Context: an optimization exercise on an open-source flow, tuned for small area and a short achievable clock period. The choices shown serve that exercise and are no tape-out recipe.
At most, simulation tests tie the RTL to the original design; equivalence was not proved.
Not every run is shown, and edits may drop behaviour that the tests do not exercise.
Only the layout flow was run in runs 5 to 8, 16 to 18 and 20; the RTL was not checked for function there.

Fig. 1: run 1, clock nets
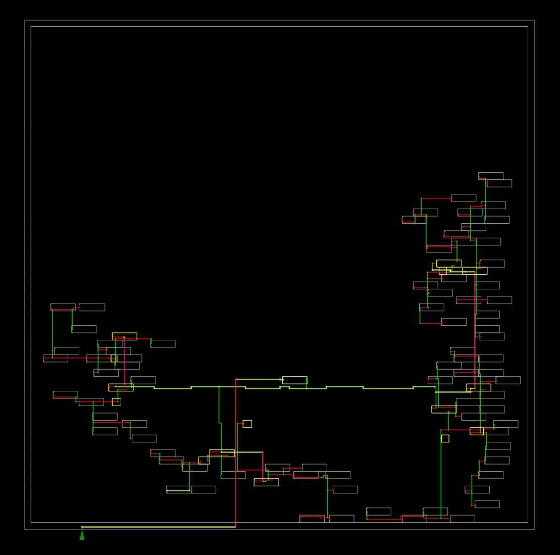
Fig. 2: run 1, wiring heat map
The die is cut into 38 by 38 equal tiles; dark blue is low, red is high, scaled to the fullest tile. Values are wire area over tile area, all layers added.
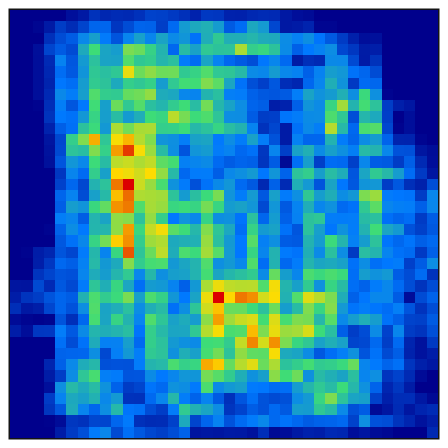
Fig. 3: run 1, signal wires on met1
Bar = 50 um.
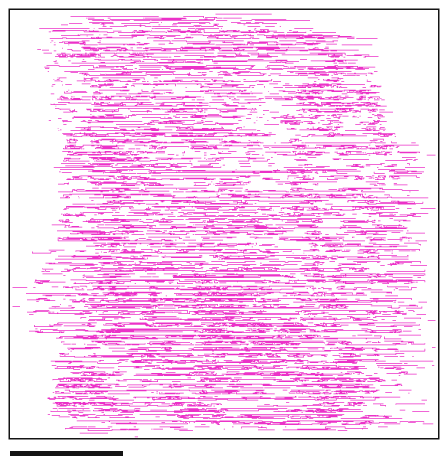
$ cat flow/run.sh
#!/bin/bash
# synth_recipe.tcl (not shown) runs the flow's synth.tcl, then flattens the netlist and writes it again
# the make line also repeats each setting of config.mk as NAME=value (left out here)
make -C /OpenROAD-flow-scripts/flow DESIGN_CONFIG=/design/flow/config.mk WORK_HOME=/design/flow/orfs CLKGATE_MAP_FILE= SYNTH_SCRIPT=/design/flow/synth_recipe.tcl finish
$ cat flow/config.mk
export PLATFORM = sky130hd
export DESIGN_NAME = alu_design
export DESIGN_NICKNAME = alu_design
export VERILOG_FILES = /design/flow/design.v
export SDC_FILE = /design/flow/constraint.sdc
export NUM_CORES = 4
export LEC_CHECK = 0
export CAP_MARGIN = 20
export CORE_MARGIN = 2
export CORE_UTILIZATION = 45
export PLACE_DENSITY = 0.6
export SLEW_MARGIN = 20
$ cat flow/constraint.sdc
create_clock -name core_clock -period 8.3 [get_ports {clock}]
set_input_delay 1.6600 -clock core_clock [delete_from_list [all_inputs] [get_ports {clock}]]
set_output_delay 1.6600 -clock core_clock [all_outputs]
set_load 0.01 [all_outputs]
$ cat flow/design.v
module alu_design #(parameter W = 16, parameter N = 4) (
  clock, reset, CE, INP_valid, MODE, CMD, OPA, OPB, CIN, ERR, RES, OV, COUT, G, L, E);
  input clock;
  input reset;
  input CE;
  input [1:0] INP_valid;
  input MODE;
  input [N-1:0] CMD;
  input [W-1:0] OPA;
  input [W-1:0] OPB;
  input CIN;
  output reg ERR;
  output reg [2*W-1:0] RES;
  output reg OV;
  output reg COUT;
  output reg G;
  output reg L;
  output reg E;
wire i_v01 = (INP_valid == 2'b01);
wire i_v11 = (INP_valid == 2'b11);
wire i_rol  = ~MODE & i_v11 & (CMD == 4'b1100);
wire i_ror  = ~MODE & i_v11 & (CMD == 4'b1101);
wire i_shra = ~MODE & i_v01 & (CMD == 4'b1000);
wire i_shla = ~MODE & i_v01 & (CMD == 4'b1001);
wire i_mul  = MODE & i_v11 & ((CMD == 4'b1001) | (CMD == 4'b1010));
wire i_rotbad = |OPB[W-1:5];
wire i_rot  = (i_rol | i_ror) & ~i_rotbad;
wire i_oneh = i_rot | i_shra | i_shla;
wire [3:0] i_k = i_rol ? OPB[3:0] : i_ror ? (4'd0 - OPB[3:0]) : i_shla ? 4'd1 : 4'd15;
wire [W-1:0] i_b = i_oneh ? (16'd1 << i_k) : OPB;
reg i_err;
always @(*) begin
  i_err = 1'b1;
  if (MODE) begin
    case (INP_valid)
      2'b01: i_err = ~((CMD == 4'b0100) | (CMD == 4'b0101));
      2'b10: i_err = ~((CMD == 4'b0110) | (CMD == 4'b0111));
      2'b11: i_err = (CMD > 4'b1100) | (CMD[3:2] == 2'b01);
      default: i_err = 1'b1;
    endcase
  end else begin
    case (INP_valid)
      2'b01: i_err = ~((CMD == 4'b0110) | (CMD == 4'b1000) | (CMD == 4'b1001));
      2'b10: i_err = ~((CMD == 4'b0111) | (CMD == 4'b1010) | (CMD == 4'b1011));
      2'b11: i_err = ~((CMD <= 4'b0101) | (((CMD == 4'b1100) | (CMD == 4'b1101)) & ~i_rotbad));
      default: i_err = 1'b1;
    endcase
  end
end
reg [W-1:0] na_r, nb_r;
reg [N-1:0] cmd_r;
reg [1:0] valid_r;
reg mode_r, cin_r;
reg mul_r, err_r;
always @(posedge clock or posedge reset) begin
  if (reset) begin
    na_r    <= 0;
    nb_r    <= 0;
    cmd_r   <= 0;
    valid_r <= 0;
    mode_r  <= 0;
    cin_r   <= 0;
    mul_r   <= 0;
    err_r   <= 0;
  end else if (CE) begin
    na_r    <= ~OPA;
    nb_r    <= ~i_b;
    cmd_r   <= CMD;
    valid_r <= INP_valid;
    mode_r  <= MODE;
    cin_r   <= CIN;
    mul_r   <= i_mul | i_oneh;
    err_r   <= i_err;
  end
end
wire [W-1:0] opa_r = ~na_r;
wire [W-1:0] opb_r = ~nb_r;
wire ok  = ~err_r;
wire v01 = ok & (valid_r == 2'b01);
wire v10 = ok & (valid_r == 2'b10);
wire v11 = ok & (valid_r == 2'b11);
wire am  = mode_r;
wire lm  = ~mode_r;
wire op_add    = am & v11 & (cmd_r == 4'b0000);
wire op_sub    = am & v11 & (cmd_r == 4'b0001);
wire op_addc   = am & v11 & (cmd_r == 4'b0010);
wire op_subc   = am & v11 & (cmd_r == 4'b0011);
wire op_inca   = am & v01 & (cmd_r == 4'b0100);
wire op_deca   = am & v01 & (cmd_r == 4'b0101);
wire op_incb   = am & v10 & (cmd_r == 4'b0110);
wire op_decb   = am & v10 & (cmd_r == 4'b0111);
wire op_cmp    = am & v11 & (cmd_r == 4'b1000);
wire op_muli   = am & v11 & (cmd_r == 4'b1001);
wire op_muls   = am & v11 & (cmd_r == 4'b1010);
wire op_sadd   = am & v11 & (cmd_r == 4'b1011);
wire op_ssub   = am & v11 & (cmd_r == 4'b1100);
wire op_and    = lm & v11 & (cmd_r == 4'b0000);
wire op_nand   = lm & v11 & (cmd_r == 4'b0001);
wire op_or     = lm & v11 & (cmd_r == 4'b0010);
wire op_nor    = lm & v11 & (cmd_r == 4'b0011);
wire op_xor    = lm & v11 & (cmd_r == 4'b0100);
wire op_xnor   = lm & v11 & (cmd_r == 4'b0101);
wire rot_ok    = lm & v11 & ((cmd_r == 4'b1100) | (cmd_r == 4'b1101));
wire op_nota   = lm & v01 & (cmd_r == 4'b0110);
wire op_shra   = lm & v01 & (cmd_r == 4'b1000);
wire op_shla   = lm & v01 & (cmd_r == 4'b1001);
wire op_notb   = lm & v10 & (cmd_r == 4'b0111);
wire op_shrb   = lm & v10 & (cmd_r == 4'b1010);
wire op_shlb   = lm & v10 & (cmd_r == 4'b1011);
wire err_comb = ~ok | (valid_r == 2'b00);
wire r_v01 = (valid_r == 2'b01);
wire r_v10 = (valid_r == 2'b10);
wire r_v11 = (valid_r == 2'b11);
wire sgn     = op_sadd | op_ssub;
wire r_sgn   = am & r_v11 & ((cmd_r == 4'b1011) | (cmd_r == 4'b1100));
wire use_a   = am & ((r_v11 & ((cmd_r[3:2] == 2'b00) | (cmd_r == 4'b1001) | (cmd_r == 4'b1011) | (cmd_r == 4'b1100))) |
                     (r_v01 & ((cmd_r == 4'b0100) | (cmd_r == 4'b0101))));
wire ones_a  = am & r_v10 & (cmd_r == 4'b0111);
wire use_b   = am & ((r_v11 & ((cmd_r[3:2] == 2'b00) | (cmd_r == 4'b1001) | (cmd_r == 4'b1011) | (cmd_r == 4'b1100))) |
                     (r_v10 & ((cmd_r == 4'b0110) | (cmd_r == 4'b0111))));
wire inv_b   = am & ((r_v11 & ((cmd_r == 4'b0001) | (cmd_r == 4'b0011) | (cmd_r == 4'b1100))) |
                     (r_v01 & (cmd_r == 4'b0101)));
wire cin_eff = am & ((r_v11 & ((cmd_r == 4'b0001) | (cmd_r == 4'b1100) | (cmd_r == 4'b1001) |
                               ((cmd_r == 4'b0010) & cin_r) | ((cmd_r == 4'b0011) & ~cin_r))) |
                     (r_v01 & (cmd_r == 4'b0100)) | (r_v10 & (cmd_r == 4'b0110)));
wire [W:0] arow = {(opa_r[W-1] & r_sgn) | ones_a, (opa_r & {W{use_a}}) | {W{ones_a}}};
wire [W:0] brow = {(opb_r[W-1] & r_sgn), opb_r & {W{use_b}}} ^ {(W+1){inv_b}};
wire [W-1:0] bm = opb_r & {W{mul_r}};
wire [2*W-1:0] tx, ty;
wire pp0_0 = opa_r[0] & bm[0];
wire pp0_1 = opa_r[0] & bm[1];
wire pp0_2 = opa_r[0] & bm[2];
wire pp0_3 = opa_r[0] & bm[3];
wire pp0_4 = opa_r[0] & bm[4];
wire pp0_5 = opa_r[0] & bm[5];
wire pp0_6 = opa_r[0] & bm[6];
wire pp0_7 = opa_r[0] & bm[7];
wire pp0_8 = opa_r[0] & bm[8];
wire pp0_9 = opa_r[0] & bm[9];
wire pp0_10 = opa_r[0] & bm[10];
wire pp0_11 = opa_r[0] & bm[11];
wire pp0_12 = opa_r[0] & bm[12];
wire pp0_13 = opa_r[0] & bm[13];
wire pp0_14 = opa_r[0] & bm[14];
wire pp0_15 = opa_r[0] & bm[15];
wire pp1_0 = opa_r[1] & bm[0];
wire pp1_1 = opa_r[1] & bm[1];
wire pp1_2 = opa_r[1] & bm[2];
wire pp1_3 = opa_r[1] & bm[3];
wire pp1_4 = opa_r[1] & bm[4];
wire pp1_5 = opa_r[1] & bm[5];
wire pp1_6 = opa_r[1] & bm[6];
wire pp1_7 = opa_r[1] & bm[7];
wire pp1_8 = opa_r[1] & bm[8];
wire pp1_9 = opa_r[1] & bm[9];
wire pp1_10 = opa_r[1] & bm[10];
wire pp1_11 = opa_r[1] & bm[11];
wire pp1_12 = opa_r[1] & bm[12];
wire pp1_13 = opa_r[1] & bm[13];
wire pp1_14 = opa_r[1] & bm[14];
wire pp1_15 = opa_r[1] & bm[15];
wire pp2_0 = opa_r[2] & bm[0];
wire pp2_1 = opa_r[2] & bm[1];
wire pp2_2 = opa_r[2] & bm[2];
wire pp2_3 = opa_r[2] & bm[3];
wire pp2_4 = opa_r[2] & bm[4];
wire pp2_5 = opa_r[2] & bm[5];
wire pp2_6 = opa_r[2] & bm[6];
wire pp2_7 = opa_r[2] & bm[7];
wire pp2_8 = opa_r[2] & bm[8];
wire pp2_9 = opa_r[2] & bm[9];
wire pp2_10 = opa_r[2] & bm[10];
wire pp2_11 = opa_r[2] & bm[11];
wire pp2_12 = opa_r[2] & bm[12];
wire pp2_13 = opa_r[2] & bm[13];
wire pp2_14 = opa_r[2] & bm[14];
wire pp2_15 = opa_r[2] & bm[15];
wire pp3_0 = opa_r[3] & bm[0];
wire pp3_1 = opa_r[3] & bm[1];
wire pp3_2 = opa_r[3] & bm[2];
wire pp3_3 = opa_r[3] & bm[3];
wire pp3_4 = opa_r[3] & bm[4];
wire pp3_5 = opa_r[3] & bm[5];
wire pp3_6 = opa_r[3] & bm[6];
wire pp3_7 = opa_r[3] & bm[7];
wire pp3_8 = opa_r[3] & bm[8];
wire pp3_9 = opa_r[3] & bm[9];
wire pp3_10 = opa_r[3] & bm[10];
wire pp3_11 = opa_r[3] & bm[11];
wire pp3_12 = opa_r[3] & bm[12];
wire pp3_13 = opa_r[3] & bm[13];
wire pp3_14 = opa_r[3] & bm[14];
wire pp3_15 = opa_r[3] & bm[15];
wire pp4_0 = opa_r[4] & bm[0];
wire pp4_1 = opa_r[4] & bm[1];
wire pp4_2 = opa_r[4] & bm[2];
wire pp4_3 = opa_r[4] & bm[3];
wire pp4_4 = opa_r[4] & bm[4];
wire pp4_5 = opa_r[4] & bm[5];
wire pp4_6 = opa_r[4] & bm[6];
wire pp4_7 = opa_r[4] & bm[7];
wire pp4_8 = opa_r[4] & bm[8];
wire pp4_9 = opa_r[4] & bm[9];
wire pp4_10 = opa_r[4] & bm[10];
wire pp4_11 = opa_r[4] & bm[11];
wire pp4_12 = opa_r[4] & bm[12];
wire pp4_13 = opa_r[4] & bm[13];
wire pp4_14 = opa_r[4] & bm[14];
wire pp4_15 = opa_r[4] & bm[15];
wire pp5_0 = opa_r[5] & bm[0];
wire pp5_1 = opa_r[5] & bm[1];
wire pp5_2 = opa_r[5] & bm[2];
wire pp5_3 = opa_r[5] & bm[3];
wire pp5_4 = opa_r[5] & bm[4];
wire pp5_5 = opa_r[5] & bm[5];
wire pp5_6 = opa_r[5] & bm[6];
wire pp5_7 = opa_r[5] & bm[7];
wire pp5_8 = opa_r[5] & bm[8];
wire pp5_9 = opa_r[5] & bm[9];
wire pp5_10 = opa_r[5] & bm[10];
wire pp5_11 = opa_r[5] & bm[11];
wire pp5_12 = opa_r[5] & bm[12];
wire pp5_13 = opa_r[5] & bm[13];
wire pp5_14 = opa_r[5] & bm[14];
wire pp5_15 = opa_r[5] & bm[15];
wire pp6_0 = opa_r[6] & bm[0];
wire pp6_1 = opa_r[6] & bm[1];
wire pp6_2 = opa_r[6] & bm[2];
wire pp6_3 = opa_r[6] & bm[3];
wire pp6_4 = opa_r[6] & bm[4];
wire pp6_5 = opa_r[6] & bm[5];
wire pp6_6 = opa_r[6] & bm[6];
wire pp6_7 = opa_r[6] & bm[7];
wire pp6_8 = opa_r[6] & bm[8];
wire pp6_9 = opa_r[6] & bm[9];
wire pp6_10 = opa_r[6] & bm[10];
wire pp6_11 = opa_r[6] & bm[11];
wire pp6_12 = opa_r[6] & bm[12];
wire pp6_13 = opa_r[6] & bm[13];
wire pp6_14 = opa_r[6] & bm[14];
wire pp6_15 = opa_r[6] & bm[15];
wire pp7_0 = opa_r[7] & bm[0];
wire pp7_1 = opa_r[7] & bm[1];
wire pp7_2 = opa_r[7] & bm[2];
wire pp7_3 = opa_r[7] & bm[3];
wire pp7_4 = opa_r[7] & bm[4];
wire pp7_5 = opa_r[7] & bm[5];
wire pp7_6 = opa_r[7] & bm[6];
wire pp7_7 = opa_r[7] & bm[7];
wire pp7_8 = opa_r[7] & bm[8];
wire pp7_9 = opa_r[7] & bm[9];
wire pp7_10 = opa_r[7] & bm[10];
wire pp7_11 = opa_r[7] & bm[11];
wire pp7_12 = opa_r[7] & bm[12];
wire pp7_13 = opa_r[7] & bm[13];
wire pp7_14 = opa_r[7] & bm[14];
wire pp7_15 = opa_r[7] & bm[15];
wire pp8_0 = opa_r[8] & bm[0];
wire pp8_1 = opa_r[8] & bm[1];
wire pp8_2 = opa_r[8] & bm[2];
wire pp8_3 = opa_r[8] & bm[3];
wire pp8_4 = opa_r[8] & bm[4];
wire pp8_5 = opa_r[8] & bm[5];
wire pp8_6 = opa_r[8] & bm[6];
wire pp8_7 = opa_r[8] & bm[7];
wire pp8_8 = opa_r[8] & bm[8];
wire pp8_9 = opa_r[8] & bm[9];
wire pp8_10 = opa_r[8] & bm[10];
wire pp8_11 = opa_r[8] & bm[11];
wire pp8_12 = opa_r[8] & bm[12];
wire pp8_13 = opa_r[8] & bm[13];
wire pp8_14 = opa_r[8] & bm[14];
wire pp8_15 = opa_r[8] & bm[15];
wire pp9_0 = opa_r[9] & bm[0];
wire pp9_1 = opa_r[9] & bm[1];
wire pp9_2 = opa_r[9] & bm[2];
wire pp9_3 = opa_r[9] & bm[3];
wire pp9_4 = opa_r[9] & bm[4];
wire pp9_5 = opa_r[9] & bm[5];
wire pp9_6 = opa_r[9] & bm[6];
wire pp9_7 = opa_r[9] & bm[7];
wire pp9_8 = opa_r[9] & bm[8];
wire pp9_9 = opa_r[9] & bm[9];
wire pp9_10 = opa_r[9] & bm[10];
wire pp9_11 = opa_r[9] & bm[11];
wire pp9_12 = opa_r[9] & bm[12];
wire pp9_13 = opa_r[9] & bm[13];
wire pp9_14 = opa_r[9] & bm[14];
wire pp9_15 = opa_r[9] & bm[15];
wire pp10_0 = opa_r[10] & bm[0];
wire pp10_1 = opa_r[10] & bm[1];
wire pp10_2 = opa_r[10] & bm[2];
wire pp10_3 = opa_r[10] & bm[3];
wire pp10_4 = opa_r[10] & bm[4];
wire pp10_5 = opa_r[10] & bm[5];
wire pp10_6 = opa_r[10] & bm[6];
wire pp10_7 = opa_r[10] & bm[7];
wire pp10_8 = opa_r[10] & bm[8];
wire pp10_9 = opa_r[10] & bm[9];
wire pp10_10 = opa_r[10] & bm[10];
wire pp10_11 = opa_r[10] & bm[11];
wire pp10_12 = opa_r[10] & bm[12];
wire pp10_13 = opa_r[10] & bm[13];
wire pp10_14 = opa_r[10] & bm[14];
wire pp10_15 = opa_r[10] & bm[15];
wire pp11_0 = opa_r[11] & bm[0];
wire pp11_1 = opa_r[11] & bm[1];
wire pp11_2 = opa_r[11] & bm[2];
wire pp11_3 = opa_r[11] & bm[3];
wire pp11_4 = opa_r[11] & bm[4];
wire pp11_5 = opa_r[11] & bm[5];
wire pp11_6 = opa_r[11] & bm[6];
wire pp11_7 = opa_r[11] & bm[7];
wire pp11_8 = opa_r[11] & bm[8];
wire pp11_9 = opa_r[11] & bm[9];
wire pp11_10 = opa_r[11] & bm[10];
wire pp11_11 = opa_r[11] & bm[11];
wire pp11_12 = opa_r[11] & bm[12];
wire pp11_13 = opa_r[11] & bm[13];
wire pp11_14 = opa_r[11] & bm[14];
wire pp11_15 = opa_r[11] & bm[15];
wire pp12_0 = opa_r[12] & bm[0];
wire pp12_1 = opa_r[12] & bm[1];
wire pp12_2 = opa_r[12] & bm[2];
wire pp12_3 = opa_r[12] & bm[3];
wire pp12_4 = opa_r[12] & bm[4];
wire pp12_5 = opa_r[12] & bm[5];
wire pp12_6 = opa_r[12] & bm[6];
wire pp12_7 = opa_r[12] & bm[7];
wire pp12_8 = opa_r[12] & bm[8];
wire pp12_9 = opa_r[12] & bm[9];
wire pp12_10 = opa_r[12] & bm[10];
wire pp12_11 = opa_r[12] & bm[11];
wire pp12_12 = opa_r[12] & bm[12];
wire pp12_13 = opa_r[12] & bm[13];
wire pp12_14 = opa_r[12] & bm[14];
wire pp12_15 = opa_r[12] & bm[15];
wire pp13_0 = opa_r[13] & bm[0];
wire pp13_1 = opa_r[13] & bm[1];
wire pp13_2 = opa_r[13] & bm[2];
wire pp13_3 = opa_r[13] & bm[3];
wire pp13_4 = opa_r[13] & bm[4];
wire pp13_5 = opa_r[13] & bm[5];
wire pp13_6 = opa_r[13] & bm[6];
wire pp13_7 = opa_r[13] & bm[7];
wire pp13_8 = opa_r[13] & bm[8];
wire pp13_9 = opa_r[13] & bm[9];
wire pp13_10 = opa_r[13] & bm[10];
wire pp13_11 = opa_r[13] & bm[11];
wire pp13_12 = opa_r[13] & bm[12];
wire pp13_13 = opa_r[13] & bm[13];
wire pp13_14 = opa_r[13] & bm[14];
wire pp13_15 = opa_r[13] & bm[15];
wire pp14_0 = opa_r[14] & bm[0];
wire pp14_1 = opa_r[14] & bm[1];
wire pp14_2 = opa_r[14] & bm[2];
wire pp14_3 = opa_r[14] & bm[3];
wire pp14_4 = opa_r[14] & bm[4];
wire pp14_5 = opa_r[14] & bm[5];
wire pp14_6 = opa_r[14] & bm[6];
wire pp14_7 = opa_r[14] & bm[7];
wire pp14_8 = opa_r[14] & bm[8];
wire pp14_9 = opa_r[14] & bm[9];
wire pp14_10 = opa_r[14] & bm[10];
wire pp14_11 = opa_r[14] & bm[11];
wire pp14_12 = opa_r[14] & bm[12];
wire pp14_13 = opa_r[14] & bm[13];
wire pp14_14 = opa_r[14] & bm[14];
wire pp14_15 = opa_r[14] & bm[15];
wire pp15_0 = opa_r[15] & bm[0];
wire pp15_1 = opa_r[15] & bm[1];
wire pp15_2 = opa_r[15] & bm[2];
wire pp15_3 = opa_r[15] & bm[3];
wire pp15_4 = opa_r[15] & bm[4];
wire pp15_5 = opa_r[15] & bm[5];
wire pp15_6 = opa_r[15] & bm[6];
wire pp15_7 = opa_r[15] & bm[7];
wire pp15_8 = opa_r[15] & bm[8];
wire pp15_9 = opa_r[15] & bm[9];
wire pp15_10 = opa_r[15] & bm[10];
wire pp15_11 = opa_r[15] & bm[11];
wire pp15_12 = opa_r[15] & bm[12];
wire pp15_13 = opa_r[15] & bm[13];
wire pp15_14 = opa_r[15] & bm[14];
wire pp15_15 = opa_r[15] & bm[15];
wire fs0 = pp0_0 ^ arow[0] ^ brow[0];
wire fc0 = (pp0_0 & arow[0]) | (pp0_0 & brow[0]) | (arow[0] & brow[0]);
assign tx[0] = cin_eff;
assign ty[0] = fs0;
wire fs1 = pp0_1 ^ pp1_0 ^ arow[1];
wire fc1 = (pp0_1 & pp1_0) | (pp0_1 & arow[1]) | (pp1_0 & arow[1]);
wire fs2 = brow[1] ^ fc0 ^ fs1;
wire fc2 = (brow[1] & fc0) | (brow[1] & fs1) | (fc0 & fs1);
assign tx[1] = fs2;
assign ty[1] = 1'b0;
wire fs3 = pp0_2 ^ pp1_1 ^ pp2_0;
wire fc3 = (pp0_2 & pp1_1) | (pp0_2 & pp2_0) | (pp1_1 & pp2_0);
wire fs4 = fs3 ^ arow[2] ^ brow[2];
wire fc4 = (fs3 & arow[2]) | (fs3 & brow[2]) | (arow[2] & brow[2]);
wire hs0 = fc1 ^ fs4;
wire hc0 = fc1 & fs4;
assign tx[2] = fc2;
assign ty[2] = hs0;
wire fs5 = pp0_3 ^ pp1_2 ^ pp2_1;
wire fc5 = (pp0_3 & pp1_2) | (pp0_3 & pp2_1) | (pp1_2 & pp2_1);
wire fs6 = pp3_0 ^ fc3 ^ fs5;
wire fc6 = (pp3_0 & fc3) | (pp3_0 & fs5) | (fc3 & fs5);
wire fs7 = arow[3] ^ brow[3] ^ fs6;
wire fc7 = (arow[3] & brow[3]) | (arow[3] & fs6) | (brow[3] & fs6);
wire fs8 = fc4 ^ fs7 ^ hc0;
wire fc8 = (fc4 & fs7) | (fc4 & hc0) | (fs7 & hc0);
assign tx[3] = fs8;
assign ty[3] = 1'b0;
wire fs9 = pp0_4 ^ pp1_3 ^ pp2_2;
wire fc9 = (pp0_4 & pp1_3) | (pp0_4 & pp2_2) | (pp1_3 & pp2_2);
wire fs10 = pp3_1 ^ pp4_0 ^ fc5;
wire fc10 = (pp3_1 & pp4_0) | (pp3_1 & fc5) | (pp4_0 & fc5);
wire fs11 = fs9 ^ arow[4] ^ brow[4];
wire fc11 = (fs9 & arow[4]) | (fs9 & brow[4]) | (arow[4] & brow[4]);
wire fs12 = fc6 ^ fs10 ^ fc7;
wire fc12 = (fc6 & fs10) | (fc6 & fc7) | (fs10 & fc7);
wire fs13 = fs11 ^ fs12 ^ fc8;
wire fc13 = (fs11 & fs12) | (fs11 & fc8) | (fs12 & fc8);
assign tx[4] = fs13;
assign ty[4] = 1'b0;
wire fs14 = pp0_5 ^ pp1_4 ^ pp2_3;
wire fc14 = (pp0_5 & pp1_4) | (pp0_5 & pp2_3) | (pp1_4 & pp2_3);
wire fs15 = pp3_2 ^ pp4_1 ^ pp5_0;
wire fc15 = (pp3_2 & pp4_1) | (pp3_2 & pp5_0) | (pp4_1 & pp5_0);
wire fs16 = fc9 ^ fs14 ^ fs15;
wire fc16 = (fc9 & fs14) | (fc9 & fs15) | (fs14 & fs15);
wire fs17 = fc10 ^ arow[5] ^ brow[5];
wire fc17 = (fc10 & arow[5]) | (fc10 & brow[5]) | (arow[5] & brow[5]);
wire fs18 = fs16 ^ fc11 ^ fs17;
wire fc18 = (fs16 & fc11) | (fs16 & fs17) | (fc11 & fs17);
wire hs1 = fc12 ^ fs18;
wire hc1 = fc12 & fs18;
assign tx[5] = fc13;
assign ty[5] = hs1;
wire fs19 = pp0_6 ^ pp1_5 ^ pp2_4;
wire fc19 = (pp0_6 & pp1_5) | (pp0_6 & pp2_4) | (pp1_5 & pp2_4);
wire fs20 = pp3_3 ^ pp4_2 ^ pp5_1;
wire fc20 = (pp3_3 & pp4_2) | (pp3_3 & pp5_1) | (pp4_2 & pp5_1);
wire fs21 = pp6_0 ^ fc14 ^ fc15;
wire fc21 = (pp6_0 & fc14) | (pp6_0 & fc15) | (fc14 & fc15);
wire fs22 = fs19 ^ fs20 ^ arow[6];
wire fc22 = (fs19 & fs20) | (fs19 & arow[6]) | (fs20 & arow[6]);
wire fs23 = brow[6] ^ fc16 ^ fs21;
wire fc23 = (brow[6] & fc16) | (brow[6] & fs21) | (fc16 & fs21);
wire fs24 = fc17 ^ fs22 ^ fs23;
wire fc24 = (fc17 & fs22) | (fc17 & fs23) | (fs22 & fs23);
wire hs2 = fc18 ^ fs24;
wire hc2 = fc18 & fs24;
assign tx[6] = hc1;
assign ty[6] = hs2;
wire fs25 = pp0_7 ^ pp1_6 ^ pp2_5;
wire fc25 = (pp0_7 & pp1_6) | (pp0_7 & pp2_5) | (pp1_6 & pp2_5);
wire fs26 = pp3_4 ^ pp4_3 ^ pp5_2;
wire fc26 = (pp3_4 & pp4_3) | (pp3_4 & pp5_2) | (pp4_3 & pp5_2);
wire fs27 = pp6_1 ^ pp7_0 ^ fc19;
wire fc27 = (pp6_1 & pp7_0) | (pp6_1 & fc19) | (pp7_0 & fc19);
wire fs28 = fc20 ^ fs25 ^ fs26;
wire fc28 = (fc20 & fs25) | (fc20 & fs26) | (fs25 & fs26);
wire fs29 = fc21 ^ arow[7] ^ brow[7];
wire fc29 = (fc21 & arow[7]) | (fc21 & brow[7]) | (arow[7] & brow[7]);
wire fs30 = fs27 ^ fs28 ^ fc22;
wire fc30 = (fs27 & fs28) | (fs27 & fc22) | (fs28 & fc22);
wire fs31 = fc23 ^ fs29 ^ fc24;
wire fc31 = (fc23 & fs29) | (fc23 & fc24) | (fs29 & fc24);
wire fs32 = fs30 ^ hc2 ^ fs31;
wire fc32 = (fs30 & hc2) | (fs30 & fs31) | (hc2 & fs31);
assign tx[7] = fs32;
assign ty[7] = 1'b0;
wire fs33 = pp0_8 ^ pp1_7 ^ pp2_6;
wire fc33 = (pp0_8 & pp1_7) | (pp0_8 & pp2_6) | (pp1_7 & pp2_6);
wire fs34 = pp3_5 ^ pp4_4 ^ pp5_3;
wire fc34 = (pp3_5 & pp4_4) | (pp3_5 & pp5_3) | (pp4_4 & pp5_3);
wire fs35 = pp6_2 ^ pp7_1 ^ pp8_0;
wire fc35 = (pp6_2 & pp7_1) | (pp6_2 & pp8_0) | (pp7_1 & pp8_0);
wire fs36 = fc25 ^ fc26 ^ fs33;
wire fc36 = (fc25 & fc26) | (fc25 & fs33) | (fc26 & fs33);
wire fs37 = fs34 ^ fs35 ^ fc27;
wire fc37 = (fs34 & fs35) | (fs34 & fc27) | (fs35 & fc27);
wire fs38 = arow[8] ^ brow[8] ^ fc28;
wire fc38 = (arow[8] & brow[8]) | (arow[8] & fc28) | (brow[8] & fc28);
wire fs39 = fs36 ^ fc29 ^ fs37;
wire fc39 = (fs36 & fc29) | (fs36 & fs37) | (fc29 & fs37);
wire fs40 = fs38 ^ fc30 ^ fs39;
wire fc40 = (fs38 & fc30) | (fs38 & fs39) | (fc30 & fs39);
wire hs3 = fc31 ^ fs40;
wire hc3 = fc31 & fs40;
assign tx[8] = fc32;
assign ty[8] = hs3;
wire fs41 = pp0_9 ^ pp1_8 ^ pp2_7;
wire fc41 = (pp0_9 & pp1_8) | (pp0_9 & pp2_7) | (pp1_8 & pp2_7);
wire fs42 = pp3_6 ^ pp4_5 ^ pp5_4;
wire fc42 = (pp3_6 & pp4_5) | (pp3_6 & pp5_4) | (pp4_5 & pp5_4);
wire fs43 = pp6_3 ^ pp7_2 ^ pp8_1;
wire fc43 = (pp6_3 & pp7_2) | (pp6_3 & pp8_1) | (pp7_2 & pp8_1);
wire fs44 = pp9_0 ^ fc33 ^ fc34;
wire fc44 = (pp9_0 & fc33) | (pp9_0 & fc34) | (fc33 & fc34);
wire fs45 = fc35 ^ fs41 ^ fs42;
wire fc45 = (fc35 & fs41) | (fc35 & fs42) | (fs41 & fs42);
wire fs46 = fs43 ^ arow[9] ^ brow[9];
wire fc46 = (fs43 & arow[9]) | (fs43 & brow[9]) | (arow[9] & brow[9]);
wire fs47 = fc36 ^ fs44 ^ fs45;
wire fc47 = (fc36 & fs44) | (fc36 & fs45) | (fs44 & fs45);
wire fs48 = fc37 ^ fc38 ^ fs46;
wire fc48 = (fc37 & fc38) | (fc37 & fs46) | (fc38 & fs46);
wire fs49 = fs47 ^ fc39 ^ fs48;
wire fc49 = (fs47 & fc39) | (fs47 & fs48) | (fc39 & fs48);
wire fs50 = fc40 ^ fs49 ^ hc3;
wire fc50 = (fc40 & fs49) | (fc40 & hc3) | (fs49 & hc3);
assign tx[9] = fs50;
assign ty[9] = 1'b0;
wire fs51 = pp0_10 ^ pp10_0 ^ pp1_9;
wire fc51 = (pp0_10 & pp10_0) | (pp0_10 & pp1_9) | (pp10_0 & pp1_9);
wire fs52 = pp2_8 ^ pp3_7 ^ pp4_6;
wire fc52 = (pp2_8 & pp3_7) | (pp2_8 & pp4_6) | (pp3_7 & pp4_6);
wire fs53 = pp5_5 ^ pp6_4 ^ pp7_3;
wire fc53 = (pp5_5 & pp6_4) | (pp5_5 & pp7_3) | (pp6_4 & pp7_3);
wire fs54 = pp8_2 ^ pp9_1 ^ fc41;
wire fc54 = (pp8_2 & pp9_1) | (pp8_2 & fc41) | (pp9_1 & fc41);
wire fs55 = fc42 ^ fc43 ^ fs51;
wire fc55 = (fc42 & fc43) | (fc42 & fs51) | (fc43 & fs51);
wire fs56 = fs52 ^ fs53 ^ fc44;
wire fc56 = (fs52 & fs53) | (fs52 & fc44) | (fs53 & fc44);
wire fs57 = arow[10] ^ brow[10] ^ fc45;
wire fc57 = (arow[10] & brow[10]) | (arow[10] & fc45) | (brow[10] & fc45);
wire fs58 = fs54 ^ fs55 ^ fc46;
wire fc58 = (fs54 & fs55) | (fs54 & fc46) | (fs55 & fc46);
wire fs59 = fs56 ^ fc47 ^ fs57;
wire fc59 = (fs56 & fc47) | (fs56 & fs57) | (fc47 & fs57);
wire fs60 = fc48 ^ fs58 ^ fs59;
wire fc60 = (fc48 & fs58) | (fc48 & fs59) | (fs58 & fs59);
wire hs4 = fc49 ^ fs60;
wire hc4 = fc49 & fs60;
assign tx[10] = fc50;
assign ty[10] = hs4;
wire fs61 = pp0_11 ^ pp10_1 ^ pp11_0;
wire fc61 = (pp0_11 & pp10_1) | (pp0_11 & pp11_0) | (pp10_1 & pp11_0);
wire fs62 = pp1_10 ^ pp2_9 ^ pp3_8;
wire fc62 = (pp1_10 & pp2_9) | (pp1_10 & pp3_8) | (pp2_9 & pp3_8);
wire fs63 = pp4_7 ^ pp5_6 ^ pp6_5;
wire fc63 = (pp4_7 & pp5_6) | (pp4_7 & pp6_5) | (pp5_6 & pp6_5);
wire fs64 = pp7_4 ^ pp8_3 ^ pp9_2;
wire fc64 = (pp7_4 & pp8_3) | (pp7_4 & pp9_2) | (pp8_3 & pp9_2);
wire fs65 = fc51 ^ fc52 ^ fc53;
wire fc65 = (fc51 & fc52) | (fc51 & fc53) | (fc52 & fc53);
wire fs66 = fs61 ^ fs62 ^ fs63;
wire fc66 = (fs61 & fs62) | (fs61 & fs63) | (fs62 & fs63);
wire fs67 = fs64 ^ fc54 ^ arow[11];
wire fc67 = (fs64 & fc54) | (fs64 & arow[11]) | (fc54 & arow[11]);
wire fs68 = brow[11] ^ fc55 ^ fs65;
wire fc68 = (brow[11] & fc55) | (brow[11] & fs65) | (fc55 & fs65);
wire fs69 = fs66 ^ fc56 ^ fc57;
wire fc69 = (fs66 & fc56) | (fs66 & fc57) | (fc56 & fc57);
wire fs70 = fs67 ^ fs68 ^ fc58;
wire fc70 = (fs67 & fs68) | (fs67 & fc58) | (fs68 & fc58);
wire fs71 = fc59 ^ fs69 ^ fs70;
wire fc71 = (fc59 & fs69) | (fc59 & fs70) | (fs69 & fs70);
wire fs72 = fc60 ^ hc4 ^ fs71;
wire fc72 = (fc60 & hc4) | (fc60 & fs71) | (hc4 & fs71);
assign tx[11] = fs72;
assign ty[11] = 1'b0;
wire fs73 = pp0_12 ^ pp10_2 ^ pp11_1;
wire fc73 = (pp0_12 & pp10_2) | (pp0_12 & pp11_1) | (pp10_2 & pp11_1);
wire fs74 = pp12_0 ^ pp1_11 ^ pp2_10;
wire fc74 = (pp12_0 & pp1_11) | (pp12_0 & pp2_10) | (pp1_11 & pp2_10);
wire fs75 = pp3_9 ^ pp4_8 ^ pp5_7;
wire fc75 = (pp3_9 & pp4_8) | (pp3_9 & pp5_7) | (pp4_8 & pp5_7);
wire fs76 = pp6_6 ^ pp7_5 ^ pp8_4;
wire fc76 = (pp6_6 & pp7_5) | (pp6_6 & pp8_4) | (pp7_5 & pp8_4);
wire fs77 = pp9_3 ^ fc61 ^ fc62;
wire fc77 = (pp9_3 & fc61) | (pp9_3 & fc62) | (fc61 & fc62);
wire fs78 = fc63 ^ fc64 ^ fs73;
wire fc78 = (fc63 & fc64) | (fc63 & fs73) | (fc64 & fs73);
wire fs79 = fs74 ^ fs75 ^ fs76;
wire fc79 = (fs74 & fs75) | (fs74 & fs76) | (fs75 & fs76);
wire fs80 = fc65 ^ arow[12] ^ brow[12];
wire fc80 = (fc65 & arow[12]) | (fc65 & brow[12]) | (arow[12] & brow[12]);
wire fs81 = fc66 ^ fs77 ^ fs78;
wire fc81 = (fc66 & fs77) | (fc66 & fs78) | (fs77 & fs78);
wire fs82 = fs79 ^ fc67 ^ fc68;
wire fc82 = (fs79 & fc67) | (fs79 & fc68) | (fc67 & fc68);
wire fs83 = fs80 ^ fs81 ^ fc69;
wire fc83 = (fs80 & fs81) | (fs80 & fc69) | (fs81 & fc69);
wire fs84 = fs82 ^ fc70 ^ fs83;
wire fc84 = (fs82 & fc70) | (fs82 & fs83) | (fc70 & fs83);
wire hs5 = fc71 ^ fs84;
wire hc5 = fc71 & fs84;
assign tx[12] = fc72;
assign ty[12] = hs5;
wire fs85 = pp0_13 ^ pp10_3 ^ pp11_2;
wire fc85 = (pp0_13 & pp10_3) | (pp0_13 & pp11_2) | (pp10_3 & pp11_2);
wire fs86 = pp12_1 ^ pp13_0 ^ pp1_12;
wire fc86 = (pp12_1 & pp13_0) | (pp12_1 & pp1_12) | (pp13_0 & pp1_12);
wire fs87 = pp2_11 ^ pp3_10 ^ pp4_9;
wire fc87 = (pp2_11 & pp3_10) | (pp2_11 & pp4_9) | (pp3_10 & pp4_9);
wire fs88 = pp5_8 ^ pp6_7 ^ pp7_6;
wire fc88 = (pp5_8 & pp6_7) | (pp5_8 & pp7_6) | (pp6_7 & pp7_6);
wire fs89 = pp8_5 ^ pp9_4 ^ fc73;
wire fc89 = (pp8_5 & pp9_4) | (pp8_5 & fc73) | (pp9_4 & fc73);
wire fs90 = fc74 ^ fc75 ^ fc76;
wire fc90 = (fc74 & fc75) | (fc74 & fc76) | (fc75 & fc76);
wire fs91 = fs85 ^ fs86 ^ fs87;
wire fc91 = (fs85 & fs86) | (fs85 & fs87) | (fs86 & fs87);
wire fs92 = fs88 ^ fc77 ^ arow[13];
wire fc92 = (fs88 & fc77) | (fs88 & arow[13]) | (fc77 & arow[13]);
wire fs93 = brow[13] ^ fc78 ^ fc79;
wire fc93 = (brow[13] & fc78) | (brow[13] & fc79) | (fc78 & fc79);
wire fs94 = fs89 ^ fs90 ^ fs91;
wire fc94 = (fs89 & fs90) | (fs89 & fs91) | (fs90 & fs91);
wire fs95 = fc80 ^ fc81 ^ fs92;
wire fc95 = (fc80 & fc81) | (fc80 & fs92) | (fc81 & fs92);
wire fs96 = fs93 ^ fs94 ^ fc82;
wire fc96 = (fs93 & fs94) | (fs93 & fc82) | (fs94 & fc82);
wire fs97 = fs95 ^ fc83 ^ fs96;
wire fc97 = (fs95 & fc83) | (fs95 & fs96) | (fc83 & fs96);
wire hs6 = fc84 ^ fs97;
wire hc6 = fc84 & fs97;
assign tx[13] = hc5;
assign ty[13] = hs6;
wire fs98 = pp0_14 ^ pp10_4 ^ pp11_3;
wire fc98 = (pp0_14 & pp10_4) | (pp0_14 & pp11_3) | (pp10_4 & pp11_3);
wire fs99 = pp12_2 ^ pp13_1 ^ pp14_0;
wire fc99 = (pp12_2 & pp13_1) | (pp12_2 & pp14_0) | (pp13_1 & pp14_0);
wire fs100 = pp1_13 ^ pp2_12 ^ pp3_11;
wire fc100 = (pp1_13 & pp2_12) | (pp1_13 & pp3_11) | (pp2_12 & pp3_11);
wire fs101 = pp4_10 ^ pp5_9 ^ pp6_8;
wire fc101 = (pp4_10 & pp5_9) | (pp4_10 & pp6_8) | (pp5_9 & pp6_8);
wire fs102 = pp7_7 ^ pp8_6 ^ pp9_5;
wire fc102 = (pp7_7 & pp8_6) | (pp7_7 & pp9_5) | (pp8_6 & pp9_5);
wire fs103 = fc85 ^ fc86 ^ fc87;
wire fc103 = (fc85 & fc86) | (fc85 & fc87) | (fc86 & fc87);
wire fs104 = fc88 ^ fs100 ^ fs101;
wire fc104 = (fc88 & fs100) | (fc88 & fs101) | (fs100 & fs101);
wire fs105 = fs102 ^ fs98 ^ fs99;
wire fc105 = (fs102 & fs98) | (fs102 & fs99) | (fs98 & fs99);
wire fs106 = fc89 ^ fc90 ^ arow[14];
wire fc106 = (fc89 & fc90) | (fc89 & arow[14]) | (fc90 & arow[14]);
wire fs107 = brow[14] ^ fc91 ^ fs103;
wire fc107 = (brow[14] & fc91) | (brow[14] & fs103) | (fc91 & fs103);
wire fs108 = fs104 ^ fs105 ^ fc92;
wire fc108 = (fs104 & fs105) | (fs104 & fc92) | (fs105 & fc92);
wire fs109 = fc93 ^ fc94 ^ fs106;
wire fc109 = (fc93 & fc94) | (fc93 & fs106) | (fc94 & fs106);
wire fs110 = fs107 ^ fc95 ^ fs108;
wire fc110 = (fs107 & fc95) | (fs107 & fs108) | (fc95 & fs108);
wire fs111 = fs109 ^ fc96 ^ fs110;
wire fc111 = (fs109 & fc96) | (fs109 & fs110) | (fc96 & fs110);
wire fs112 = fc97 ^ fs111 ^ hc6;
wire fc112 = (fc97 & fs111) | (fc97 & hc6) | (fs111 & hc6);
assign tx[14] = fs112;
assign ty[14] = 1'b0;
wire fs113 = pp0_15 ^ pp10_5 ^ pp11_4;
wire fc113 = (pp0_15 & pp10_5) | (pp0_15 & pp11_4) | (pp10_5 & pp11_4);
wire fs114 = pp12_3 ^ pp13_2 ^ pp14_1;
wire fc114 = (pp12_3 & pp13_2) | (pp12_3 & pp14_1) | (pp13_2 & pp14_1);
wire fs115 = pp15_0 ^ pp1_14 ^ pp2_13;
wire fc115 = (pp15_0 & pp1_14) | (pp15_0 & pp2_13) | (pp1_14 & pp2_13);
wire fs116 = pp3_12 ^ pp4_11 ^ pp5_10;
wire fc116 = (pp3_12 & pp4_11) | (pp3_12 & pp5_10) | (pp4_11 & pp5_10);
wire fs117 = pp6_9 ^ pp7_8 ^ pp8_7;
wire fc117 = (pp6_9 & pp7_8) | (pp6_9 & pp8_7) | (pp7_8 & pp8_7);
wire fs118 = pp9_6 ^ fc100 ^ fc101;
wire fc118 = (pp9_6 & fc100) | (pp9_6 & fc101) | (fc100 & fc101);
wire fs119 = fc102 ^ fc98 ^ fc99;
wire fc119 = (fc102 & fc98) | (fc102 & fc99) | (fc98 & fc99);
wire fs120 = fs113 ^ fs114 ^ fs115;
wire fc120 = (fs113 & fs114) | (fs113 & fs115) | (fs114 & fs115);
wire fs121 = fs116 ^ fs117 ^ fc103;
wire fc121 = (fs116 & fs117) | (fs116 & fc103) | (fs117 & fc103);
wire fs122 = arow[15] ^ brow[15] ^ fc104;
wire fc122 = (arow[15] & brow[15]) | (arow[15] & fc104) | (brow[15] & fc104);
wire fs123 = fc105 ^ fs118 ^ fs119;
wire fc123 = (fc105 & fs118) | (fc105 & fs119) | (fs118 & fs119);
wire fs124 = fs120 ^ fc106 ^ fc107;
wire fc124 = (fs120 & fc106) | (fs120 & fc107) | (fc106 & fc107);
wire fs125 = fs121 ^ fs122 ^ fs123;
wire fc125 = (fs121 & fs122) | (fs121 & fs123) | (fs122 & fs123);
wire fs126 = fc108 ^ fc109 ^ fs124;
wire fc126 = (fc108 & fc109) | (fc108 & fs124) | (fc109 & fs124);
wire fs127 = fs125 ^ fc110 ^ fs126;
wire fc127 = (fs125 & fc110) | (fs125 & fs126) | (fc110 & fs126);
wire hs7 = fc111 ^ fs127;
wire hc7 = fc111 & fs127;
assign tx[15] = fc112;
assign ty[15] = hs7;
wire fs128 = pp10_6 ^ pp11_5 ^ pp12_4;
wire fc128 = (pp10_6 & pp11_5) | (pp10_6 & pp12_4) | (pp11_5 & pp12_4);
wire fs129 = pp13_3 ^ pp14_2 ^ pp15_1;
wire fc129 = (pp13_3 & pp14_2) | (pp13_3 & pp15_1) | (pp14_2 & pp15_1);
wire fs130 = pp1_15 ^ pp2_14 ^ pp3_13;
wire fc130 = (pp1_15 & pp2_14) | (pp1_15 & pp3_13) | (pp2_14 & pp3_13);
wire fs131 = pp4_12 ^ pp5_11 ^ pp6_10;
wire fc131 = (pp4_12 & pp5_11) | (pp4_12 & pp6_10) | (pp5_11 & pp6_10);
wire fs132 = pp7_9 ^ pp8_8 ^ pp9_7;
wire fc132 = (pp7_9 & pp8_8) | (pp7_9 & pp9_7) | (pp8_8 & pp9_7);
wire fs133 = fc113 ^ fc114 ^ fc115;
wire fc133 = (fc113 & fc114) | (fc113 & fc115) | (fc114 & fc115);
wire fs134 = fc116 ^ fc117 ^ fs128;
wire fc134 = (fc116 & fc117) | (fc116 & fs128) | (fc117 & fs128);
wire fs135 = fs129 ^ fs130 ^ fs131;
wire fc135 = (fs129 & fs130) | (fs129 & fs131) | (fs130 & fs131);
wire fs136 = fs132 ^ fc118 ^ fc119;
wire fc136 = (fs132 & fc118) | (fs132 & fc119) | (fc118 & fc119);
wire fs137 = arow[16] ^ brow[16] ^ fc120;
wire fc137 = (arow[16] & brow[16]) | (arow[16] & fc120) | (brow[16] & fc120);
wire fs138 = fs133 ^ fs134 ^ fs135;
wire fc138 = (fs133 & fs134) | (fs133 & fs135) | (fs134 & fs135);
wire fs139 = fc121 ^ fc122 ^ fc123;
wire fc139 = (fc121 & fc122) | (fc121 & fc123) | (fc122 & fc123);
wire fs140 = fs136 ^ fs137 ^ fs138;
wire fc140 = (fs136 & fs137) | (fs136 & fs138) | (fs137 & fs138);
wire fs141 = fc124 ^ fc125 ^ fs139;
wire fc141 = (fc124 & fc125) | (fc124 & fs139) | (fc125 & fs139);
wire fs142 = fs140 ^ fc126 ^ fs141;
wire fc142 = (fs140 & fc126) | (fs140 & fs141) | (fc126 & fs141);
wire hs8 = fc127 ^ fs142;
wire hc8 = fc127 & fs142;
assign tx[16] = hc7;
assign ty[16] = hs8;
wire fs143 = pp10_7 ^ pp11_6 ^ pp12_5;
wire fc143 = (pp10_7 & pp11_6) | (pp10_7 & pp12_5) | (pp11_6 & pp12_5);
wire fs144 = pp13_4 ^ pp14_3 ^ pp15_2;
wire fc144 = (pp13_4 & pp14_3) | (pp13_4 & pp15_2) | (pp14_3 & pp15_2);
wire fs145 = pp2_15 ^ pp3_14 ^ pp4_13;
wire fc145 = (pp2_15 & pp3_14) | (pp2_15 & pp4_13) | (pp3_14 & pp4_13);
wire fs146 = pp5_12 ^ pp6_11 ^ pp7_10;
wire fc146 = (pp5_12 & pp6_11) | (pp5_12 & pp7_10) | (pp6_11 & pp7_10);
wire fs147 = pp8_9 ^ pp9_8 ^ fc128;
wire fc147 = (pp8_9 & pp9_8) | (pp8_9 & fc128) | (pp9_8 & fc128);
wire fs148 = fc129 ^ fc130 ^ fc131;
wire fc148 = (fc129 & fc130) | (fc129 & fc131) | (fc130 & fc131);
wire fs149 = fc132 ^ fs143 ^ fs144;
wire fc149 = (fc132 & fs143) | (fc132 & fs144) | (fs143 & fs144);
wire fs150 = fs145 ^ fs146 ^ fc133;
wire fc150 = (fs145 & fs146) | (fs145 & fc133) | (fs146 & fc133);
wire fs151 = fc134 ^ fc135 ^ fs147;
wire fc151 = (fc134 & fc135) | (fc134 & fs147) | (fc135 & fs147);
wire fs152 = fs148 ^ fs149 ^ fc136;
wire fc152 = (fs148 & fs149) | (fs148 & fc136) | (fs149 & fc136);
wire fs153 = fc137 ^ fs150 ^ fc138;
wire fc153 = (fc137 & fs150) | (fc137 & fc138) | (fs150 & fc138);
wire fs154 = fs151 ^ fc139 ^ fs152;
wire fc154 = (fs151 & fc139) | (fs151 & fs152) | (fc139 & fs152);
wire fs155 = fc140 ^ fs153 ^ fc141;
wire fc155 = (fc140 & fs153) | (fc140 & fc141) | (fs153 & fc141);
wire fs156 = fs154 ^ fc142 ^ fs155;
wire fc156 = (fs154 & fc142) | (fs154 & fs155) | (fc142 & fs155);
assign tx[17] = hc8;
assign ty[17] = fs156;
wire fs157 = pp10_8 ^ pp11_7 ^ pp12_6;
wire fc157 = (pp10_8 & pp11_7) | (pp10_8 & pp12_6) | (pp11_7 & pp12_6);
wire fs158 = pp13_5 ^ pp14_4 ^ pp15_3;
wire fc158 = (pp13_5 & pp14_4) | (pp13_5 & pp15_3) | (pp14_4 & pp15_3);
wire fs159 = pp3_15 ^ pp4_14 ^ pp5_13;
wire fc159 = (pp3_15 & pp4_14) | (pp3_15 & pp5_13) | (pp4_14 & pp5_13);
wire fs160 = pp6_12 ^ pp7_11 ^ pp8_10;
wire fc160 = (pp6_12 & pp7_11) | (pp6_12 & pp8_10) | (pp7_11 & pp8_10);
wire fs161 = pp9_9 ^ fc143 ^ fc144;
wire fc161 = (pp9_9 & fc143) | (pp9_9 & fc144) | (fc143 & fc144);
wire fs162 = fc145 ^ fc146 ^ fs157;
wire fc162 = (fc145 & fc146) | (fc145 & fs157) | (fc146 & fs157);
wire fs163 = fs158 ^ fs159 ^ fs160;
wire fc163 = (fs158 & fs159) | (fs158 & fs160) | (fs159 & fs160);
wire fs164 = fc147 ^ fc148 ^ fc149;
wire fc164 = (fc147 & fc148) | (fc147 & fc149) | (fc148 & fc149);
wire fs165 = fs161 ^ fs162 ^ fs163;
wire fc165 = (fs161 & fs162) | (fs161 & fs163) | (fs162 & fs163);
wire fs166 = fc150 ^ fc151 ^ fs164;
wire fc166 = (fc150 & fc151) | (fc150 & fs164) | (fc151 & fs164);
wire fs167 = fs165 ^ fc152 ^ fc153;
wire fc167 = (fs165 & fc152) | (fs165 & fc153) | (fc152 & fc153);
wire fs168 = fs166 ^ fc154 ^ fs167;
wire fc168 = (fs166 & fc154) | (fs166 & fs167) | (fc154 & fs167);
wire hs9 = fc155 ^ fs168;
wire hc9 = fc155 & fs168;
assign tx[18] = fc156;
assign ty[18] = hs9;
wire fs169 = pp10_9 ^ pp11_8 ^ pp12_7;
wire fc169 = (pp10_9 & pp11_8) | (pp10_9 & pp12_7) | (pp11_8 & pp12_7);
wire fs170 = pp13_6 ^ pp14_5 ^ pp15_4;
wire fc170 = (pp13_6 & pp14_5) | (pp13_6 & pp15_4) | (pp14_5 & pp15_4);
wire fs171 = pp4_15 ^ pp5_14 ^ pp6_13;
wire fc171 = (pp4_15 & pp5_14) | (pp4_15 & pp6_13) | (pp5_14 & pp6_13);
wire fs172 = pp7_12 ^ pp8_11 ^ pp9_10;
wire fc172 = (pp7_12 & pp8_11) | (pp7_12 & pp9_10) | (pp8_11 & pp9_10);
wire fs173 = fc157 ^ fc158 ^ fc159;
wire fc173 = (fc157 & fc158) | (fc157 & fc159) | (fc158 & fc159);
wire fs174 = fc160 ^ fs169 ^ fs170;
wire fc174 = (fc160 & fs169) | (fc160 & fs170) | (fs169 & fs170);
wire fs175 = fs171 ^ fs172 ^ fc161;
wire fc175 = (fs171 & fs172) | (fs171 & fc161) | (fs172 & fc161);
wire fs176 = fc162 ^ fc163 ^ fs173;
wire fc176 = (fc162 & fc163) | (fc162 & fs173) | (fc163 & fs173);
wire fs177 = fs174 ^ fc164 ^ fs175;
wire fc177 = (fs174 & fc164) | (fs174 & fs175) | (fc164 & fs175);
wire fs178 = fc165 ^ fs176 ^ fc166;
wire fc178 = (fc165 & fs176) | (fc165 & fc166) | (fs176 & fc166);
wire fs179 = fs177 ^ fc167 ^ fs178;
wire fc179 = (fs177 & fc167) | (fs177 & fs178) | (fc167 & fs178);
wire hs10 = fc168 ^ fs179;
wire hc10 = fc168 & fs179;
assign tx[19] = hc9;
assign ty[19] = hs10;
wire fs180 = pp10_10 ^ pp11_9 ^ pp12_8;
wire fc180 = (pp10_10 & pp11_9) | (pp10_10 & pp12_8) | (pp11_9 & pp12_8);
wire fs181 = pp13_7 ^ pp14_6 ^ pp15_5;
wire fc181 = (pp13_7 & pp14_6) | (pp13_7 & pp15_5) | (pp14_6 & pp15_5);
wire fs182 = pp5_15 ^ pp6_14 ^ pp7_13;
wire fc182 = (pp5_15 & pp6_14) | (pp5_15 & pp7_13) | (pp6_14 & pp7_13);
wire fs183 = pp8_12 ^ pp9_11 ^ fc169;
wire fc183 = (pp8_12 & pp9_11) | (pp8_12 & fc169) | (pp9_11 & fc169);
wire fs184 = fc170 ^ fc171 ^ fc172;
wire fc184 = (fc170 & fc171) | (fc170 & fc172) | (fc171 & fc172);
wire fs185 = fs180 ^ fs181 ^ fs182;
wire fc185 = (fs180 & fs181) | (fs180 & fs182) | (fs181 & fs182);
wire fs186 = fc173 ^ fc174 ^ fs183;
wire fc186 = (fc173 & fc174) | (fc173 & fs183) | (fc174 & fs183);
wire fs187 = fs184 ^ fs185 ^ fc175;
wire fc187 = (fs184 & fs185) | (fs184 & fc175) | (fs185 & fc175);
wire fs188 = fc176 ^ fs186 ^ fc177;
wire fc188 = (fc176 & fs186) | (fc176 & fc177) | (fs186 & fc177);
wire fs189 = fs187 ^ fc178 ^ fs188;
wire fc189 = (fs187 & fc178) | (fs187 & fs188) | (fc178 & fs188);
wire hs11 = fc179 ^ fs189;
wire hc11 = fc179 & fs189;
assign tx[20] = hc10;
assign ty[20] = hs11;
wire fs190 = pp10_11 ^ pp11_10 ^ pp12_9;
wire fc190 = (pp10_11 & pp11_10) | (pp10_11 & pp12_9) | (pp11_10 & pp12_9);
wire fs191 = pp13_8 ^ pp14_7 ^ pp15_6;
wire fc191 = (pp13_8 & pp14_7) | (pp13_8 & pp15_6) | (pp14_7 & pp15_6);
wire fs192 = pp6_15 ^ pp7_14 ^ pp8_13;
wire fc192 = (pp6_15 & pp7_14) | (pp6_15 & pp8_13) | (pp7_14 & pp8_13);
wire fs193 = pp9_12 ^ fc180 ^ fc181;
wire fc193 = (pp9_12 & fc180) | (pp9_12 & fc181) | (fc180 & fc181);
wire fs194 = fc182 ^ fs190 ^ fs191;
wire fc194 = (fc182 & fs190) | (fc182 & fs191) | (fs190 & fs191);
wire fs195 = fs192 ^ fc183 ^ fc184;
wire fc195 = (fs192 & fc183) | (fs192 & fc184) | (fc183 & fc184);
wire fs196 = fc185 ^ fs193 ^ fs194;
wire fc196 = (fc185 & fs193) | (fc185 & fs194) | (fs193 & fs194);
wire fs197 = fc186 ^ fs195 ^ fs196;
wire fc197 = (fc186 & fs195) | (fc186 & fs196) | (fs195 & fs196);
wire fs198 = fc187 ^ fs197 ^ fc188;
wire fc198 = (fc187 & fs197) | (fc187 & fc188) | (fs197 & fc188);
wire hs12 = fc189 ^ fs198;
wire hc12 = fc189 & fs198;
assign tx[21] = hc11;
assign ty[21] = hs12;
wire fs199 = pp10_12 ^ pp11_11 ^ pp12_10;
wire fc199 = (pp10_12 & pp11_11) | (pp10_12 & pp12_10) | (pp11_11 & pp12_10);
wire fs200 = pp13_9 ^ pp14_8 ^ pp15_7;
wire fc200 = (pp13_9 & pp14_8) | (pp13_9 & pp15_7) | (pp14_8 & pp15_7);
wire fs201 = pp7_15 ^ pp8_14 ^ pp9_13;
wire fc201 = (pp7_15 & pp8_14) | (pp7_15 & pp9_13) | (pp8_14 & pp9_13);
wire fs202 = fc190 ^ fc191 ^ fc192;
wire fc202 = (fc190 & fc191) | (fc190 & fc192) | (fc191 & fc192);
wire fs203 = fs199 ^ fs200 ^ fs201;
wire fc203 = (fs199 & fs200) | (fs199 & fs201) | (fs200 & fs201);
wire fs204 = fc193 ^ fc194 ^ fs202;
wire fc204 = (fc193 & fc194) | (fc193 & fs202) | (fc194 & fs202);
wire fs205 = fs203 ^ fc195 ^ fc196;
wire fc205 = (fs203 & fc195) | (fs203 & fc196) | (fc195 & fc196);
wire fs206 = fs204 ^ fc197 ^ fs205;
wire fc206 = (fs204 & fc197) | (fs204 & fs205) | (fc197 & fs205);
wire hs13 = fs206 ^ fc198;
wire hc13 = fs206 & fc198;
assign tx[22] = hc12;
assign ty[22] = hs13;
wire fs207 = pp10_13 ^ pp11_12 ^ pp12_11;
wire fc207 = (pp10_13 & pp11_12) | (pp10_13 & pp12_11) | (pp11_12 & pp12_11);
wire fs208 = pp13_10 ^ pp14_9 ^ pp15_8;
wire fc208 = (pp13_10 & pp14_9) | (pp13_10 & pp15_8) | (pp14_9 & pp15_8);
wire fs209 = pp8_15 ^ pp9_14 ^ fc199;
wire fc209 = (pp8_15 & pp9_14) | (pp8_15 & fc199) | (pp9_14 & fc199);
wire fs210 = fc200 ^ fc201 ^ fs207;
wire fc210 = (fc200 & fc201) | (fc200 & fs207) | (fc201 & fs207);
wire fs211 = fs208 ^ fc202 ^ fc203;
wire fc211 = (fs208 & fc202) | (fs208 & fc203) | (fc202 & fc203);
wire fs212 = fs209 ^ fs210 ^ fc204;
wire fc212 = (fs209 & fs210) | (fs209 & fc204) | (fs210 & fc204);
wire fs213 = fs211 ^ fc205 ^ fs212;
wire fc213 = (fs211 & fc205) | (fs211 & fs212) | (fc205 & fs212);
wire hs14 = fc206 ^ fs213;
wire hc14 = fc206 & fs213;
assign tx[23] = hc13;
assign ty[23] = hs14;
wire fs214 = pp10_14 ^ pp11_13 ^ pp12_12;
wire fc214 = (pp10_14 & pp11_13) | (pp10_14 & pp12_12) | (pp11_13 & pp12_12);
wire fs215 = pp13_11 ^ pp14_10 ^ pp15_9;
wire fc215 = (pp13_11 & pp14_10) | (pp13_11 & pp15_9) | (pp14_10 & pp15_9);
wire fs216 = pp9_15 ^ fc207 ^ fc208;
wire fc216 = (pp9_15 & fc207) | (pp9_15 & fc208) | (fc207 & fc208);
wire fs217 = fs214 ^ fs215 ^ fc209;
wire fc217 = (fs214 & fs215) | (fs214 & fc209) | (fs215 & fc209);
wire fs218 = fc210 ^ fs216 ^ fc211;
wire fc218 = (fc210 & fs216) | (fc210 & fc211) | (fs216 & fc211);
wire fs219 = fs217 ^ fc212 ^ fs218;
wire fc219 = (fs217 & fc212) | (fs217 & fs218) | (fc212 & fs218);
wire hs15 = fc213 ^ fs219;
wire hc15 = fc213 & fs219;
assign tx[24] = hc14;
assign ty[24] = hs15;
wire fs220 = pp10_15 ^ pp11_14 ^ pp12_13;
wire fc220 = (pp10_15 & pp11_14) | (pp10_15 & pp12_13) | (pp11_14 & pp12_13);
wire fs221 = pp13_12 ^ pp14_11 ^ pp15_10;
wire fc221 = (pp13_12 & pp14_11) | (pp13_12 & pp15_10) | (pp14_11 & pp15_10);
wire fs222 = fc214 ^ fc215 ^ fs220;
wire fc222 = (fc214 & fc215) | (fc214 & fs220) | (fc215 & fs220);
wire fs223 = fs221 ^ fc216 ^ fs222;
wire fc223 = (fs221 & fc216) | (fs221 & fs222) | (fc216 & fs222);
wire fs224 = fc217 ^ fs223 ^ fc218;
wire fc224 = (fc217 & fs223) | (fc217 & fc218) | (fs223 & fc218);
wire hs16 = fc219 ^ fs224;
wire hc16 = fc219 & fs224;
assign tx[25] = hc15;
assign ty[25] = hs16;
wire fs225 = pp11_15 ^ pp12_14 ^ pp13_13;
wire fc225 = (pp11_15 & pp12_14) | (pp11_15 & pp13_13) | (pp12_14 & pp13_13);
wire fs226 = pp14_12 ^ pp15_11 ^ fc220;
wire fc226 = (pp14_12 & pp15_11) | (pp14_12 & fc220) | (pp15_11 & fc220);
wire fs227 = fc221 ^ fs225 ^ fc222;
wire fc227 = (fc221 & fs225) | (fc221 & fc222) | (fs225 & fc222);
wire fs228 = fs226 ^ fc223 ^ fs227;
wire fc228 = (fs226 & fc223) | (fs226 & fs227) | (fc223 & fs227);
wire hs17 = fs228 ^ fc224;
wire hc17 = fs228 & fc224;
assign tx[26] = hc16;
assign ty[26] = hs17;
wire fs229 = pp12_15 ^ pp13_14 ^ pp14_13;
wire fc229 = (pp12_15 & pp13_14) | (pp12_15 & pp14_13) | (pp13_14 & pp14_13);
wire fs230 = pp15_12 ^ fc225 ^ fs229;
wire fc230 = (pp15_12 & fc225) | (pp15_12 & fs229) | (fc225 & fs229);
wire fs231 = fc226 ^ fs230 ^ fc227;
wire fc231 = (fc226 & fs230) | (fc226 & fc227) | (fs230 & fc227);
wire hs18 = fc228 ^ fs231;
wire hc18 = fc228 & fs231;
assign tx[27] = hc17;
assign ty[27] = hs18;
wire fs232 = pp13_15 ^ pp14_14 ^ pp15_13;
wire fc232 = (pp13_15 & pp14_14) | (pp13_15 & pp15_13) | (pp14_14 & pp15_13);
wire fs233 = fc229 ^ fs232 ^ fc230;
wire fc233 = (fc229 & fs232) | (fc229 & fc230) | (fs232 & fc230);
wire hs19 = fs233 ^ fc231;
wire hc19 = fs233 & fc231;
assign tx[28] = hc18;
assign ty[28] = hs19;
wire fs234 = pp14_15 ^ pp15_14 ^ fc232;
wire fc234 = (pp14_15 & pp15_14) | (pp14_15 & fc232) | (pp15_14 & fc232);
wire hs20 = fs234 ^ fc233;
wire hc20 = fs234 & fc233;
assign tx[29] = hc19;
assign ty[29] = hs20;
wire hs21 = pp15_15 ^ fc234;
wire hc21 = pp15_15 & fc234;
assign tx[30] = hc20;
assign ty[30] = hs21;
assign tx[31] = hc21;
assign ty[31] = 1'b0;
wire [2*W-1:0] S = tx + ty;
wire eq = (opa_r == opb_r);
wire lt = {opa_r[W-1] ^ sgn, opa_r[W-2:0]} < {opb_r[W-1] ^ sgn, opb_r[W-2:0]};
wire cmp_sel = op_cmp | sgn;
wire [W-1:0] lres =
    ({W{op_and}}  & (opa_r & opb_r)) |
    ({W{op_nand}} & ~(opa_r & opb_r)) |
    ({W{op_or}}   & (opa_r | opb_r)) |
    ({W{op_nor}}  & ~(opa_r | opb_r)) |
    ({W{op_xor}}  & (opa_r ^ opb_r)) |
    ({W{op_xnor}} & ~(opa_r ^ opb_r)) |
    ({W{op_nota}} & ~opa_r) |
    ({W{op_notb}} & ~opb_r) |
    ({W{op_shrb}} & (opb_r >> 1)) |
    ({W{op_shlb}} & (opb_r << 1));
wire ar_small = op_add | op_sub | op_addc | op_subc | op_inca | op_deca | op_incb | op_decb | sgn;
wire sx       = op_sub | op_subc | op_deca | op_decb | sgn;
wire sel_lo   = ar_small | op_muli | rot_ok | op_shla;
wire sel_hi   = rot_ok | op_shra;
wire [2*W-1:0] res_comb =
    ({2*W{ar_small}} & {{(W-1){S[W] & sx}}, S[W:0]}) |
    ({2*W{op_muli}}  & S) |
    ({2*W{op_muls}}  & {S[2*W-2:0], 1'b0}) |
    {{W{1'b0}}, ({W{sel_lo}} & S[W-1:0]) | ({W{sel_hi}} & S[2*W-1:W]) | lres};
wire cout_comb = S[W] & (op_add | op_addc | op_inca | op_incb);
wire ov_comb   = (S[W] & (op_sub | op_deca | op_decb)) |
                 (S[W] & op_subc & ~(cin_r & (&opb_r))) |
                 ((S[W] ^ S[W-1]) & sgn);
wire e_comb = cmp_sel & eq;
wire l_comb = cmp_sel & lt;
wire g_comb = cmp_sel & ~eq & ~lt;
always @(posedge clock or posedge reset) begin
  if (reset) begin
    RES  <= 0;
    COUT <= 0;
    OV   <= 0;
    G    <= 0;
    L    <= 0;
    E    <= 0;
    ERR  <= 0;
  end else if (CE) begin
    RES  <= res_comb;
    COUT <= cout_comb;
    OV   <= ov_comb;
    G    <= g_comb;
    L    <= l_comb;
    E    <= e_comb;
    ERR  <= err_comb;
  end
end
endmodule
==> results.yml, run 1 <==
synth:
  synth_cell_types: 85
  synth-compound-area-share_pct: 15.5
  synthAdderAreaFrac_pct: 37.8
  synth_area_mm2: 0.0156
  synthTopCellsByArea: "fa_1 (30%), dfrtp_1 (13%), ha_1 (7.6%), nor2_1 (7.3%), inv_1 (6.6%)"
  syn_area_per_cell_um2: 8.23
  synthSimpleGateAreaFrac_pct: 19.3
  synth_top_area_share_pct: 30.2
  synthTopCellsByCount: "nor2_1 (302), inv_1 (273), fa_1 (235)"
  ys_async_sr_fraction_pct: 100
  synth_top_family_by_area: "adder cells"
  synth-edff-count: 0
  ys_ff_latch: 80
  synth_ff_type: "dfrtp_1"
  synth.mux.area_fraction_pct: 1.53
  yosysSeqAreaShare_pct: 12.9
  synth_xor_area_share_pct: 3.37
finish:
  sh_seq_area_pct: 11.7
  regArea_mm2: 0.00200
  fin_util_pct: 50.0
  nNonClkInverters: 290
  final_cell_mix: "nor2_1 (302), inv_1 (272), fa_1 (235), nand2_1 (115), nand3_1 (107)"
  nNonClkBuffers: 121
  multi_input_area_share_pct: 70.4
  fillers: 3354
  clkCellAreaFrac_pct: 1.68
  biggestCellCategory: "multi-input gates"
  syn2layout_area_growth_pct: 10.2
  top_register: "RES"
  largest_registers: "RES (32), na_r (16), nb_r (16)"
  clkbuf_count: 10
  fin_nets: 2294
  stdcell_count: 2381
  seq_cells: 80
cts:
  cts_sinks: 80
  ctsHoldBuffers: 0
  htreeDepth: 3
  cts_root_buf: "clkbuf_16"
  cts_setup_buffers: 0
  path_clk_slew_ns: 0.06
route:
  met1Wirelength_um: 24600
  vias_per_cell: 5.98
  ant_nets: 0
  route.met3.wl_um: 5790
  wl_per_cell_um: 23.8
  first_iter_violations: 2107
  post-route-drc-count: 0
timing:
  maxSlewViolCount: 0
  finalHoldViolCount: 0
  setup_tns_ns: 0
  rsz0062_at_grt: "no"
  fin_crit_ns: 7.56
  finalSetupViolCount: 0
  holdWs_ns: 0.488
placement:
  place_area_mm2: 0.0169
  place.port_buffers: 80
  place_hpwl_um: 44500
  place_ws_ns: 0.881
  placedCellCount: 2365
  gp_congestion: 0.975
global_route:
  use_met1_pct: 46.3
  grt_pass1_wl_um: 87000
  grt_max_degree: 81
  met3_usage_pct: 6.49
  grtUsageMet2_pct: 48.4
  grt-busiest-layer: "met2"
setup_path:
  end_kind: "flip-flop"
  critPathKind: "flip-flop to flip-flop"
  crit_path_end: "RES[5]"
  cp_max_fo: 10
  worstReg2RegEnd: "RES[5]"
  critical_path.slowest_cell: "dfrtp_1"
  r2r_cells: 21
  crit_start: "nb_r[12]"
  path_common_cell: "fa_1"
  crit_chain: "clkinv_1, nand2_1, nor2_1, fa_1, inv_1, fa_1, fa_1, fa_1, inv_1, fa_1, ha_1, inv_1, fa_1, nand2b_1, or3_1, o211a_1, a31oi_4, a21oi_1, xor2_1, o221ai_1, o21a_1"
  reg2reg_slack_ns: 0.74
  cp.required_ns: 8.55
  path_buf_inv: 4
run:
  drv_cap: 0
floorplan:
  die_x_um: 190
  io_pins: 81
  tap_cells: 455
  start_util_pct: 45.4
  rows: 68
worst_hold_path:
  worstHoldPathType: "flip-flop to flip-flop"
outcome:
  status: "finished clean"
Back to the opening pictures, Fig. 1:
Num CTS Buffers: 9
latest clock arrival within the worst-skew pair: 0.36 ns

Back to the opening pictures, Fig. 2:
The emptiest ninth of the die: top right. The fullest tile reaches 0.94. 12% of the tiles are nearly empty. 14% of the tiles are over half the peak. The mean over all tiles is 0.26.

Back to the opening pictures, Fig. 3:
The layer carries 24.6 mm of wire. The layer holds 43% of the routed length. 2,060 nets have wire on it. The wires run mostly horizontal. The longest straight run is 68.1 um.

Fig. 4: run 1, sequential cells grouped by signal name
Bar = 50 um. Other sequential cells in the stronger gray, the rest of the logic in the fainter gray.
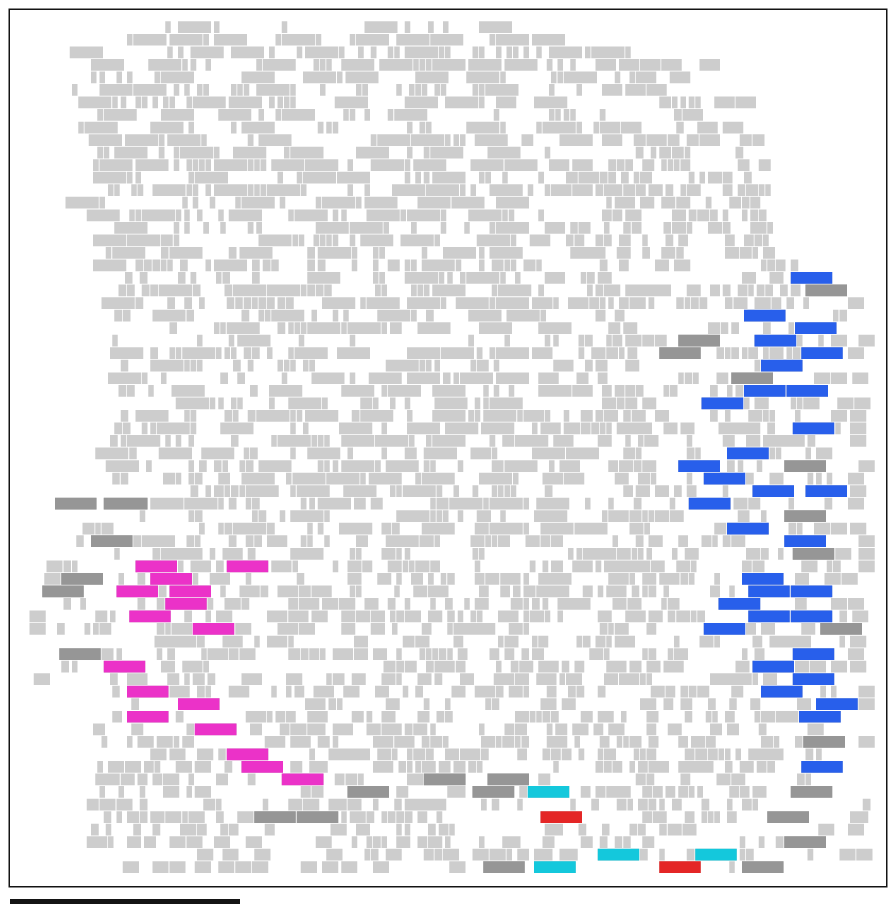

==> run 2, diff against run 1 <==
--- a/flow/config.mk
+++ b/flow/config.mk
@@ -9,4 +9,5 @@
 export CORE_MARGIN = 2
 export CORE_UTILIZATION = 45
 export PLACE_DENSITY = 0.6
+export SETUP_SLACK_MARGIN = 2.5
 export SLEW_MARGIN = 20
Fig. 5: run 2, sequential cells grouped by signal name
Bar = 50 um. Other sequential cells in the stronger gray, the rest of the logic in the fainter gray.
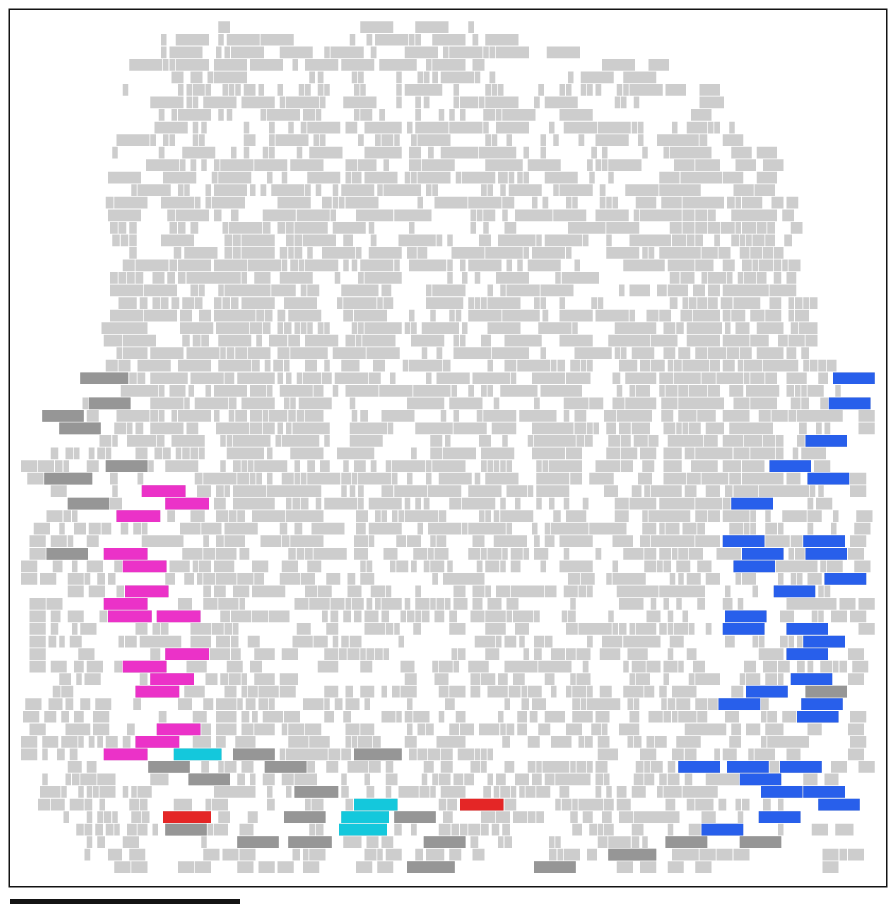
Key: nb_r = magenta [sequential cells 16]; cmd_r = cyan [sequential cells 4, where bottom middle]; valid_r = red [sequential cells 2]; RES = blue [sequential cells 32]
Another 26 sequential cells are not colored.

Fig. 6: run 2, wiring heat map
The die is cut into 38 by 38 equal tiles; dark blue is low, red is high, scaled to the fullest tile. Values are wire area over tile area, all layers added.
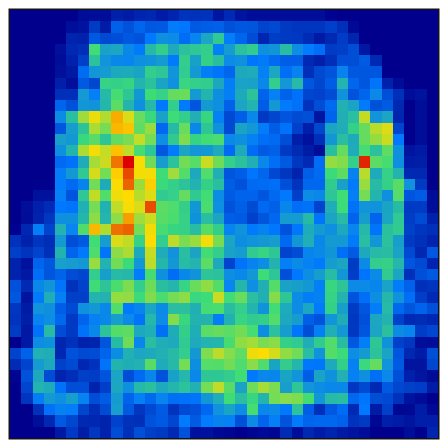
14% of the tiles are over half the peak. The fullest tile reaches 1.0. The mean over all tiles is 0.28. 11% of the tiles are nearly empty. The emptiest ninth of the die: top right.

Fig. 7: run 2, signal wires on met1
Bar = 50 um.
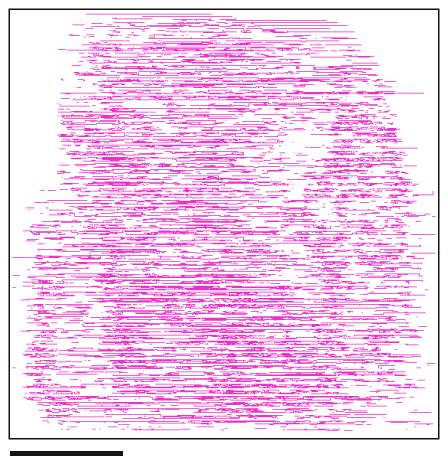
The layer holds 42% of the routed length. The layer carries 25.0 mm of wire.

==> run 2 against run 1 <==
Against the previous run:
- final cell count grew 5.3%
- critical endpoint is now RES[11]
- still clean on timing, DRC and antenna
- sequential share of layout area shrank 1.4 points
- critical path type unchanged
- routed wire length increased by 5.0%
- worst setup slack improved by 1.3 ns
- synthesized cell count unchanged
==> results.yml, run 2 <==
setup_path:
  worstReg2RegEnd: "RES[11]"
  cp.required_ns: 8.59
  cpPeakStageDelay_ns: 0.60
  critical_path.slowest_cell: "fa_1"
  critPathKind: "flip-flop to flip-flop"
  cp_max_fo: 8
  crit_chain: "buf_12, clkbuf_16, nand2_8, nor2_4, fa_1, fa_2, fa_1, inv_2, fa_2, inv_2, fa_2, fa_1, ha_4, ha_4, nand4_1, buf_4, nor3_4, and4_1, o21ai_2, a31oi_1, xor2_1, nand2_1, a21oi_2"
  r2r_cells: 23
  crit_path_end: "RES[11]"
  end_kind: "flip-flop"
  path_buf_inv: 5
  reg2reg_slack_ns: 2.02
synth:
  synth_top_family_by_area: "adder cells"
  synth-compound-area-share_pct: 15.5
  yosysSeqAreaShare_pct: 12.9
  synth-edff-count: 0
  ys_ff_latch: 80
  synth_ff_type: "dfrtp_1"
  syn_area_per_cell_um2: 8.23
  synthTopCellsByCount: "nor2_1 (302), inv_1 (273), fa_1 (235)"
  synth_cell_types: 85
  synthTopCellsByArea: "fa_1 (30%), dfrtp_1 (13%), ha_1 (7.6%), nor2_1 (7.3%), inv_1 (6.6%)"
  synth_area_mm2: 0.0156
  synth_top_area_share_pct: 30.2
  synthSimpleGateAreaFrac_pct: 19.3
  ys_async_sr_fraction_pct: 100
  synth.mux.area_fraction_pct: 1.53
  synth_xor_area_share_pct: 3.37
  synthAdderAreaFrac_pct: 37.8
timing:
  rsz0062_at_grt: "yes"
  finalHoldViolCount: 0
  finalSetupViolCount: 0
  fin_crit_ns: 6.28
  fin_skew_ns: 0.0101
  holdWs_ns: 0.491
  maxSlewViolCount: 0
  setup_tns_ns: 0
floorplan:
  rows: 68
  die_h_um: 190
  die_x_um: 190
  io_pins: 81
  tap_cells: 455
  start_util_pct: 45.4
cts:
  cts_tree: "built"
  cts_setup_buffers: 75
  cts_sinks: 80
  htreeDepth: 3
  path_clk_slew_ns: 0.06
  numCtsBuffers: 9
  cts_root_buf: "clkbuf_16"
  ctsHoldBuffers: 0
run:
  drv_cap: 0
finish:
  nNonClkBuffers: 245
  fillers: 2995
  syn2layout_area_growth_pct: 28.5
  clkCellAreaFrac_pct: 1.61
  sh_seq_area_pct: 10.3
  largest_registers: "RES (32), na_r (16), nb_r (16)"
  regArea_mm2: 0.00206
  top_register: "RES"
  stdcell_count: 2508
  fin_util_pct: 58.4
  multi_input_area_share_pct: 67.5
  clkbuf_count: 11
  nNonClkInverters: 290
  seq_cells: 80
  fin_nets: 2421
route:
  vias_per_cell: 6.00
  first_iter_violations: 1729
  wl_per_cell_um: 23.7
  post-route-drc-count: 0
  ant_nets: 0
  route.met3.wl_um: 5720
  met1Wirelength_um: 25000
placement:
  place_hpwl_um: 43100
  place_ws_ns: 1.17
  place.port_buffers: 80
  gp_congestion: 0.979
  place_area_mm2: 0.0170
  placedCellCount: 2355
global_route:
  met3_usage_pct: 5.28
  grt_max_degree: 81
  use_met1_pct: 46.1
  grt-busiest-layer: "met2"
  grtUsageMet2_pct: 49.8
  grt_pass1_wl_um: 88700
outcome:
  status: "finished clean"
worst_hold_path:
  worstHoldPathType: "flip-flop to flip-flop"
==> run 3, diff against run 2 <==
--- a/flow/config.mk
+++ b/flow/config.mk
@@ -9,5 +9,5 @@
 export CORE_MARGIN = 2
 export CORE_UTILIZATION = 45
 export PLACE_DENSITY = 0.6
-export SETUP_SLACK_MARGIN = 2.5
+export SETUP_SLACK_MARGIN = 4
 export SLEW_MARGIN = 20
==> run 3 against run 2 <==
Against the previous run:
- still clean
- routed wire length is 1.8% lower
- critical path type unchanged
- synthesized area did not move
- global-route usage is essentially flat
==> results.yml, run 3 <==
setup_path:
  cp_max_fo: 9
  r2r_cells: 21
  path_common_cell: "fa_1"
  crit_path_end: "RES[31]"
  worstReg2RegEnd: "RES[31]"
  reg2reg_slack_ns: 2.01
  path_buf_inv: 4
  crit_chain: "buf_4, buf_4, nand2_8, nor2_1, fa_1, fa_1, inv_1, fa_1, fa_1, inv_1, fa_1, ha_1, ha_2, nand2_1, nor2_2, nand2_1, a31oi_1, a31oi_2, xnor2_2, a21oi_2, o211ai_1"
  crit_start: "mul_r"
  worst-path-stages: 21
  critPathKind: "flip-flop to flip-flop"
  end_kind: "flip-flop"
  cp.required_ns: 8.57
  critical_path.slowest_cell: "fa_1"
  cpPeakStageDelay_ns: 0.57
timing:
  holdWs_ns: 0.480
  maxSlewViolCount: 0
  finalHoldViolCount: 0
  period_share_pct: 75.7
  fin_skew_ns: 0.00989
  fin_crit_ns: 6.29
  setup_tns_ns: 0
  finalSetupViolCount: 0
  rsz0062_at_grt: "yes"
synth:
  synthTopCellsByArea: "fa_1 (30%), dfrtp_1 (13%), ha_1 (7.6%), nor2_1 (7.3%), inv_1 (6.6%)"
  yosysSeqAreaShare_pct: 12.9
  synth_cell_types: 85
  synth.mux.area_fraction_pct: 1.53
  synthAdderAreaFrac_pct: 37.8
  synthSimpleGateAreaFrac_pct: 19.3
  synth_area_mm2: 0.0156
  ys_async_sr_fraction_pct: 100
  syn_area_per_cell_um2: 8.23
  synth-edff-count: 0
  synth-compound-area-share_pct: 15.5
  synth_top_family_by_area: "adder cells"
  synth_top_area_share_pct: 30.2
  synth_xor_area_share_pct: 3.37
  synthTopCellsByCount: "nor2_1 (302), inv_1 (273), fa_1 (235)"
  synth.most_common_cell: "nor2_1"
  synth_ff_type: "dfrtp_1"
floorplan:
  io_pins: 81
  die_h_um: 190
  tap_cells: 455
  start_util_pct: 45.4
  rows: 68
  die_x_um: 190
cts:
  cts_sinks: 80
  numCtsBuffers: 9
  cts_setup_buffers: 63
  htreeDepth: 3
  insertion_delay_ns: 0.36
  cts_tree: "built"
  cts_root_buf: "clkbuf_16"
  path_clk_slew_ns: 0.06
route:
  post-route-drc-count: 0
  wl_per_cell_um: 23.7
  ant_nets: 0
  met1Wirelength_um: 24500
  route.met3.wl_um: 5960
  vias_per_cell: 6.04
  first_iter_violations: 1647
worst_hold_path:
  worstHoldPathType: "flip-flop to flip-flop"
finish:
  clkbuf_count: 12
  nNonClkBuffers: 201
  biggestCellCategory: "multi-input gates"
  sh_seq_area_pct: 10.6
  seq_cells: 80
  regArea_mm2: 0.00206
  largest_registers: "RES (32), na_r (16), nb_r (16)"
  stdcell_count: 2463
  clkCellAreaFrac_pct: 1.59
  multi_input_area_share_pct: 69.1
  fin_nets: 2376
  fin_util_pct: 56.6
  syn2layout_area_growth_pct: 24.5
  nNonClkInverters: 290
  fillers: 3072
  top_register: "RES"
placement:
  placedCellCount: 2352
  place_ws_ns: 1.15
  place.port_buffers: 80
  place_area_mm2: 0.0172
  place_hpwl_um: 43000
  gp_congestion: 0.939
run:
  drv_cap: 0
global_route:
  grt_max_degree: 63
  grt_pass1_wl_um: 88700
  met3_usage_pct: 7.23
  grtUsageMet2_pct: 49.0
  grt-busiest-layer: "met2"
  grt_usage_pct: 32.6
  use_met1_pct: 45.8
outcome:
  status: "finished clean"
Fig. 8: run 3, signal wires on met1
Bar = 50 um.
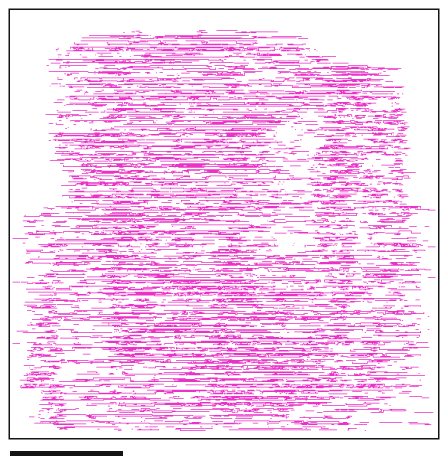
The longest straight run is 72.2 um. The layer holds 42% of the routed length. The wires run mostly horizontal.

Fig. 9: run 3, cell classes on the final placement
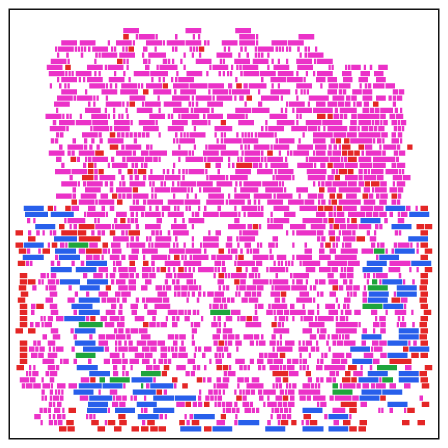
Key: remaining logic cells = magenta [cells 1,711]; registers = blue [cells 80]; clock drivers and dummy loads = green [cells 16]; remaining buffers and delay cells = red [cells 201]

Fig. 10: run 3, wiring heat map
The die is cut into 38 by 38 equal tiles; dark blue is low, red is high, scaled to the fullest tile. Values are wire area over tile area, all layers added.
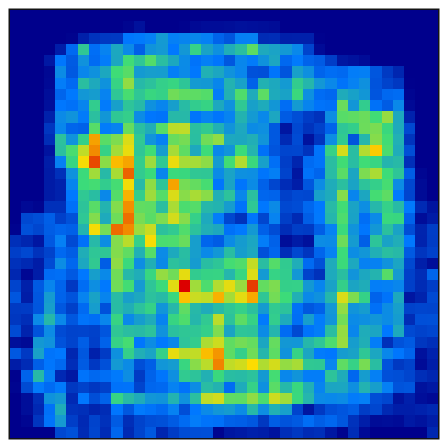
The mean over all tiles is 0.28. The emptiest ninth of the die: top right. 14% of the tiles are nearly empty. 14% of the tiles are over half the peak. The fullest tile reaches 0.98.

==> run 4, diff against run 3 <==
--- a/flow/config.mk
+++ b/flow/config.mk
@@ -7,7 +7,7 @@
 export LEC_CHECK = 0
 export CAP_MARGIN = 20
 export CORE_MARGIN = 2
-export CORE_UTILIZATION = 45
-export PLACE_DENSITY = 0.6
-export SETUP_SLACK_MARGIN = 4
+export CORE_UTILIZATION = 65
+export PLACE_DENSITY = 0.75
+export SETUP_SLACK_MARGIN = 1.5
 export SLEW_MARGIN = 20
Fig. 11: run 4, clock nets
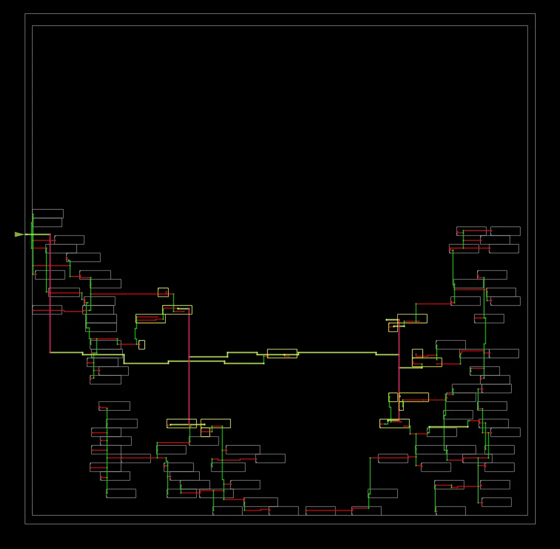
CTS Sinks: 80
clk_buf instances: 10

Fig. 12: run 4, sequential cells grouped by signal name
Bar = 50 um. Other sequential cells in the stronger gray, the rest of the logic in the fainter gray.
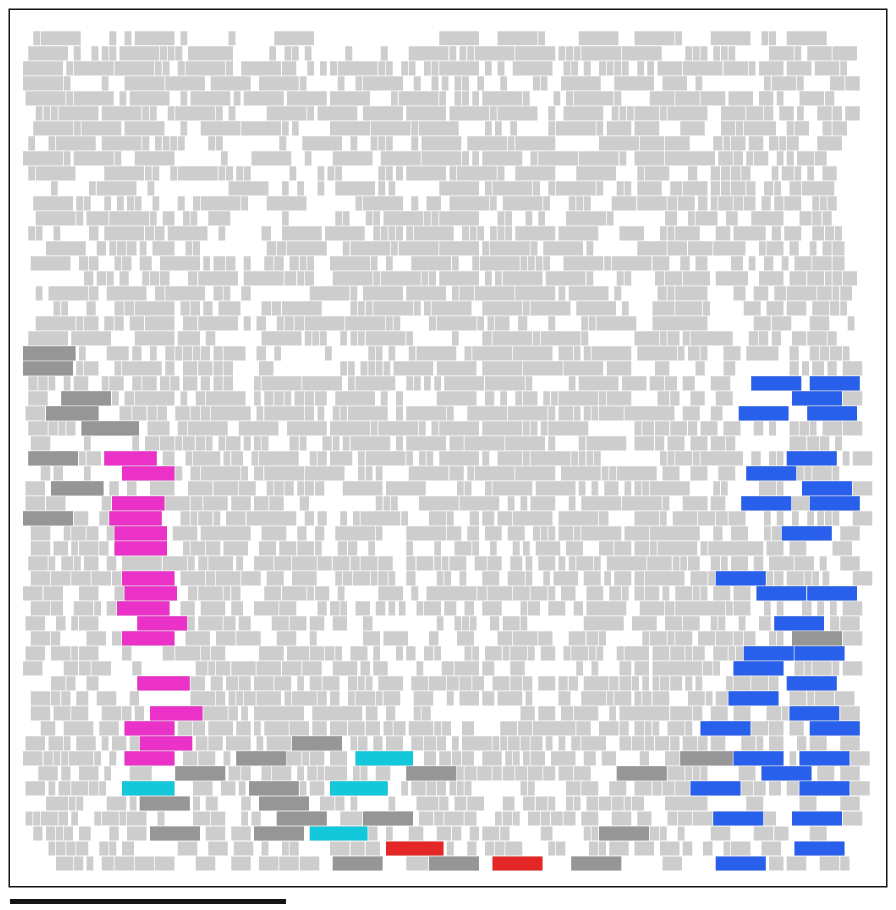
Key: nb_r = magenta [sequential cells 16]; cmd_r = cyan [sequential cells 4, where bottom middle]; valid_r = red [sequential cells 2]; RES = blue [sequential cells 32]
Another 26 sequential cells are not colored.

Fig. 13: run 4, cell classes on the final placement
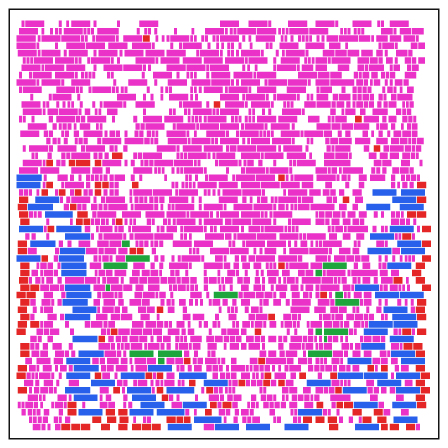
Key: clock drivers and dummy loads = green [cells 16]; remaining logic cells = magenta [cells 1,710]; registers = blue [cells 80]; remaining buffers and delay cells = red [cells 140]

==> run 4 against run 3 <==
Against the previous run:
- core utilization rose by 18 points
- sequential cell count unchanged
- largest cell class unchanged
- critical path depth shrank 2
- still clean
==> results.yml, run 4 <==
outcome:
  status: "finished clean"
cts:
  insertion_delay_ns: 0.35
  cts_root_buf: "clkbuf_16"
  cts_setup_buffers: 4
  htreeDepth: 3
  ctsHoldBuffers: 0
  post_cts_resize_count: 35
  path_clk_slew_ns: 0.07
  numCtsBuffers: 9
  cts_tree: "built"
placement:
  gp_congestion: 1.04
  place.port_buffers: 80
  place_hpwl_um: 40600
  place_ws_ns: 0.912
  placedCellCount: 2224
  place_area_mm2: 0.0166
setup_path:
  critPathKind: "flip-flop to flip-flop"
  path_common_cell: "fa_1"
  r2r_cells: 19
  cp_max_fo: 9
  critical_path.slowest_cell: "dfrtp_1"
  r2r_start: "na_r[4]"
  reg2reg_slack_ns: 1.62
  crit_path_end: "RES[15]"
  worst-path-stages: 19
  end_kind: "flip-flop"
  start_kind: "flip-flop"
  crit_start: "na_r[4]"
  cp.required_ns: 8.53
  worstReg2RegEnd: "RES[15]"
  crit_chain: "buf_4, nor2_1, fa_1, inv_1, fa_1, fa_1, inv_1, fa_1, fa_1, fa_1, ha_1, and3_1, o2111ai_1, o21ai_2, o21ai_0, xor2_1, o22ai_1, o22ai_1, nand3_1"
  path_buf_inv: 3
finish:
  sh_seq_area_pct: 11.7
  nNonClkInverters: 290
  biggestCellCategory: "multi-input gates"
  syn2layout_area_growth_pct: 12.1
  stdcell_count: 2265
  largest_registers: "RES (32), na_r (16), nb_r (16)"
  multi_input_area_share_pct: 70.8
  multi_input_area_mm2: 0.0124
  fin_util_pct: 74.4
  clkCellAreaFrac_pct: 1.57
  nNonClkBuffers: 140
  seq_cells: 80
  final_cell_mix: "nor2_1 (301), inv_1 (268), fa_1 (234), nand3_1 (107), nand2_1 (100)"
  regArea_mm2: 0.00204
  fin_nets: 2314
  buf_share_pct: 7.24
  fillers: 1760
  top_register: "RES"
synth:
  synth.most_common_cell: "nor2_1"
  syn_nets: 2265
  yosysSeqAreaShare_pct: 12.9
  synthSimpleGateAreaFrac_pct: 19.3
  ys_ff_latch: 80
  synth_top_area_share_pct: 30.2
  synth_ff_type: "dfrtp_1"
  ys_async_sr_fraction_pct: 100
  synthTopCellsByArea: "fa_1 (30%), dfrtp_1 (13%), ha_1 (7.6%), nor2_1 (7.3%), inv_1 (6.6%)"
  synth-edff-count: 0
  synth-compound-area-share_pct: 15.5
  synth_xor_area_share_pct: 3.37
  synth_cell_types: 85
  synth_area_mm2: 0.0156
  syn_area_per_cell_um2: 8.23
  synthTopCellsByCount: "nor2_1 (302), inv_1 (273), fa_1 (235)"
  synthAdderAreaFrac_pct: 37.8
  synth_top_family_by_area: "adder cells"
  synth.mux.area_fraction_pct: 1.53
floorplan:
  rows: 56
  tap_cells: 319
  start_util_pct: 66.4
  io_pins: 81
  die_h_um: 159
route:
  vias_per_cell: 6.53
  wl_per_cell_um: 23.4
  route.met3.wl_um: 7450
  top_layer_used: "met4"
  ant_nets: 0
  post-route-drc-count: 0
  met1Wirelength_um: 20000
  first_iter_violations: 2096
worst_hold_path:
  min-delay-start: "E"
  holdPathStages: 1
  worstHoldPathType: "flip-flop to flip-flop"
global_route:
  use_met1_pct: 56.1
  grt_pass1_wl_um: 81200
  grt_usage_pct: 41.6
  met3_usage_pct: 12.2
  grt-busiest-layer: "met2"
  grtUsageMet2_pct: 62.9
  grt_max_degree: 70
  grt-ovfl-total: 0
timing:
  finalHoldViolCount: 0
  fin_crit_ns: 6.68
  rsz0062_at_grt: "yes"
  period_share_pct: 80.4
  maxSlewViolCount: 0
  finalSetupViolCount: 0
  holdWs_ns: 0.490
  fin_skew_ns: 0.00687
  setup_tns_ns: 0
run:
  drv_cap: 0
==> run 5, diff against run 4 <==
--- a/flow/design.v
+++ b/flow/design.v
@@ -47,6 +47,8 @@
     endcase
   end
 end
+localparam KL = 8;     
+localparam KH = 27;    
 reg [W-1:0] na_r, nb_r;
 reg [N-1:0] cmd_r;
 reg [1:0] valid_r;
@@ -108,6 +110,17 @@
 wire op_shrb   = lm & v10 & (cmd_r == 4'b1010);
 wire op_shlb   = lm & v10 & (cmd_r == 4'b1011);
 wire err_comb = ~ok | (valid_r == 2'b00);
+wire [W-1:0] lres =
+    ({W{op_and}}  & (opa_r & opb_r)) |
+    ({W{op_nand}} & ~(opa_r & opb_r)) |
+    ({W{op_or}}   & (opa_r | opb_r)) |
+    ({W{op_nor}}  & ~(opa_r | opb_r)) |
+    ({W{op_xor}}  & (opa_r ^ opb_r)) |
+    ({W{op_xnor}} & ~(opa_r ^ opb_r)) |
+    ({W{op_nota}} & ~opa_r) |
+    ({W{op_notb}} & ~opb_r) |
+    ({W{op_shrb}} & (opb_r >> 1)) |
+    ({W{op_shlb}} & (opb_r << 1));
 wire r_v01 = (valid_r == 2'b01);
 wire r_v10 = (valid_r == 2'b10);
 wire r_v11 = (valid_r == 2'b11);
@@ -123,7 +136,7 @@
 wire cin_eff = am & ((r_v11 & ((cmd_r == 4'b0001) | (cmd_r == 4'b1100) | (cmd_r == 4'b1001) |
                                ((cmd_r == 4'b0010) & cin_r) | ((cmd_r == 4'b0011) & ~cin_r))) |
                      (r_v01 & (cmd_r == 4'b0100)) | (r_v10 & (cmd_r == 4'b0110)));
-wire [W:0] arow = {(opa_r[W-1] & r_sgn) | ones_a, (opa_r & {W{use_a}}) | {W{ones_a}}};
+wire [W:0] arow = {(opa_r[W-1] & r_sgn) | ones_a, (opa_r & {W{use_a}}) | {W{ones_a}} | lres};
 wire [W:0] brow = {(opb_r[W-1] & r_sgn), opb_r & {W{use_b}}} ^ {(W+1){inv_b}};
 wire [W-1:0] bm = opb_r & {W{mul_r}};
 wire [2*W-1:0] tx, ty;
@@ -961,54 +974,86 @@
 assign ty[30] = hs21;
 assign tx[31] = hc21;
 assign ty[31] = 1'b0;
-wire [2*W-1:0] S = tx + ty;
 wire eq = (opa_r == opb_r);
 wire lt = {opa_r[W-1] ^ sgn, opa_r[W-2:0]} < {opb_r[W-1] ^ sgn, opb_r[W-2:0]};
 wire cmp_sel = op_cmp | sgn;
-wire [W-1:0] lres =
-    ({W{op_and}}  & (opa_r & opb_r)) |
-    ({W{op_nand}} & ~(opa_r & opb_r)) |
-    ({W{op_or}}   & (opa_r | opb_r)) |
-    ({W{op_nor}}  & ~(opa_r | opb_r)) |
-    ({W{op_xor}}  & (opa_r ^ opb_r)) |
-    ({W{op_xnor}} & ~(opa_r ^ opb_r)) |
-    ({W{op_nota}} & ~opa_r) |
-    ({W{op_notb}} & ~opb_r) |
-    ({W{op_shrb}} & (opb_r >> 1)) |
-    ({W{op_shlb}} & (opb_r << 1));
 wire ar_small = op_add | op_sub | op_addc | op_subc | op_inca | op_deca | op_incb | op_decb | sgn;
 wire sx       = op_sub | op_subc | op_deca | op_decb | sgn;
-wire sel_lo   = ar_small | op_muli | rot_ok | op_shla;
-wire sel_hi   = rot_ok | op_shra;
-wire [2*W-1:0] res_comb =
-    ({2*W{ar_small}} & {{(W-1){S[W] & sx}}, S[W:0]}) |
-    ({2*W{op_muli}}  & S) |
-    ({2*W{op_muls}}  & {S[2*W-2:0], 1'b0}) |
-    {{W{1'b0}}, ({W{sel_lo}} & S[W-1:0]) | ({W{sel_hi}} & S[2*W-1:W]) | lres};
-wire cout_comb = S[W] & (op_add | op_addc | op_inca | op_incb);
-wire ov_comb   = (S[W] & (op_sub | op_deca | op_decb)) |
-                 (S[W] & op_subc & ~(cin_r & (&opb_r))) |
-                 ((S[W] ^ S[W-1]) & sgn);
+wire logic_op = op_and | op_nand | op_or | op_nor | op_xor | op_xnor | op_nota | op_notb | op_shrb | op_shlb;
+wire [KL:0] lo_sum = tx[KL-1:0] + ty[KL-1:0];
+wire [2*W-KH-1:0] hi_sum = tx[2*W-1:KH] + ty[2*W-1:KH];
+wire c_lo  = ar_small | op_muli | rot_ok | op_shla | logic_op;   
+wire c_hi  = rot_ok | op_shra;                                   
+wire c_sh  = op_muls;                                            
+wire c_16  = ar_small | op_muli;                                 
+wire c_up  = op_muli;                                            
+wire c_sx  = sx;                                                 
+wire c_co  = op_add | op_addc | op_inca | op_incb;               
+wire c_ovu = op_sub | op_deca | op_decb | (op_subc & ~(cin_r & (&opb_r)));   
+wire c_ovs = sgn;                                                
 wire e_comb = cmp_sel & eq;
 wire l_comb = cmp_sel & lt;
 wire g_comb = cmp_sel & ~eq & ~lt;
+reg [KL-1:0] s_lo;
+reg        s_cl;
+reg [KH-KL-1:0] s_mx, s_my;
+reg [2*W-KH-1:0] s_hi;
+reg q_lo, q_hi, q_sh, q_16, q_up, q_sx, q_co, q_ovu, q_ovs;
+reg q_g, q_l, q_e, q_err;
 always @(posedge clock or posedge reset) begin
   if (reset) begin
-    RES  <= 0;
-    COUT <= 0;
-    OV   <= 0;
-    G    <= 0;
-    L    <= 0;
-    E    <= 0;
-    ERR  <= 0;
+    s_lo  <= 0;
+    s_cl  <= 0;
+    s_mx  <= 0;
+    s_my  <= 0;
+    s_hi  <= 0;
+    q_lo  <= 0;
+    q_hi  <= 0;
+    q_sh  <= 0;
+    q_16  <= 0;
+    q_up  <= 0;
+    q_sx  <= 0;
+    q_co  <= 0;
+    q_ovu <= 0;
+    q_ovs <= 0;
+    q_g   <= 0;
+    q_l   <= 0;
+    q_e   <= 0;
+    q_err <= 0;
   end else if (CE) begin
-    RES  <= res_comb;
-    COUT <= cout_comb;
-    OV   <= ov_comb;
-    G    <= g_comb;
-    L    <= l_comb;
-    E    <= e_comb;
-    ERR  <= err_comb;
+    s_lo  <= lo_sum[KL-1:0];
+    s_cl  <= lo_sum[KL];
+    s_mx  <= tx[KH-1:KL];
+    s_my  <= ty[KH-1:KL];
+    s_hi  <= hi_sum;
+    q_lo  <= c_lo;
+    q_hi  <= c_hi;
+    q_sh  <= c_sh;
+    q_16  <= c_16;
+    q_up  <= c_up;
+    q_sx  <= c_sx;
+    q_co  <= c_co;
+    q_ovu <= c_ovu;
+    q_ovs <= c_ovs;
+    q_g   <= g_comb;
+    q_l   <= l_comb;
+    q_e   <= e_comb;
+    q_err <= err_comb;
   end
 end
+wire [KH-KL:0] mid_sum = s_mx + s_my + s_cl;
+wire [2*W-KH-1:0] hi_fin = s_hi + mid_sum[KH-KL];
+wire [2*W-1:0] S = {hi_fin, mid_sum[KH-KL-1:0], s_lo};
+always @(*) begin
+  RES = ({2*W{q_sh}} & {S[2*W-2:0], 1'b0}) |
+        {({(W-1){q_up}} & S[2*W-1:W+1]) | {(W-1){q_sx & S[W]}},
+         q_16 & S[W],
+         ({W{q_lo}} & S[W-1:0]) | ({W{q_hi}} & S[2*W-1:W])};
+  COUT = q_co & S[W];
+  OV   = (q_ovu & S[W]) | (q_ovs & (S[W] ^ S[W-1]));
+  G    = q_g;
+  L    = q_l;
+  E    = q_e;
+  ERR  = q_err;
+end
 endmodule
Fig. 14: run 5, sequential cells grouped by signal name
Bar = 50 um. Other sequential cells in the stronger gray, the rest of the logic in the fainter gray.
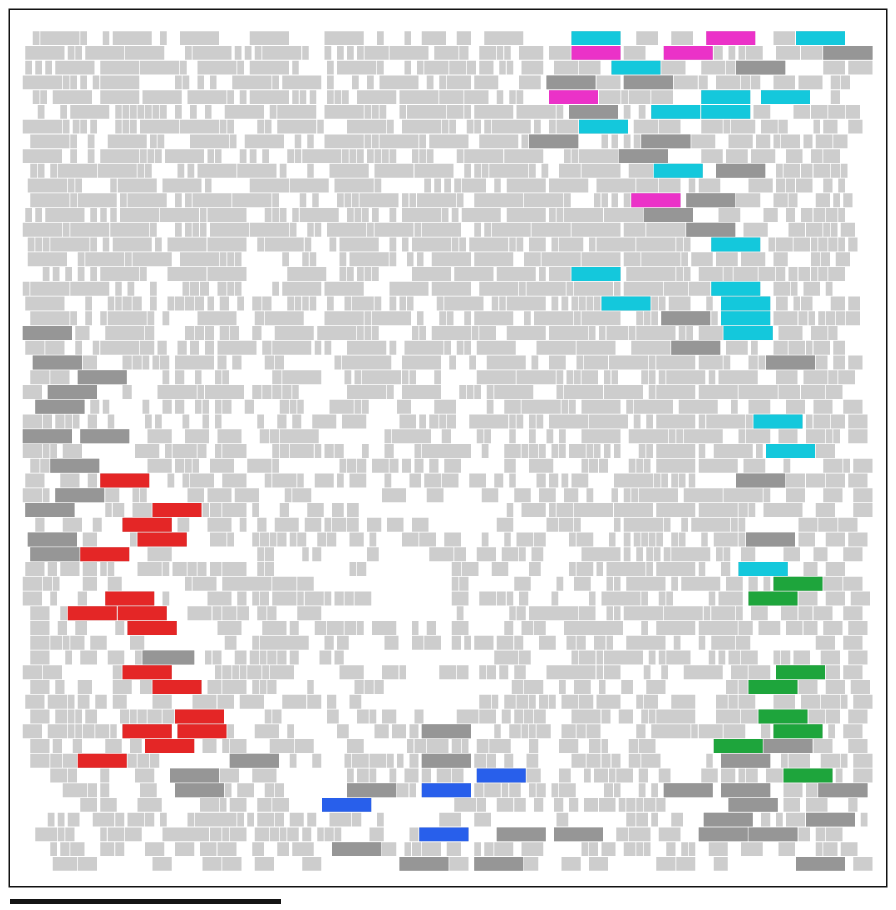
Key: s_mx = cyan [sequential cells 19]; s_hi = magenta [sequential cells 5, where top right]; cmd_r = blue [sequential cells 4, where bottom middle]; s_lo = green [sequential cells 8, where bottom right]; nb_r = red [sequential cells 16]
Another 52 sequential cells are not colored.

Fig. 15: run 5, signal wires on met1
Bar = 50 um.
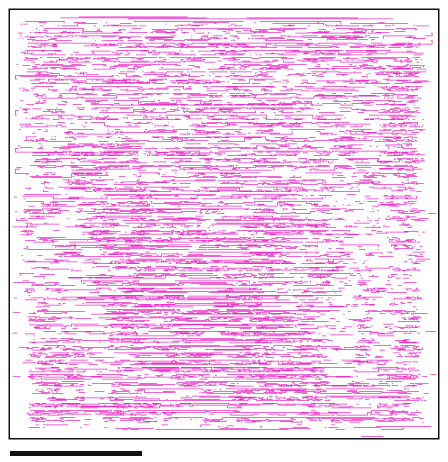
2,008 nets have wire on it. The layer carries 20.3 mm of wire. The wires run mostly horizontal.

Fig. 16: run 5, cell classes on the final placement
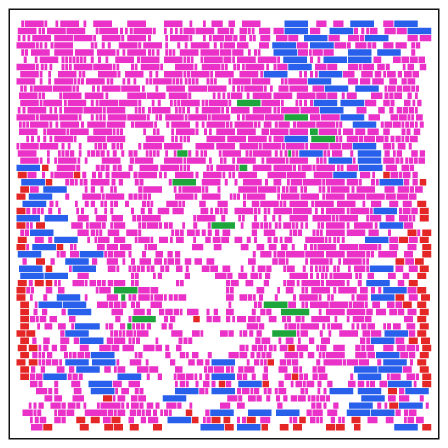
Key: registers = blue [cells 104]; clock drivers and dummy loads = green [cells 16]; remaining logic cells = magenta [cells 1,642]; remaining buffers and delay cells = red [cells 99]

==> run 5 against run 4 <==
Against the previous run:
- still clean on timing, DRC and antenna
- sequential share of layout area rose by 3.4 points
- synthesized cell count shrank 1.2%
- clock-buffer cell count stayed put
- clock skew increased by 0.0046 ns
- critical path depth decreased by 6
- global-route usage decreased by 0.96 points
- largest cell class unchanged
==> results.yml, run 5 <==
outcome:
  status: "finished clean"
synth:
  syn_nets: 2247
  synthAdderAreaFrac_pct: 36.9
  syn_area_per_cell_um2: 8.63
  ys_ff_latch: 104
  yosysSeqAreaShare_pct: 16.1
  synthTopCellsByArea: "fa_1 (29%), dfrtp_1 (16%), ha_1 (7.5%), nor2_1 (7.0%), inv_1 (6.7%)"
  ys_async_sr_fraction_pct: 100
  synth_xor_area_share_pct: 2.82
  synth-edff-count: 0
  synth_ff_type: "dfrtp_1"
  synthTopCellsByCount: "nor2_1 (303), inv_1 (286), fa_1 (237)"
  synthSimpleGateAreaFrac_pct: 16.6
  synth.most_common_cell: "nor2_1"
  synth_top_area_share_pct: 29.4
  synth-compound-area-share_pct: 13.4
  synth_top_family_by_area: "adder cells"
cts:
  ctsHoldBuffers: 0
  cts_sinks: 104
  cts_tree: "built"
  post_cts_resize_count: 0
  cts_setup_buffers: 0
  path_clk_slew_ns: 0.08
  htreeDepth: 3
  numCtsBuffers: 9
placement:
  place_hpwl_um: 38700
  place_area_mm2: 0.0170
  place_ws_ns: 2.65
  place.port_buffers: 80
  placedCellCount: 2169
route:
  route.met3.wl_um: 6240
  ant_nets: 0
  vias_per_cell: 6.37
  top_layer_used: "met4"
  wl_per_cell_um: 23.4
  met1Wirelength_um: 20300
  post-route-drc-count: 0
floorplan:
  tap_cells: 324
  rows: 57
  die_x_um: 162
  start_util_pct: 66.4
finish:
  multi_input_area_share_pct: 69.1
  fin_util_pct: 71.1
  top_register: "s_mx"
  sh_seq_area_pct: 15.1
  biggestCellCategory: "multi-input gates"
  clkCellAreaFrac_pct: 1.72
  nNonClkInverters: 290
  syn2layout_area_growth_pct: 7.10
  regArea_mm2: 0.00260
  fin_nets: 2233
  seq_cells: 104
  buf_share_pct: 5.44
  fillers: 1921
  stdcell_count: 2185
setup_path:
  cp_max_fo: 4
  path_common_cell: "ha_1"
  cp.required_ns: 6.64
  crit_path_end: "RES[13]"
  crit_start: "s_cl"
  critical_path.slowest_cell: "clkdlybuf4s50_1"
  worst-path-stages: 13
  reg2reg_slack_ns: 2.52
  r2r_start: "cmd_r[0]"
  start_kind: "flip-flop"
  r2r_cells: 14
  worstReg2RegEnd: "s_mx[6]"
  critPathKind: "flip-flop to primary output"
  cp.arrival_ns: 4.24
  crit_chain: "fa_1, a31oi_1, nor3b_1, o21ai_1, nand3_1, a21oi_1, o21ai_0, ha_1, ha_1, xor2_1, a222oi_1, inv_1, clkdlybuf4s50_1"
  path_buf_inv: 2
timing:
  finalSetupViolCount: 0
  fin_crit_ns: 5.90
  maxSlewViolCount: 0
  finalHoldViolCount: 0
  rsz0062_at_grt: "no"
  fin_skew_ns: 0.0114
  period_share_pct: 71.1
global_route:
  use_met1_pct: 57.1
  grt_pass1_wl_um: 80000
  grt_max_degree: 94
  grt_usage_pct: 40.6
  met3_usage_pct: 10.8
  grt-ovfl-total: 0
worst_hold_path:
  min-delay-start: "q_16"
  worstHoldPathType: "flip-flop to flip-flop"
  holdPathStages: 1
Fig. 17: run 5, wiring heat map
The die is cut into 32 by 32 equal tiles; dark blue is low, red is high, scaled to the fullest tile. Values are wire area over tile area, all layers added.
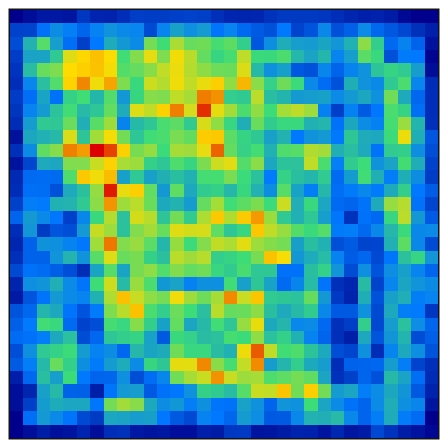

==> run 6, diff against run 5 <==
--- a/flow/config.mk
+++ b/flow/config.mk
@@ -9,5 +9,5 @@
 export CORE_MARGIN = 2
 export CORE_UTILIZATION = 65
 export PLACE_DENSITY = 0.75
-export SETUP_SLACK_MARGIN = 1.5
+export SETUP_SLACK_MARGIN = 2.5
 export SLEW_MARGIN = 20
Fig. 18: run 6, wiring heat map
The die is cut into 32 by 32 equal tiles; dark blue is low, red is high, scaled to the fullest tile. Values are wire area over tile area, all layers added.
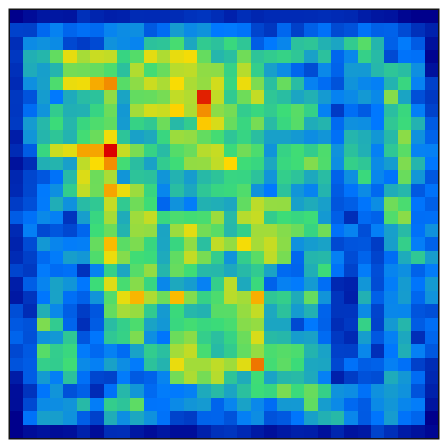
The emptiest ninth of the die: bottom right. 0.90% of the tiles are nearly empty. The fullest tile reaches 0.94. The mean over all tiles is 0.34.

Fig. 19: run 6, cell classes on the final placement
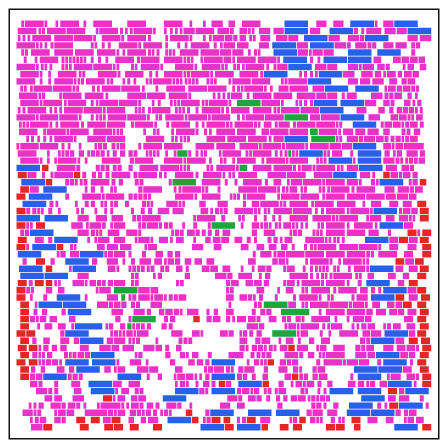
Key: remaining logic cells = magenta [cells 1,642]; registers = blue [cells 104]; remaining buffers and delay cells = red [cells 99]; clock drivers and dummy loads = green [cells 16]

Fig. 20: run 6, signal wires on met1
Bar = 50 um.
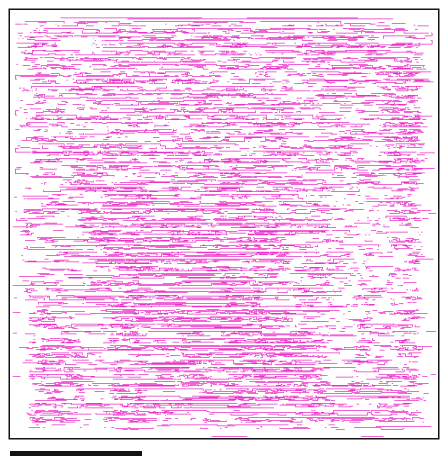
The wires run mostly horizontal. The layer holds 39% of the routed length. 2,009 nets have wire on it. The longest straight run is 72.2 um.

==> run 6 against run 5 <==
Against the previous run:
- global-route usage is essentially flat
- worst hold slack about the same
- still clean
- clock-buffer cell count did not move
- register-to-register slack gained 0.20 ns
- synthesized area is the same
- critical path type unchanged
- synthesized cell count did not move
- clock skew up 0.0043 ns
- design area is 0.30% higher
- sequential cell count did not move
- critical path depth is 1 higher
==> results.yml, run 6 <==
global_route:
  grt_pass1_vias: 13794
  grt_pass1_wl_um: 80000
  use_met1_pct: 57.2
  grtUsageMet2_pct: 61.9
  grt-ovfl-total: 0
  grt-busiest-layer: "met2"
  grt_max_degree: 94
  grt_usage_pct: 40.6
  met3_usage_pct: 10.8
  antenna_found_initial: 0
floorplan:
  core_mm2: 0.0243
  tap_cells: 324
  die_x_um: 162
  die_h_um: 162
  io_pins: 81
  rows: 57
  start_util_pct: 66.4
setup_path:
  crit_start: "s_cl"
  cp_max_fo: 4
  path_buf_inv: 2
  r2r_start: "mul_r"
  crit_chain: "fa_1, a31oi_4, nor3b_2, o21ai_2, nand3_1, a21oi_1, o21ai_0, ha_1, ha_1, nand3_1, xnor2_1, a222oi_1, inv_1, clkdlybuf4s50_1"
  r2r_cells: 17
  end_kind: "primary output"
  crit_path_end: "RES[15]"
  cp.required_ns: 6.64
  start_kind: "flip-flop"
  reg2reg_slack_ns: 2.72
  cp.arrival_ns: 3.98
  critical_path.slowest_cell: "clkdlybuf4s50_1"
  worst-path-stages: 14
  worstReg2RegEnd: "s_hi[4]"
  cpPeakStageDelay_ns: 0.54
  critPathKind: "flip-flop to primary output"
finish:
  biggestCellCategory: "multi-input gates"
  fin_util_pct: 71.3
  clkbuf_count: 10
  num-multi-input-gates: 1352
  nNonClkBuffers: 99
  top_register: "s_mx"
  seq_cells: 104
  final_cell_mix: "nor2_1 (303), inv_1 (285), fa_1 (237), dfrtp_1 (103), ha_1 (97)"
  fillers: 1916
  nNonClkInverters: 290
  sh_seq_area_pct: 15.0
  regArea_mm2: 0.00261
  final_area_mm2: 0.0173
  buf_share_pct: 5.43
  multi_input_area_share_pct: 69.2
  clkCellAreaFrac_pct: 1.72
  syn2layout_area_growth_pct: 7.42
  stdcell_count: 2185
  fin_nets: 2233
  multi_input_area_mm2: 0.0120
cts:
  cts_root_buf: "clkbuf_16"
  insertion_delay_ns: 0.37
  cts_sinks: 104
  numCtsBuffers: 9
  path_clk_slew_ns: 0.08
  cts_tree: "built"
  ctsHoldBuffers: 0
  post_cts_resize_count: 1
  htreeDepth: 3
  cts_setup_buffers: 0
route:
  dr_wl_met2_um: 22700
  met1Wirelength_um: 20100
  wl_per_cell_um: 23.4
  vias_per_cell: 6.40
  route.met3.wl_um: 6430
  post-route-drc-count: 0
  first_iter_violations: 1870
  ant_nets: 0
  drtPass1Iterations: 6
  top_layer_used: "met4"
synth:
  synth-compound-area-share_pct: 13.4
  ys_async_sr_fraction_pct: 100
  synth.mux.area_fraction_pct: 4.30
  synth_cell_types: 76
  synth_top_area_share_pct: 29.4
  synth_xor_area_share_pct: 2.82
  synthTopCellsByCount: "nor2_1 (303), inv_1 (286), fa_1 (237)"
  synth-edff-count: 0
  ys_ff_latch: 104
  synth_top_family_by_area: "adder cells"
  synthTopCellsByArea: "fa_1 (29%), dfrtp_1 (16%), ha_1 (7.5%), nor2_1 (7.0%), inv_1 (6.7%)"
  yosysSeqAreaShare_pct: 16.1
  synth.most_common_cell: "nor2_1"
  synth_ff_type: "dfrtp_1"
  syn_nets: 2247
  synthSimpleGateAreaFrac_pct: 16.6
  syn_area_per_cell_um2: 8.63
  synth_area_mm2: 0.0161
  synthAdderAreaFrac_pct: 36.9
placement:
  gp_congestion: 1.00
  place_area_mm2: 0.0170
  place.port_buffers: 80
  placedCellCount: 2169
  place_ws_ns: 2.65
  place_hpwl_um: 38700
run:
  drv_cap: 0
timing:
  relSlewSlack_pct: 27.4
  fin_skew_ns: 0.0158
  rsz0062_at_grt: "yes"
  holdWs_ns: 0.505
  finalHoldViolCount: 0
  setup_tns_ns: 0
  period_share_pct: 68.0
  maxSlewViolCount: 0
  finalSetupViolCount: 0
  fin_crit_ns: 5.64
worst_hold_path:
  holdPathStages: 1
  worstHoldPathType: "flip-flop to flip-flop"
  min-delay-start: "q_16"
outcome:
  status: "finished clean"
==> run 7, diff against run 6 <==
--- a/flow/config.mk
+++ b/flow/config.mk
@@ -9,5 +9,5 @@
 export CORE_MARGIN = 2
 export CORE_UTILIZATION = 65
 export PLACE_DENSITY = 0.75
-export SETUP_SLACK_MARGIN = 2.5
+export SETUP_SLACK_MARGIN = 3.5
 export SLEW_MARGIN = 20
Fig. 21: run 7, clock nets
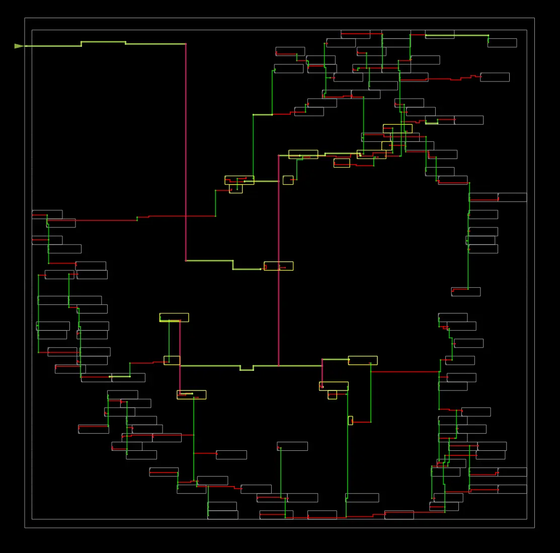
latest clock arrival within the worst-skew pair: 0.37 ns
clk_skew: 0.0125 ns
CTS Sinks: 104

Fig. 22: run 7, wiring heat map
The die is cut into 32 by 32 equal tiles; dark blue is low, red is high, scaled to the fullest tile. Values are wire area over tile area, all layers added.
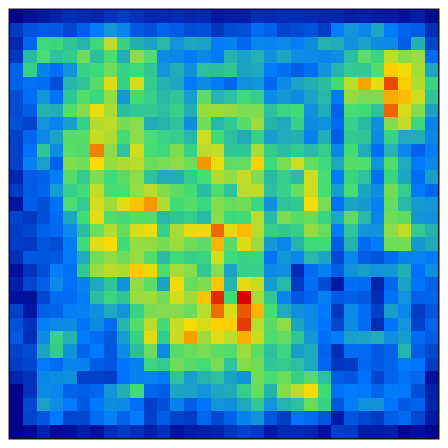
0.90% of the tiles are nearly empty. The fullest tile reaches 1.1. 27% of the tiles are over half the peak. The densest ninth of the die: middle. The mean over all tiles is 0.41.

Fig. 23: run 7, cell classes on the final placement
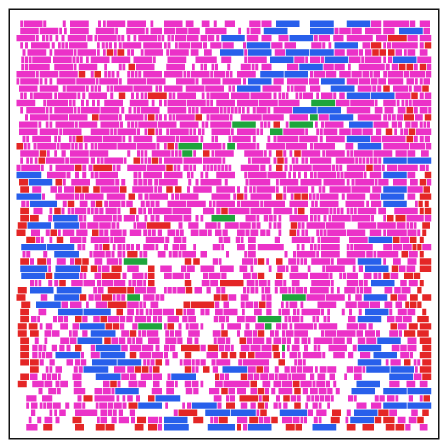
Key: clock drivers and dummy loads = green [cells 16]; registers = blue [cells 104]; remaining buffers and delay cells = red [cells 253]; remaining logic cells = magenta [cells 1,645]

==> run 7 against run 6 <==
Against the previous run:
- still clean on timing, DRC and antenna
- clock-buffer cell count up 2
- sequential cell count unchanged
- die area stayed put
- critical path depth up 1
- sequential share of layout area fell by 1.5 points
- critical path type unchanged
- highest routed layer unchanged
==> results.yml, run 7 <==
outcome:
  status: "finished clean"
synth:
  ys_async_sr_fraction_pct: 100
  synthCells: 1870
  syn_nets: 2247
  syn_area_per_cell_um2: 8.63
  synth_area_mm2: 0.0161
  synth_xor_area_share_pct: 2.82
  ys_ff_latch: 104
  synth-compound-area-share_pct: 13.4
  synth_top_family_by_area: "adder cells"
  synth_top_area_share_pct: 29.4
  synth.most_common_cell: "nor2_1"
  synth_ff_type: "dfrtp_1"
  yosysTopAreaCell: "fa_1"
  synthTopCellsByArea: "fa_1 (29%), dfrtp_1 (16%), ha_1 (7.5%), nor2_1 (7.0%), inv_1 (6.7%)"
  synthTopCellsByCount: "nor2_1 (303), inv_1 (286), fa_1 (237)"
  synthAdderAreaFrac_pct: 36.9
  yosysSeqAreaShare_pct: 16.1
  synth.mux.area_fraction_pct: 4.30
  synth-edff-count: 0
  synthSimpleGateAreaFrac_pct: 16.6
  synth_cell_types: 76
setup_path:
  worstReg2RegEnd: "s_my[9]"
  path_buf_inv: 4
  crit_path_end: "RES[30]"
  r2r_cells: 14
  cpPeakStageDelay_ns: 0.55
  critical_path.slowest_cell: "nor3b_4"
  cp.arrival_ns: 3.79
  path_common_cell: "buf_6"
  crit_chain: "ha_4, nand4_1, nor3b_4, o21ai_2, nand3_2, a21oi_2, o21ai_1, ha_2, buf_4, buf_6, nand3_4, xnor2_4, buf_6, a221o_1, buf_2"
  worst-path-stages: 15
  cp.required_ns: 6.64
  reg2reg_slack_ns: 3.45
  cp_max_fo: 4
  start_kind: "flip-flop"
  end_kind: "primary output"
  r2r_start: "cmd_r[0]"
  critPathKind: "flip-flop to primary output"
  crit_start: "s_mx[8]"
  critPathTopFamily: "simple AND/OR/NAND/NOR gates"
global_route:
  grt_pass1_vias: 14852
  grt-busiest-layer: "met2"
  met3_usage_pct: 12.4
  antenna_found_initial: 0
  grt-ovfl-total: 0
  grt_max_degree: 97
  use_met1_pct: 58.8
  grt_pass1_wl_um: 85200
  grt_usage_pct: 43.2
  grtUsageMet2_pct: 63.6
floorplan:
  core_mm2: 0.0243
  rows: 57
  io_pins: 81
  die_h_um: 162
  die_x_um: 162
  start_util_pct: 66.4
  dieArea_mm2: 0.0261
  tap_cells: 324
finish:
  num-multi-input-gates: 1355
  final_common_cell: "nor2_1"
  regArea_mm2: 0.00266
  syn2layout_area_growth_pct: 21.5
  buf_share_pct: 11.5
  stdcell_count: 2342
  fin_nets: 2390
  nNonClkBuffers: 253
  clkbuf_count: 12
  sh_seq_area_pct: 13.6
  nNonClkInverters: 290
  drive_gt1_share_pct: 22.2
  biggestCellCategory: "multi-input gates"
  clkCellAreaFrac_pct: 1.49
  largest_reg_flops: 19
  multi_input_area_share_pct: 65.6
  multi_input_area_mm2: 0.0129
  seq_cells: 104
  final_cell_mix: "nor2_1 (299), inv_1 (263), fa_1 (209), buf_4 (150), ha_1 (89)"
  fin_util_pct: 80.6
  top_register: "s_mx"
  final_area_mm2: 0.0196
  fillers: 1521
route:
  first_iter_violations: 2456
  top_layer_used: "met4"
  ant_nets: 0
  route.met3.wl_um: 8150
  met1Wirelength_um: 21400
  drtPass1Iterations: 9
  dr_wl_met2_um: 24600
  wl_per_cell_um: 24.9
  num_vias: 15424
  wirelength_um: 58400
  vias_per_cell: 6.59
  post-route-drc-count: 0
timing:
  maxSlewViolCount: 0
  setup_tns_ns: 0
  rsz0062_at_grt: "yes"
  finalSetupViolCount: 0
  period_share_pct: 65.6
  finalHoldViolCount: 0
  fmax_ghz: 0.184
  holdWs_ns: 0.487
  worst_pin_slew_ns: 1.01
  relSlewSlack_pct: 32.7
  setup_slack_ns: 2.85
  fin_crit_ns: 5.45
run:
  drv_cap: 0
cts:
  numCtsBuffers: 9
  htreeDepth: 3
  cts_root_buf: "clkbuf_16"
  clockBufferDepth: 2
  post_cts_resize_count: 190
  ctsHoldBuffers: 0
  cts_tree: "built"
  path_clk_slew_ns: 0.08
  cts_setup_buffers: 61
worst_hold_path:
  holdPathStages: 1
  min-delay-start: "q_16"
  hold_end: "q_16"
  worstHoldPathType: "flip-flop to flip-flop"
placement:
  placedCellCount: 2166
  place.port_buffers: 80
  place_hpwl_um: 38900
  place_area_mm2: 0.0170
  place_ws_ns: 2.55
  gp_congestion: 0.991
==> run 8, diff against run 7 <==
--- a/flow/design.v
+++ b/flow/design.v
@@ -55,20 +55,16 @@
 reg mode_r, cin_r;
 reg mul_r, err_r;
 always @(posedge clock or posedge reset) begin
-  if (reset) begin
-    na_r    <= 0;
-    nb_r    <= 0;
-    cmd_r   <= 0;
+  if (reset)
     valid_r <= 0;
-    mode_r  <= 0;
-    cin_r   <= 0;
-    mul_r   <= 0;
-    err_r   <= 0;
-  end else if (CE) begin
+  else if (CE)
+    valid_r <= INP_valid;
+end
+always @(posedge clock) begin
+  if (CE) begin
     na_r    <= ~OPA;
     nb_r    <= ~i_b;
     cmd_r   <= CMD;
-    valid_r <= INP_valid;
     mode_r  <= MODE;
     cin_r   <= CIN;
     mul_r   <= i_mul | i_oneh;
@@ -1000,13 +996,17 @@
 reg [2*W-KH-1:0] s_hi;
 reg q_lo, q_hi, q_sh, q_16, q_up, q_sx, q_co, q_ovu, q_ovs;
 reg q_g, q_l, q_e, q_err;
+always @(posedge clock) begin
+  if (CE) begin
+    s_lo  <= lo_sum[KL-1:0];
+    s_cl  <= lo_sum[KL];
+    s_mx  <= tx[KH-1:KL];
+    s_my  <= ty[KH-1:KL];
+    s_hi  <= hi_sum;
+  end
+end
 always @(posedge clock or posedge reset) begin
   if (reset) begin
-    s_lo  <= 0;
-    s_cl  <= 0;
-    s_mx  <= 0;
-    s_my  <= 0;
-    s_hi  <= 0;
     q_lo  <= 0;
     q_hi  <= 0;
     q_sh  <= 0;
@@ -1021,11 +1021,6 @@
     q_e   <= 0;
     q_err <= 0;
   end else if (CE) begin
-    s_lo  <= lo_sum[KL-1:0];
-    s_cl  <= lo_sum[KL];
-    s_mx  <= tx[KH-1:KL];
-    s_my  <= ty[KH-1:KL];
-    s_hi  <= hi_sum;
     q_lo  <= c_lo;
     q_hi  <= c_hi;
     q_sh  <= c_sh;
--- a/flow/config.mk
+++ b/flow/config.mk
@@ -9,5 +9,5 @@
 export CORE_MARGIN = 2
 export CORE_UTILIZATION = 65
 export PLACE_DENSITY = 0.75
-export SETUP_SLACK_MARGIN = 3.5
+export SETUP_SLACK_MARGIN = 2.5
 export SLEW_MARGIN = 20
Fig. 24: run 8, cell classes on the final placement
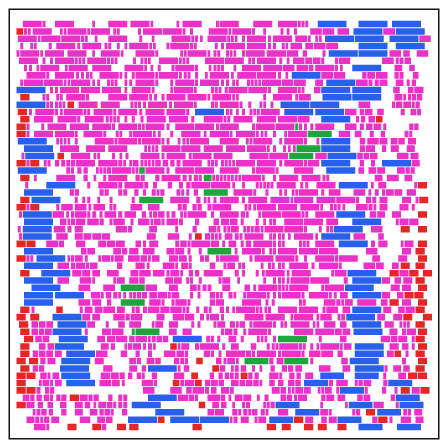
Key: clock drivers and dummy loads = green [cells 16]; remaining buffers and delay cells = red [cells 95]; remaining logic cells = magenta [cells 1,509]; registers = blue [cells 104]

Fig. 25: run 8, wiring heat map
The die is cut into 32 by 32 equal tiles; dark blue is low, red is high, scaled to the fullest tile. Values are wire area over tile area, all layers added.
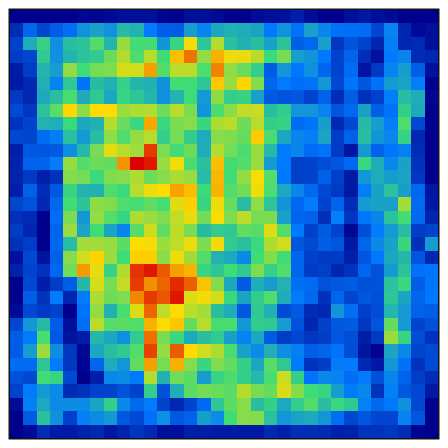
28% of the tiles are over half the peak. The densest ninth of the die: middle. The fullest tile reaches 0.91. The mean over all tiles is 0.32.

Fig. 26: run 8, signal wires on met1
Bar = 50 um.
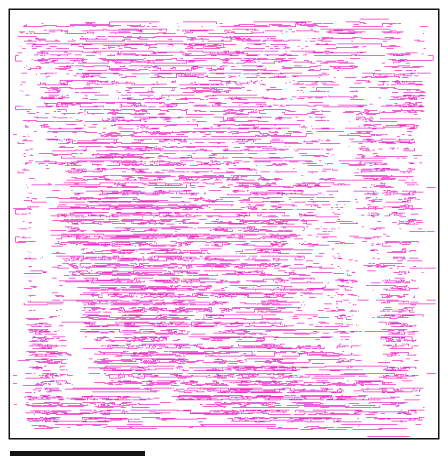
The layer carries 17,100 um of wire. The wires run mostly horizontal. The layer holds 38% of the routed length. 1,877 nets have wire on it. The longest straight run is 63.0 um.

==> run 8 against run 7 <==
Against the previous run:
- synthesized area down 3.4%
- routed wire length shrank 22%
- register-to-register slack worse by 0.79 ns
- sequential cell count did not move
- critical path type is now flip-flop to flip-flop
- largest cell class unchanged
==> results.yml, run 8 <==
placement:
  placedCellCount: 2025
  place_ws_ns: 2.71
  gp_congestion: 1.01
  place.port_buffers: 80
  place_hpwl_um: 34300
  place_area_mm2: 0.0165
cts:
  cts_setup_buffers: 0
  numCtsBuffers: 9
  cts_tree: "built"
  cts_root_buf: "clkbuf_16"
  insertion_delay_ns: 0.36
synth:
  synth-compound-area-share_pct: 12.8
  yosysSeqAreaShare_pct: 19.5
  synth.mux.area_fraction_pct: 0.858
  synth_top_family_by_area: "adder cells"
  synthAdderAreaFrac_pct: 38.2
  synthSimpleGateAreaFrac_pct: 15.6
  ys_ff_latch: 104
  synth.most_common_cell: "inv_1"
  synth_xor_area_share_pct: 2.75
  syn_area_per_cell_um2: 9.10
  synthTopCellsByArea: "fa_1 (30%), edfxtp_1 (17%), ha_1 (7.8%), inv_1 (7.3%), nor2_1 (6.7%)"
outcome:
  status: "finished clean"
route:
  wl_per_cell_um: 22.2
  ant_nets: 0
  drtPass1Iterations: 7
  first_iter_violations: 1905
  dr_wl_met2_um: 19800
  post-route-drc-count: 0
  vias_per_cell: 6.33
setup_path:
  cp_max_fo: 23
  end_kind: "flip-flop"
  r2r_cells: 12
  worstReg2RegEnd: "s_mx[6]"
  crit_path_end: "s_mx[6]"
  crit_chain: "nand2b_1, nor3_1, nand2b_1, o221ai_1, a221o_1, a211oi_1, fa_1, fa_1, inv_1, fa_1, fa_1, fa_1"
  cp.required_ns: 8.40
  path_buf_inv: 1
  reg2reg_slack_ns: 2.66
  critPathKind: "flip-flop to flip-flop"
  critical_path.slowest_cell: "edfxtp_1"
  path_common_cell: "fa_1"
  worst-path-stages: 12
  r2r_start: "mode_r"
finish:
  seq_cells: 104
  nNonClkInverters: 308
  biggestCellCategory: "multi-input gates"
  buf_share_pct: 5.41
  nNonClkBuffers: 95
  multi_input_area_mm2: 0.0110
  sh_seq_area_pct: 18.1
  largest_reg_flops: 19
  multi_input_area_share_pct: 65.3
  final_cell_mix: "inv_1 (305), nor2_1 (276), fa_1 (237), ha_1 (97), edfxtp_1 (89)"
  num-multi-input-gates: 1201
timing:
  rsz0062_at_grt: "no"
  fmax_ghz: 0.177
  fin_crit_ns: 5.64
  maxSlewViolCount: 0
  setup_tns_ns: 0
  relSlewSlack_pct: 31.9
  finalSetupViolCount: 0
  worst_pin_slew_ns: 0.996
  setup_slack_ns: 2.66
global_route:
  grt-ovfl-total: 0
  grt_pass1_vias: 12961
  antenna_found_initial: 0
  grt-busiest-layer: "met2"
  met3_usage_pct: 12.5
  grtUsageMet2_pct: 55.8
  grt_pass1_wl_um: 71400
  grt_usage_pct: 36.7
floorplan:
  rows: 56
  start_util_pct: 66.3
worst_hold_path:
  holdPathStages: 1
  min-delay-start: "q_l"
==> run 9, diff against run 8 <==
--- a/flow/design.v
+++ b/flow/design.v
@@ -28,6 +28,23 @@
 wire i_oneh = i_rot | i_shra | i_shla;
 wire [3:0] i_k = i_rol ? OPB[3:0] : i_ror ? (4'd0 - OPB[3:0]) : i_shla ? 4'd1 : 4'd15;
 wire [W-1:0] i_b = i_oneh ? (16'd1 << i_k) : OPB;
+wire i_l11 = ~MODE & i_v11;
+wire i_l01 = ~MODE & i_v01;
+wire i_l10 = ~MODE & (INP_valid == 2'b10);
+wire [W-1:0] i_lres =
+    ({W{i_l11 & (CMD == 4'b0000)}}  & (OPA & OPB)) |
+    ({W{i_l11 & (CMD == 4'b0001)}} & ~(OPA & OPB)) |
+    ({W{i_l11 & (CMD == 4'b0010)}}   & (OPA | OPB)) |
+    ({W{i_l11 & (CMD == 4'b0011)}}  & ~(OPA | OPB)) |
+    ({W{i_l11 & (CMD == 4'b0100)}}  & (OPA ^ OPB)) |
+    ({W{i_l11 & (CMD == 4'b0101)}} & ~(OPA ^ OPB)) |
+    ({W{i_l01 & (CMD == 4'b0110)}} & ~OPA) |
+    ({W{i_l10 & (CMD == 4'b0111)}} & ~OPB) |
+    ({W{i_l10 & (CMD == 4'b1010)}} & (OPB >> 1)) |
+    ({W{i_l10 & (CMD == 4'b1011)}} & (OPB << 1));
+wire i_logic = (i_l11 & (CMD <= 4'b0101)) | (i_l01 & (CMD == 4'b0110)) |
+               (i_l10 & ((CMD == 4'b0111) | (CMD == 4'b1010) | (CMD == 4'b1011)));
+wire [W-1:0] i_a = i_logic ? i_lres : OPA;
 reg i_err;
 always @(*) begin
   i_err = 1'b1;
@@ -55,16 +72,20 @@
 reg mode_r, cin_r;
 reg mul_r, err_r;
 always @(posedge clock or posedge reset) begin
-  if (reset)
+  if (reset) begin
+    na_r    <= 0;
+    nb_r    <= 0;
+    cmd_r   <= 0;
     valid_r <= 0;
-  else if (CE)
-    valid_r <= INP_valid;
-end
-always @(posedge clock) begin
-  if (CE) begin
-    na_r    <= ~OPA;
+    mode_r  <= 0;
+    cin_r   <= 0;
+    mul_r   <= 0;
+    err_r   <= 0;
+  end else if (CE) begin
+    na_r    <= ~i_a;
     nb_r    <= ~i_b;
     cmd_r   <= CMD;
+    valid_r <= INP_valid;
     mode_r  <= MODE;
     cin_r   <= CIN;
     mul_r   <= i_mul | i_oneh;
@@ -106,24 +127,15 @@
 wire op_shrb   = lm & v10 & (cmd_r == 4'b1010);
 wire op_shlb   = lm & v10 & (cmd_r == 4'b1011);
 wire err_comb = ~ok | (valid_r == 2'b00);
-wire [W-1:0] lres =
-    ({W{op_and}}  & (opa_r & opb_r)) |
-    ({W{op_nand}} & ~(opa_r & opb_r)) |
-    ({W{op_or}}   & (opa_r | opb_r)) |
-    ({W{op_nor}}  & ~(opa_r | opb_r)) |
-    ({W{op_xor}}  & (opa_r ^ opb_r)) |
-    ({W{op_xnor}} & ~(opa_r ^ opb_r)) |
-    ({W{op_nota}} & ~opa_r) |
-    ({W{op_notb}} & ~opb_r) |
-    ({W{op_shrb}} & (opb_r >> 1)) |
-    ({W{op_shlb}} & (opb_r << 1));
 wire r_v01 = (valid_r == 2'b01);
 wire r_v10 = (valid_r == 2'b10);
 wire r_v11 = (valid_r == 2'b11);
 wire sgn     = op_sadd | op_ssub;
 wire r_sgn   = am & r_v11 & ((cmd_r == 4'b1011) | (cmd_r == 4'b1100));
-wire use_a   = am & ((r_v11 & ((cmd_r[3:2] == 2'b00) | (cmd_r == 4'b1001) | (cmd_r == 4'b1011) | (cmd_r == 4'b1100))) |
-                     (r_v01 & ((cmd_r == 4'b0100) | (cmd_r == 4'b0101))));
+wire r_logic = lm & ((r_v11 & (cmd_r <= 4'b0101)) | (r_v01 & (cmd_r == 4'b0110)) |
+                     (r_v10 & ((cmd_r == 4'b0111) | (cmd_r == 4'b1010) | (cmd_r == 4'b1011))));
+wire use_a   = (am & ((r_v11 & ((cmd_r[3:2] == 2'b00) | (cmd_r == 4'b1001) | (cmd_r == 4'b1011) | (cmd_r == 4'b1100))) |
+                      (r_v01 & ((cmd_r == 4'b0100) | (cmd_r == 4'b0101))))) | r_logic;
 wire ones_a  = am & r_v10 & (cmd_r == 4'b0111);
 wire use_b   = am & ((r_v11 & ((cmd_r[3:2] == 2'b00) | (cmd_r == 4'b1001) | (cmd_r == 4'b1011) | (cmd_r == 4'b1100))) |
                      (r_v10 & ((cmd_r == 4'b0110) | (cmd_r == 4'b0111))));
@@ -132,7 +144,7 @@
 wire cin_eff = am & ((r_v11 & ((cmd_r == 4'b0001) | (cmd_r == 4'b1100) | (cmd_r == 4'b1001) |
                                ((cmd_r == 4'b0010) & cin_r) | ((cmd_r == 4'b0011) & ~cin_r))) |
                      (r_v01 & (cmd_r == 4'b0100)) | (r_v10 & (cmd_r == 4'b0110)));
-wire [W:0] arow = {(opa_r[W-1] & r_sgn) | ones_a, (opa_r & {W{use_a}}) | {W{ones_a}} | lres};
+wire [W:0] arow = {(opa_r[W-1] & r_sgn) | ones_a, (opa_r & {W{use_a}}) | {W{ones_a}}};
 wire [W:0] brow = {(opb_r[W-1] & r_sgn), opb_r & {W{use_b}}} ^ {(W+1){inv_b}};
 wire [W-1:0] bm = opb_r & {W{mul_r}};
 wire [2*W-1:0] tx, ty;
@@ -975,7 +987,7 @@
 wire cmp_sel = op_cmp | sgn;
 wire ar_small = op_add | op_sub | op_addc | op_subc | op_inca | op_deca | op_incb | op_decb | sgn;
 wire sx       = op_sub | op_subc | op_deca | op_decb | sgn;
-wire logic_op = op_and | op_nand | op_or | op_nor | op_xor | op_xnor | op_nota | op_notb | op_shrb | op_shlb;
+wire logic_op = op_and | op_nand | op_or | op_nor | op_xor | op_xnor | op_nota | op_notb | op_shrb | op_shlb;   
 wire [KL:0] lo_sum = tx[KL-1:0] + ty[KL-1:0];
 wire [2*W-KH-1:0] hi_sum = tx[2*W-1:KH] + ty[2*W-1:KH];
 wire c_lo  = ar_small | op_muli | rot_ok | op_shla | logic_op;   
@@ -996,17 +1008,13 @@
 reg [2*W-KH-1:0] s_hi;
 reg q_lo, q_hi, q_sh, q_16, q_up, q_sx, q_co, q_ovu, q_ovs;
 reg q_g, q_l, q_e, q_err;
-always @(posedge clock) begin
-  if (CE) begin
-    s_lo  <= lo_sum[KL-1:0];
-    s_cl  <= lo_sum[KL];
-    s_mx  <= tx[KH-1:KL];
-    s_my  <= ty[KH-1:KL];
-    s_hi  <= hi_sum;
-  end
-end
 always @(posedge clock or posedge reset) begin
   if (reset) begin
+    s_lo  <= 0;
+    s_cl  <= 0;
+    s_mx  <= 0;
+    s_my  <= 0;
+    s_hi  <= 0;
     q_lo  <= 0;
     q_hi  <= 0;
     q_sh  <= 0;
@@ -1021,6 +1029,11 @@
     q_e   <= 0;
     q_err <= 0;
   end else if (CE) begin
+    s_lo  <= lo_sum[KL-1:0];
+    s_cl  <= lo_sum[KL];
+    s_mx  <= tx[KH-1:KL];
+    s_my  <= ty[KH-1:KL];
+    s_hi  <= hi_sum;
     q_lo  <= c_lo;
     q_hi  <= c_hi;
     q_sh  <= c_sh;
Fig. 27: run 9, clock nets
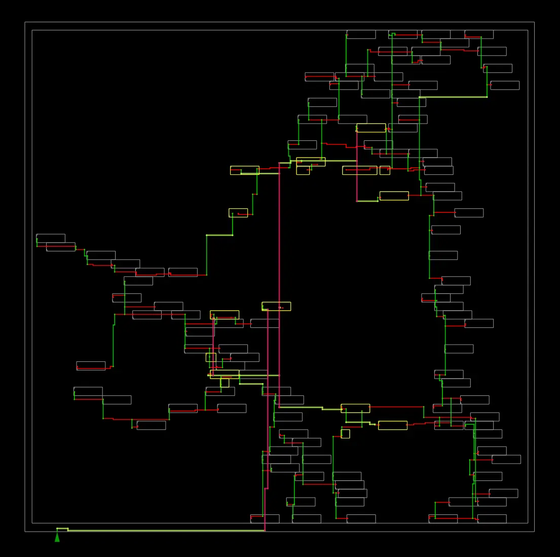
seq_cells: 104
clk_buf instances: 9
clk_skew: 0.00901 ns

Fig. 28: run 9, cell classes on the final placement
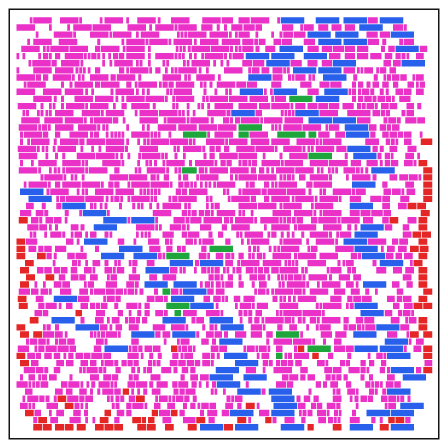
Key: registers = blue [cells 104]; clock drivers and dummy loads = green [cells 16]; remaining buffers and delay cells = red [cells 91]; remaining logic cells = magenta [cells 1,631]

==> run 9 against run 8 <==
Against the previous run:
- first-iteration DRC count is 21% lower
- non-clock buffer count is 4 lower
- sequential share of layout area is 3.3 points lower
- synthesized area is 5.5% higher
- core utilization is 1.4 points lower
- clock-buffer cell count is 4 lower
- worst hold slack worse by 0.0035 ns
- sequential cell count stayed put
- global-route usage is 0.84 points higher
- largest cell class unchanged
- routed wire length is 4.5% higher
==> results.yml, run 9 <==
route:
  route.met3.wl_um: 5120
  wl_per_cell_um: 21.8
  dr_wl_met2_um: 21200
  vias_per_cell: 6.30
  ant_nets: 0
  num_vias: 13688
  top_layer_used: "met4"
  wirelength_um: 47400
  first_iter_violations: 1508
  post-route-drc-count: 0
  met1Wirelength_um: 19200
  drtPass1Iterations: 6
finish:
  drive_gt1_share_pct: 6.35
  buf_share_pct: 5.00
  fillers: 2037
  diodes: 0
  nNonClkInverters: 294
  nNonClkBuffers: 91
  regArea_mm2: 0.00260
  clkCellAreaFrac_pct: 1.80
  biggestCellCategory: "multi-input gates"
  num-multi-input-gates: 1337
  fin_nets: 2214
  largest_reg_flops: 19
  fin_util_pct: 70.1
  final_area_mm2: 0.0176
  multi_input_area_mm2: 0.0122
  sh_seq_area_pct: 14.8
  final_cell_mix: "inv_1 (290), nor2_1 (288), fa_1 (237), dfrtp_1 (104), ha_1 (94)"
  top_register: "s_mx"
  stdcell_count: 2172
  multi_input_area_share_pct: 69.7
  syn2layout_area_growth_pct: 6.70
  final_common_cell: "inv_1"
synth:
  yosys_warnings: 1
  synth_xor_area_share_pct: 3.25
  synthTopCellsByCount: "inv_1 (291), nor2_1 (289), fa_1 (237)"
  synth.most_common_cell: "inv_1"
  syn_area_per_cell_um2: 8.87
  syn_nets: 2231
  synth_top_area_share_pct: 28.8
  synth-edff-count: 0
  ys_async_sr_fraction_pct: 100
  yosysSeqAreaShare_pct: 15.8
  yosysTopAreaCell: "fa_1"
  synth-compound-area-share_pct: 15.5
  synth_ff_type: "dfrtp_1"
  synthAdderAreaFrac_pct: 36.2
  synth_cell_types: 82
  synth_top_family_by_area: "adder cells"
  ys_ff_latch: 104
  synth.mux.area_fraction_pct: 3.52
  synthTopCellsByArea: "fa_1 (29%), dfrtp_1 (16%), ha_1 (7.4%), inv_1 (6.6%), nor2_1 (6.6%)"
  synthSimpleGateAreaFrac_pct: 15.8
  synthCells: 1854
  synth_area_mm2: 0.0164
global_route:
  grt-busiest-layer: "met2"
  grtUsageMet2_pct: 57.8
  grt_pass1_vias: 13812
  grt_usage_pct: 37.5
  grt-ovfl-total: 0
  antenna_found_initial: 0
  met3_usage_pct: 8.91
  grt_max_degree: 70
  grt_pass1_wl_um: 76700
  use_met1_pct: 52.1
setup_path:
  r2r_start: "mul_r"
  crit_start: "s_my[7]"
  end_kind: "primary output"
  worstReg2RegEnd: "s_mx[6]"
  start_kind: "flip-flop"
  reg2reg_slack_ns: 2.87
  crit_path_end: "RES[31]"
  path_common_cell: "ha_1"
  r2r_cells: 13
  crit_chain: "ha_2, nand4_1, or3_1, a21oi_2, nor2_1, o21a_1, o21ai_1, ha_1, ha_1, nand3_1, xnor2_1, a221o_1, clkdlybuf4s50_1"
  critPathKind: "flip-flop to primary output"
  cp.required_ns: 6.64
  cp.arrival_ns: 3.89
  critPathTopFamily: "compound AO/OA/AOI/OAI gates"
  cp_max_fo: 5
  path_buf_inv: 1
  worst-path-stages: 13
  critical_path.slowest_cell: "clkdlybuf4s50_1"
  cpPeakStageDelay_ns: 0.54
timing:
  setup_slack_ns: 2.75
  period_share_pct: 66.8
  relSlewSlack_pct: 24.9
  finalSetupViolCount: 0
  fin_crit_ns: 5.55
  holdWs_ns: 0.493
  rsz0062_at_grt: "no"
  setup_tns_ns: 0
  maxSlewViolCount: 0
  fmax_ghz: 0.180
  finalHoldViolCount: 0
  worst_pin_slew_ns: 1.12
cts:
  clockBufferDepth: 2
  cts_root_buf: "clkbuf_16"
  numCtsBuffers: 9
  insertion_delay_ns: 0.37
  cts_sinks: 104
  cts_setup_buffers: 0
  post_cts_resize_count: 0
  path_clk_slew_ns: 0.08
  ctsHoldBuffers: 0
  htreeDepth: 3
  cts_tree: "built"
worst_hold_path:
  hold_end: "q_e"
  holdPathStages: 1
  worstHoldPathType: "flip-flop to flip-flop"
  min-delay-start: "q_e"
placement:
  place_ws_ns: 2.95
  place_hpwl_um: 36000
  place.port_buffers: 80
  placedCellCount: 2156
  gp_congestion: 0.969
  place_area_mm2: 0.0172
floorplan:
  tap_cells: 330
  rows: 58
  die_h_um: 163
  start_util_pct: 65.7
  die_x_um: 163
  io_pins: 81
  dieArea_mm2: 0.0266
  core_mm2: 0.0250
run:
  drv_cap: 0
outcome:
  status: "finished clean"
Fig. 29: run 9, signal wires on met1
Bar = 50 um.
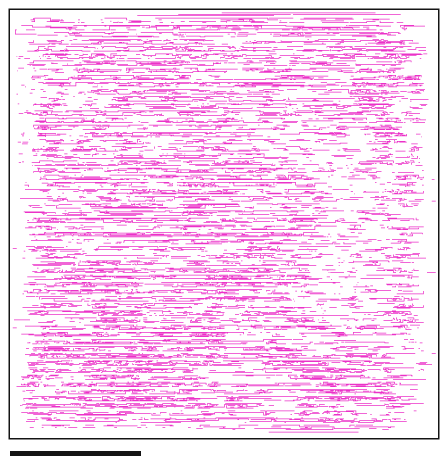
The layer holds 41% of the routed length. The layer carries 19,200 um of wire.

==> run 10, diff against run 9 <==
--- a/flow/design.v
+++ b/flow/design.v
@@ -72,20 +72,16 @@
 reg mode_r, cin_r;
 reg mul_r, err_r;
 always @(posedge clock or posedge reset) begin
-  if (reset) begin
-    na_r    <= 0;
-    nb_r    <= 0;
-    cmd_r   <= 0;
+  if (reset)
     valid_r <= 0;
-    mode_r  <= 0;
-    cin_r   <= 0;
-    mul_r   <= 0;
-    err_r   <= 0;
-  end else if (CE) begin
+  else if (CE)
+    valid_r <= INP_valid;
+end
+always @(posedge clock) begin
+  if (CE) begin
     na_r    <= ~i_a;
     nb_r    <= ~i_b;
     cmd_r   <= CMD;
-    valid_r <= INP_valid;
     mode_r  <= MODE;
     cin_r   <= CIN;
     mul_r   <= i_mul | i_oneh;
@@ -1008,13 +1004,17 @@
 reg [2*W-KH-1:0] s_hi;
 reg q_lo, q_hi, q_sh, q_16, q_up, q_sx, q_co, q_ovu, q_ovs;
 reg q_g, q_l, q_e, q_err;
+always @(posedge clock) begin
+  if (CE) begin
+    s_lo  <= lo_sum[KL-1:0];
+    s_cl  <= lo_sum[KL];
+    s_mx  <= tx[KH-1:KL];
+    s_my  <= ty[KH-1:KL];
+    s_hi  <= hi_sum;
+  end
+end
 always @(posedge clock or posedge reset) begin
   if (reset) begin
-    s_lo  <= 0;
-    s_cl  <= 0;
-    s_mx  <= 0;
-    s_my  <= 0;
-    s_hi  <= 0;
     q_lo  <= 0;
     q_hi  <= 0;
     q_sh  <= 0;
@@ -1029,11 +1029,6 @@
     q_e   <= 0;
     q_err <= 0;
   end else if (CE) begin
-    s_lo  <= lo_sum[KL-1:0];
-    s_cl  <= lo_sum[KL];
-    s_mx  <= tx[KH-1:KL];
-    s_my  <= ty[KH-1:KL];
-    s_hi  <= hi_sum;
     q_lo  <= c_lo;
     q_hi  <= c_hi;
     q_sh  <= c_sh;
==> run 10 against run 9 <==
Against the previous run:
- sequential cell count did not move
- critical endpoint is now RES[15]
- register-to-register slack barely moved
- worst setup slack improved by 0.042 ns
- core utilization rose by 0.74 points
==> results.yml, run 10 <==
outcome:
  status: "finished clean"
synth:
  synth_top_area_share_pct: 29.7
  synth_ff_type: "edfxtp_1"
  synth.mux.area_fraction_pct: 0.665
  yosys_warnings: 1
  synth-compound-area-share_pct: 13.1
  synthTopCellsByCount: "inv_1 (300), nor2_1 (279), fa_1 (237)"
  synth_area_mm2: 0.0160
  synth_xor_area_share_pct: 3.40
  syn_area_per_cell_um2: 9.04
  synth-edff-count: 89
  ys_async_sr_fraction_pct: 14.4
  synthAdderAreaFrac_pct: 37.4
  synth_cell_types: 83
  synthSimpleGateAreaFrac_pct: 16.7
  syn_nets: 2146
  synth_top_family_by_area: "adder cells"
  ys_ff_latch: 104
  yosysSeqAreaShare_pct: 19.1
  yosysTopAreaCell: "fa_1"
  synthTopCellsByArea: "fa_1 (30%), edfxtp_1 (17%), ha_1 (7.6%), inv_1 (7.0%), nor2_1 (6.5%)"
  synth.most_common_cell: "inv_1"
  synthCells: 1769
placement:
  place_hpwl_um: 33100
  gp_congestion: 0.927
  place_area_mm2: 0.0169
  place_ws_ns: 2.94
  place.port_buffers: 80
worst_hold_path:
  holdPathStages: 1
  min-delay-start: "q_l"
  worstHoldPathType: "flip-flop to flip-flop"
  hold_end: "q_l"
route:
  post-route-drc-count: 0
  ant_nets: 0
  num_vias: 12976
  top_layer_used: "met4"
  first_iter_violations: 1356
  vias_per_cell: 6.18
  wirelength_um: 43400
  wl_per_cell_um: 20.7
timing:
  fmax_ghz: 0.182
  holdWs_ns: 0.512
  fin_skew_ns: 0.0132
  relSlewSlack_pct: 36.3
  fin_crit_ns: 5.50
  setup_tns_ns: 0
  rsz0062_at_grt: "no"
  worst_pin_slew_ns: 0.947
setup_path:
  reg2reg_slack_ns: 2.88
  r2r_cells: 12
  r2r_start: "mul_r"
  critPathKind: "flip-flop to primary output"
  worst-path-stages: 14
  path_buf_inv: 1
  cp_max_fo: 4
  end_kind: "primary output"
  worstReg2RegEnd: "s_mx[6]"
  cp.arrival_ns: 3.84
  crit_start: "s_mx[5]"
  start_kind: "flip-flop"
  crit_chain: "ha_1, nand3_1, o21ai_2, a211oi_1, nor3_1, a21oi_1, o21ai_0, ha_1, ha_1, nand3_1, xnor2_1, a22oi_1, o21ai_0, clkdlybuf4s50_1"
finish:
  nNonClkInverters: 300
  nNonClkBuffers: 89
  clkbuf_count: 10
  syn2layout_area_growth_pct: 7.44
  stdcell_count: 2100
  num-multi-input-gates: 1267
  biggestCellCategory: "multi-input gates"
  drive_gt1_share_pct: 3.60
  final_area_mm2: 0.0172
  multi_input_area_mm2: 0.0114
  top_register: "s_mx"
floorplan:
  tap_cells: 324
  die_h_um: 161
  rows: 57
  dieArea_mm2: 0.0259
  start_util_pct: 65.9
  core_mm2: 0.0242
cts:
  clockBufferDepth: 2
  insertion_delay_ns: 0.36
  cts_root_buf: "clkbuf_16"
  ctsHoldBuffers: 0
  path_clk_slew_ns: 0.08
  htreeDepth: 3
  cts_setup_buffers: 0
global_route:
  met3_usage_pct: 5.73
  grt-ovfl-total: 0
  antenna_found_initial: 0
  grt_pass1_wl_um: 70300
  use_met1_pct: 48.9
Fig. 30: run 10, wiring heat map
The die is cut into 32 by 32 equal tiles; dark blue is low, red is high, scaled to the fullest tile. Values are wire area over tile area, all layers added.
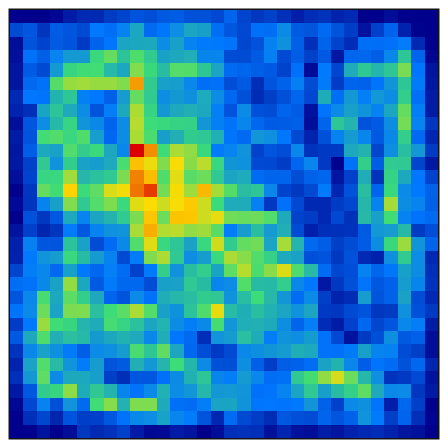
The fullest tile reaches 0.95. The densest ninth of the die: middle. 2.5% of the tiles are nearly empty.

Fig. 31: run 10, cell classes on the final placement
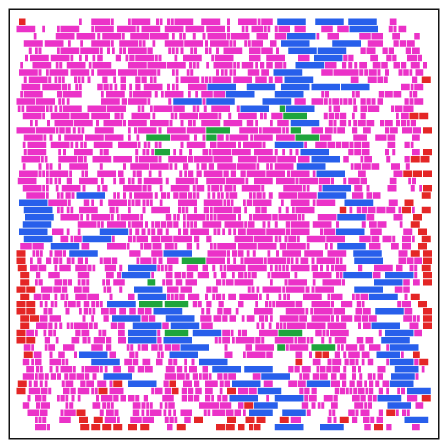
Key: remaining logic cells = magenta [cells 1,567]; registers = blue [cells 104]; clock drivers and dummy loads = green [cells 16]; remaining buffers and delay cells = red [cells 89]

Fig. 32: run 10, sequential cells grouped by signal name
Bar = 50 um. Other sequential cells in the stronger gray, the rest of the logic in the fainter gray.
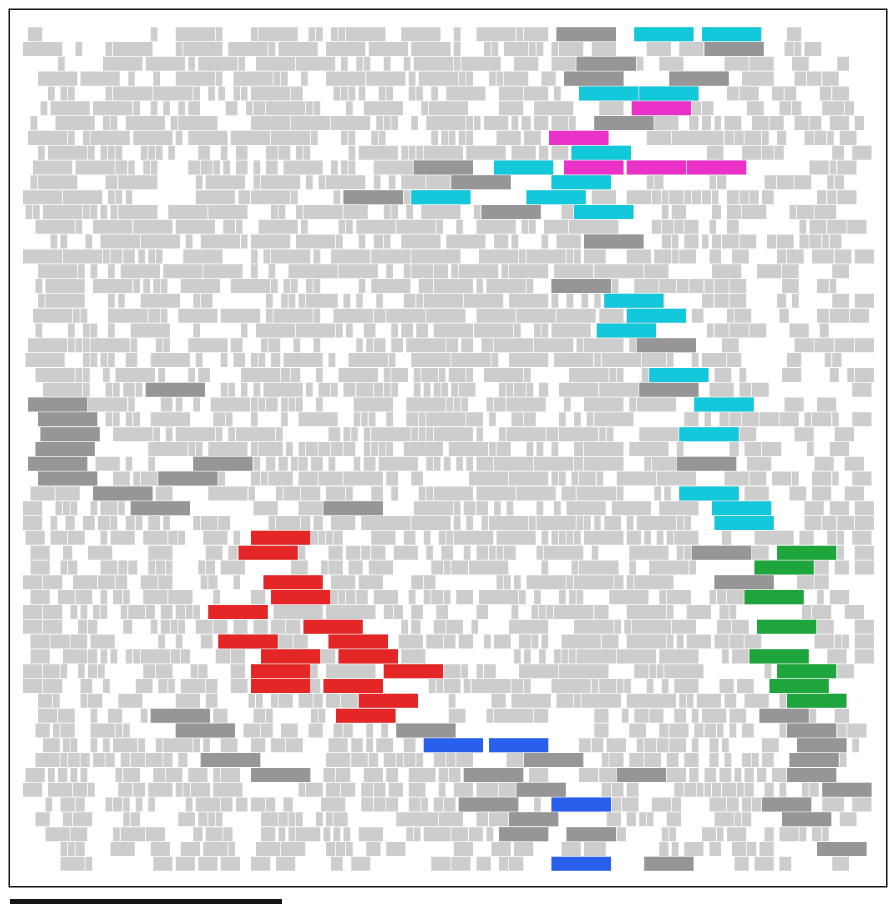
Key: s_hi = magenta [sequential cells 5, where top right]; nb_r = red [sequential cells 16]; s_lo = green [sequential cells 8, where bottom right]; s_mx = cyan [sequential cells 19]; cmd_r = blue [sequential cells 4, where bottom middle]
Another 52 sequential cells are not colored.

==> run 11, diff against run 10 <==
--- a/flow/config.mk
+++ b/flow/config.mk
@@ -9,5 +9,5 @@
 export CORE_MARGIN = 2
 export CORE_UTILIZATION = 65
 export PLACE_DENSITY = 0.75
-export SETUP_SLACK_MARGIN = 2.5
+export SETUP_SLACK_MARGIN = 3.6
 export SLEW_MARGIN = 20
Fig. 33: run 11, sequential cells grouped by signal name
Bar = 50 um. Other sequential cells in the stronger gray, the rest of the logic in the fainter gray.
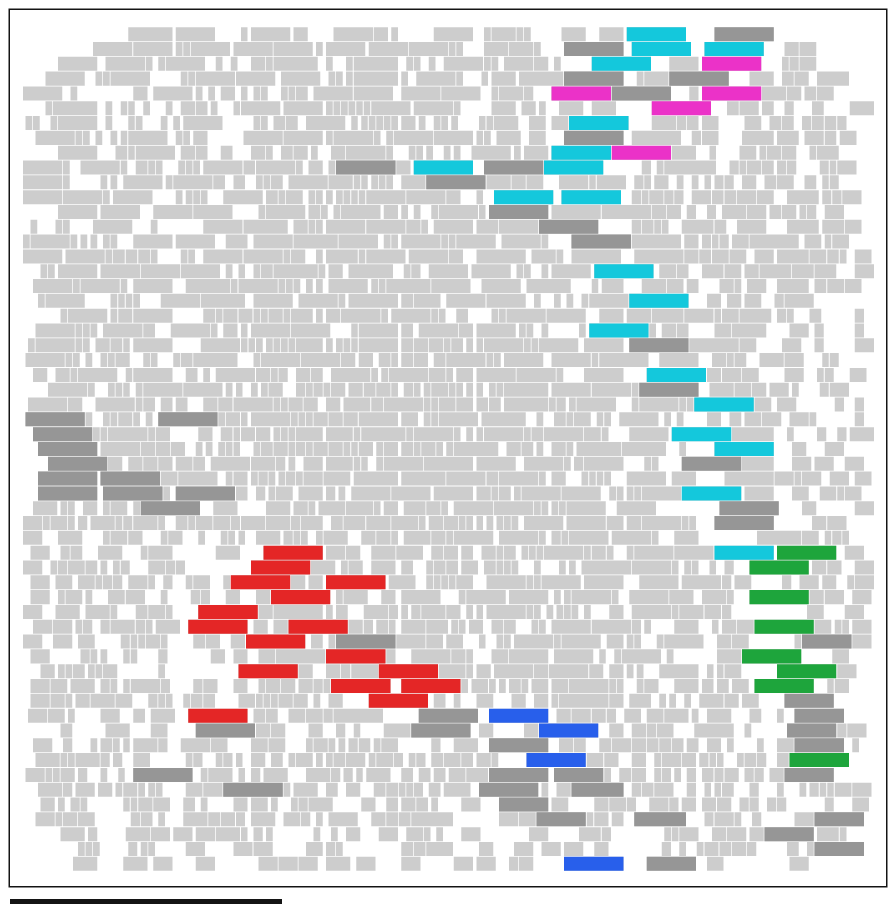
Key: s_mx = cyan [sequential cells 19]; cmd_r = blue [sequential cells 4]; s_lo = green [sequential cells 8, where bottom right]; s_hi = magenta [sequential cells 5, where top right]; nb_r = red [sequential cells 16]
Another 52 sequential cells are not colored.

Fig. 34: run 11, wiring heat map
The die is cut into 32 by 32 equal tiles; dark blue is low, red is high, scaled to the fullest tile. Values are wire area over tile area, all layers added.
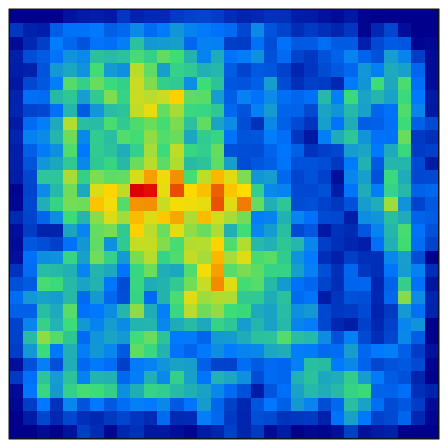
The mean over all tiles is 0.33. 16% of the tiles are over half the peak. The fullest tile reaches 1.1. The densest ninth of the die: middle. 3.5% of the tiles are nearly empty.

Fig. 35: run 11, signal wires on met1
Bar = 50 um.
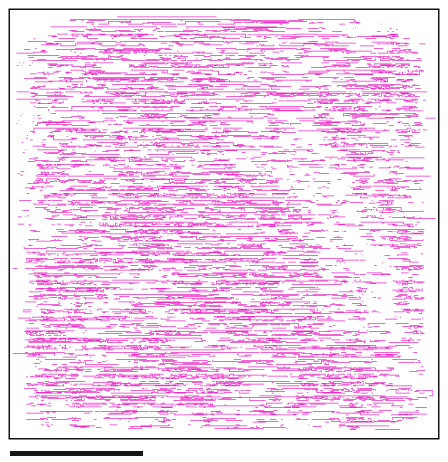
2,101 nets have wire on it. The wires run mostly horizontal.

==> run 11 against run 10 <==
Against the previous run:
- still clean on timing, DRC and antenna
- clock-buffer cell count increased by 1
- final cell count increased by 6.4%
- core utilization up 6.6 points
- worst setup slack better by 0.62 ns
- critical path type unchanged
==> results.yml, run 11 <==
outcome:
  status: "finished clean"
setup_path:
  r2r_cells: 14
  path_buf_inv: 2
  crit_chain: "fa_2, ha_2, a21oi_4, o21ai_2, a221oi_4, buf_4, a21oi_2, xor2_2, a21o_1, clkdlybuf4s50_1"
  worstReg2RegEnd: "s_mx[6]"
  cp.required_ns: 6.64
  reg2reg_slack_ns: 3.61
  cpPeakStageDelay_ns: 0.53
  r2r_start: "mul_r"
  end_kind: "primary output"
  worst-path-stages: 10
  cp.arrival_ns: 3.22
  crit_path_end: "RES[8]"
  cp_max_fo: 4
  start_kind: "flip-flop"
  crit_start: "s_my[0]"
  critPathTopFamily: "compound AO/OA/AOI/OAI gates"
  critPathKind: "flip-flop to primary output"
  critical_path.slowest_cell: "clkdlybuf4s50_1"
floorplan:
  core_mm2: 0.0242
  tap_cells: 324
  start_util_pct: 65.9
  rows: 57
  die_h_um: 161
  io_pins: 81
  dieArea_mm2: 0.0259
  die_x_um: 161
timing:
  fin_skew_ns: 0.0118
  maxSlewViolCount: 0
  fin_crit_ns: 4.88
  setup_tns_ns: 0
  relSlewSlack_pct: 31.0
  setup_slack_ns: 3.42
  finalSetupViolCount: 0
  holdWs_ns: 0.502
  worst_pin_slew_ns: 1.03
  fmax_ghz: 0.205
  rsz0062_at_grt: "yes"
  finalHoldViolCount: 0
  period_share_pct: 58.8
synth:
  synth.mux.area_fraction_pct: 0.665
  yosysTopAreaCell: "fa_1"
  synth-compound-area-share_pct: 13.1
  synthTopCellsByArea: "fa_1 (30%), edfxtp_1 (17%), ha_1 (7.6%), inv_1 (7.0%), nor2_1 (6.5%)"
  ys_async_sr_fraction_pct: 14.4
  syn_area_per_cell_um2: 9.04
  synth_area_mm2: 0.0160
  synth-edff-count: 89
  ys_ff_latch: 104
  synthAdderAreaFrac_pct: 37.4
  synth_top_family_by_area: "adder cells"
  synthCells: 1769
  synth_top_area_share_pct: 29.7
  yosysSeqAreaShare_pct: 19.1
  synth_ff_type: "edfxtp_1"
  synth.most_common_cell: "inv_1"
  synth_cell_types: 83
  synthSimpleGateAreaFrac_pct: 16.7
  yosys_warnings: 1
  synthTopCellsByCount: "inv_1 (300), nor2_1 (279), fa_1 (237)"
  synth_xor_area_share_pct: 3.40
  syn_nets: 2146
finish:
  nNonClkBuffers: 223
  clkbuf_count: 11
  final_area_mm2: 0.0188
  drive_gt1_share_pct: 15.3
  stdcell_count: 2235
  multi_input_area_mm2: 0.0119
  fin_nets: 2283
  syn2layout_area_growth_pct: 17.4
  final_common_cell: "inv_1"
  largest_reg_flops: 19
  fin_util_pct: 77.4
  sh_seq_area_pct: 16.2
  biggestCellCategory: "multi-input gates"
  nNonClkInverters: 300
  seq_cells: 104
  multi_input_area_share_pct: 63.3
  buf_share_pct: 10.5
  fillers: 1631
  diodes: 0
  top_register: "s_mx"
  clkCellAreaFrac_pct: 1.75
  num-multi-input-gates: 1268
  regArea_mm2: 0.00305
  final_cell_mix: "inv_1 (294), nor2_1 (277), fa_1 (212), buf_4 (124), edfxtp_1 (89)"
global_route:
  grt_pass1_vias: 13878
  met3_usage_pct: 8.50
  grtUsageMet2_pct: 58.5
  grt_usage_pct: 37.1
  grt_pass1_wl_um: 74600
  grt_max_degree: 73
  grt-ovfl-total: 0
  antenna_found_initial: 0
  use_met1_pct: 49.4
  grt-busiest-layer: "met2"
cts:
  htreeDepth: 3
  cts_root_buf: "clkbuf_16"
  cts_tree: "built"
  insertion_delay_ns: 0.37
  clockBufferDepth: 2
  post_cts_resize_count: 118
  cts_setup_buffers: 73
  numCtsBuffers: 9
  path_clk_slew_ns: 0.08
  ctsHoldBuffers: 0
  cts_sinks: 104
placement:
  place.port_buffers: 80
  place_area_mm2: 0.0169
  gp_congestion: 0.932
  place_ws_ns: 2.96
  placedCellCount: 2085
  place_hpwl_um: 33200
route:
  first_iter_violations: 1800
  ant_nets: 0
  wl_per_cell_um: 21.8
  num_vias: 14107
  drtPass1Iterations: 9
  top_layer_used: "met4"
  dr_wl_met2_um: 22000
  route.met3.wl_um: 5390
  vias_per_cell: 6.31
  wirelength_um: 48800
  met1Wirelength_um: 18200
  post-route-drc-count: 0
worst_hold_path:
  worstHoldPathType: "flip-flop to flip-flop"
  hold_end: "q_co"
  holdPathStages: 1
  min-delay-start: "q_co"
run:
  drv_cap: 0
==> run 12, diff against run 11 <==
--- a/flow/config.mk
+++ b/flow/config.mk
@@ -9,5 +9,5 @@
 export CORE_MARGIN = 2
 export CORE_UTILIZATION = 65
 export PLACE_DENSITY = 0.75
-export SETUP_SLACK_MARGIN = 3.6
+export SETUP_SLACK_MARGIN = 3.45
 export SLEW_MARGIN = 20
Fig. 36: run 12, clock nets
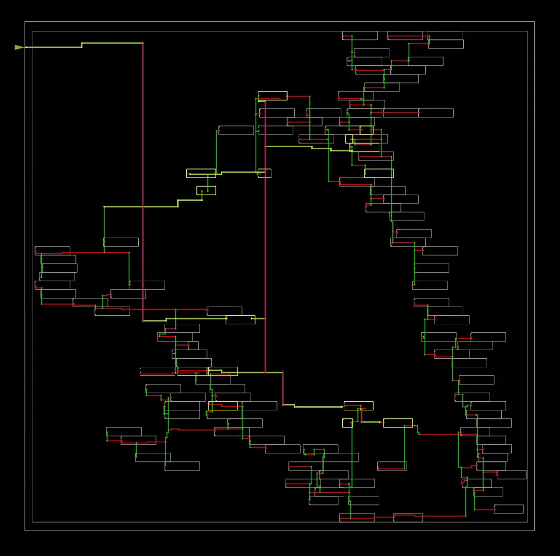
clk_buf instances: 10
clk_skew: 0.0122 ns

Fig. 37: run 12, wiring heat map
The die is cut into 32 by 32 equal tiles; dark blue is low, red is high, scaled to the fullest tile. Values are wire area over tile area, all layers added.
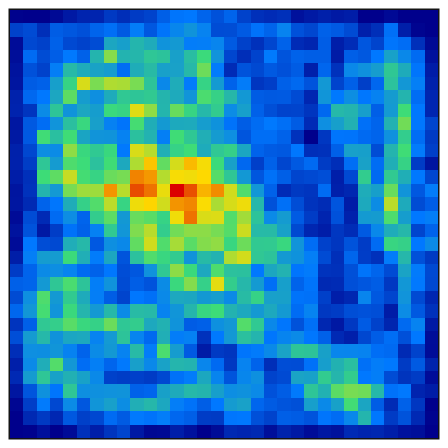
11% of the tiles are over half the peak. 2.3% of the tiles are nearly empty. The mean over all tiles is 0.31.

==> run 12 against run 11 <==
Against the previous run:
- synthesized area did not move
- clock skew barely moved
- via count fell by 2.8%
- sequential cell count did not move
- still clean
- routed wire length fell by 4.8%
- critical path depth rose by 3
- highest routed layer unchanged
- largest cell class unchanged
==> results.yml, run 12 <==
outcome:
  status: "finished clean"
timing:
  fin_crit_ns: 4.86
  fmax_ghz: 0.206
  finalHoldViolCount: 0
  rsz0062_at_grt: "yes"
  setup_tns_ns: 0
  period_share_pct: 58.5
  relSlewSlack_pct: 35.8
  worst_pin_slew_ns: 0.956
  holdWs_ns: 0.514
  setup_slack_ns: 3.44
  finalSetupViolCount: 0
  maxSlewViolCount: 0
setup_path:
  cp.arrival_ns: 3.20
  critical_path.slowest_cell: "fa_2"
  crit_start: "s_my[0]"
  cpPeakStageDelay_ns: 0.44
  r2r_cells: 14
  critPathKind: "flip-flop to primary output"
  start_kind: "flip-flop"
  cp.required_ns: 6.64
  worst-path-stages: 13
  path_buf_inv: 2
  r2r_start: "nb_r[13]"
  crit_chain: "fa_2, a31oi_4, o21ai_4, a211oi_2, nor3_2, a21oi_1, o21ai_1, ha_2, ha_4, xor2_2, a222oi_1, inv_1, buf_2"
  critPathTopFamily: "compound AO/OA/AOI/OAI gates"
  end_kind: "primary output"
  worstReg2RegEnd: "s_hi[4]"
  crit_path_end: "RES[13]"
  cp_max_fo: 4
  reg2reg_slack_ns: 3.58
finish:
  nNonClkInverters: 300
  multi_input_area_mm2: 0.0119
  seq_cells: 104
  final_common_cell: "inv_1"
  multi_input_area_share_pct: 64.1
  nNonClkBuffers: 199
  final_area_mm2: 0.0185
  sh_seq_area_pct: 16.5
  buf_share_pct: 9.29
  top_register: "s_mx"
  regArea_mm2: 0.00305
  stdcell_count: 2210
  fin_util_pct: 76.2
  clkCellAreaFrac_pct: 1.69
  num-multi-input-gates: 1267
  final_cell_mix: "inv_1 (296), nor2_1 (278), fa_1 (235), buf_4 (113), edfxtp_1 (89)"
  syn2layout_area_growth_pct: 15.6
  fillers: 1731
  diodes: 0
  largest_reg_flops: 19
  biggestCellCategory: "multi-input gates"
  fin_nets: 2258
  drive_gt1_share_pct: 12.7
cts:
  cts_setup_buffers: 24
  cts_root_buf: "clkbuf_16"
  cts_tree: "built"
  insertion_delay_ns: 0.37
  clockBufferDepth: 2
  cts_sinks: 104
  htreeDepth: 3
  ctsHoldBuffers: 0
  numCtsBuffers: 9
  path_clk_slew_ns: 0.08
  post_cts_resize_count: 92
synth:
  synthCells: 1769
  synth_top_family_by_area: "adder cells"
  synth_top_area_share_pct: 29.7
  syn_nets: 2146
  yosys_warnings: 1
  synthAdderAreaFrac_pct: 37.4
  synth.mux.area_fraction_pct: 0.665
  synth.most_common_cell: "inv_1"
  syn_area_per_cell_um2: 9.04
  synth-compound-area-share_pct: 13.1
  synth-edff-count: 89
  ys_async_sr_fraction_pct: 14.4
  synthSimpleGateAreaFrac_pct: 16.7
  yosysSeqAreaShare_pct: 19.1
  synthTopCellsByArea: "fa_1 (30%), edfxtp_1 (17%), ha_1 (7.6%), inv_1 (7.0%), nor2_1 (6.5%)"
  synthTopCellsByCount: "inv_1 (300), nor2_1 (279), fa_1 (237)"
  synth_cell_types: 83
  ys_ff_latch: 104
  yosysTopAreaCell: "fa_1"
  synth_ff_type: "edfxtp_1"
  synth_xor_area_share_pct: 3.40
  synth_area_mm2: 0.0160
worst_hold_path:
  min-delay-start: "q_l"
  hold_end: "q_l"
  worstHoldPathType: "flip-flop to flip-flop"
  holdPathStages: 1
global_route:
  grt_usage_pct: 35.7
  grt_pass1_vias: 13427
  met3_usage_pct: 8.34
  grt_max_degree: 68
  grtUsageMet2_pct: 56.6
  grt_pass1_wl_um: 71900
  grt-ovfl-total: 0
  grt-busiest-layer: "met2"
  antenna_found_initial: 0
  use_met1_pct: 48.0
run:
  drv_cap: 0
floorplan:
  dieArea_mm2: 0.0259
  tap_cells: 324
  rows: 57
  start_util_pct: 65.9
  core_mm2: 0.0242
  io_pins: 81
  die_x_um: 161
  die_h_um: 161
route:
  first_iter_violations: 1691
  post-route-drc-count: 0
  route.met3.wl_um: 5150
  ant_nets: 0
  met1Wirelength_um: 17900
  num_vias: 13711
  dr_wl_met2_um: 21300
  wirelength_um: 46400
  top_layer_used: "met4"
  wl_per_cell_um: 21.0
  vias_per_cell: 6.20
  drtPass1Iterations: 8
placement:
  place.port_buffers: 80
  placedCellCount: 2084
  place_hpwl_um: 33100
  place_ws_ns: 2.94
  place_area_mm2: 0.0169
  gp_congestion: 0.927
Fig. 38: run 12, cell classes on the final placement
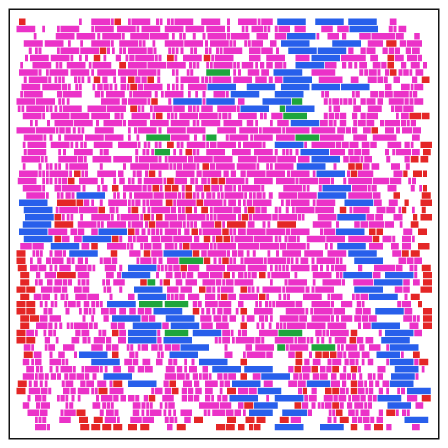
Key: remaining logic cells = magenta [cells 1,567]; remaining buffers and delay cells = red [cells 199]; registers = blue [cells 104]; clock drivers and dummy loads = green [cells 16]

==> run 13, diff against run 12 <==
--- a/flow/config.mk
+++ b/flow/config.mk
@@ -9,5 +9,5 @@
 export CORE_MARGIN = 2
 export CORE_UTILIZATION = 65
 export PLACE_DENSITY = 0.75
-export SETUP_SLACK_MARGIN = 3.45
+export SETUP_SLACK_MARGIN = 3.0
 export SLEW_MARGIN = 20
==> run 13 against run 12 <==
Against the previous run:
- clock skew about the same
- still clean on timing, DRC and antenna
- synthesized cell count did not move
- critical path depth is 1 higher
- core utilization is 4.6 points lower
- non-clock buffer count down 102
- global-route usage shrank 0.76 points
- worst hold slack worse by 0.0020 ns
==> results.yml, run 13 <==
outcome:
  status: "finished clean"
finish:
  final_common_cell: "inv_1"
  drive_gt1_share_pct: 5.38
  nNonClkInverters: 300
  seq_cells: 104
  final_area_mm2: 0.0174
  diodes: 0
  stdcell_count: 2108
  sh_seq_area_pct: 17.6
  multi_input_area_share_pct: 66.5
  regArea_mm2: 0.00305
  final_cell_mix: "inv_1 (300), nor2_1 (278), fa_1 (236), ha_1 (91), edfxtp_1 (89)"
  top_register: "s_mx"
  num-multi-input-gates: 1267
  fillers: 1939
  syn2layout_area_growth_pct: 8.59
  buf_share_pct: 5.31
  biggestCellCategory: "multi-input gates"
  multi_input_area_mm2: 0.0115
  clkbuf_count: 10
  clkCellAreaFrac_pct: 1.80
  fin_util_pct: 71.6
global_route:
  grt_max_degree: 68
  met3_usage_pct: 5.71
  antenna_found_initial: 0
  use_met1_pct: 49.0
  grt-busiest-layer: "met2"
  grtUsageMet2_pct: 56.2
  grt-ovfl-total: 0
  grt_usage_pct: 34.9
setup_path:
  critPathKind: "flip-flop to primary output"
  path_common_cell: "ha_1"
  path_buf_inv: 1
  r2r_start: "mul_r"
  end_kind: "primary output"
  reg2reg_slack_ns: 3.12
  crit_start: "s_mx[12]"
  crit_path_end: "RES[15]"
  critPathTopFamily: "compound AO/OA/AOI/OAI gates"
  r2r_cells: 13
timing:
  holdWs_ns: 0.512
  relSlewSlack_pct: 34.7
  fin_crit_ns: 5.27
  setup_slack_ns: 3.03
  worst_pin_slew_ns: 0.972
  setup_tns_ns: 0
  rsz0062_at_grt: "yes"
route:
  route.met3.wl_um: 4130
  post-route-drc-count: 0
  wl_per_cell_um: 20.7
  vias_per_cell: 6.15
  met1Wirelength_um: 17900
  dr_wl_met2_um: 20200
synth:
  synthSimpleGateAreaFrac_pct: 16.7
  synthCells: 1769
  synthAdderAreaFrac_pct: 37.4
  synth-edff-count: 89
  synth_cell_types: 83
  syn_nets: 2146
  ys_ff_latch: 104
  synth.most_common_cell: "inv_1"
  synthTopCellsByCount: "inv_1 (300), nor2_1 (279), fa_1 (237)"
  syn_area_per_cell_um2: 9.04
  yosysSeqAreaShare_pct: 19.1
  synth_top_area_share_pct: 29.7
  yosys_warnings: 1
  yosysTopAreaCell: "fa_1"
  ys_async_sr_fraction_pct: 14.4
  synth_ff_type: "edfxtp_1"
cts:
  cts_tree: "built"
  clockBufferDepth: 2
  cts_sinks: 104
  path_clk_slew_ns: 0.08
  ctsHoldBuffers: 0
  htreeDepth: 3
  numCtsBuffers: 9
  post_cts_resize_count: 20
floorplan:
  start_util_pct: 65.9
  core_mm2: 0.0242
  io_pins: 81
  tap_cells: 324
  die_x_um: 161
placement:
  place_area_mm2: 0.0169
  placedCellCount: 2084
  place.port_buffers: 80
  place_ws_ns: 2.94
worst_hold_path:
  holdPathStages: 1
  hold_end: "q_l"
Fig. 39: run 13, clock nets
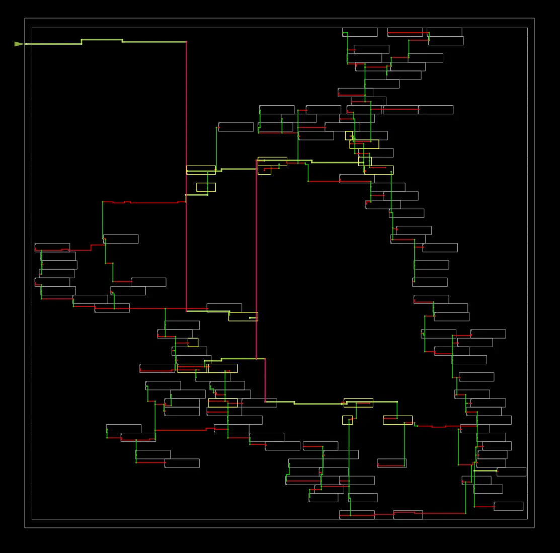
clk_skew: 0.0124 ns

Fig. 40: run 13, wiring heat map
The die is cut into 32 by 32 equal tiles; dark blue is low, red is high, scaled to the fullest tile. Values are wire area over tile area, all layers added.
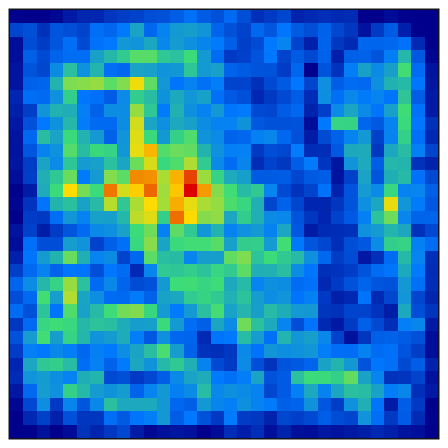
The mean over all tiles is 0.28. 8.9% of the tiles are over half the peak. The densest ninth of the die: middle. The fullest tile reaches 1.0. 2.6% of the tiles are nearly empty.

Fig. 41: run 13, cell classes on the final placement
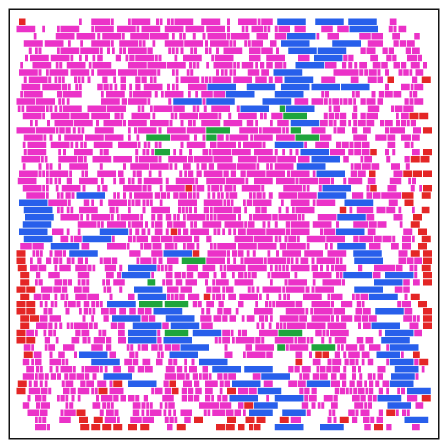
Key: clock drivers and dummy loads = green [cells 16]; remaining buffers and delay cells = red [cells 97]; remaining logic cells = magenta [cells 1,567]; registers = blue [cells 104]

Fig. 42: run 13, sequential cells grouped by signal name
Bar = 50 um. Other sequential cells in the stronger gray, the rest of the logic in the fainter gray.
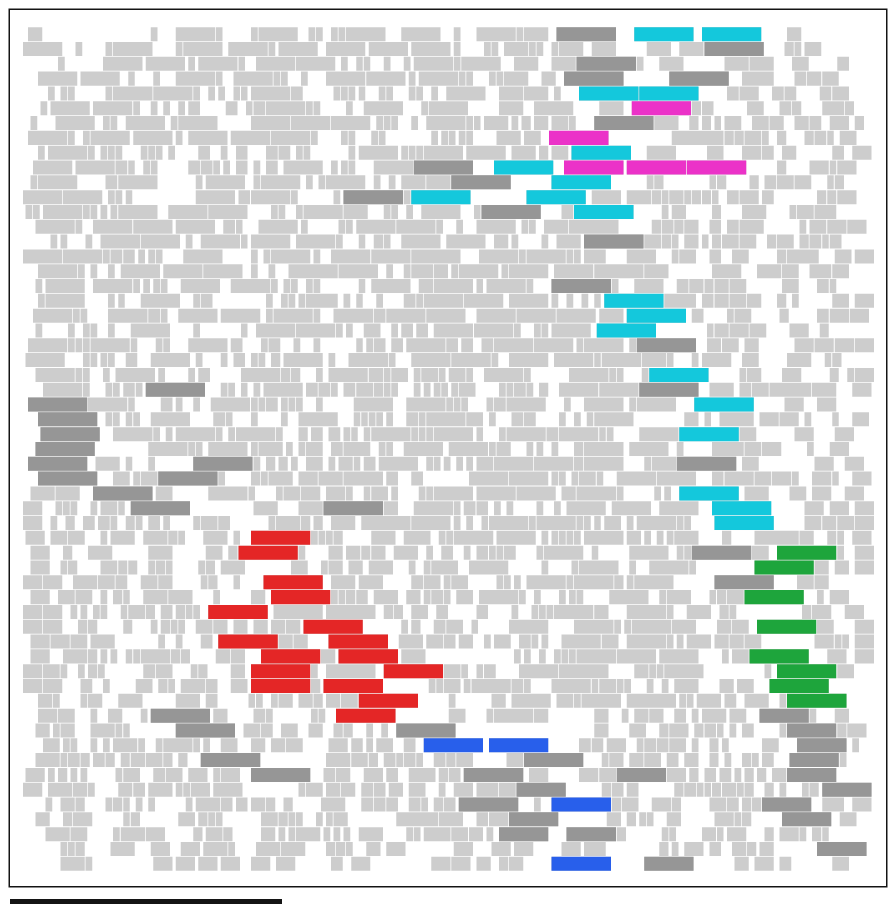

==> run 14, diff against run 13 <==
--- a/flow/config.mk
+++ b/flow/config.mk
@@ -9,5 +9,5 @@
 export CORE_MARGIN = 2
 export CORE_UTILIZATION = 65
 export PLACE_DENSITY = 0.75
-export SETUP_SLACK_MARGIN = 3.0
+export SETUP_SLACK_MARGIN = 3.3
 export SLEW_MARGIN = 20
Fig. 43: run 14, sequential cells grouped by signal name
Bar = 50 um. Other sequential cells in the stronger gray, the rest of the logic in the fainter gray.
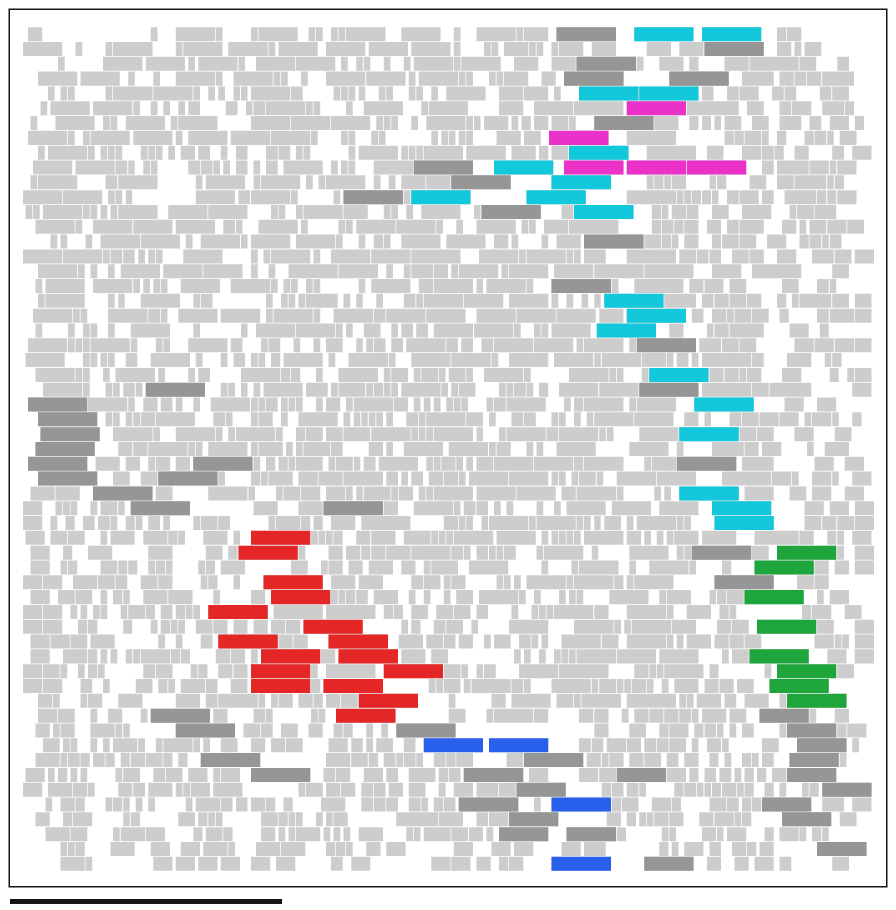
Key: s_lo = green [sequential cells 8, where bottom right]; nb_r = red [sequential cells 16]; s_mx = cyan [sequential cells 19]; cmd_r = blue [sequential cells 4, where bottom middle]; s_hi = magenta [sequential cells 5, where top right]

Fig. 44: run 14, signal wires on met1
Bar = 50 um.
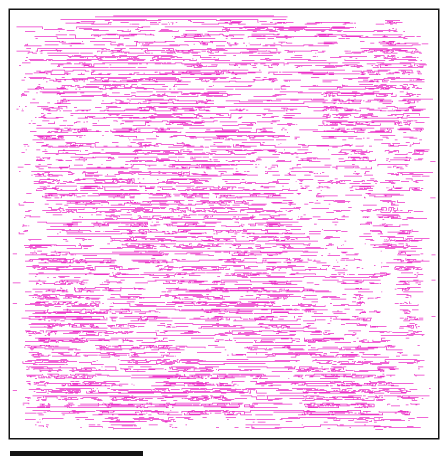
The layer holds 41% of the routed length. The longest straight run is 72.2 um. 2,012 nets have wire on it. The wires run mostly horizontal. The layer carries 18,100 um of wire.

==> run 14 against run 13 <==
Against the previous run:
- first-iteration DRC count up 18%
- worst hold slack worse by 0.0011 ns
- core utilization rose by 2.2 points
- register-to-register slack improved by 0.26 ns
- maximum frequency rose by 6.3%
- clock skew up 0.0026 ns
- synthesized area stayed put
- highest routed layer unchanged
==> results.yml, run 14 <==
setup_path:
  cp.required_ns: 6.64
  critPathKind: "flip-flop to primary output"
  path_common_cell: "ha_4"
  cp_max_fo: 3
  r2r_start: "nb_r[12]"
  r2r_cells: 12
  crit_chain: "ha_4, a31oi_4, o21ai_4, a211oi_2, nor3_2, a21oi_1, o21ai_1, ha_2, ha_4, nand3_2, xnor2_2, a22oi_2, o21ai_0, dlygate4sd2_1"
  reg2reg_slack_ns: 3.38
  start_kind: "flip-flop"
  worstReg2RegEnd: "s_mx[6]"
  end_kind: "primary output"
  crit_path_end: "RES[15]"
  crit_start: "s_mx[2]"
  critPathTopFamily: "compound AO/OA/AOI/OAI gates"
  worst-path-stages: 14
  path_buf_inv: 1
  cp.arrival_ns: 3.30
  cpPeakStageDelay_ns: 0.42
  critical_path.slowest_cell: "edfxtp_1"
route:
  ant_nets: 0
  top_layer_used: "met4"
  post-route-drc-count: 0
  drtPass1Iterations: 8
  met1Wirelength_um: 18100
  vias_per_cell: 6.19
  num_vias: 13254
  dr_wl_met2_um: 20900
  route.met3.wl_um: 4280
  first_iter_violations: 1514
  wirelength_um: 44600
  wl_per_cell_um: 20.8
placement:
  place_hpwl_um: 33100
  place_area_mm2: 0.0169
  placedCellCount: 2084
  place_ws_ns: 2.94
  place.port_buffers: 80
  gp_congestion: 0.927
global_route:
  grt_pass1_vias: 13209
  grt-busiest-layer: "met2"
  grt-ovfl-total: 0
  grt_max_degree: 68
  antenna_found_initial: 0
  grt_usage_pct: 35.1
  grtUsageMet2_pct: 56.9
  use_met1_pct: 49.0
  met3_usage_pct: 6.12
  grt_pass1_wl_um: 71200
finish:
  nNonClkBuffers: 131
  seq_cells: 104
  final_cell_mix: "inv_1 (297), nor2_1 (278), fa_1 (236), edfxtp_1 (89), ha_1 (83)"
  syn2layout_area_growth_pct: 12.0
  drive_gt1_share_pct: 8.80
  nNonClkInverters: 300
  final_area_mm2: 0.0179
  multi_input_area_share_pct: 65.9
  sh_seq_area_pct: 17.0
  diodes: 0
  final_common_cell: "inv_1"
  clkCellAreaFrac_pct: 1.75
  fin_util_pct: 73.8
  num-multi-input-gates: 1267
  top_register: "s_mx"
  largest_reg_flops: 19
  fin_nets: 2190
  buf_share_pct: 6.68
  multi_input_area_mm2: 0.0118
  stdcell_count: 2142
  clkbuf_count: 10
  biggestCellCategory: "multi-input gates"
  fillers: 1858
  regArea_mm2: 0.00305
floorplan:
  tap_cells: 324
  io_pins: 81
  die_h_um: 161
  rows: 57
  dieArea_mm2: 0.0259
  core_mm2: 0.0242
  die_x_um: 161
  start_util_pct: 65.9
synth:
  synth_top_area_share_pct: 29.7
  synthCells: 1769
  ys_async_sr_fraction_pct: 14.4
  synthTopCellsByArea: "fa_1 (30%), edfxtp_1 (17%), ha_1 (7.6%), inv_1 (7.0%), nor2_1 (6.5%)"
  synth_area_mm2: 0.0160
  synth.most_common_cell: "inv_1"
  synthTopCellsByCount: "inv_1 (300), nor2_1 (279), fa_1 (237)"
  yosysSeqAreaShare_pct: 19.1
  yosysTopAreaCell: "fa_1"
  syn_nets: 2146
  synth-compound-area-share_pct: 13.1
  synth-edff-count: 89
  synth_ff_type: "edfxtp_1"
  syn_area_per_cell_um2: 9.04
  synth_cell_types: 83
  synth_top_family_by_area: "adder cells"
  ys_ff_latch: 104
  synthSimpleGateAreaFrac_pct: 16.7
  yosys_warnings: 1
  synthAdderAreaFrac_pct: 37.4
  synth_xor_area_share_pct: 3.40
  synth.mux.area_fraction_pct: 0.665
run:
  drv_cap: 0
timing:
  rsz0062_at_grt: "yes"
  setup_slack_ns: 3.34
  holdWs_ns: 0.511
  period_share_pct: 59.8
  finalHoldViolCount: 0
  fin_crit_ns: 4.96
  finalSetupViolCount: 0
  relSlewSlack_pct: 36.4
  setup_tns_ns: 0
  worst_pin_slew_ns: 0.946
  maxSlewViolCount: 0
  fmax_ghz: 0.202
cts:
  numCtsBuffers: 9
  ctsHoldBuffers: 0
  cts_tree: "built"
  cts_setup_buffers: 7
  post_cts_resize_count: 48
  htreeDepth: 3
  path_clk_slew_ns: 0.08
  cts_root_buf: "clkbuf_16"
  clockBufferDepth: 2
  cts_sinks: 104
  insertion_delay_ns: 0.37
worst_hold_path:
  hold_end: "q_l"
  holdPathStages: 1
  worstHoldPathType: "flip-flop to flip-flop"
  min-delay-start: "q_l"
outcome:
  status: "finished clean"
Fig. 45: run 14, clock nets
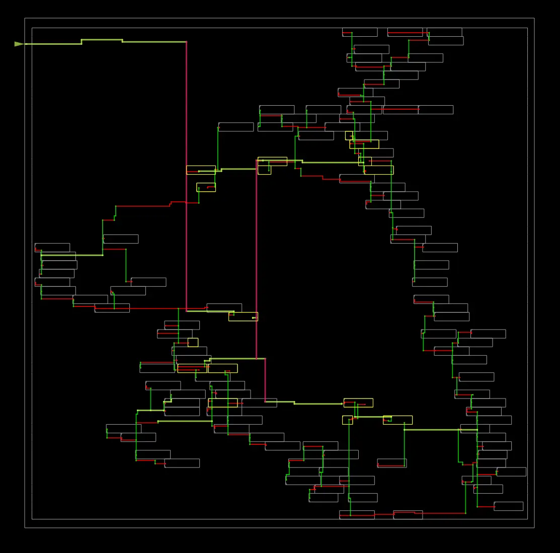
clk_skew: 0.0150 ns

==> run 15, diff against run 14 <==
--- a/flow/config.mk
+++ b/flow/config.mk
@@ -7,7 +7,7 @@
 export LEC_CHECK = 0
 export CAP_MARGIN = 20
 export CORE_MARGIN = 2
-export CORE_UTILIZATION = 65
-export PLACE_DENSITY = 0.75
+export CORE_UTILIZATION = 55
+export PLACE_DENSITY = 0.7
 export SETUP_SLACK_MARGIN = 3.3
 export SLEW_MARGIN = 20
==> run 15 against run 14 <==
Against the previous run:
- core utilization down 11 points
- worst hold slack got worse by 0.021 ns
- final cell count up 2.9%
- highest routed layer unchanged
- first-iteration DRC count down 25%
- routed wire length up 0.21%
- largest cell class unchanged
- critical path depth fell by 1
- sequential cell count unchanged
- still clean on timing, DRC and antenna
==> results.yml, run 15 <==
setup_path:
  path_buf_inv: 1
  path_common_cell: "ha_2"
  cp.required_ns: 6.64
  start_kind: "flip-flop"
  r2r_cells: 13
  end_kind: "primary output"
  cp.arrival_ns: 3.26
  cpPeakStageDelay_ns: 0.44
  crit_path_end: "RES[31]"
  worst-path-stages: 13
  crit_start: "s_my[0]"
  reg2reg_slack_ns: 3.44
  cp_max_fo: 2
  crit_chain: "fa_2, a31oi_4, o21ai_4, a211oi_2, nor3_2, a21oi_1, o21ai_1, ha_2, ha_2, nand3_2, xnor2_2, a221o_1, dlygate4sd2_1"
  critPathKind: "flip-flop to primary output"
  critical_path.slowest_cell: "fa_2"
  r2r_start: "na_r[12]"
  worstReg2RegEnd: "s_hi[4]"
  critPathTopFamily: "compound AO/OA/AOI/OAI gates"
finish:
  drive_gt1_share_pct: 8.74
  nNonClkInverters: 300
  buf_share_pct: 6.63
  final_common_cell: "inv_1"
  syn2layout_area_growth_pct: 12.0
  num-multi-input-gates: 1268
  top_register: "s_mx"
  seq_cells: 104
  multi_input_area_share_pct: 65.5
  sh_seq_area_pct: 17.0
  stdcell_count: 2204
  regArea_mm2: 0.00305
  fin_nets: 2192
  largest_reg_flops: 19
  multi_input_area_mm2: 0.0117
  final_cell_mix: "inv_1 (297), nor2_1 (278), fa_1 (235), edfxtp_1 (89), ha_1 (85)"
  fin_util_pct: 62.4
  clkCellAreaFrac_pct: 1.82
  clkbuf_count: 10
  nNonClkBuffers: 132
  diodes: 0
  fillers: 2415
  biggestCellCategory: "multi-input gates"
  final_area_mm2: 0.0179
floorplan:
  start_util_pct: 55.7
  io_pins: 81
  die_h_um: 175
  rows: 62
  dieArea_mm2: 0.0305
  die_x_um: 175
  tap_cells: 384
  core_mm2: 0.0287
synth:
  ys_ff_latch: 104
  synth.most_common_cell: "inv_1"
  syn_area_per_cell_um2: 9.04
  ys_async_sr_fraction_pct: 14.4
  synth_cell_types: 83
  synth-compound-area-share_pct: 13.1
  yosysSeqAreaShare_pct: 19.1
  synthCells: 1769
  yosysTopAreaCell: "fa_1"
  syn_nets: 2146
  synthAdderAreaFrac_pct: 37.4
  synth.mux.area_fraction_pct: 0.665
  synth_area_mm2: 0.0160
  synth_ff_type: "edfxtp_1"
  yosys_warnings: 1
  synthTopCellsByCount: "inv_1 (300), nor2_1 (279), fa_1 (237)"
  synth_top_area_share_pct: 29.7
  synthSimpleGateAreaFrac_pct: 16.7
  synth-edff-count: 89
  synth_xor_area_share_pct: 3.40
  synth_top_family_by_area: "adder cells"
  synthTopCellsByArea: "fa_1 (30%), edfxtp_1 (17%), ha_1 (7.6%), inv_1 (7.0%), nor2_1 (6.5%)"
cts:
  post_cts_resize_count: 43
  insertion_delay_ns: 0.37
  htreeDepth: 3
  cts_sinks: 104
  cts_tree: "built"
  cts_root_buf: "clkbuf_16"
  cts_setup_buffers: 7
  ctsHoldBuffers: 0
  clockBufferDepth: 2
  path_clk_slew_ns: 0.08
  numCtsBuffers: 9
worst_hold_path:
  hold_end: "q_co"
  worstHoldPathType: "flip-flop to flip-flop"
  holdPathStages: 1
  min-delay-start: "q_co"
placement:
  placedCellCount: 2143
  place_hpwl_um: 33900
  gp_congestion: 0.943
  place_ws_ns: 2.98
  place_area_mm2: 0.0169
  place.port_buffers: 80
route:
  drtPass1Iterations: 5
  first_iter_violations: 1129
  num_vias: 13054
  wirelength_um: 44700
  ant_nets: 0
  wl_per_cell_um: 20.3
  dr_wl_met2_um: 21000
  top_layer_used: "met4"
  route.met3.wl_um: 3720
  met1Wirelength_um: 18400
  post-route-drc-count: 0
  vias_per_cell: 5.92
timing:
  period_share_pct: 59.3
  maxSlewViolCount: 0
  fin_crit_ns: 4.92
  finalSetupViolCount: 0
  fmax_ghz: 0.203
  fin_skew_ns: 0.0165
  rsz0062_at_grt: "no"
  relSlewSlack_pct: 30.8
  setup_slack_ns: 3.38
  holdWs_ns: 0.489
  worst_pin_slew_ns: 1.03
  setup_tns_ns: 0
  finalHoldViolCount: 0
global_route:
  grt_usage_pct: 30.2
  grt-busiest-layer: "met2"
  antenna_found_initial: 0
  grt_pass1_wl_um: 72000
  grt_max_degree: 73
  met3_usage_pct: 4.59
  grtUsageMet2_pct: 49.5
  grt_pass1_vias: 13274
  use_met1_pct: 41.6
  grt-ovfl-total: 0
outcome:
  status: "finished clean"
run:
  drv_cap: 0
Fig. 46: run 15, wiring heat map
The die is cut into 35 by 35 equal tiles; dark blue is low, red is high, scaled to the fullest tile. Values are wire area over tile area, all layers added.
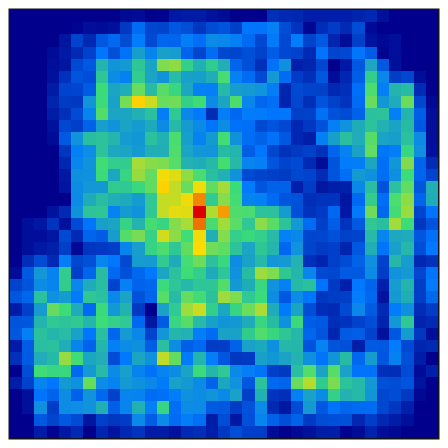
The mean over all tiles is 0.24. The densest ninth of the die: middle. The fullest tile reaches 0.97.

Fig. 47: run 15, sequential cells grouped by signal name
Bar = 50 um. Other sequential cells in the stronger gray, the rest of the logic in the fainter gray.
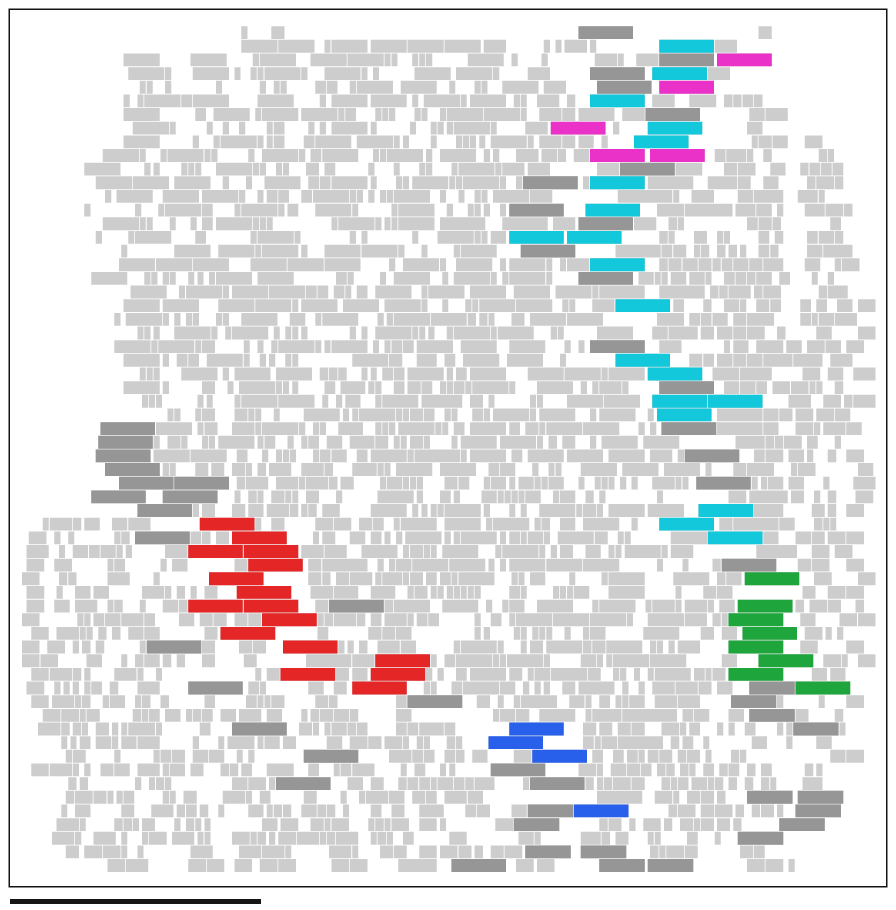
Key: s_lo = green [sequential cells 8, where bottom right]; s_mx = cyan [sequential cells 19]; cmd_r = blue [sequential cells 4, where bottom middle]; nb_r = red [sequential cells 16]; s_hi = magenta [sequential cells 5, where top right]

Fig. 48: run 15, cell classes on the final placement
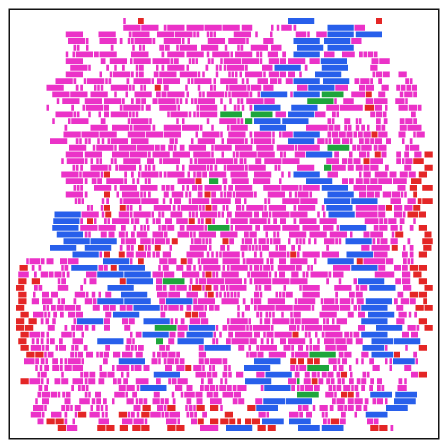
Key: remaining logic cells = magenta [cells 1,568]; remaining buffers and delay cells = red [cells 132]; clock drivers and dummy loads = green [cells 16]; registers = blue [cells 104]

Fig. 49: run 15, clock nets
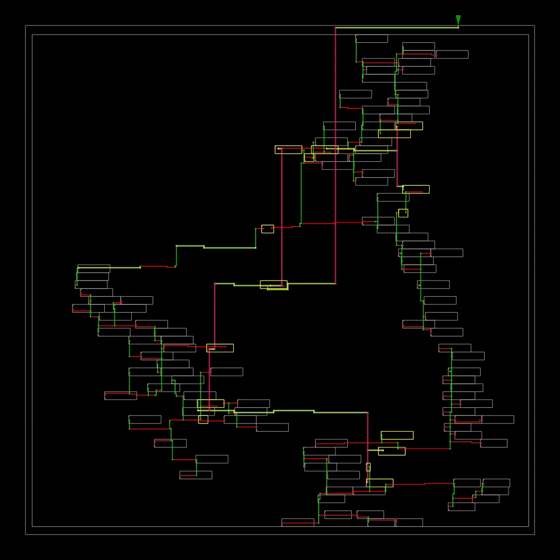

==> run 16, diff against run 15 <==
--- a/flow/design.v
+++ b/flow/design.v
@@ -16,21 +16,38 @@
   output reg G;
   output reg L;
   output reg E;
+localparam KL = 8;     
+localparam KH = 27;    
 wire i_v01 = (INP_valid == 2'b01);
+wire i_v10 = (INP_valid == 2'b10);
 wire i_v11 = (INP_valid == 2'b11);
-wire i_rol  = ~MODE & i_v11 & (CMD == 4'b1100);
-wire i_ror  = ~MODE & i_v11 & (CMD == 4'b1101);
-wire i_shra = ~MODE & i_v01 & (CMD == 4'b1000);
-wire i_shla = ~MODE & i_v01 & (CMD == 4'b1001);
-wire i_mul  = MODE & i_v11 & ((CMD == 4'b1001) | (CMD == 4'b1010));
-wire i_rotbad = |OPB[W-1:5];
-wire i_rot  = (i_rol | i_ror) & ~i_rotbad;
-wire i_oneh = i_rot | i_shra | i_shla;
-wire [3:0] i_k = i_rol ? OPB[3:0] : i_ror ? (4'd0 - OPB[3:0]) : i_shla ? 4'd1 : 4'd15;
-wire [W-1:0] i_b = i_oneh ? (16'd1 << i_k) : OPB;
+wire i_a11 = MODE & i_v11;
 wire i_l11 = ~MODE & i_v11;
 wire i_l01 = ~MODE & i_v01;
-wire i_l10 = ~MODE & (INP_valid == 2'b10);
+wire i_l10 = ~MODE & i_v10;
+wire i_add  = i_a11 & (CMD == 4'b0000);
+wire i_sub  = i_a11 & (CMD == 4'b0001);
+wire i_addc = i_a11 & (CMD == 4'b0010);
+wire i_subc = i_a11 & (CMD == 4'b0011);
+wire i_inca = MODE & i_v01 & (CMD == 4'b0100);
+wire i_deca = MODE & i_v01 & (CMD == 4'b0101);
+wire i_incb = MODE & i_v10 & (CMD == 4'b0110);
+wire i_decb = MODE & i_v10 & (CMD == 4'b0111);
+wire i_cmp  = i_a11 & (CMD == 4'b1000);
+wire i_mul  = i_a11 & ((CMD == 4'b1001) | (CMD == 4'b1010));
+wire i_sadd = i_a11 & (CMD == 4'b1011);
+wire i_ssub = i_a11 & (CMD == 4'b1100);
+wire i_sgn  = i_sadd | i_ssub;
+wire i_arith = i_add | i_sub | i_addc | i_subc | i_inca | i_deca | i_incb | i_decb | i_sgn;
+wire i_useb  = i_incb | i_decb;
+wire i_invb  = i_sub | i_subc | i_ssub;
+wire [W:0] i_op1 = i_useb ? {1'b0, OPB} : {OPA[W-1] & i_sgn, OPA};
+wire [W:0] i_op2 = (i_inca | i_incb) ? {(W+1){1'b0}} :
+                   (i_deca | i_decb) ? {(W+1){1'b1}} :
+                   ({OPB[W-1] & i_sgn, OPB} ^ {(W+1){i_invb}});
+wire i_c0 = i_sub | i_ssub | i_inca | i_incb | (i_addc & CIN) | (i_subc & ~CIN);
+wire [W+1:0] i_rc = {i_op1, 1'b1} + {i_op2, i_c0};    
+wire [W:0] i_r = i_rc[W+1:1];
 wire [W-1:0] i_lres =
     ({W{i_l11 & (CMD == 4'b0000)}}  & (OPA & OPB)) |
     ({W{i_l11 & (CMD == 4'b0001)}} & ~(OPA & OPB)) |
@@ -44,7 +61,18 @@
     ({W{i_l10 & (CMD == 4'b1011)}} & (OPB << 1));
 wire i_logic = (i_l11 & (CMD <= 4'b0101)) | (i_l01 & (CMD == 4'b0110)) |
                (i_l10 & ((CMD == 4'b0111) | (CMD == 4'b1010) | (CMD == 4'b1011)));
-wire [W-1:0] i_a = i_logic ? i_lres : OPA;
+wire i_rol  = i_l11 & (CMD == 4'b1100);
+wire i_ror  = i_l11 & (CMD == 4'b1101);
+wire i_shra = i_l01 & (CMD == 4'b1000);
+wire i_shla = i_l01 & (CMD == 4'b1001);
+wire i_rotbad = |OPB[W-1:5];
+wire i_rot  = (i_rol | i_ror) & ~i_rotbad;
+wire i_oneh = i_rot | i_shra | i_shla;
+wire [3:0] i_k = i_rol ? OPB[3:0] : i_ror ? (4'd0 - OPB[3:0]) : i_shla ? 4'd1 : 4'd15;
+wire i_eq = (OPA == OPB);
+wire i_lt = {OPA[W-1] ^ i_sgn, OPA[W-2:0]} < {OPB[W-1] ^ i_sgn, OPB[W-2:0]};
+wire i_csel = i_cmp | i_sgn;
+wire i_ovu = i_sub | i_deca | i_decb | (i_subc & ~(CIN & (&OPB)));
 reg i_err;
 always @(*) begin
   i_err = 1'b1;
@@ -64,13 +92,13 @@
     endcase
   end
 end
-localparam KL = 8;     
-localparam KH = 27;    
+wire [W:0]   i_a = i_arith ? i_r : i_logic ? {1'b0, i_lres} : {1'b0, OPA};
+wire [W-1:0] i_b = i_mul ? OPB : i_oneh ? (16'd1 << i_k) : {W{1'b0}};
 reg [W-1:0] na_r, nb_r;
+reg a16_r;
 reg [N-1:0] cmd_r;
 reg [1:0] valid_r;
-reg mode_r, cin_r;
-reg mul_r, err_r;
+reg mode_r, err_r, ovu_r, g_r, l_r, e_r;
 always @(posedge clock or posedge reset) begin
   if (reset)
     valid_r <= 0;
@@ -79,13 +107,16 @@
 end
 always @(posedge clock) begin
   if (CE) begin
-    na_r    <= ~i_a;
-    nb_r    <= ~i_b;
-    cmd_r   <= CMD;
-    mode_r  <= MODE;
-    cin_r   <= CIN;
-    mul_r   <= i_mul | i_oneh;
-    err_r   <= i_err;
+    na_r  <= ~i_a[W-1:0];
+    a16_r <= i_a[W];
+    nb_r  <= ~i_b;
+    cmd_r <= CMD;
+    mode_r <= MODE;
+    err_r <= i_err;
+    ovu_r <= i_ovu;
+    g_r   <= i_csel & ~i_eq & ~i_lt;
+    l_r   <= i_csel & i_lt;
+    e_r   <= i_csel & i_eq;
   end
 end
 wire [W-1:0] opa_r = ~na_r;
@@ -109,40 +140,23 @@
 wire op_muls   = am & v11 & (cmd_r == 4'b1010);
 wire op_sadd   = am & v11 & (cmd_r == 4'b1011);
 wire op_ssub   = am & v11 & (cmd_r == 4'b1100);
-wire op_and    = lm & v11 & (cmd_r == 4'b0000);
-wire op_nand   = lm & v11 & (cmd_r == 4'b0001);
-wire op_or     = lm & v11 & (cmd_r == 4'b0010);
-wire op_nor    = lm & v11 & (cmd_r == 4'b0011);
-wire op_xor    = lm & v11 & (cmd_r == 4'b0100);
-wire op_xnor   = lm & v11 & (cmd_r == 4'b0101);
+wire sgn       = op_sadd | op_ssub;
+wire logic_op  = lm & ((v11 & (cmd_r <= 4'b0101)) | (v01 & (cmd_r == 4'b0110)) |
+                       (v10 & ((cmd_r == 4'b0111) | (cmd_r == 4'b1010) | (cmd_r == 4'b1011))));
 wire rot_ok    = lm & v11 & ((cmd_r == 4'b1100) | (cmd_r == 4'b1101));
-wire op_nota   = lm & v01 & (cmd_r == 4'b0110);
 wire op_shra   = lm & v01 & (cmd_r == 4'b1000);
 wire op_shla   = lm & v01 & (cmd_r == 4'b1001);
-wire op_notb   = lm & v10 & (cmd_r == 4'b0111);
-wire op_shrb   = lm & v10 & (cmd_r == 4'b1010);
-wire op_shlb   = lm & v10 & (cmd_r == 4'b1011);
 wire err_comb = ~ok | (valid_r == 2'b00);
 wire r_v01 = (valid_r == 2'b01);
 wire r_v10 = (valid_r == 2'b10);
 wire r_v11 = (valid_r == 2'b11);
-wire sgn     = op_sadd | op_ssub;
-wire r_sgn   = am & r_v11 & ((cmd_r == 4'b1011) | (cmd_r == 4'b1100));
-wire r_logic = lm & ((r_v11 & (cmd_r <= 4'b0101)) | (r_v01 & (cmd_r == 4'b0110)) |
-                     (r_v10 & ((cmd_r == 4'b0111) | (cmd_r == 4'b1010) | (cmd_r == 4'b1011))));
-wire use_a   = (am & ((r_v11 & ((cmd_r[3:2] == 2'b00) | (cmd_r == 4'b1001) | (cmd_r == 4'b1011) | (cmd_r == 4'b1100))) |
-                      (r_v01 & ((cmd_r == 4'b0100) | (cmd_r == 4'b0101))))) | r_logic;
-wire ones_a  = am & r_v10 & (cmd_r == 4'b0111);
-wire use_b   = am & ((r_v11 & ((cmd_r[3:2] == 2'b00) | (cmd_r == 4'b1001) | (cmd_r == 4'b1011) | (cmd_r == 4'b1100))) |
-                     (r_v10 & ((cmd_r == 4'b0110) | (cmd_r == 4'b0111))));
-wire inv_b   = am & ((r_v11 & ((cmd_r == 4'b0001) | (cmd_r == 4'b0011) | (cmd_r == 4'b1100))) |
-                     (r_v01 & (cmd_r == 4'b0101)));
-wire cin_eff = am & ((r_v11 & ((cmd_r == 4'b0001) | (cmd_r == 4'b1100) | (cmd_r == 4'b1001) |
-                               ((cmd_r == 4'b0010) & cin_r) | ((cmd_r == 4'b0011) & ~cin_r))) |
-                     (r_v01 & (cmd_r == 4'b0100)) | (r_v10 & (cmd_r == 4'b0110)));
-wire [W:0] arow = {(opa_r[W-1] & r_sgn) | ones_a, (opa_r & {W{use_a}}) | {W{ones_a}}};
-wire [W:0] brow = {(opb_r[W-1] & r_sgn), opb_r & {W{use_b}}} ^ {(W+1){inv_b}};
-wire [W-1:0] bm = opb_r & {W{mul_r}};
+wire r_muli = am & r_v11 & (cmd_r == 4'b1001);
+wire use_a  = (am & ((r_v11 & ~(cmd_r == 4'b1010)) | r_v01 | r_v10)) |
+              (lm & ((r_v11 & (cmd_r <= 4'b0101)) | r_v01 & (cmd_r == 4'b0110) | r_v10));
+wire [W:0] arow = {a16_r & use_a, opa_r & {W{use_a}}};
+wire [W:0] brow = {1'b0, opb_r & {W{r_muli}}};
+wire cin_eff = r_muli;
+wire [W-1:0] bm = opb_r;
 wire [2*W-1:0] tx, ty;
 wire pp0_0 = opa_r[0] & bm[0];
 wire pp0_1 = opa_r[0] & bm[1];
@@ -978,12 +992,8 @@
 assign ty[30] = hs21;
 assign tx[31] = hc21;
 assign ty[31] = 1'b0;
-wire eq = (opa_r == opb_r);
-wire lt = {opa_r[W-1] ^ sgn, opa_r[W-2:0]} < {opb_r[W-1] ^ sgn, opb_r[W-2:0]};
-wire cmp_sel = op_cmp | sgn;
 wire ar_small = op_add | op_sub | op_addc | op_subc | op_inca | op_deca | op_incb | op_decb | sgn;
 wire sx       = op_sub | op_subc | op_deca | op_decb | sgn;
-wire logic_op = op_and | op_nand | op_or | op_nor | op_xor | op_xnor | op_nota | op_notb | op_shrb | op_shlb;   
 wire [KL:0] lo_sum = tx[KL-1:0] + ty[KL-1:0];
 wire [2*W-KH-1:0] hi_sum = tx[2*W-1:KH] + ty[2*W-1:KH];
 wire c_lo  = ar_small | op_muli | rot_ok | op_shla | logic_op;   
@@ -993,11 +1003,9 @@
 wire c_up  = op_muli;                                            
 wire c_sx  = sx;                                                 
 wire c_co  = op_add | op_addc | op_inca | op_incb;               
-wire c_ovu = op_sub | op_deca | op_decb | (op_subc & ~(cin_r & (&opb_r)));   
+wire c_ovu = ovu_r & (op_sub | op_subc | op_deca | op_decb);     
 wire c_ovs = sgn;                                                
-wire e_comb = cmp_sel & eq;
-wire l_comb = cmp_sel & lt;
-wire g_comb = cmp_sel & ~eq & ~lt;
+wire cmp_sel = op_cmp | sgn;
 reg [KL-1:0] s_lo;
 reg        s_cl;
 reg [KH-KL-1:0] s_mx, s_my;
@@ -1038,9 +1046,9 @@
     q_co  <= c_co;
     q_ovu <= c_ovu;
     q_ovs <= c_ovs;
-    q_g   <= g_comb;
-    q_l   <= l_comb;
-    q_e   <= e_comb;
+    q_g   <= g_r & cmp_sel;
+    q_l   <= l_r & cmp_sel;
+    q_e   <= e_r & cmp_sel;
     q_err <= err_comb;
   end
 end
--- a/flow/config.mk
+++ b/flow/config.mk
@@ -7,7 +7,7 @@
 export LEC_CHECK = 0
 export CAP_MARGIN = 20
 export CORE_MARGIN = 2
-export CORE_UTILIZATION = 55
-export PLACE_DENSITY = 0.7
-export SETUP_SLACK_MARGIN = 3.3
+export CORE_UTILIZATION = 65
+export PLACE_DENSITY = 0.75
+export SETUP_SLACK_MARGIN = 2.5
 export SLEW_MARGIN = 20
Fig. 50: run 16, clock nets
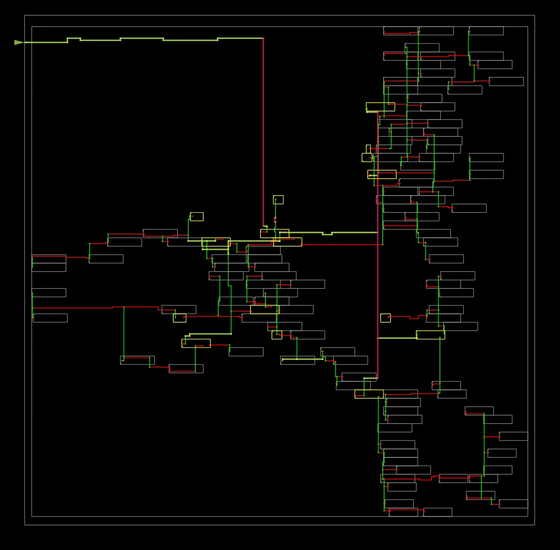
clk_skew: 0.0129 ns

Fig. 51: run 16, signal wires on met1
Bar = 50 um.
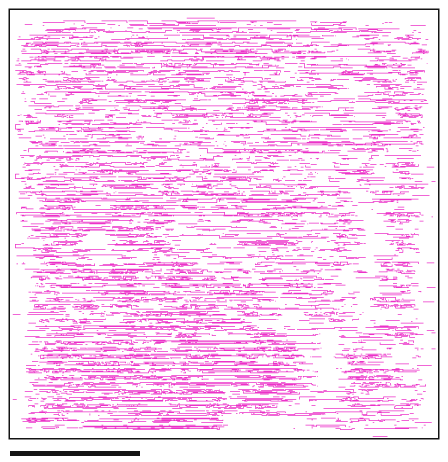
The layer carries 18,500 um of wire. The longest straight run is 51.5 um. 2,029 nets have wire on it. The layer holds 38% of the routed length.

Fig. 52: run 16, wiring heat map
The die is cut into 33 by 33 equal tiles; dark blue is low, red is high, scaled to the fullest tile. Values are wire area over tile area, all layers added.
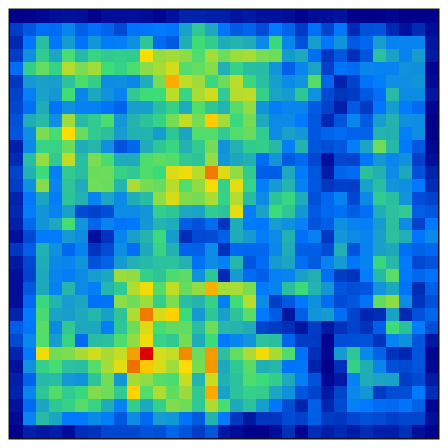
The fullest tile reaches 0.97. 2.8% of the tiles are nearly empty. 18% of the tiles are over half the peak. The emptiest ninth of the die: bottom right.

==> run 16 against run 15 <==
Against the previous run:
- register-to-register slack worse by 0.04 ns
- sequential cell count up 3
- core utilization up 8.9 points
- synthesized area rose by 4.3%
- design area is 0.31% higher
- synthesized cell count is 4.8% higher
- clock-buffer cell count did not move
- largest cell class unchanged
- clock skew down 0.0036 ns
- routed wire length grew 9.2%
- non-clock buffer count shrank 32
==> results.yml, run 16 <==
cts:
  insertion_delay_ns: 0.37
  cts_tree: "built"
  path_clk_slew_ns: 0.08
  post_cts_resize_count: 2
  numCtsBuffers: 9
setup_path:
  critPathTopFamily: "compound AO/OA/AOI/OAI gates"
  path_buf_inv: 2
  cp.required_ns: 6.64
  start_kind: "flip-flop"
  crit_chain: "fa_1, a31oi_2, o21ai_2, a21boi_2, o21ai_2, a31oi_1, o21ai_0, ha_1, ha_1, xor2_2, a222oi_1, inv_1, clkdlybuf4s50_1"
  end_kind: "primary output"
  cp.arrival_ns: 3.92
  reg2reg_slack_ns: 3.40
  cpPeakStageDelay_ns: 0.49
  crit_start: "s_cl"
  worst-path-stages: 13
  worstReg2RegEnd: "s_hi[4]"
floorplan:
  io_pins: 81
  dieArea_mm2: 0.0269
  rows: 58
  die_x_um: 164
finish:
  seq_cells: 107
  top_register: "s_mx"
  multi_input_area_share_pct: 67.2
  sh_seq_area_pct: 17.5
  num-multi-input-gates: 1349
  final_cell_mix: "inv_1 (289), nor2_1 (266), fa_1 (237), ha_1 (117), edfxtp_1 (92)"
  biggestCellCategory: "multi-input gates"
  drive_gt1_share_pct: 7.25
  stdcell_count: 2191
  largest_reg_flops: 19
  regArea_mm2: 0.00314
route:
  post-route-drc-count: 0
  met1Wirelength_um: 18500
  drtPass1Iterations: 6
  first_iter_violations: 1745
  route.met3.wl_um: 5510
  wl_per_cell_um: 22.3
  ant_nets: 0
  num_vias: 13960
  vias_per_cell: 6.37
synth:
  yosys_warnings: 1
  synth_top_area_share_pct: 28.5
  yosysSeqAreaShare_pct: 18.8
  ys_async_sr_fraction_pct: 14.0
  synth_cell_types: 72
  synth.most_common_cell: "inv_1"
  synthTopCellsByArea: "fa_1 (28%), edfxtp_1 (17%), ha_1 (8.8%), inv_1 (6.5%), nor2_1 (6.0%)"
  synth.mux.area_fraction_pct: 1.01
  ys_ff_latch: 107
  synth-edff-count: 92
  syn_nets: 2251
timing:
  maxSlewViolCount: 0
  rsz0062_at_grt: "yes"
  setup_slack_ns: 2.72
  fmax_ghz: 0.179
  relSlewSlack_pct: 20.5
  period_share_pct: 67.2
  finalHoldViolCount: 0
placement:
  placedCellCount: 2166
  place_hpwl_um: 36500
outcome:
  status: "finished clean"
global_route:
  grt-ovfl-total: 0
  grt-busiest-layer: "met2"
  grt_pass1_vias: 14255
  use_met1_pct: 50.2
  met3_usage_pct: 8.84
run:
  drv_cap: 0
worst_hold_path:
  hold_end: "q_g"
  min-delay-start: "g_r"
Fig. 53: run 16, sequential cells grouped by signal name
Bar = 50 um. Other sequential cells in the stronger gray, the rest of the logic in the fainter gray.
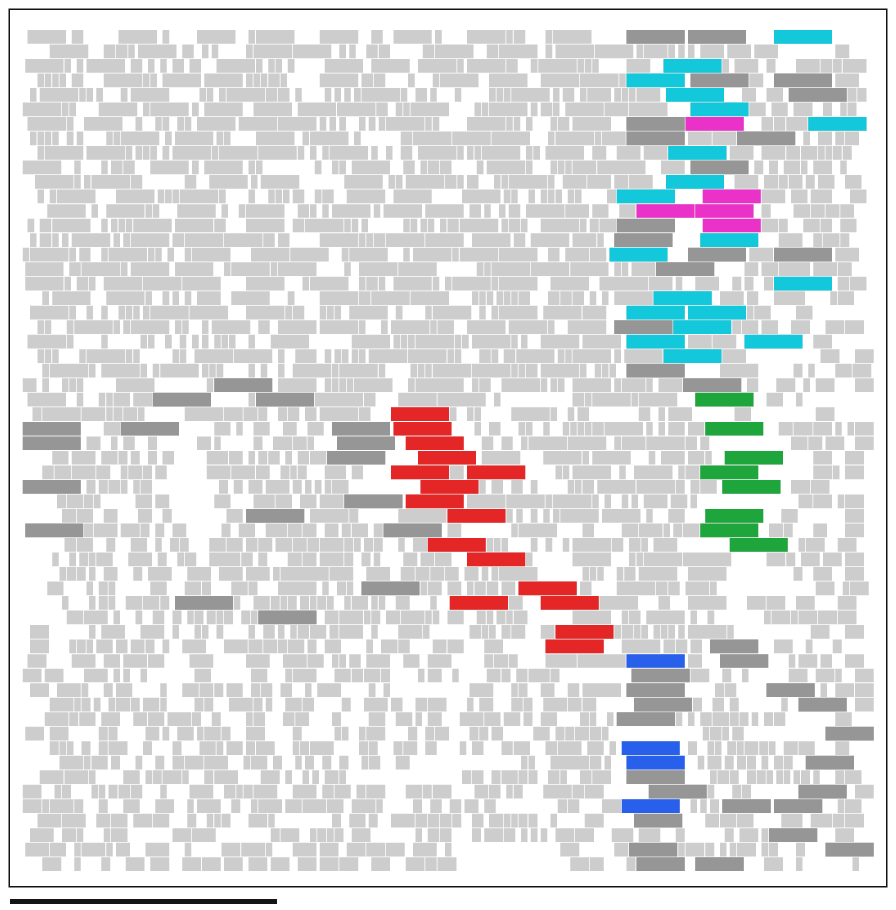

==> run 17, diff against run 16 <==
--- a/flow/config.mk
+++ b/flow/config.mk
@@ -9,5 +9,5 @@
 export CORE_MARGIN = 2
 export CORE_UTILIZATION = 65
 export PLACE_DENSITY = 0.75
-export SETUP_SLACK_MARGIN = 2.5
+export SETUP_SLACK_MARGIN = 3.0
 export SLEW_MARGIN = 20
Fig. 54: run 17, sequential cells grouped by signal name
Bar = 50 um. Other sequential cells in the stronger gray, the rest of the logic in the fainter gray.
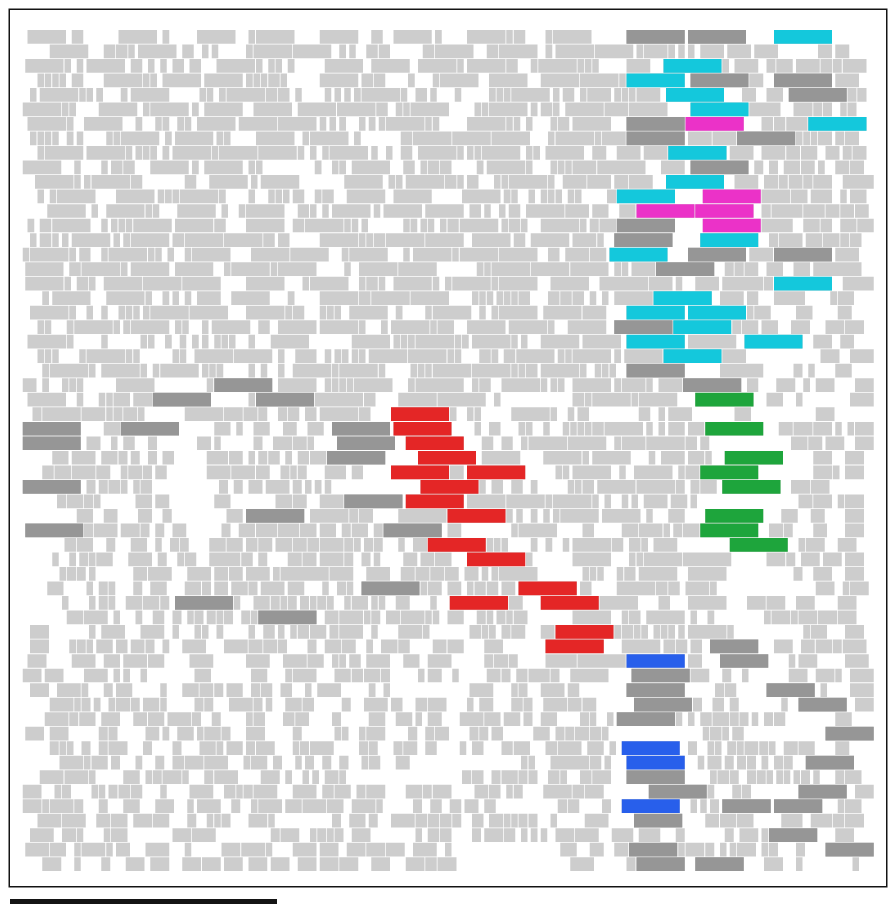
Key: cmd_r = blue [sequential cells 4, where bottom right]; s_hi = magenta [sequential cells 5, where top right]; s_mx = cyan [sequential cells 19]; s_lo = green [sequential cells 8, where right middle]; nb_r = red [sequential cells 16, where middle]
Another 55 sequential cells are not colored.

Fig. 55: run 17, wiring heat map
The die is cut into 33 by 33 equal tiles; dark blue is low, red is high, scaled to the fullest tile. Values are wire area over tile area, all layers added.
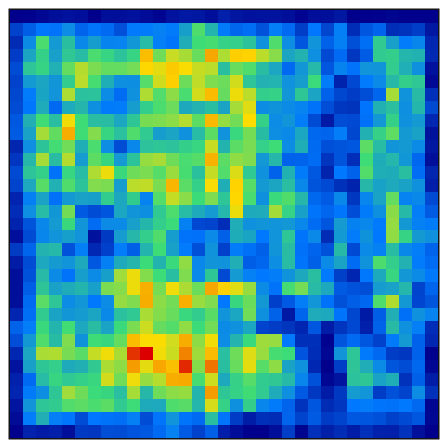
The emptiest ninth of the die: bottom right. 2.5% of the tiles are nearly empty. The fullest tile reaches 0.91.

==> run 17 against run 16 <==
Against the previous run:
- still clean
- worst hold slack worse by 0.0010 ns
- clock skew is 0.00079 ns lower
- register-to-register slack hardly changed
- synthesized area stayed put
- first-iteration DRC count is 4.7% lower
- sequential share of layout area is 0.16 points lower
- final cell count is 0.50% higher
- via count is 0.66% higher
- synthesized cell count stayed put
- critical path type unchanged
- critical endpoint is now RES[29]
- highest routed layer unchanged
==> results.yml, run 17 <==
synth:
  synthAdderAreaFrac_pct: 37.2
  ys_async_sr_fraction_pct: 14.0
  synth.mux.area_fraction_pct: 1.01
  ys_ff_latch: 107
  synth_xor_area_share_pct: 3.78
  synth_ff_type: "edfxtp_1"
  yosysSeqAreaShare_pct: 18.8
  synth-compound-area-share_pct: 14.3
  synth_cell_types: 72
  synthTopCellsByArea: "fa_1 (28%), edfxtp_1 (17%), ha_1 (8.8%), inv_1 (6.5%), nor2_1 (6.0%)"
  synth.most_common_cell: "inv_1"
  synth_top_family_by_area: "adder cells"
  yosys_warnings: 1
  synth_top_area_share_pct: 28.5
  syn_nets: 2251
  synthSimpleGateAreaFrac_pct: 15.7
  syn_area_per_cell_um2: 8.99
route:
  top_layer_used: "met4"
  first_iter_violations: 1663
  dr_wl_met2_um: 22500
  wl_per_cell_um: 22.4
  drtPass1Iterations: 7
  met1Wirelength_um: 18600
  vias_per_cell: 6.38
setup_path:
  start_kind: "flip-flop"
  cpPeakStageDelay_ns: 0.53
  cp.required_ns: 6.64
  crit_chain: "fa_2, a31oi_4, o21ai_2, a21boi_2, o21ai_2, a31oi_1, o21ai_1, ha_1, ha_2, xor2_2, a221o_1, clkdlybuf4s50_1"
  worst-path-stages: 12
  end_kind: "primary output"
  crit_start: "s_cl"
  cp_max_fo: 3
  path_common_cell: "o21ai_2"
  path_buf_inv: 1
  crit_path_end: "RES[29]"
  critPathKind: "flip-flop to primary output"
  cp.arrival_ns: 3.68
  critical_path.slowest_cell: "clkdlybuf4s50_1"
  r2r_start: "nb_r[9]"
  reg2reg_slack_ns: 3.40
placement:
  place_area_mm2: 0.0175
  place.port_buffers: 80
  place_hpwl_um: 36500
  gp_congestion: 1.01
  placedCellCount: 2166
timing:
  fin_crit_ns: 5.34
  setup_tns_ns: 0
  period_share_pct: 64.3
  finalHoldViolCount: 0
  fin_skew_ns: 0.0121
  setup_slack_ns: 2.96
  fmax_ghz: 0.187
  finalSetupViolCount: 0
  holdWs_ns: 0.476
  maxSlewViolCount: 0
  worst_pin_slew_ns: 1.15
  relSlewSlack_pct: 21.7
  rsz0062_at_grt: "yes"
cts:
  insertion_delay_ns: 0.36
  post_cts_resize_count: 23
  ctsHoldBuffers: 0
  cts_setup_buffers: 11
  cts_sinks: 107
  clockBufferDepth: 2
  cts_root_buf: "clkbuf_16"
  path_clk_slew_ns: 0.08
finish:
  fillers: 1940
  clkCellAreaFrac_pct: 1.58
  seq_cells: 107
  syn2layout_area_growth_pct: 8.73
  largest_reg_flops: 19
  num-multi-input-gates: 1350
  final_area_mm2: 0.0181
  biggestCellCategory: "multi-input gates"
  nNonClkInverters: 289
  nNonClkBuffers: 110
  diodes: 0
  fin_util_pct: 72.0
  top_register: "s_mx"
  multi_input_area_share_pct: 67.1
  sh_seq_area_pct: 17.3
floorplan:
  tap_cells: 330
  io_pins: 81
  core_mm2: 0.0252
  die_x_um: 164
  dieArea_mm2: 0.0269
global_route:
  grt_max_degree: 60
  antenna_found_initial: 0
  grtUsageMet2_pct: 60.4
  grt_pass1_wl_um: 77900
  grt-ovfl-total: 0
  use_met1_pct: 50.6
outcome:
  status: "finished clean"
worst_hold_path:
  holdPathStages: 2
  worstHoldPathType: "flip-flop to flip-flop"
  min-delay-start: "g_r"
  hold_end: "q_g"
Fig. 56: run 17, signal wires on met1
Bar = 50 um.
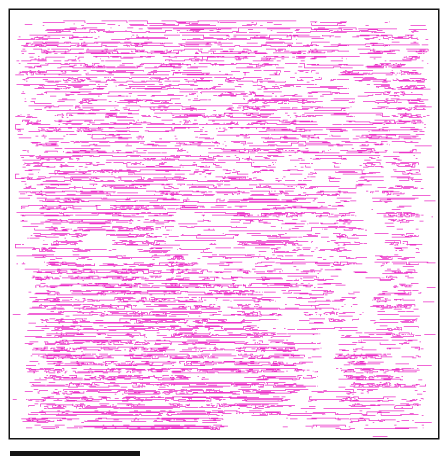
The layer holds 38% of the routed length. The layer carries 18,600 um of wire. The longest straight run is 52.4 um.

==> run 18, diff against run 17 <==
--- a/flow/config.mk
+++ b/flow/config.mk
@@ -7,7 +7,7 @@
 export LEC_CHECK = 0
 export CAP_MARGIN = 20
 export CORE_MARGIN = 2
-export CORE_UTILIZATION = 65
-export PLACE_DENSITY = 0.75
-export SETUP_SLACK_MARGIN = 3.0
+export CORE_UTILIZATION = 75
+export PLACE_DENSITY = 0.85
+export SETUP_SLACK_MARGIN = 2.5
 export SLEW_MARGIN = 20
==> run 18 against run 17 <==
Against the previous run:
- register-to-register slack worse by 0.07 ns
- clock-buffer cell count is 1 lower
- synthesized cell count stayed put
- first-iteration DRC count grew 13%
- worst hold slack hardly changed
- still clean on timing, DRC and antenna
- critical path depth decreased by 3
- highest routed layer is now met5
- final cell count decreased by 2.9%
- global-route usage increased by 4.7 points
- critical path type unchanged
- sequential cell count stayed put
==> results.yml, run 18 <==
global_route:
  use_met1_pct: 52.3
  grt_pass1_vias: 14834
  grtUsageMet2_pct: 68.4
  met3_usage_pct: 14.5
  grt-busiest-layer: "met2"
  grt-ovfl-total: 0
  grt_usage_pct: 43.1
finish:
  fin_nets: 2251
  largest_reg_flops: 19
  sh_seq_area_pct: 17.5
  nNonClkBuffers: 98
  buf_share_pct: 5.26
  syn2layout_area_growth_pct: 7.32
  regArea_mm2: 0.00314
  final_common_cell: "inv_1"
  final_cell_mix: "inv_1 (289), nor2_1 (266), fa_1 (237), ha_1 (117), edfxtp_1 (92)"
  nNonClkInverters: 289
  stdcell_count: 2139
  clkCellAreaFrac_pct: 1.69
  final_area_mm2: 0.0179
  multi_input_area_share_pct: 67.5
  top_register: "s_mx"
  drive_gt1_share_pct: 7.26
cts:
  insertion_delay_ns: 0.37
  ctsHoldBuffers: 0
  cts_setup_buffers: 0
  path_clk_slew_ns: 0.08
  htreeDepth: 3
  numCtsBuffers: 9
setup_path:
  crit_start: "s_cl"
  r2r_start: "nb_r[5]"
  crit_path_end: "RES[18]"
  cp.required_ns: 6.64
  reg2reg_slack_ns: 3.33
  end_kind: "primary output"
  critPathKind: "flip-flop to primary output"
  critical_path.slowest_cell: "and2_0"
  cpPeakStageDelay_ns: 0.67
  crit_chain: "fa_1, ha_1, a21oi_1, o21ai_0, a31oi_1, xnor2_1, and2_0, a221o_1, clkdlybuf4s50_1"
  path_buf_inv: 1
floorplan:
  tap_cells: 280
  rows: 54
  start_util_pct: 76.4
  die_h_um: 153
  io_pins: 81
  core_mm2: 0.0218
worst_hold_path:
  worstHoldPathType: "flip-flop to flip-flop"
  holdPathStages: 2
  hold_end: "q_l"
route:
  post-route-drc-count: 0
  drtPass1Iterations: 9
  route.met3.wl_um: 6980
  vias_per_cell: 6.73
  dr_wl_met2_um: 23000
timing:
  finalSetupViolCount: 0
  setup_slack_ns: 2.73
  fmax_ghz: 0.179
  setup_tns_ns: 0
  finalHoldViolCount: 0
  maxSlewViolCount: 0
  period_share_pct: 67.1
  holdWs_ns: 0.476
  relSlewSlack_pct: 20.9
placement:
  place_area_mm2: 0.0175
  place.port_buffers: 80
  gp_congestion: 1.02
synth:
  synth_cell_types: 72
  synth_xor_area_share_pct: 3.78
  synth_top_family_by_area: "adder cells"
  synthCells: 1854
  synthSimpleGateAreaFrac_pct: 15.7
  synthTopCellsByCount: "inv_1 (289), nor2_1 (266), fa_1 (237)"
  yosysSeqAreaShare_pct: 18.8
  ys_ff_latch: 107
  synthAdderAreaFrac_pct: 37.2
  synth_top_area_share_pct: 28.5
  synth_ff_type: "edfxtp_1"
  synthTopCellsByArea: "fa_1 (28%), edfxtp_1 (17%), ha_1 (8.8%), inv_1 (6.5%), nor2_1 (6.0%)"
  synth-edff-count: 92
outcome:
  status: "finished clean"
Fig. 57: run 18, sequential cells grouped by signal name
Bar = 50 um. Other sequential cells in the stronger gray, the rest of the logic in the fainter gray.
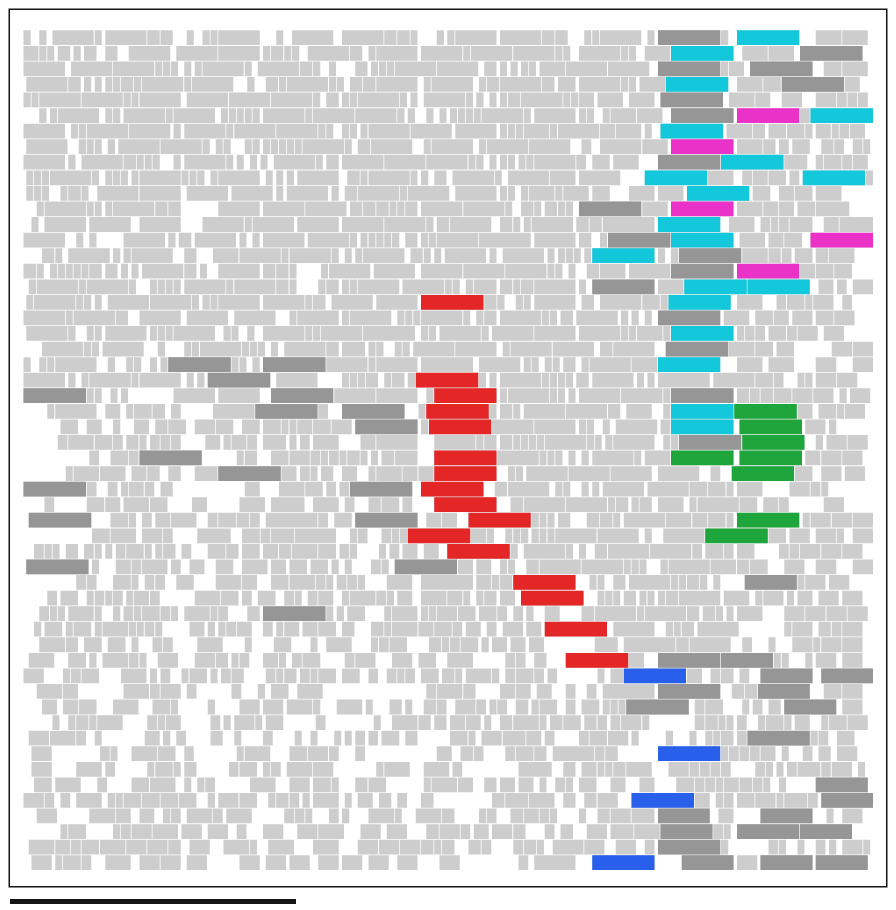
Key: s_hi = magenta [sequential cells 5, where top right]; s_mx = cyan [sequential cells 19]; cmd_r = blue [sequential cells 4, where bottom right]; nb_r = red [sequential cells 16, where middle]; s_lo = green [sequential cells 8, where right middle]
Another 55 sequential cells are not colored.

Fig. 58: run 18, cell classes on the final placement
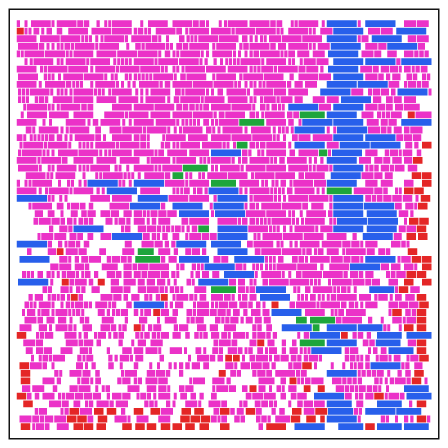
Key: registers = blue [cells 107]; remaining logic cells = magenta [cells 1,638]; clock drivers and dummy loads = green [cells 16]; remaining buffers and delay cells = red [cells 98]

Fig. 59: run 18, clock nets
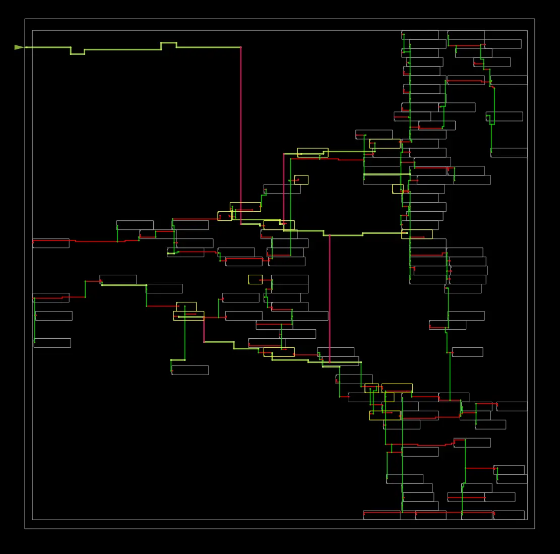
seq_cells: 107
clk_skew: 0.0102 ns
CTS Sinks: 107

==> run 19: too many edits to list; what changed since run 18 <==
flow/design.v: 1070 -> 1014 lines; modules unchanged: 0
  alu_design: edited, 1070 -> 1014 lines
new, not shown: flow/flow/run.sh
new, not shown: flow/flow/cutff.py
new, not shown: flow/flow/equiv.sh
new, not shown: flow/flow/fixpol.py
new, not shown: flow/flow/mkcells.py
new, not shown: flow/flow/mkstubs.py
new, not shown: flow/standard.sh
removed: flow/run.sh
--- a/flow/config.mk
+++ b/flow/config.mk
@@ -8,6 +8,6 @@
 export CAP_MARGIN = 20
 export CORE_MARGIN = 2
-export CORE_UTILIZATION = 75
-export PLACE_DENSITY = 0.85
-export SETUP_SLACK_MARGIN = 2.5
+export CORE_UTILIZATION = 65
+export PLACE_DENSITY = 0.75
+export SETUP_SLACK_MARGIN = 1.5
 export SLEW_MARGIN = 20
==> run 19 against run 18 <==
Against the previous run:
- synthesized cell count down 14%
- largest cell class unchanged
- die area down 1.1%
- final cell count down 5.9%
- sequential share of layout area down 5.4 points
- core utilization down 5.1 points
- critical path type is now flip-flop to flip-flop
- worst hold slack better by 0.0048 ns
- worst setup slack worse by 1.2 ns
- non-clock buffer count up 60
==> results.yml, run 19 <==
setup_path:
  path_common_cell: "fa_1"
  r2r_start: "nb_r[3]"
  r2r_cells: 21
  crit_start: "nb_r[3]"
  crit_path_end: "RES[14]"
  critPathTopFamily: "adder cells"
  start_kind: "flip-flop"
  end_kind: "flip-flop"
  critical_path.slowest_cell: "fa_1"
  worstReg2RegEnd: "RES[14]"
  crit_chain: "clkinvlp_4, buf_4, nand3_1, fa_1, clkinv_1, fa_1, fa_1, fa_1, fa_1, fa_1, ha_1, ha_4, nand3_2, or2_4, o221ai_2, o21ai_0, o211ai_1, o21ai_2, xnor2_2, a221oi_1, nor2_1"
  worst-path-stages: 21
  critPathKind: "flip-flop to flip-flop"
  cp.required_ns: 8.53
  cp.arrival_ns: 7.00
  path_buf_inv: 3
timing:
  setup_tns_ns: 0
  maxSlewViolCount: 0
  fin_crit_ns: 6.77
  worst_pin_slew_ns: 1.27
  rsz0062_at_grt: "yes"
  relSlewSlack_pct: 14.9
  finalSetupViolCount: 0
  holdWs_ns: 0.480
  finalHoldViolCount: 0
  period_share_pct: 81.6
  fmax_ghz: 0.148
floorplan:
  tap_cells: 280
  start_util_pct: 65.9
  core_mm2: 0.0217
  die_h_um: 152
  io_pins: 81
  rows: 54
  dieArea_mm2: 0.0232
global_route:
  antenna_found_initial: 1
  grtUsageMet2_pct: 63.2
  met3_usage_pct: 12.5
  grt-busiest-layer: "met2"
  grt-ovfl-total: 0
  grt_max_degree: 81
  grt_pass1_wl_um: 75800
  grt_pass1_vias: 13253
  use_met1_pct: 57.8
cts:
  ctsHoldBuffers: 0
  path_clk_slew_ns: 0.07
  numCtsBuffers: 9
  clockBufferDepth: 2
  cts_setup_buffers: 7
  cts_tree: "built"
  cts_sinks: 80
  insertion_delay_ns: 0.36
  htreeDepth: 3
synth:
  synthCells: 1591
  syn_area_per_cell_um2: 8.98
  synth_area_mm2: 0.0143
  yosys_warnings: 1
finish:
  final_common_cell: "nor2_1"
  num-multi-input-gates: 1336
  fin_nets: 2101
  drive_gt1_share_pct: 11.5
  syn2layout_area_growth_pct: 16.7
  final_area_mm2: 0.0167
  clkCellAreaFrac_pct: 1.99
  multi_input_area_share_pct: 71.7
  largest_reg_flops: 32
  clkbuf_count: 10
  multi_input_area_mm2: 0.0120
  final_cell_mix: "nor2_1 (285), fa_1 (225), clkinv_1 (126), nand3_1 (92), ha_1 (88)"
  biggestCellCategory: "multi-input gates"
  nNonClkInverters: 143
  regArea_mm2: 0.00203
  largest_registers: "RES (32), na_r (16), nb_r (16)"
  seq_cells: 80
  diodes: 0
  top_register: "RES"
  fin_util_pct: 76.9
  nNonClkBuffers: 158
route:
  route.met3.wl_um: 6660
  dr_wl_met2_um: 21500
  drtPass1Iterations: 6
  num_vias: 13520
  wl_per_cell_um: 24.8
  top_layer_used: "met5"
  first_iter_violations: 1751
  vias_per_cell: 6.72
  wirelength_um: 49800
placement:
  place_area_mm2: 0.0156
  placedCellCount: 1959
  gp_congestion: 0.994
  place_ws_ns: 0.714
  place.port_buffers: 80
worst_hold_path:
  worstHoldPathType: "flip-flop to flip-flop"
  holdPathStages: 1
  hold_end: "RES[24]"
outcome:
  status: "finished clean"
run:
  drv_cap: 0
Fig. 60: run 19, wiring heat map
The die is cut into 30 by 30 equal tiles; dark blue is low, red is high, scaled to the fullest tile. Values are wire area over tile area, all layers added.
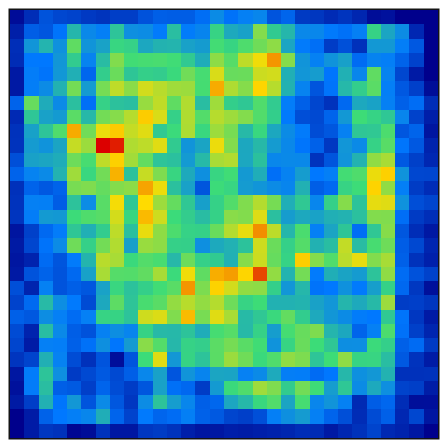
The mean over all tiles is 0.38. 27% of the tiles are over half the peak. 1.2% of the tiles are nearly empty. The fullest tile reaches 1.1.

Fig. 61: run 19, sequential cells grouped by signal name
Bar = 50 um. Other sequential cells in the stronger gray, the rest of the logic in the fainter gray.
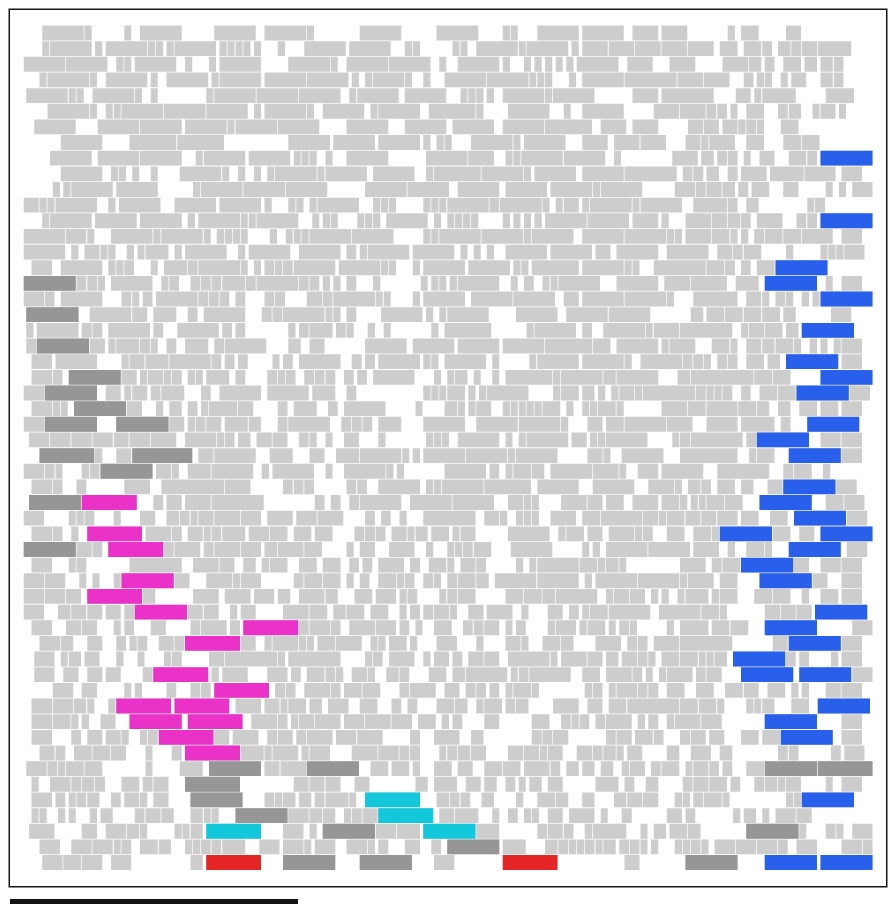
Key: RES = blue [sequential cells 32]; valid_r = red [sequential cells 2]; nb_r = magenta [sequential cells 16, where bottom left]; cmd_r = cyan [sequential cells 4, where bottom middle]

Fig. 62: run 19, cell classes on the final placement
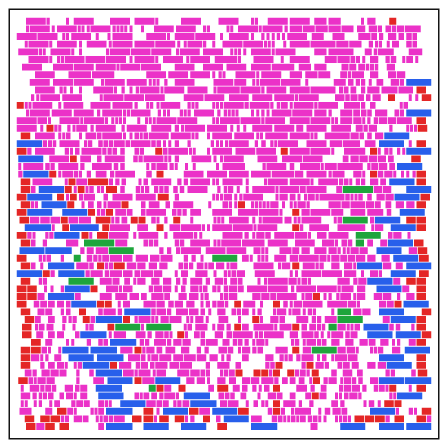
Key: clock drivers and dummy loads = green [cells 16]; remaining logic cells = magenta [cells 1,479]; remaining buffers and delay cells = red [cells 158]; registers = blue [cells 80]

--- run 20: outline of the changes from run 19 ---
flow/design.v: 1014 -> 1059 lines; modules unchanged: 0
  alu_design: edited, 1014 -> 1059 lines
Fig. 63: run 20, sequential cells grouped by signal name
Bar = 50 um. Other sequential cells in the stronger gray, the rest of the logic in the fainter gray.
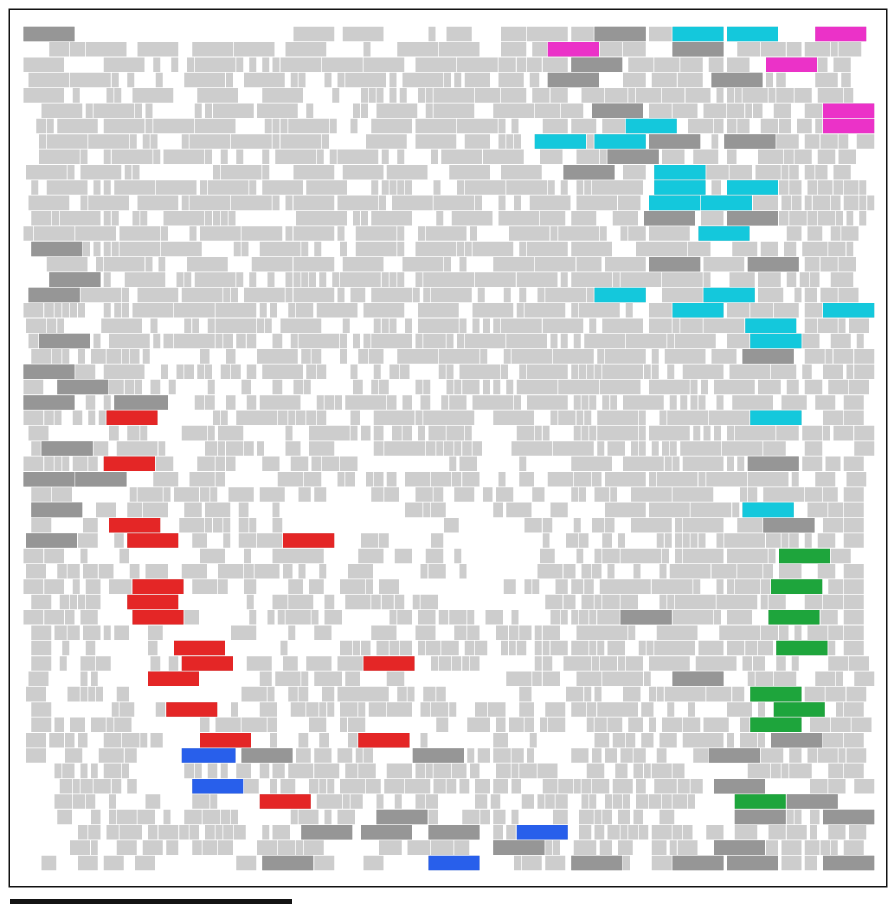
Key: cmd_r = blue [sequential cells 4]; s_mx = cyan [sequential cells 19, where top right]; s_hi = magenta [sequential cells 5, where top right]; s_lo = green [sequential cells 8, where bottom right]; nb_r = red [sequential cells 16]
Another 52 sequential cells are not colored.

Fig. 64: run 20, wiring heat map
The die is cut into 31 by 31 equal tiles; dark blue is low, red is high, scaled to the fullest tile. Values are wire area over tile area, all layers added.
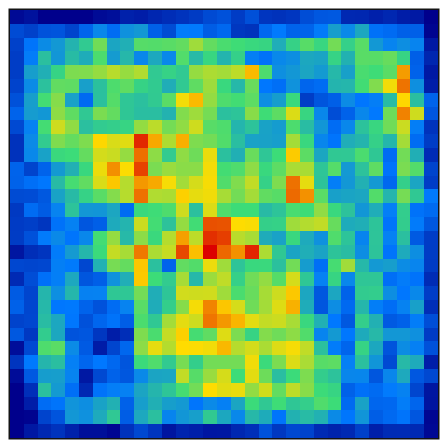
1.5% of the tiles are nearly empty. The emptiest ninth of the die: bottom left. The mean over all tiles is 0.37. The fullest tile reaches 0.92. The densest ninth of the die: middle. 33% of the tiles are over half the peak.

==> run 20 against run 19 <==
Against the previous run:
- final cell count fell by 2.1%
- core utilization fell by 3.9 points
- routed wire length rose by 0.80%
- critical path depth fell by 7
- die area rose by 4.0%
- worst hold slack improved by 0.017 ns
- via count fell by 0.29%
- global-route usage rose by 1.1 points
- worst setup slack improved by 0.67 ns
- critical path type unchanged
==> results.yml, run 20 <==
route:
  dr_wl_met2_um: 22000
  route.met3.wl_um: 6740
  ant_nets: 0
  top_layer_used: "met4"
  met1Wirelength_um: 19000
  wirelength_um: 50200
  post-route-drc-count: 0
  vias_per_cell: 6.84
  drtPass1Iterations: 6
  first_iter_violations: 1970
  wl_per_cell_um: 25.5
  num_vias: 13481
timing:
  holdWs_ns: 0.498
  maxSlewViolCount: 0
  setup_slack_ns: 2.20
  fmax_ghz: 0.164
  rsz0062_at_grt: "no"
  fin_crit_ns: 6.10
  period_share_pct: 73.5
  fin_skew_ns: 0.0149
  finalHoldViolCount: 0
  worst_pin_slew_ns: 1.04
  setup_tns_ns: 0
  finalSetupViolCount: 0
  relSlewSlack_pct: 31.0
setup_path:
  path_common_cell: "fa_1"
  critPathKind: "flip-flop to flip-flop"
  cpPeakStageDelay_ns: 1.00
  reg2reg_slack_ns: 2.20
  path_buf_inv: 0
  r2r_cells: 14
  crit_path_end: "s_hi[4]"
  cp_max_fo: 64
  crit_chain: "nand2_1, nor2_1, fa_1, fa_1, fa_1, fa_1, fa_1, ha_1, ha_1, fa_1, a21o_1, a21oi_1, xnor2_1, mux2_1"
  cp.arrival_ns: 6.36
  worst-path-stages: 14
  critPathTopFamily: "adder cells"
  crit_start: "mul_r"
  worstReg2RegEnd: "s_hi[4]"
  cp.required_ns: 8.56
  start_kind: "flip-flop"
  critical_path.slowest_cell: "dfrtp_2"
  r2r_start: "mul_r"
finish:
  regArea_mm2: 0.00261
  nNonClkBuffers: 100
  fillers: 1639
  clkCellAreaFrac_pct: 1.82
  multi_input_area_share_pct: 71.2
  syn2layout_area_growth_pct: 10.9
  diodes: 0
  biggestCellCategory: "multi-input gates"
  sh_seq_area_pct: 15.8
  fin_util_pct: 73.0
  final_common_cell: "nor2_1"
  buf_share_pct: 5.76
  clkbuf_count: 11
  stdcell_count: 1970
  top_register: "s_mx"
  drive_gt1_share_pct: 2.43
  final_area_mm2: 0.0165
  multi_input_area_mm2: 0.0117
  fin_nets: 2057
  num-multi-input-gates: 1322
  nNonClkInverters: 143
global_route:
  grt_usage_pct: 43.5
  use_met1_pct: 59.2
  grt_max_degree: 74
  grt-busiest-layer: "met2"
  grtUsageMet2_pct: 65.6
  met3_usage_pct: 12.9
  grt_pass1_wl_um: 78800
  grt_pass1_vias: 13579
  antenna_found_initial: 0
  grt-ovfl-total: 0
worst_hold_path:
  min-delay-start: "s_mx[18]"
  hold_end: "s_mx[18]"
  worstHoldPathType: "flip-flop to flip-flop"
synth:
  synth_area_mm2: 0.0149
  syn_nets: 1946
  synthCells: 1569
placement:
  gp_congestion: 1.02
  place_hpwl_um: 37700
  place_area_mm2: 0.0162
  place_ws_ns: 2.22
floorplan:
  start_util_pct: 65.8
  die_x_um: 155
  dieArea_mm2: 0.0241
  io_pins: 81
  tap_cells: 285
  core_mm2: 0.0226
  rows: 55
  die_h_um: 155
cts:
  ctsHoldBuffers: 0
  cts_sinks: 104
  insertion_delay_ns: 0.37
  post_cts_resize_count: 0
  htreeDepth: 3
  cts_tree: "built"
  numCtsBuffers: 9
  cts_setup_buffers: 0
  clockBufferDepth: 2
  cts_root_buf: "clkbuf_16"
  path_clk_slew_ns: 0.08
outcome:
  status: "finished clean"
run:
  drv_cap: 0
Fig. 65: run 20, cell classes on the final placement
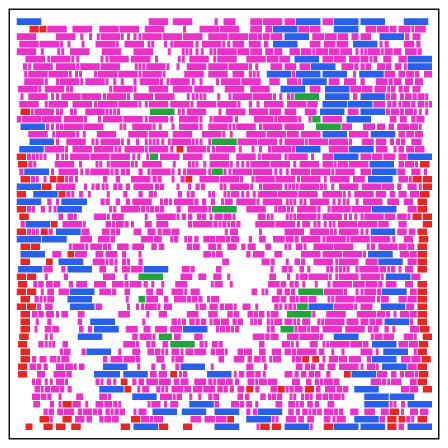
Key: remaining logic cells = magenta [cells 1,465]; remaining buffers and delay cells = red [cells 100]; registers = blue [cells 104]; clock drivers and dummy loads = green [cells 16]


==> gallery <==
Cell classes on the final placement.
Plate I
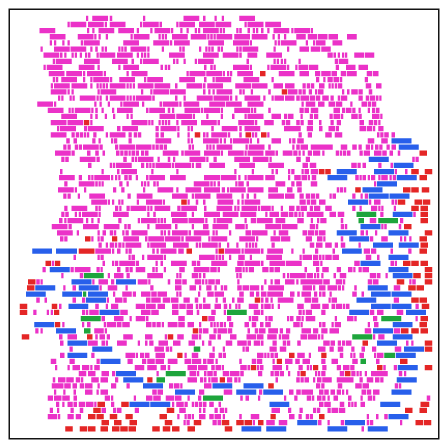
Plate II
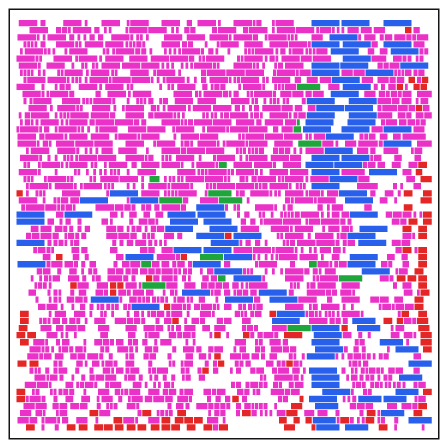
Plate III
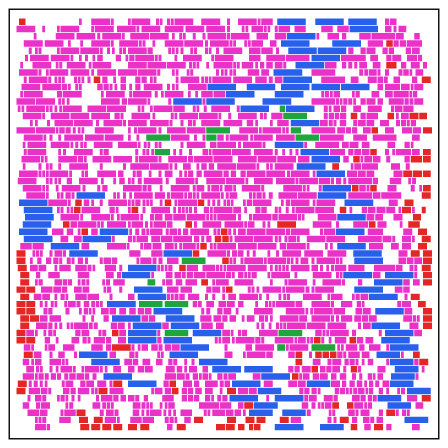
Plate IV
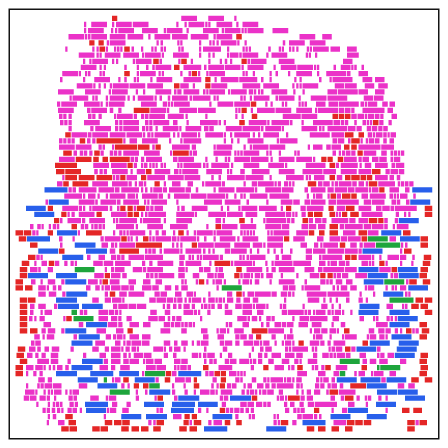
- lowest utilization: Plate I
Plate IV -> run 2
Plate III -> run 14
Plate I -> run 1
Plate II -> run 17

Key to Plate III:
Key: remaining logic cells = magenta [cells 1,567]; registers = blue [cells 104]; remaining buffers and delay cells = red [cells 131]; clock drivers and dummy loads = green [cells 16]


==> notes/layouts.md <==
Pictures saved along the way, in no particular order.

Clock nets.
panel A
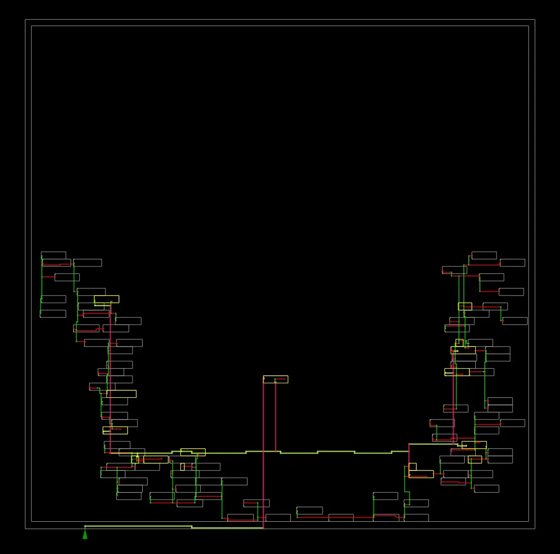
panel B
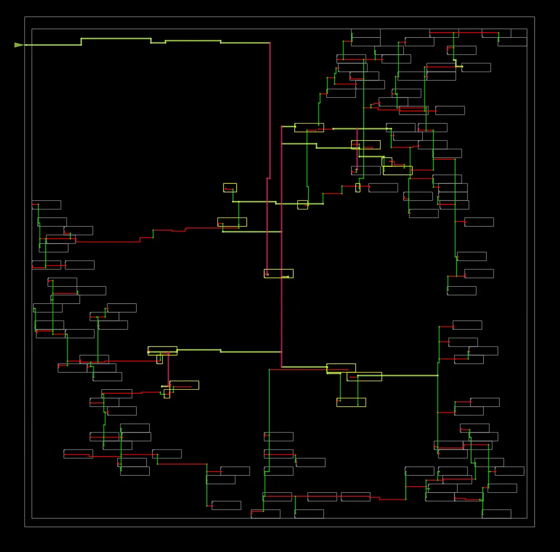
panel C
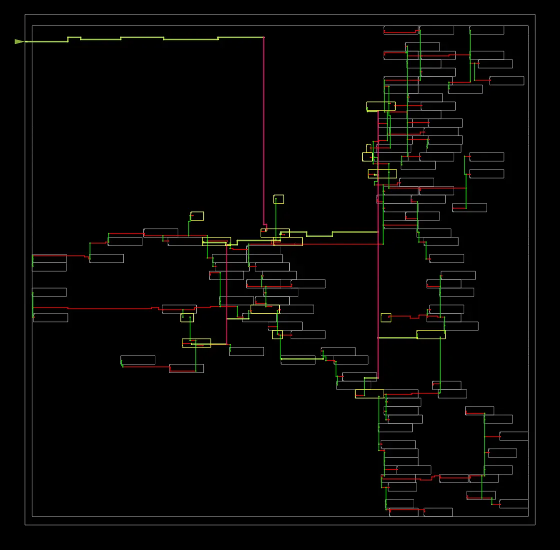
panel D
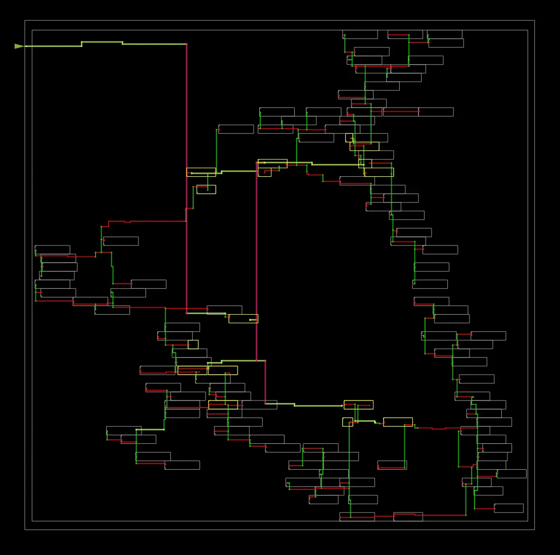
panel E
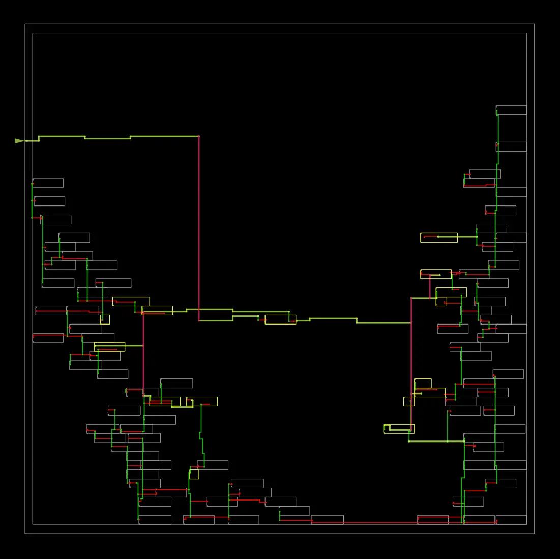
panel F
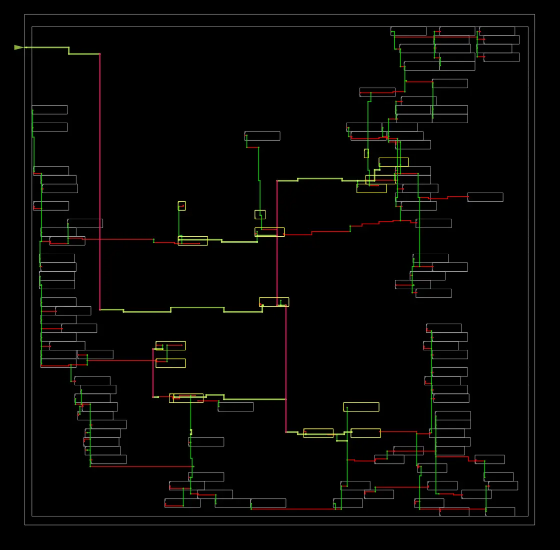
run 8: panel F
run 3: panel A
run 19: panel E
run 17: panel C
run 5: panel B
run 10: panel D

-- what the ideal ports hide --
How much do the figures lean on ideal ports? The routed layouts below were timed once more, with nothing changed but the port constraints.
Step 1 (the two cells are an assumption about what drives the block):
set clk [get_ports {clock}]
set_driving_cell -lib_cell sky130_fd_sc_hd__clkbuf_16 $clk
set_driving_cell -lib_cell sky130_fd_sc_hd__buf_2 [delete_from_list [all_inputs] $clk]
Step 2 adds t to the input delays and takes it off the output delays; t is the mean of the earliest and latest rising clock arrival at the registers after step 1. Input paths then give back, and output paths get back, about the clock's delay inside the block.
a / b / c = ideal / step 1 / step 2; a / b = the first two.
| run | shift t [ns] | slack for setup (ns) | cell pins on the clock port's net |
|---|---|---|---|
| run 1 | 0.402 | 0.736 / 0.736 / 0.736 | 1 |
| run 2 | 0.401 | 2.022 / 2.022 / 2.022 | 1 |
| run 3 | 0.391 | 2.013 / 2.013 / 2.013 | 1 |
| run 4 | 0.391 | 1.624 / 1.624 / 1.624 | 1 |
| run 5 | 0.415 | 2.399 / 2.347 / 2.519 | 1 |
| run 6 | 0.416 | 2.656 / 2.604 / 2.719 | 1 |
| run 7 | 0.413 | 2.855 / 2.803 / 3.216 | 1 |
| run 8 | 0.412 | 2.663 / 2.663 / 2.663 | 1 |
| run 9 | 0.404 | 2.753 / 2.710 / 2.872 | 1 |
| run 10 | 0.410 | 2.795 / 2.744 / 2.877 | 1 |
| run 11 | 0.413 | 3.419 / 3.365 / 3.609 | 1 |
| run 12 | 0.411 | 3.444 / 3.393 / 3.579 | 1 |
| run 13 | 0.409 | 3.026 / 2.975 / 3.123 | 1 |
| run 14 | 0.409 | 3.338 / 3.286 / 3.375 | 1 |
| run 15 | 0.413 | 3.380 / 3.331 / 3.437 | 1 |
| run 16 | 0.409 | 2.723 / 2.673 / 2.333 | 1 |
| run 17 | 0.408 | 2.961 / 2.911 / 2.742 | 1 |
| run 18 | 0.414 | 2.728 / 2.679 / 2.412 | 1 |
| run 19 | 0.398 | 1.528 / 1.528 / 1.528 | 1 |
| run 20 | 0.414 | 2.202 / 2.202 / 2.202 | 1 |
After both steps every run listed still meets setup and hold. The setup slack of run 16, which loses most, moves by -0.050 ns with the drivers and by -0.390 ns with both steps.
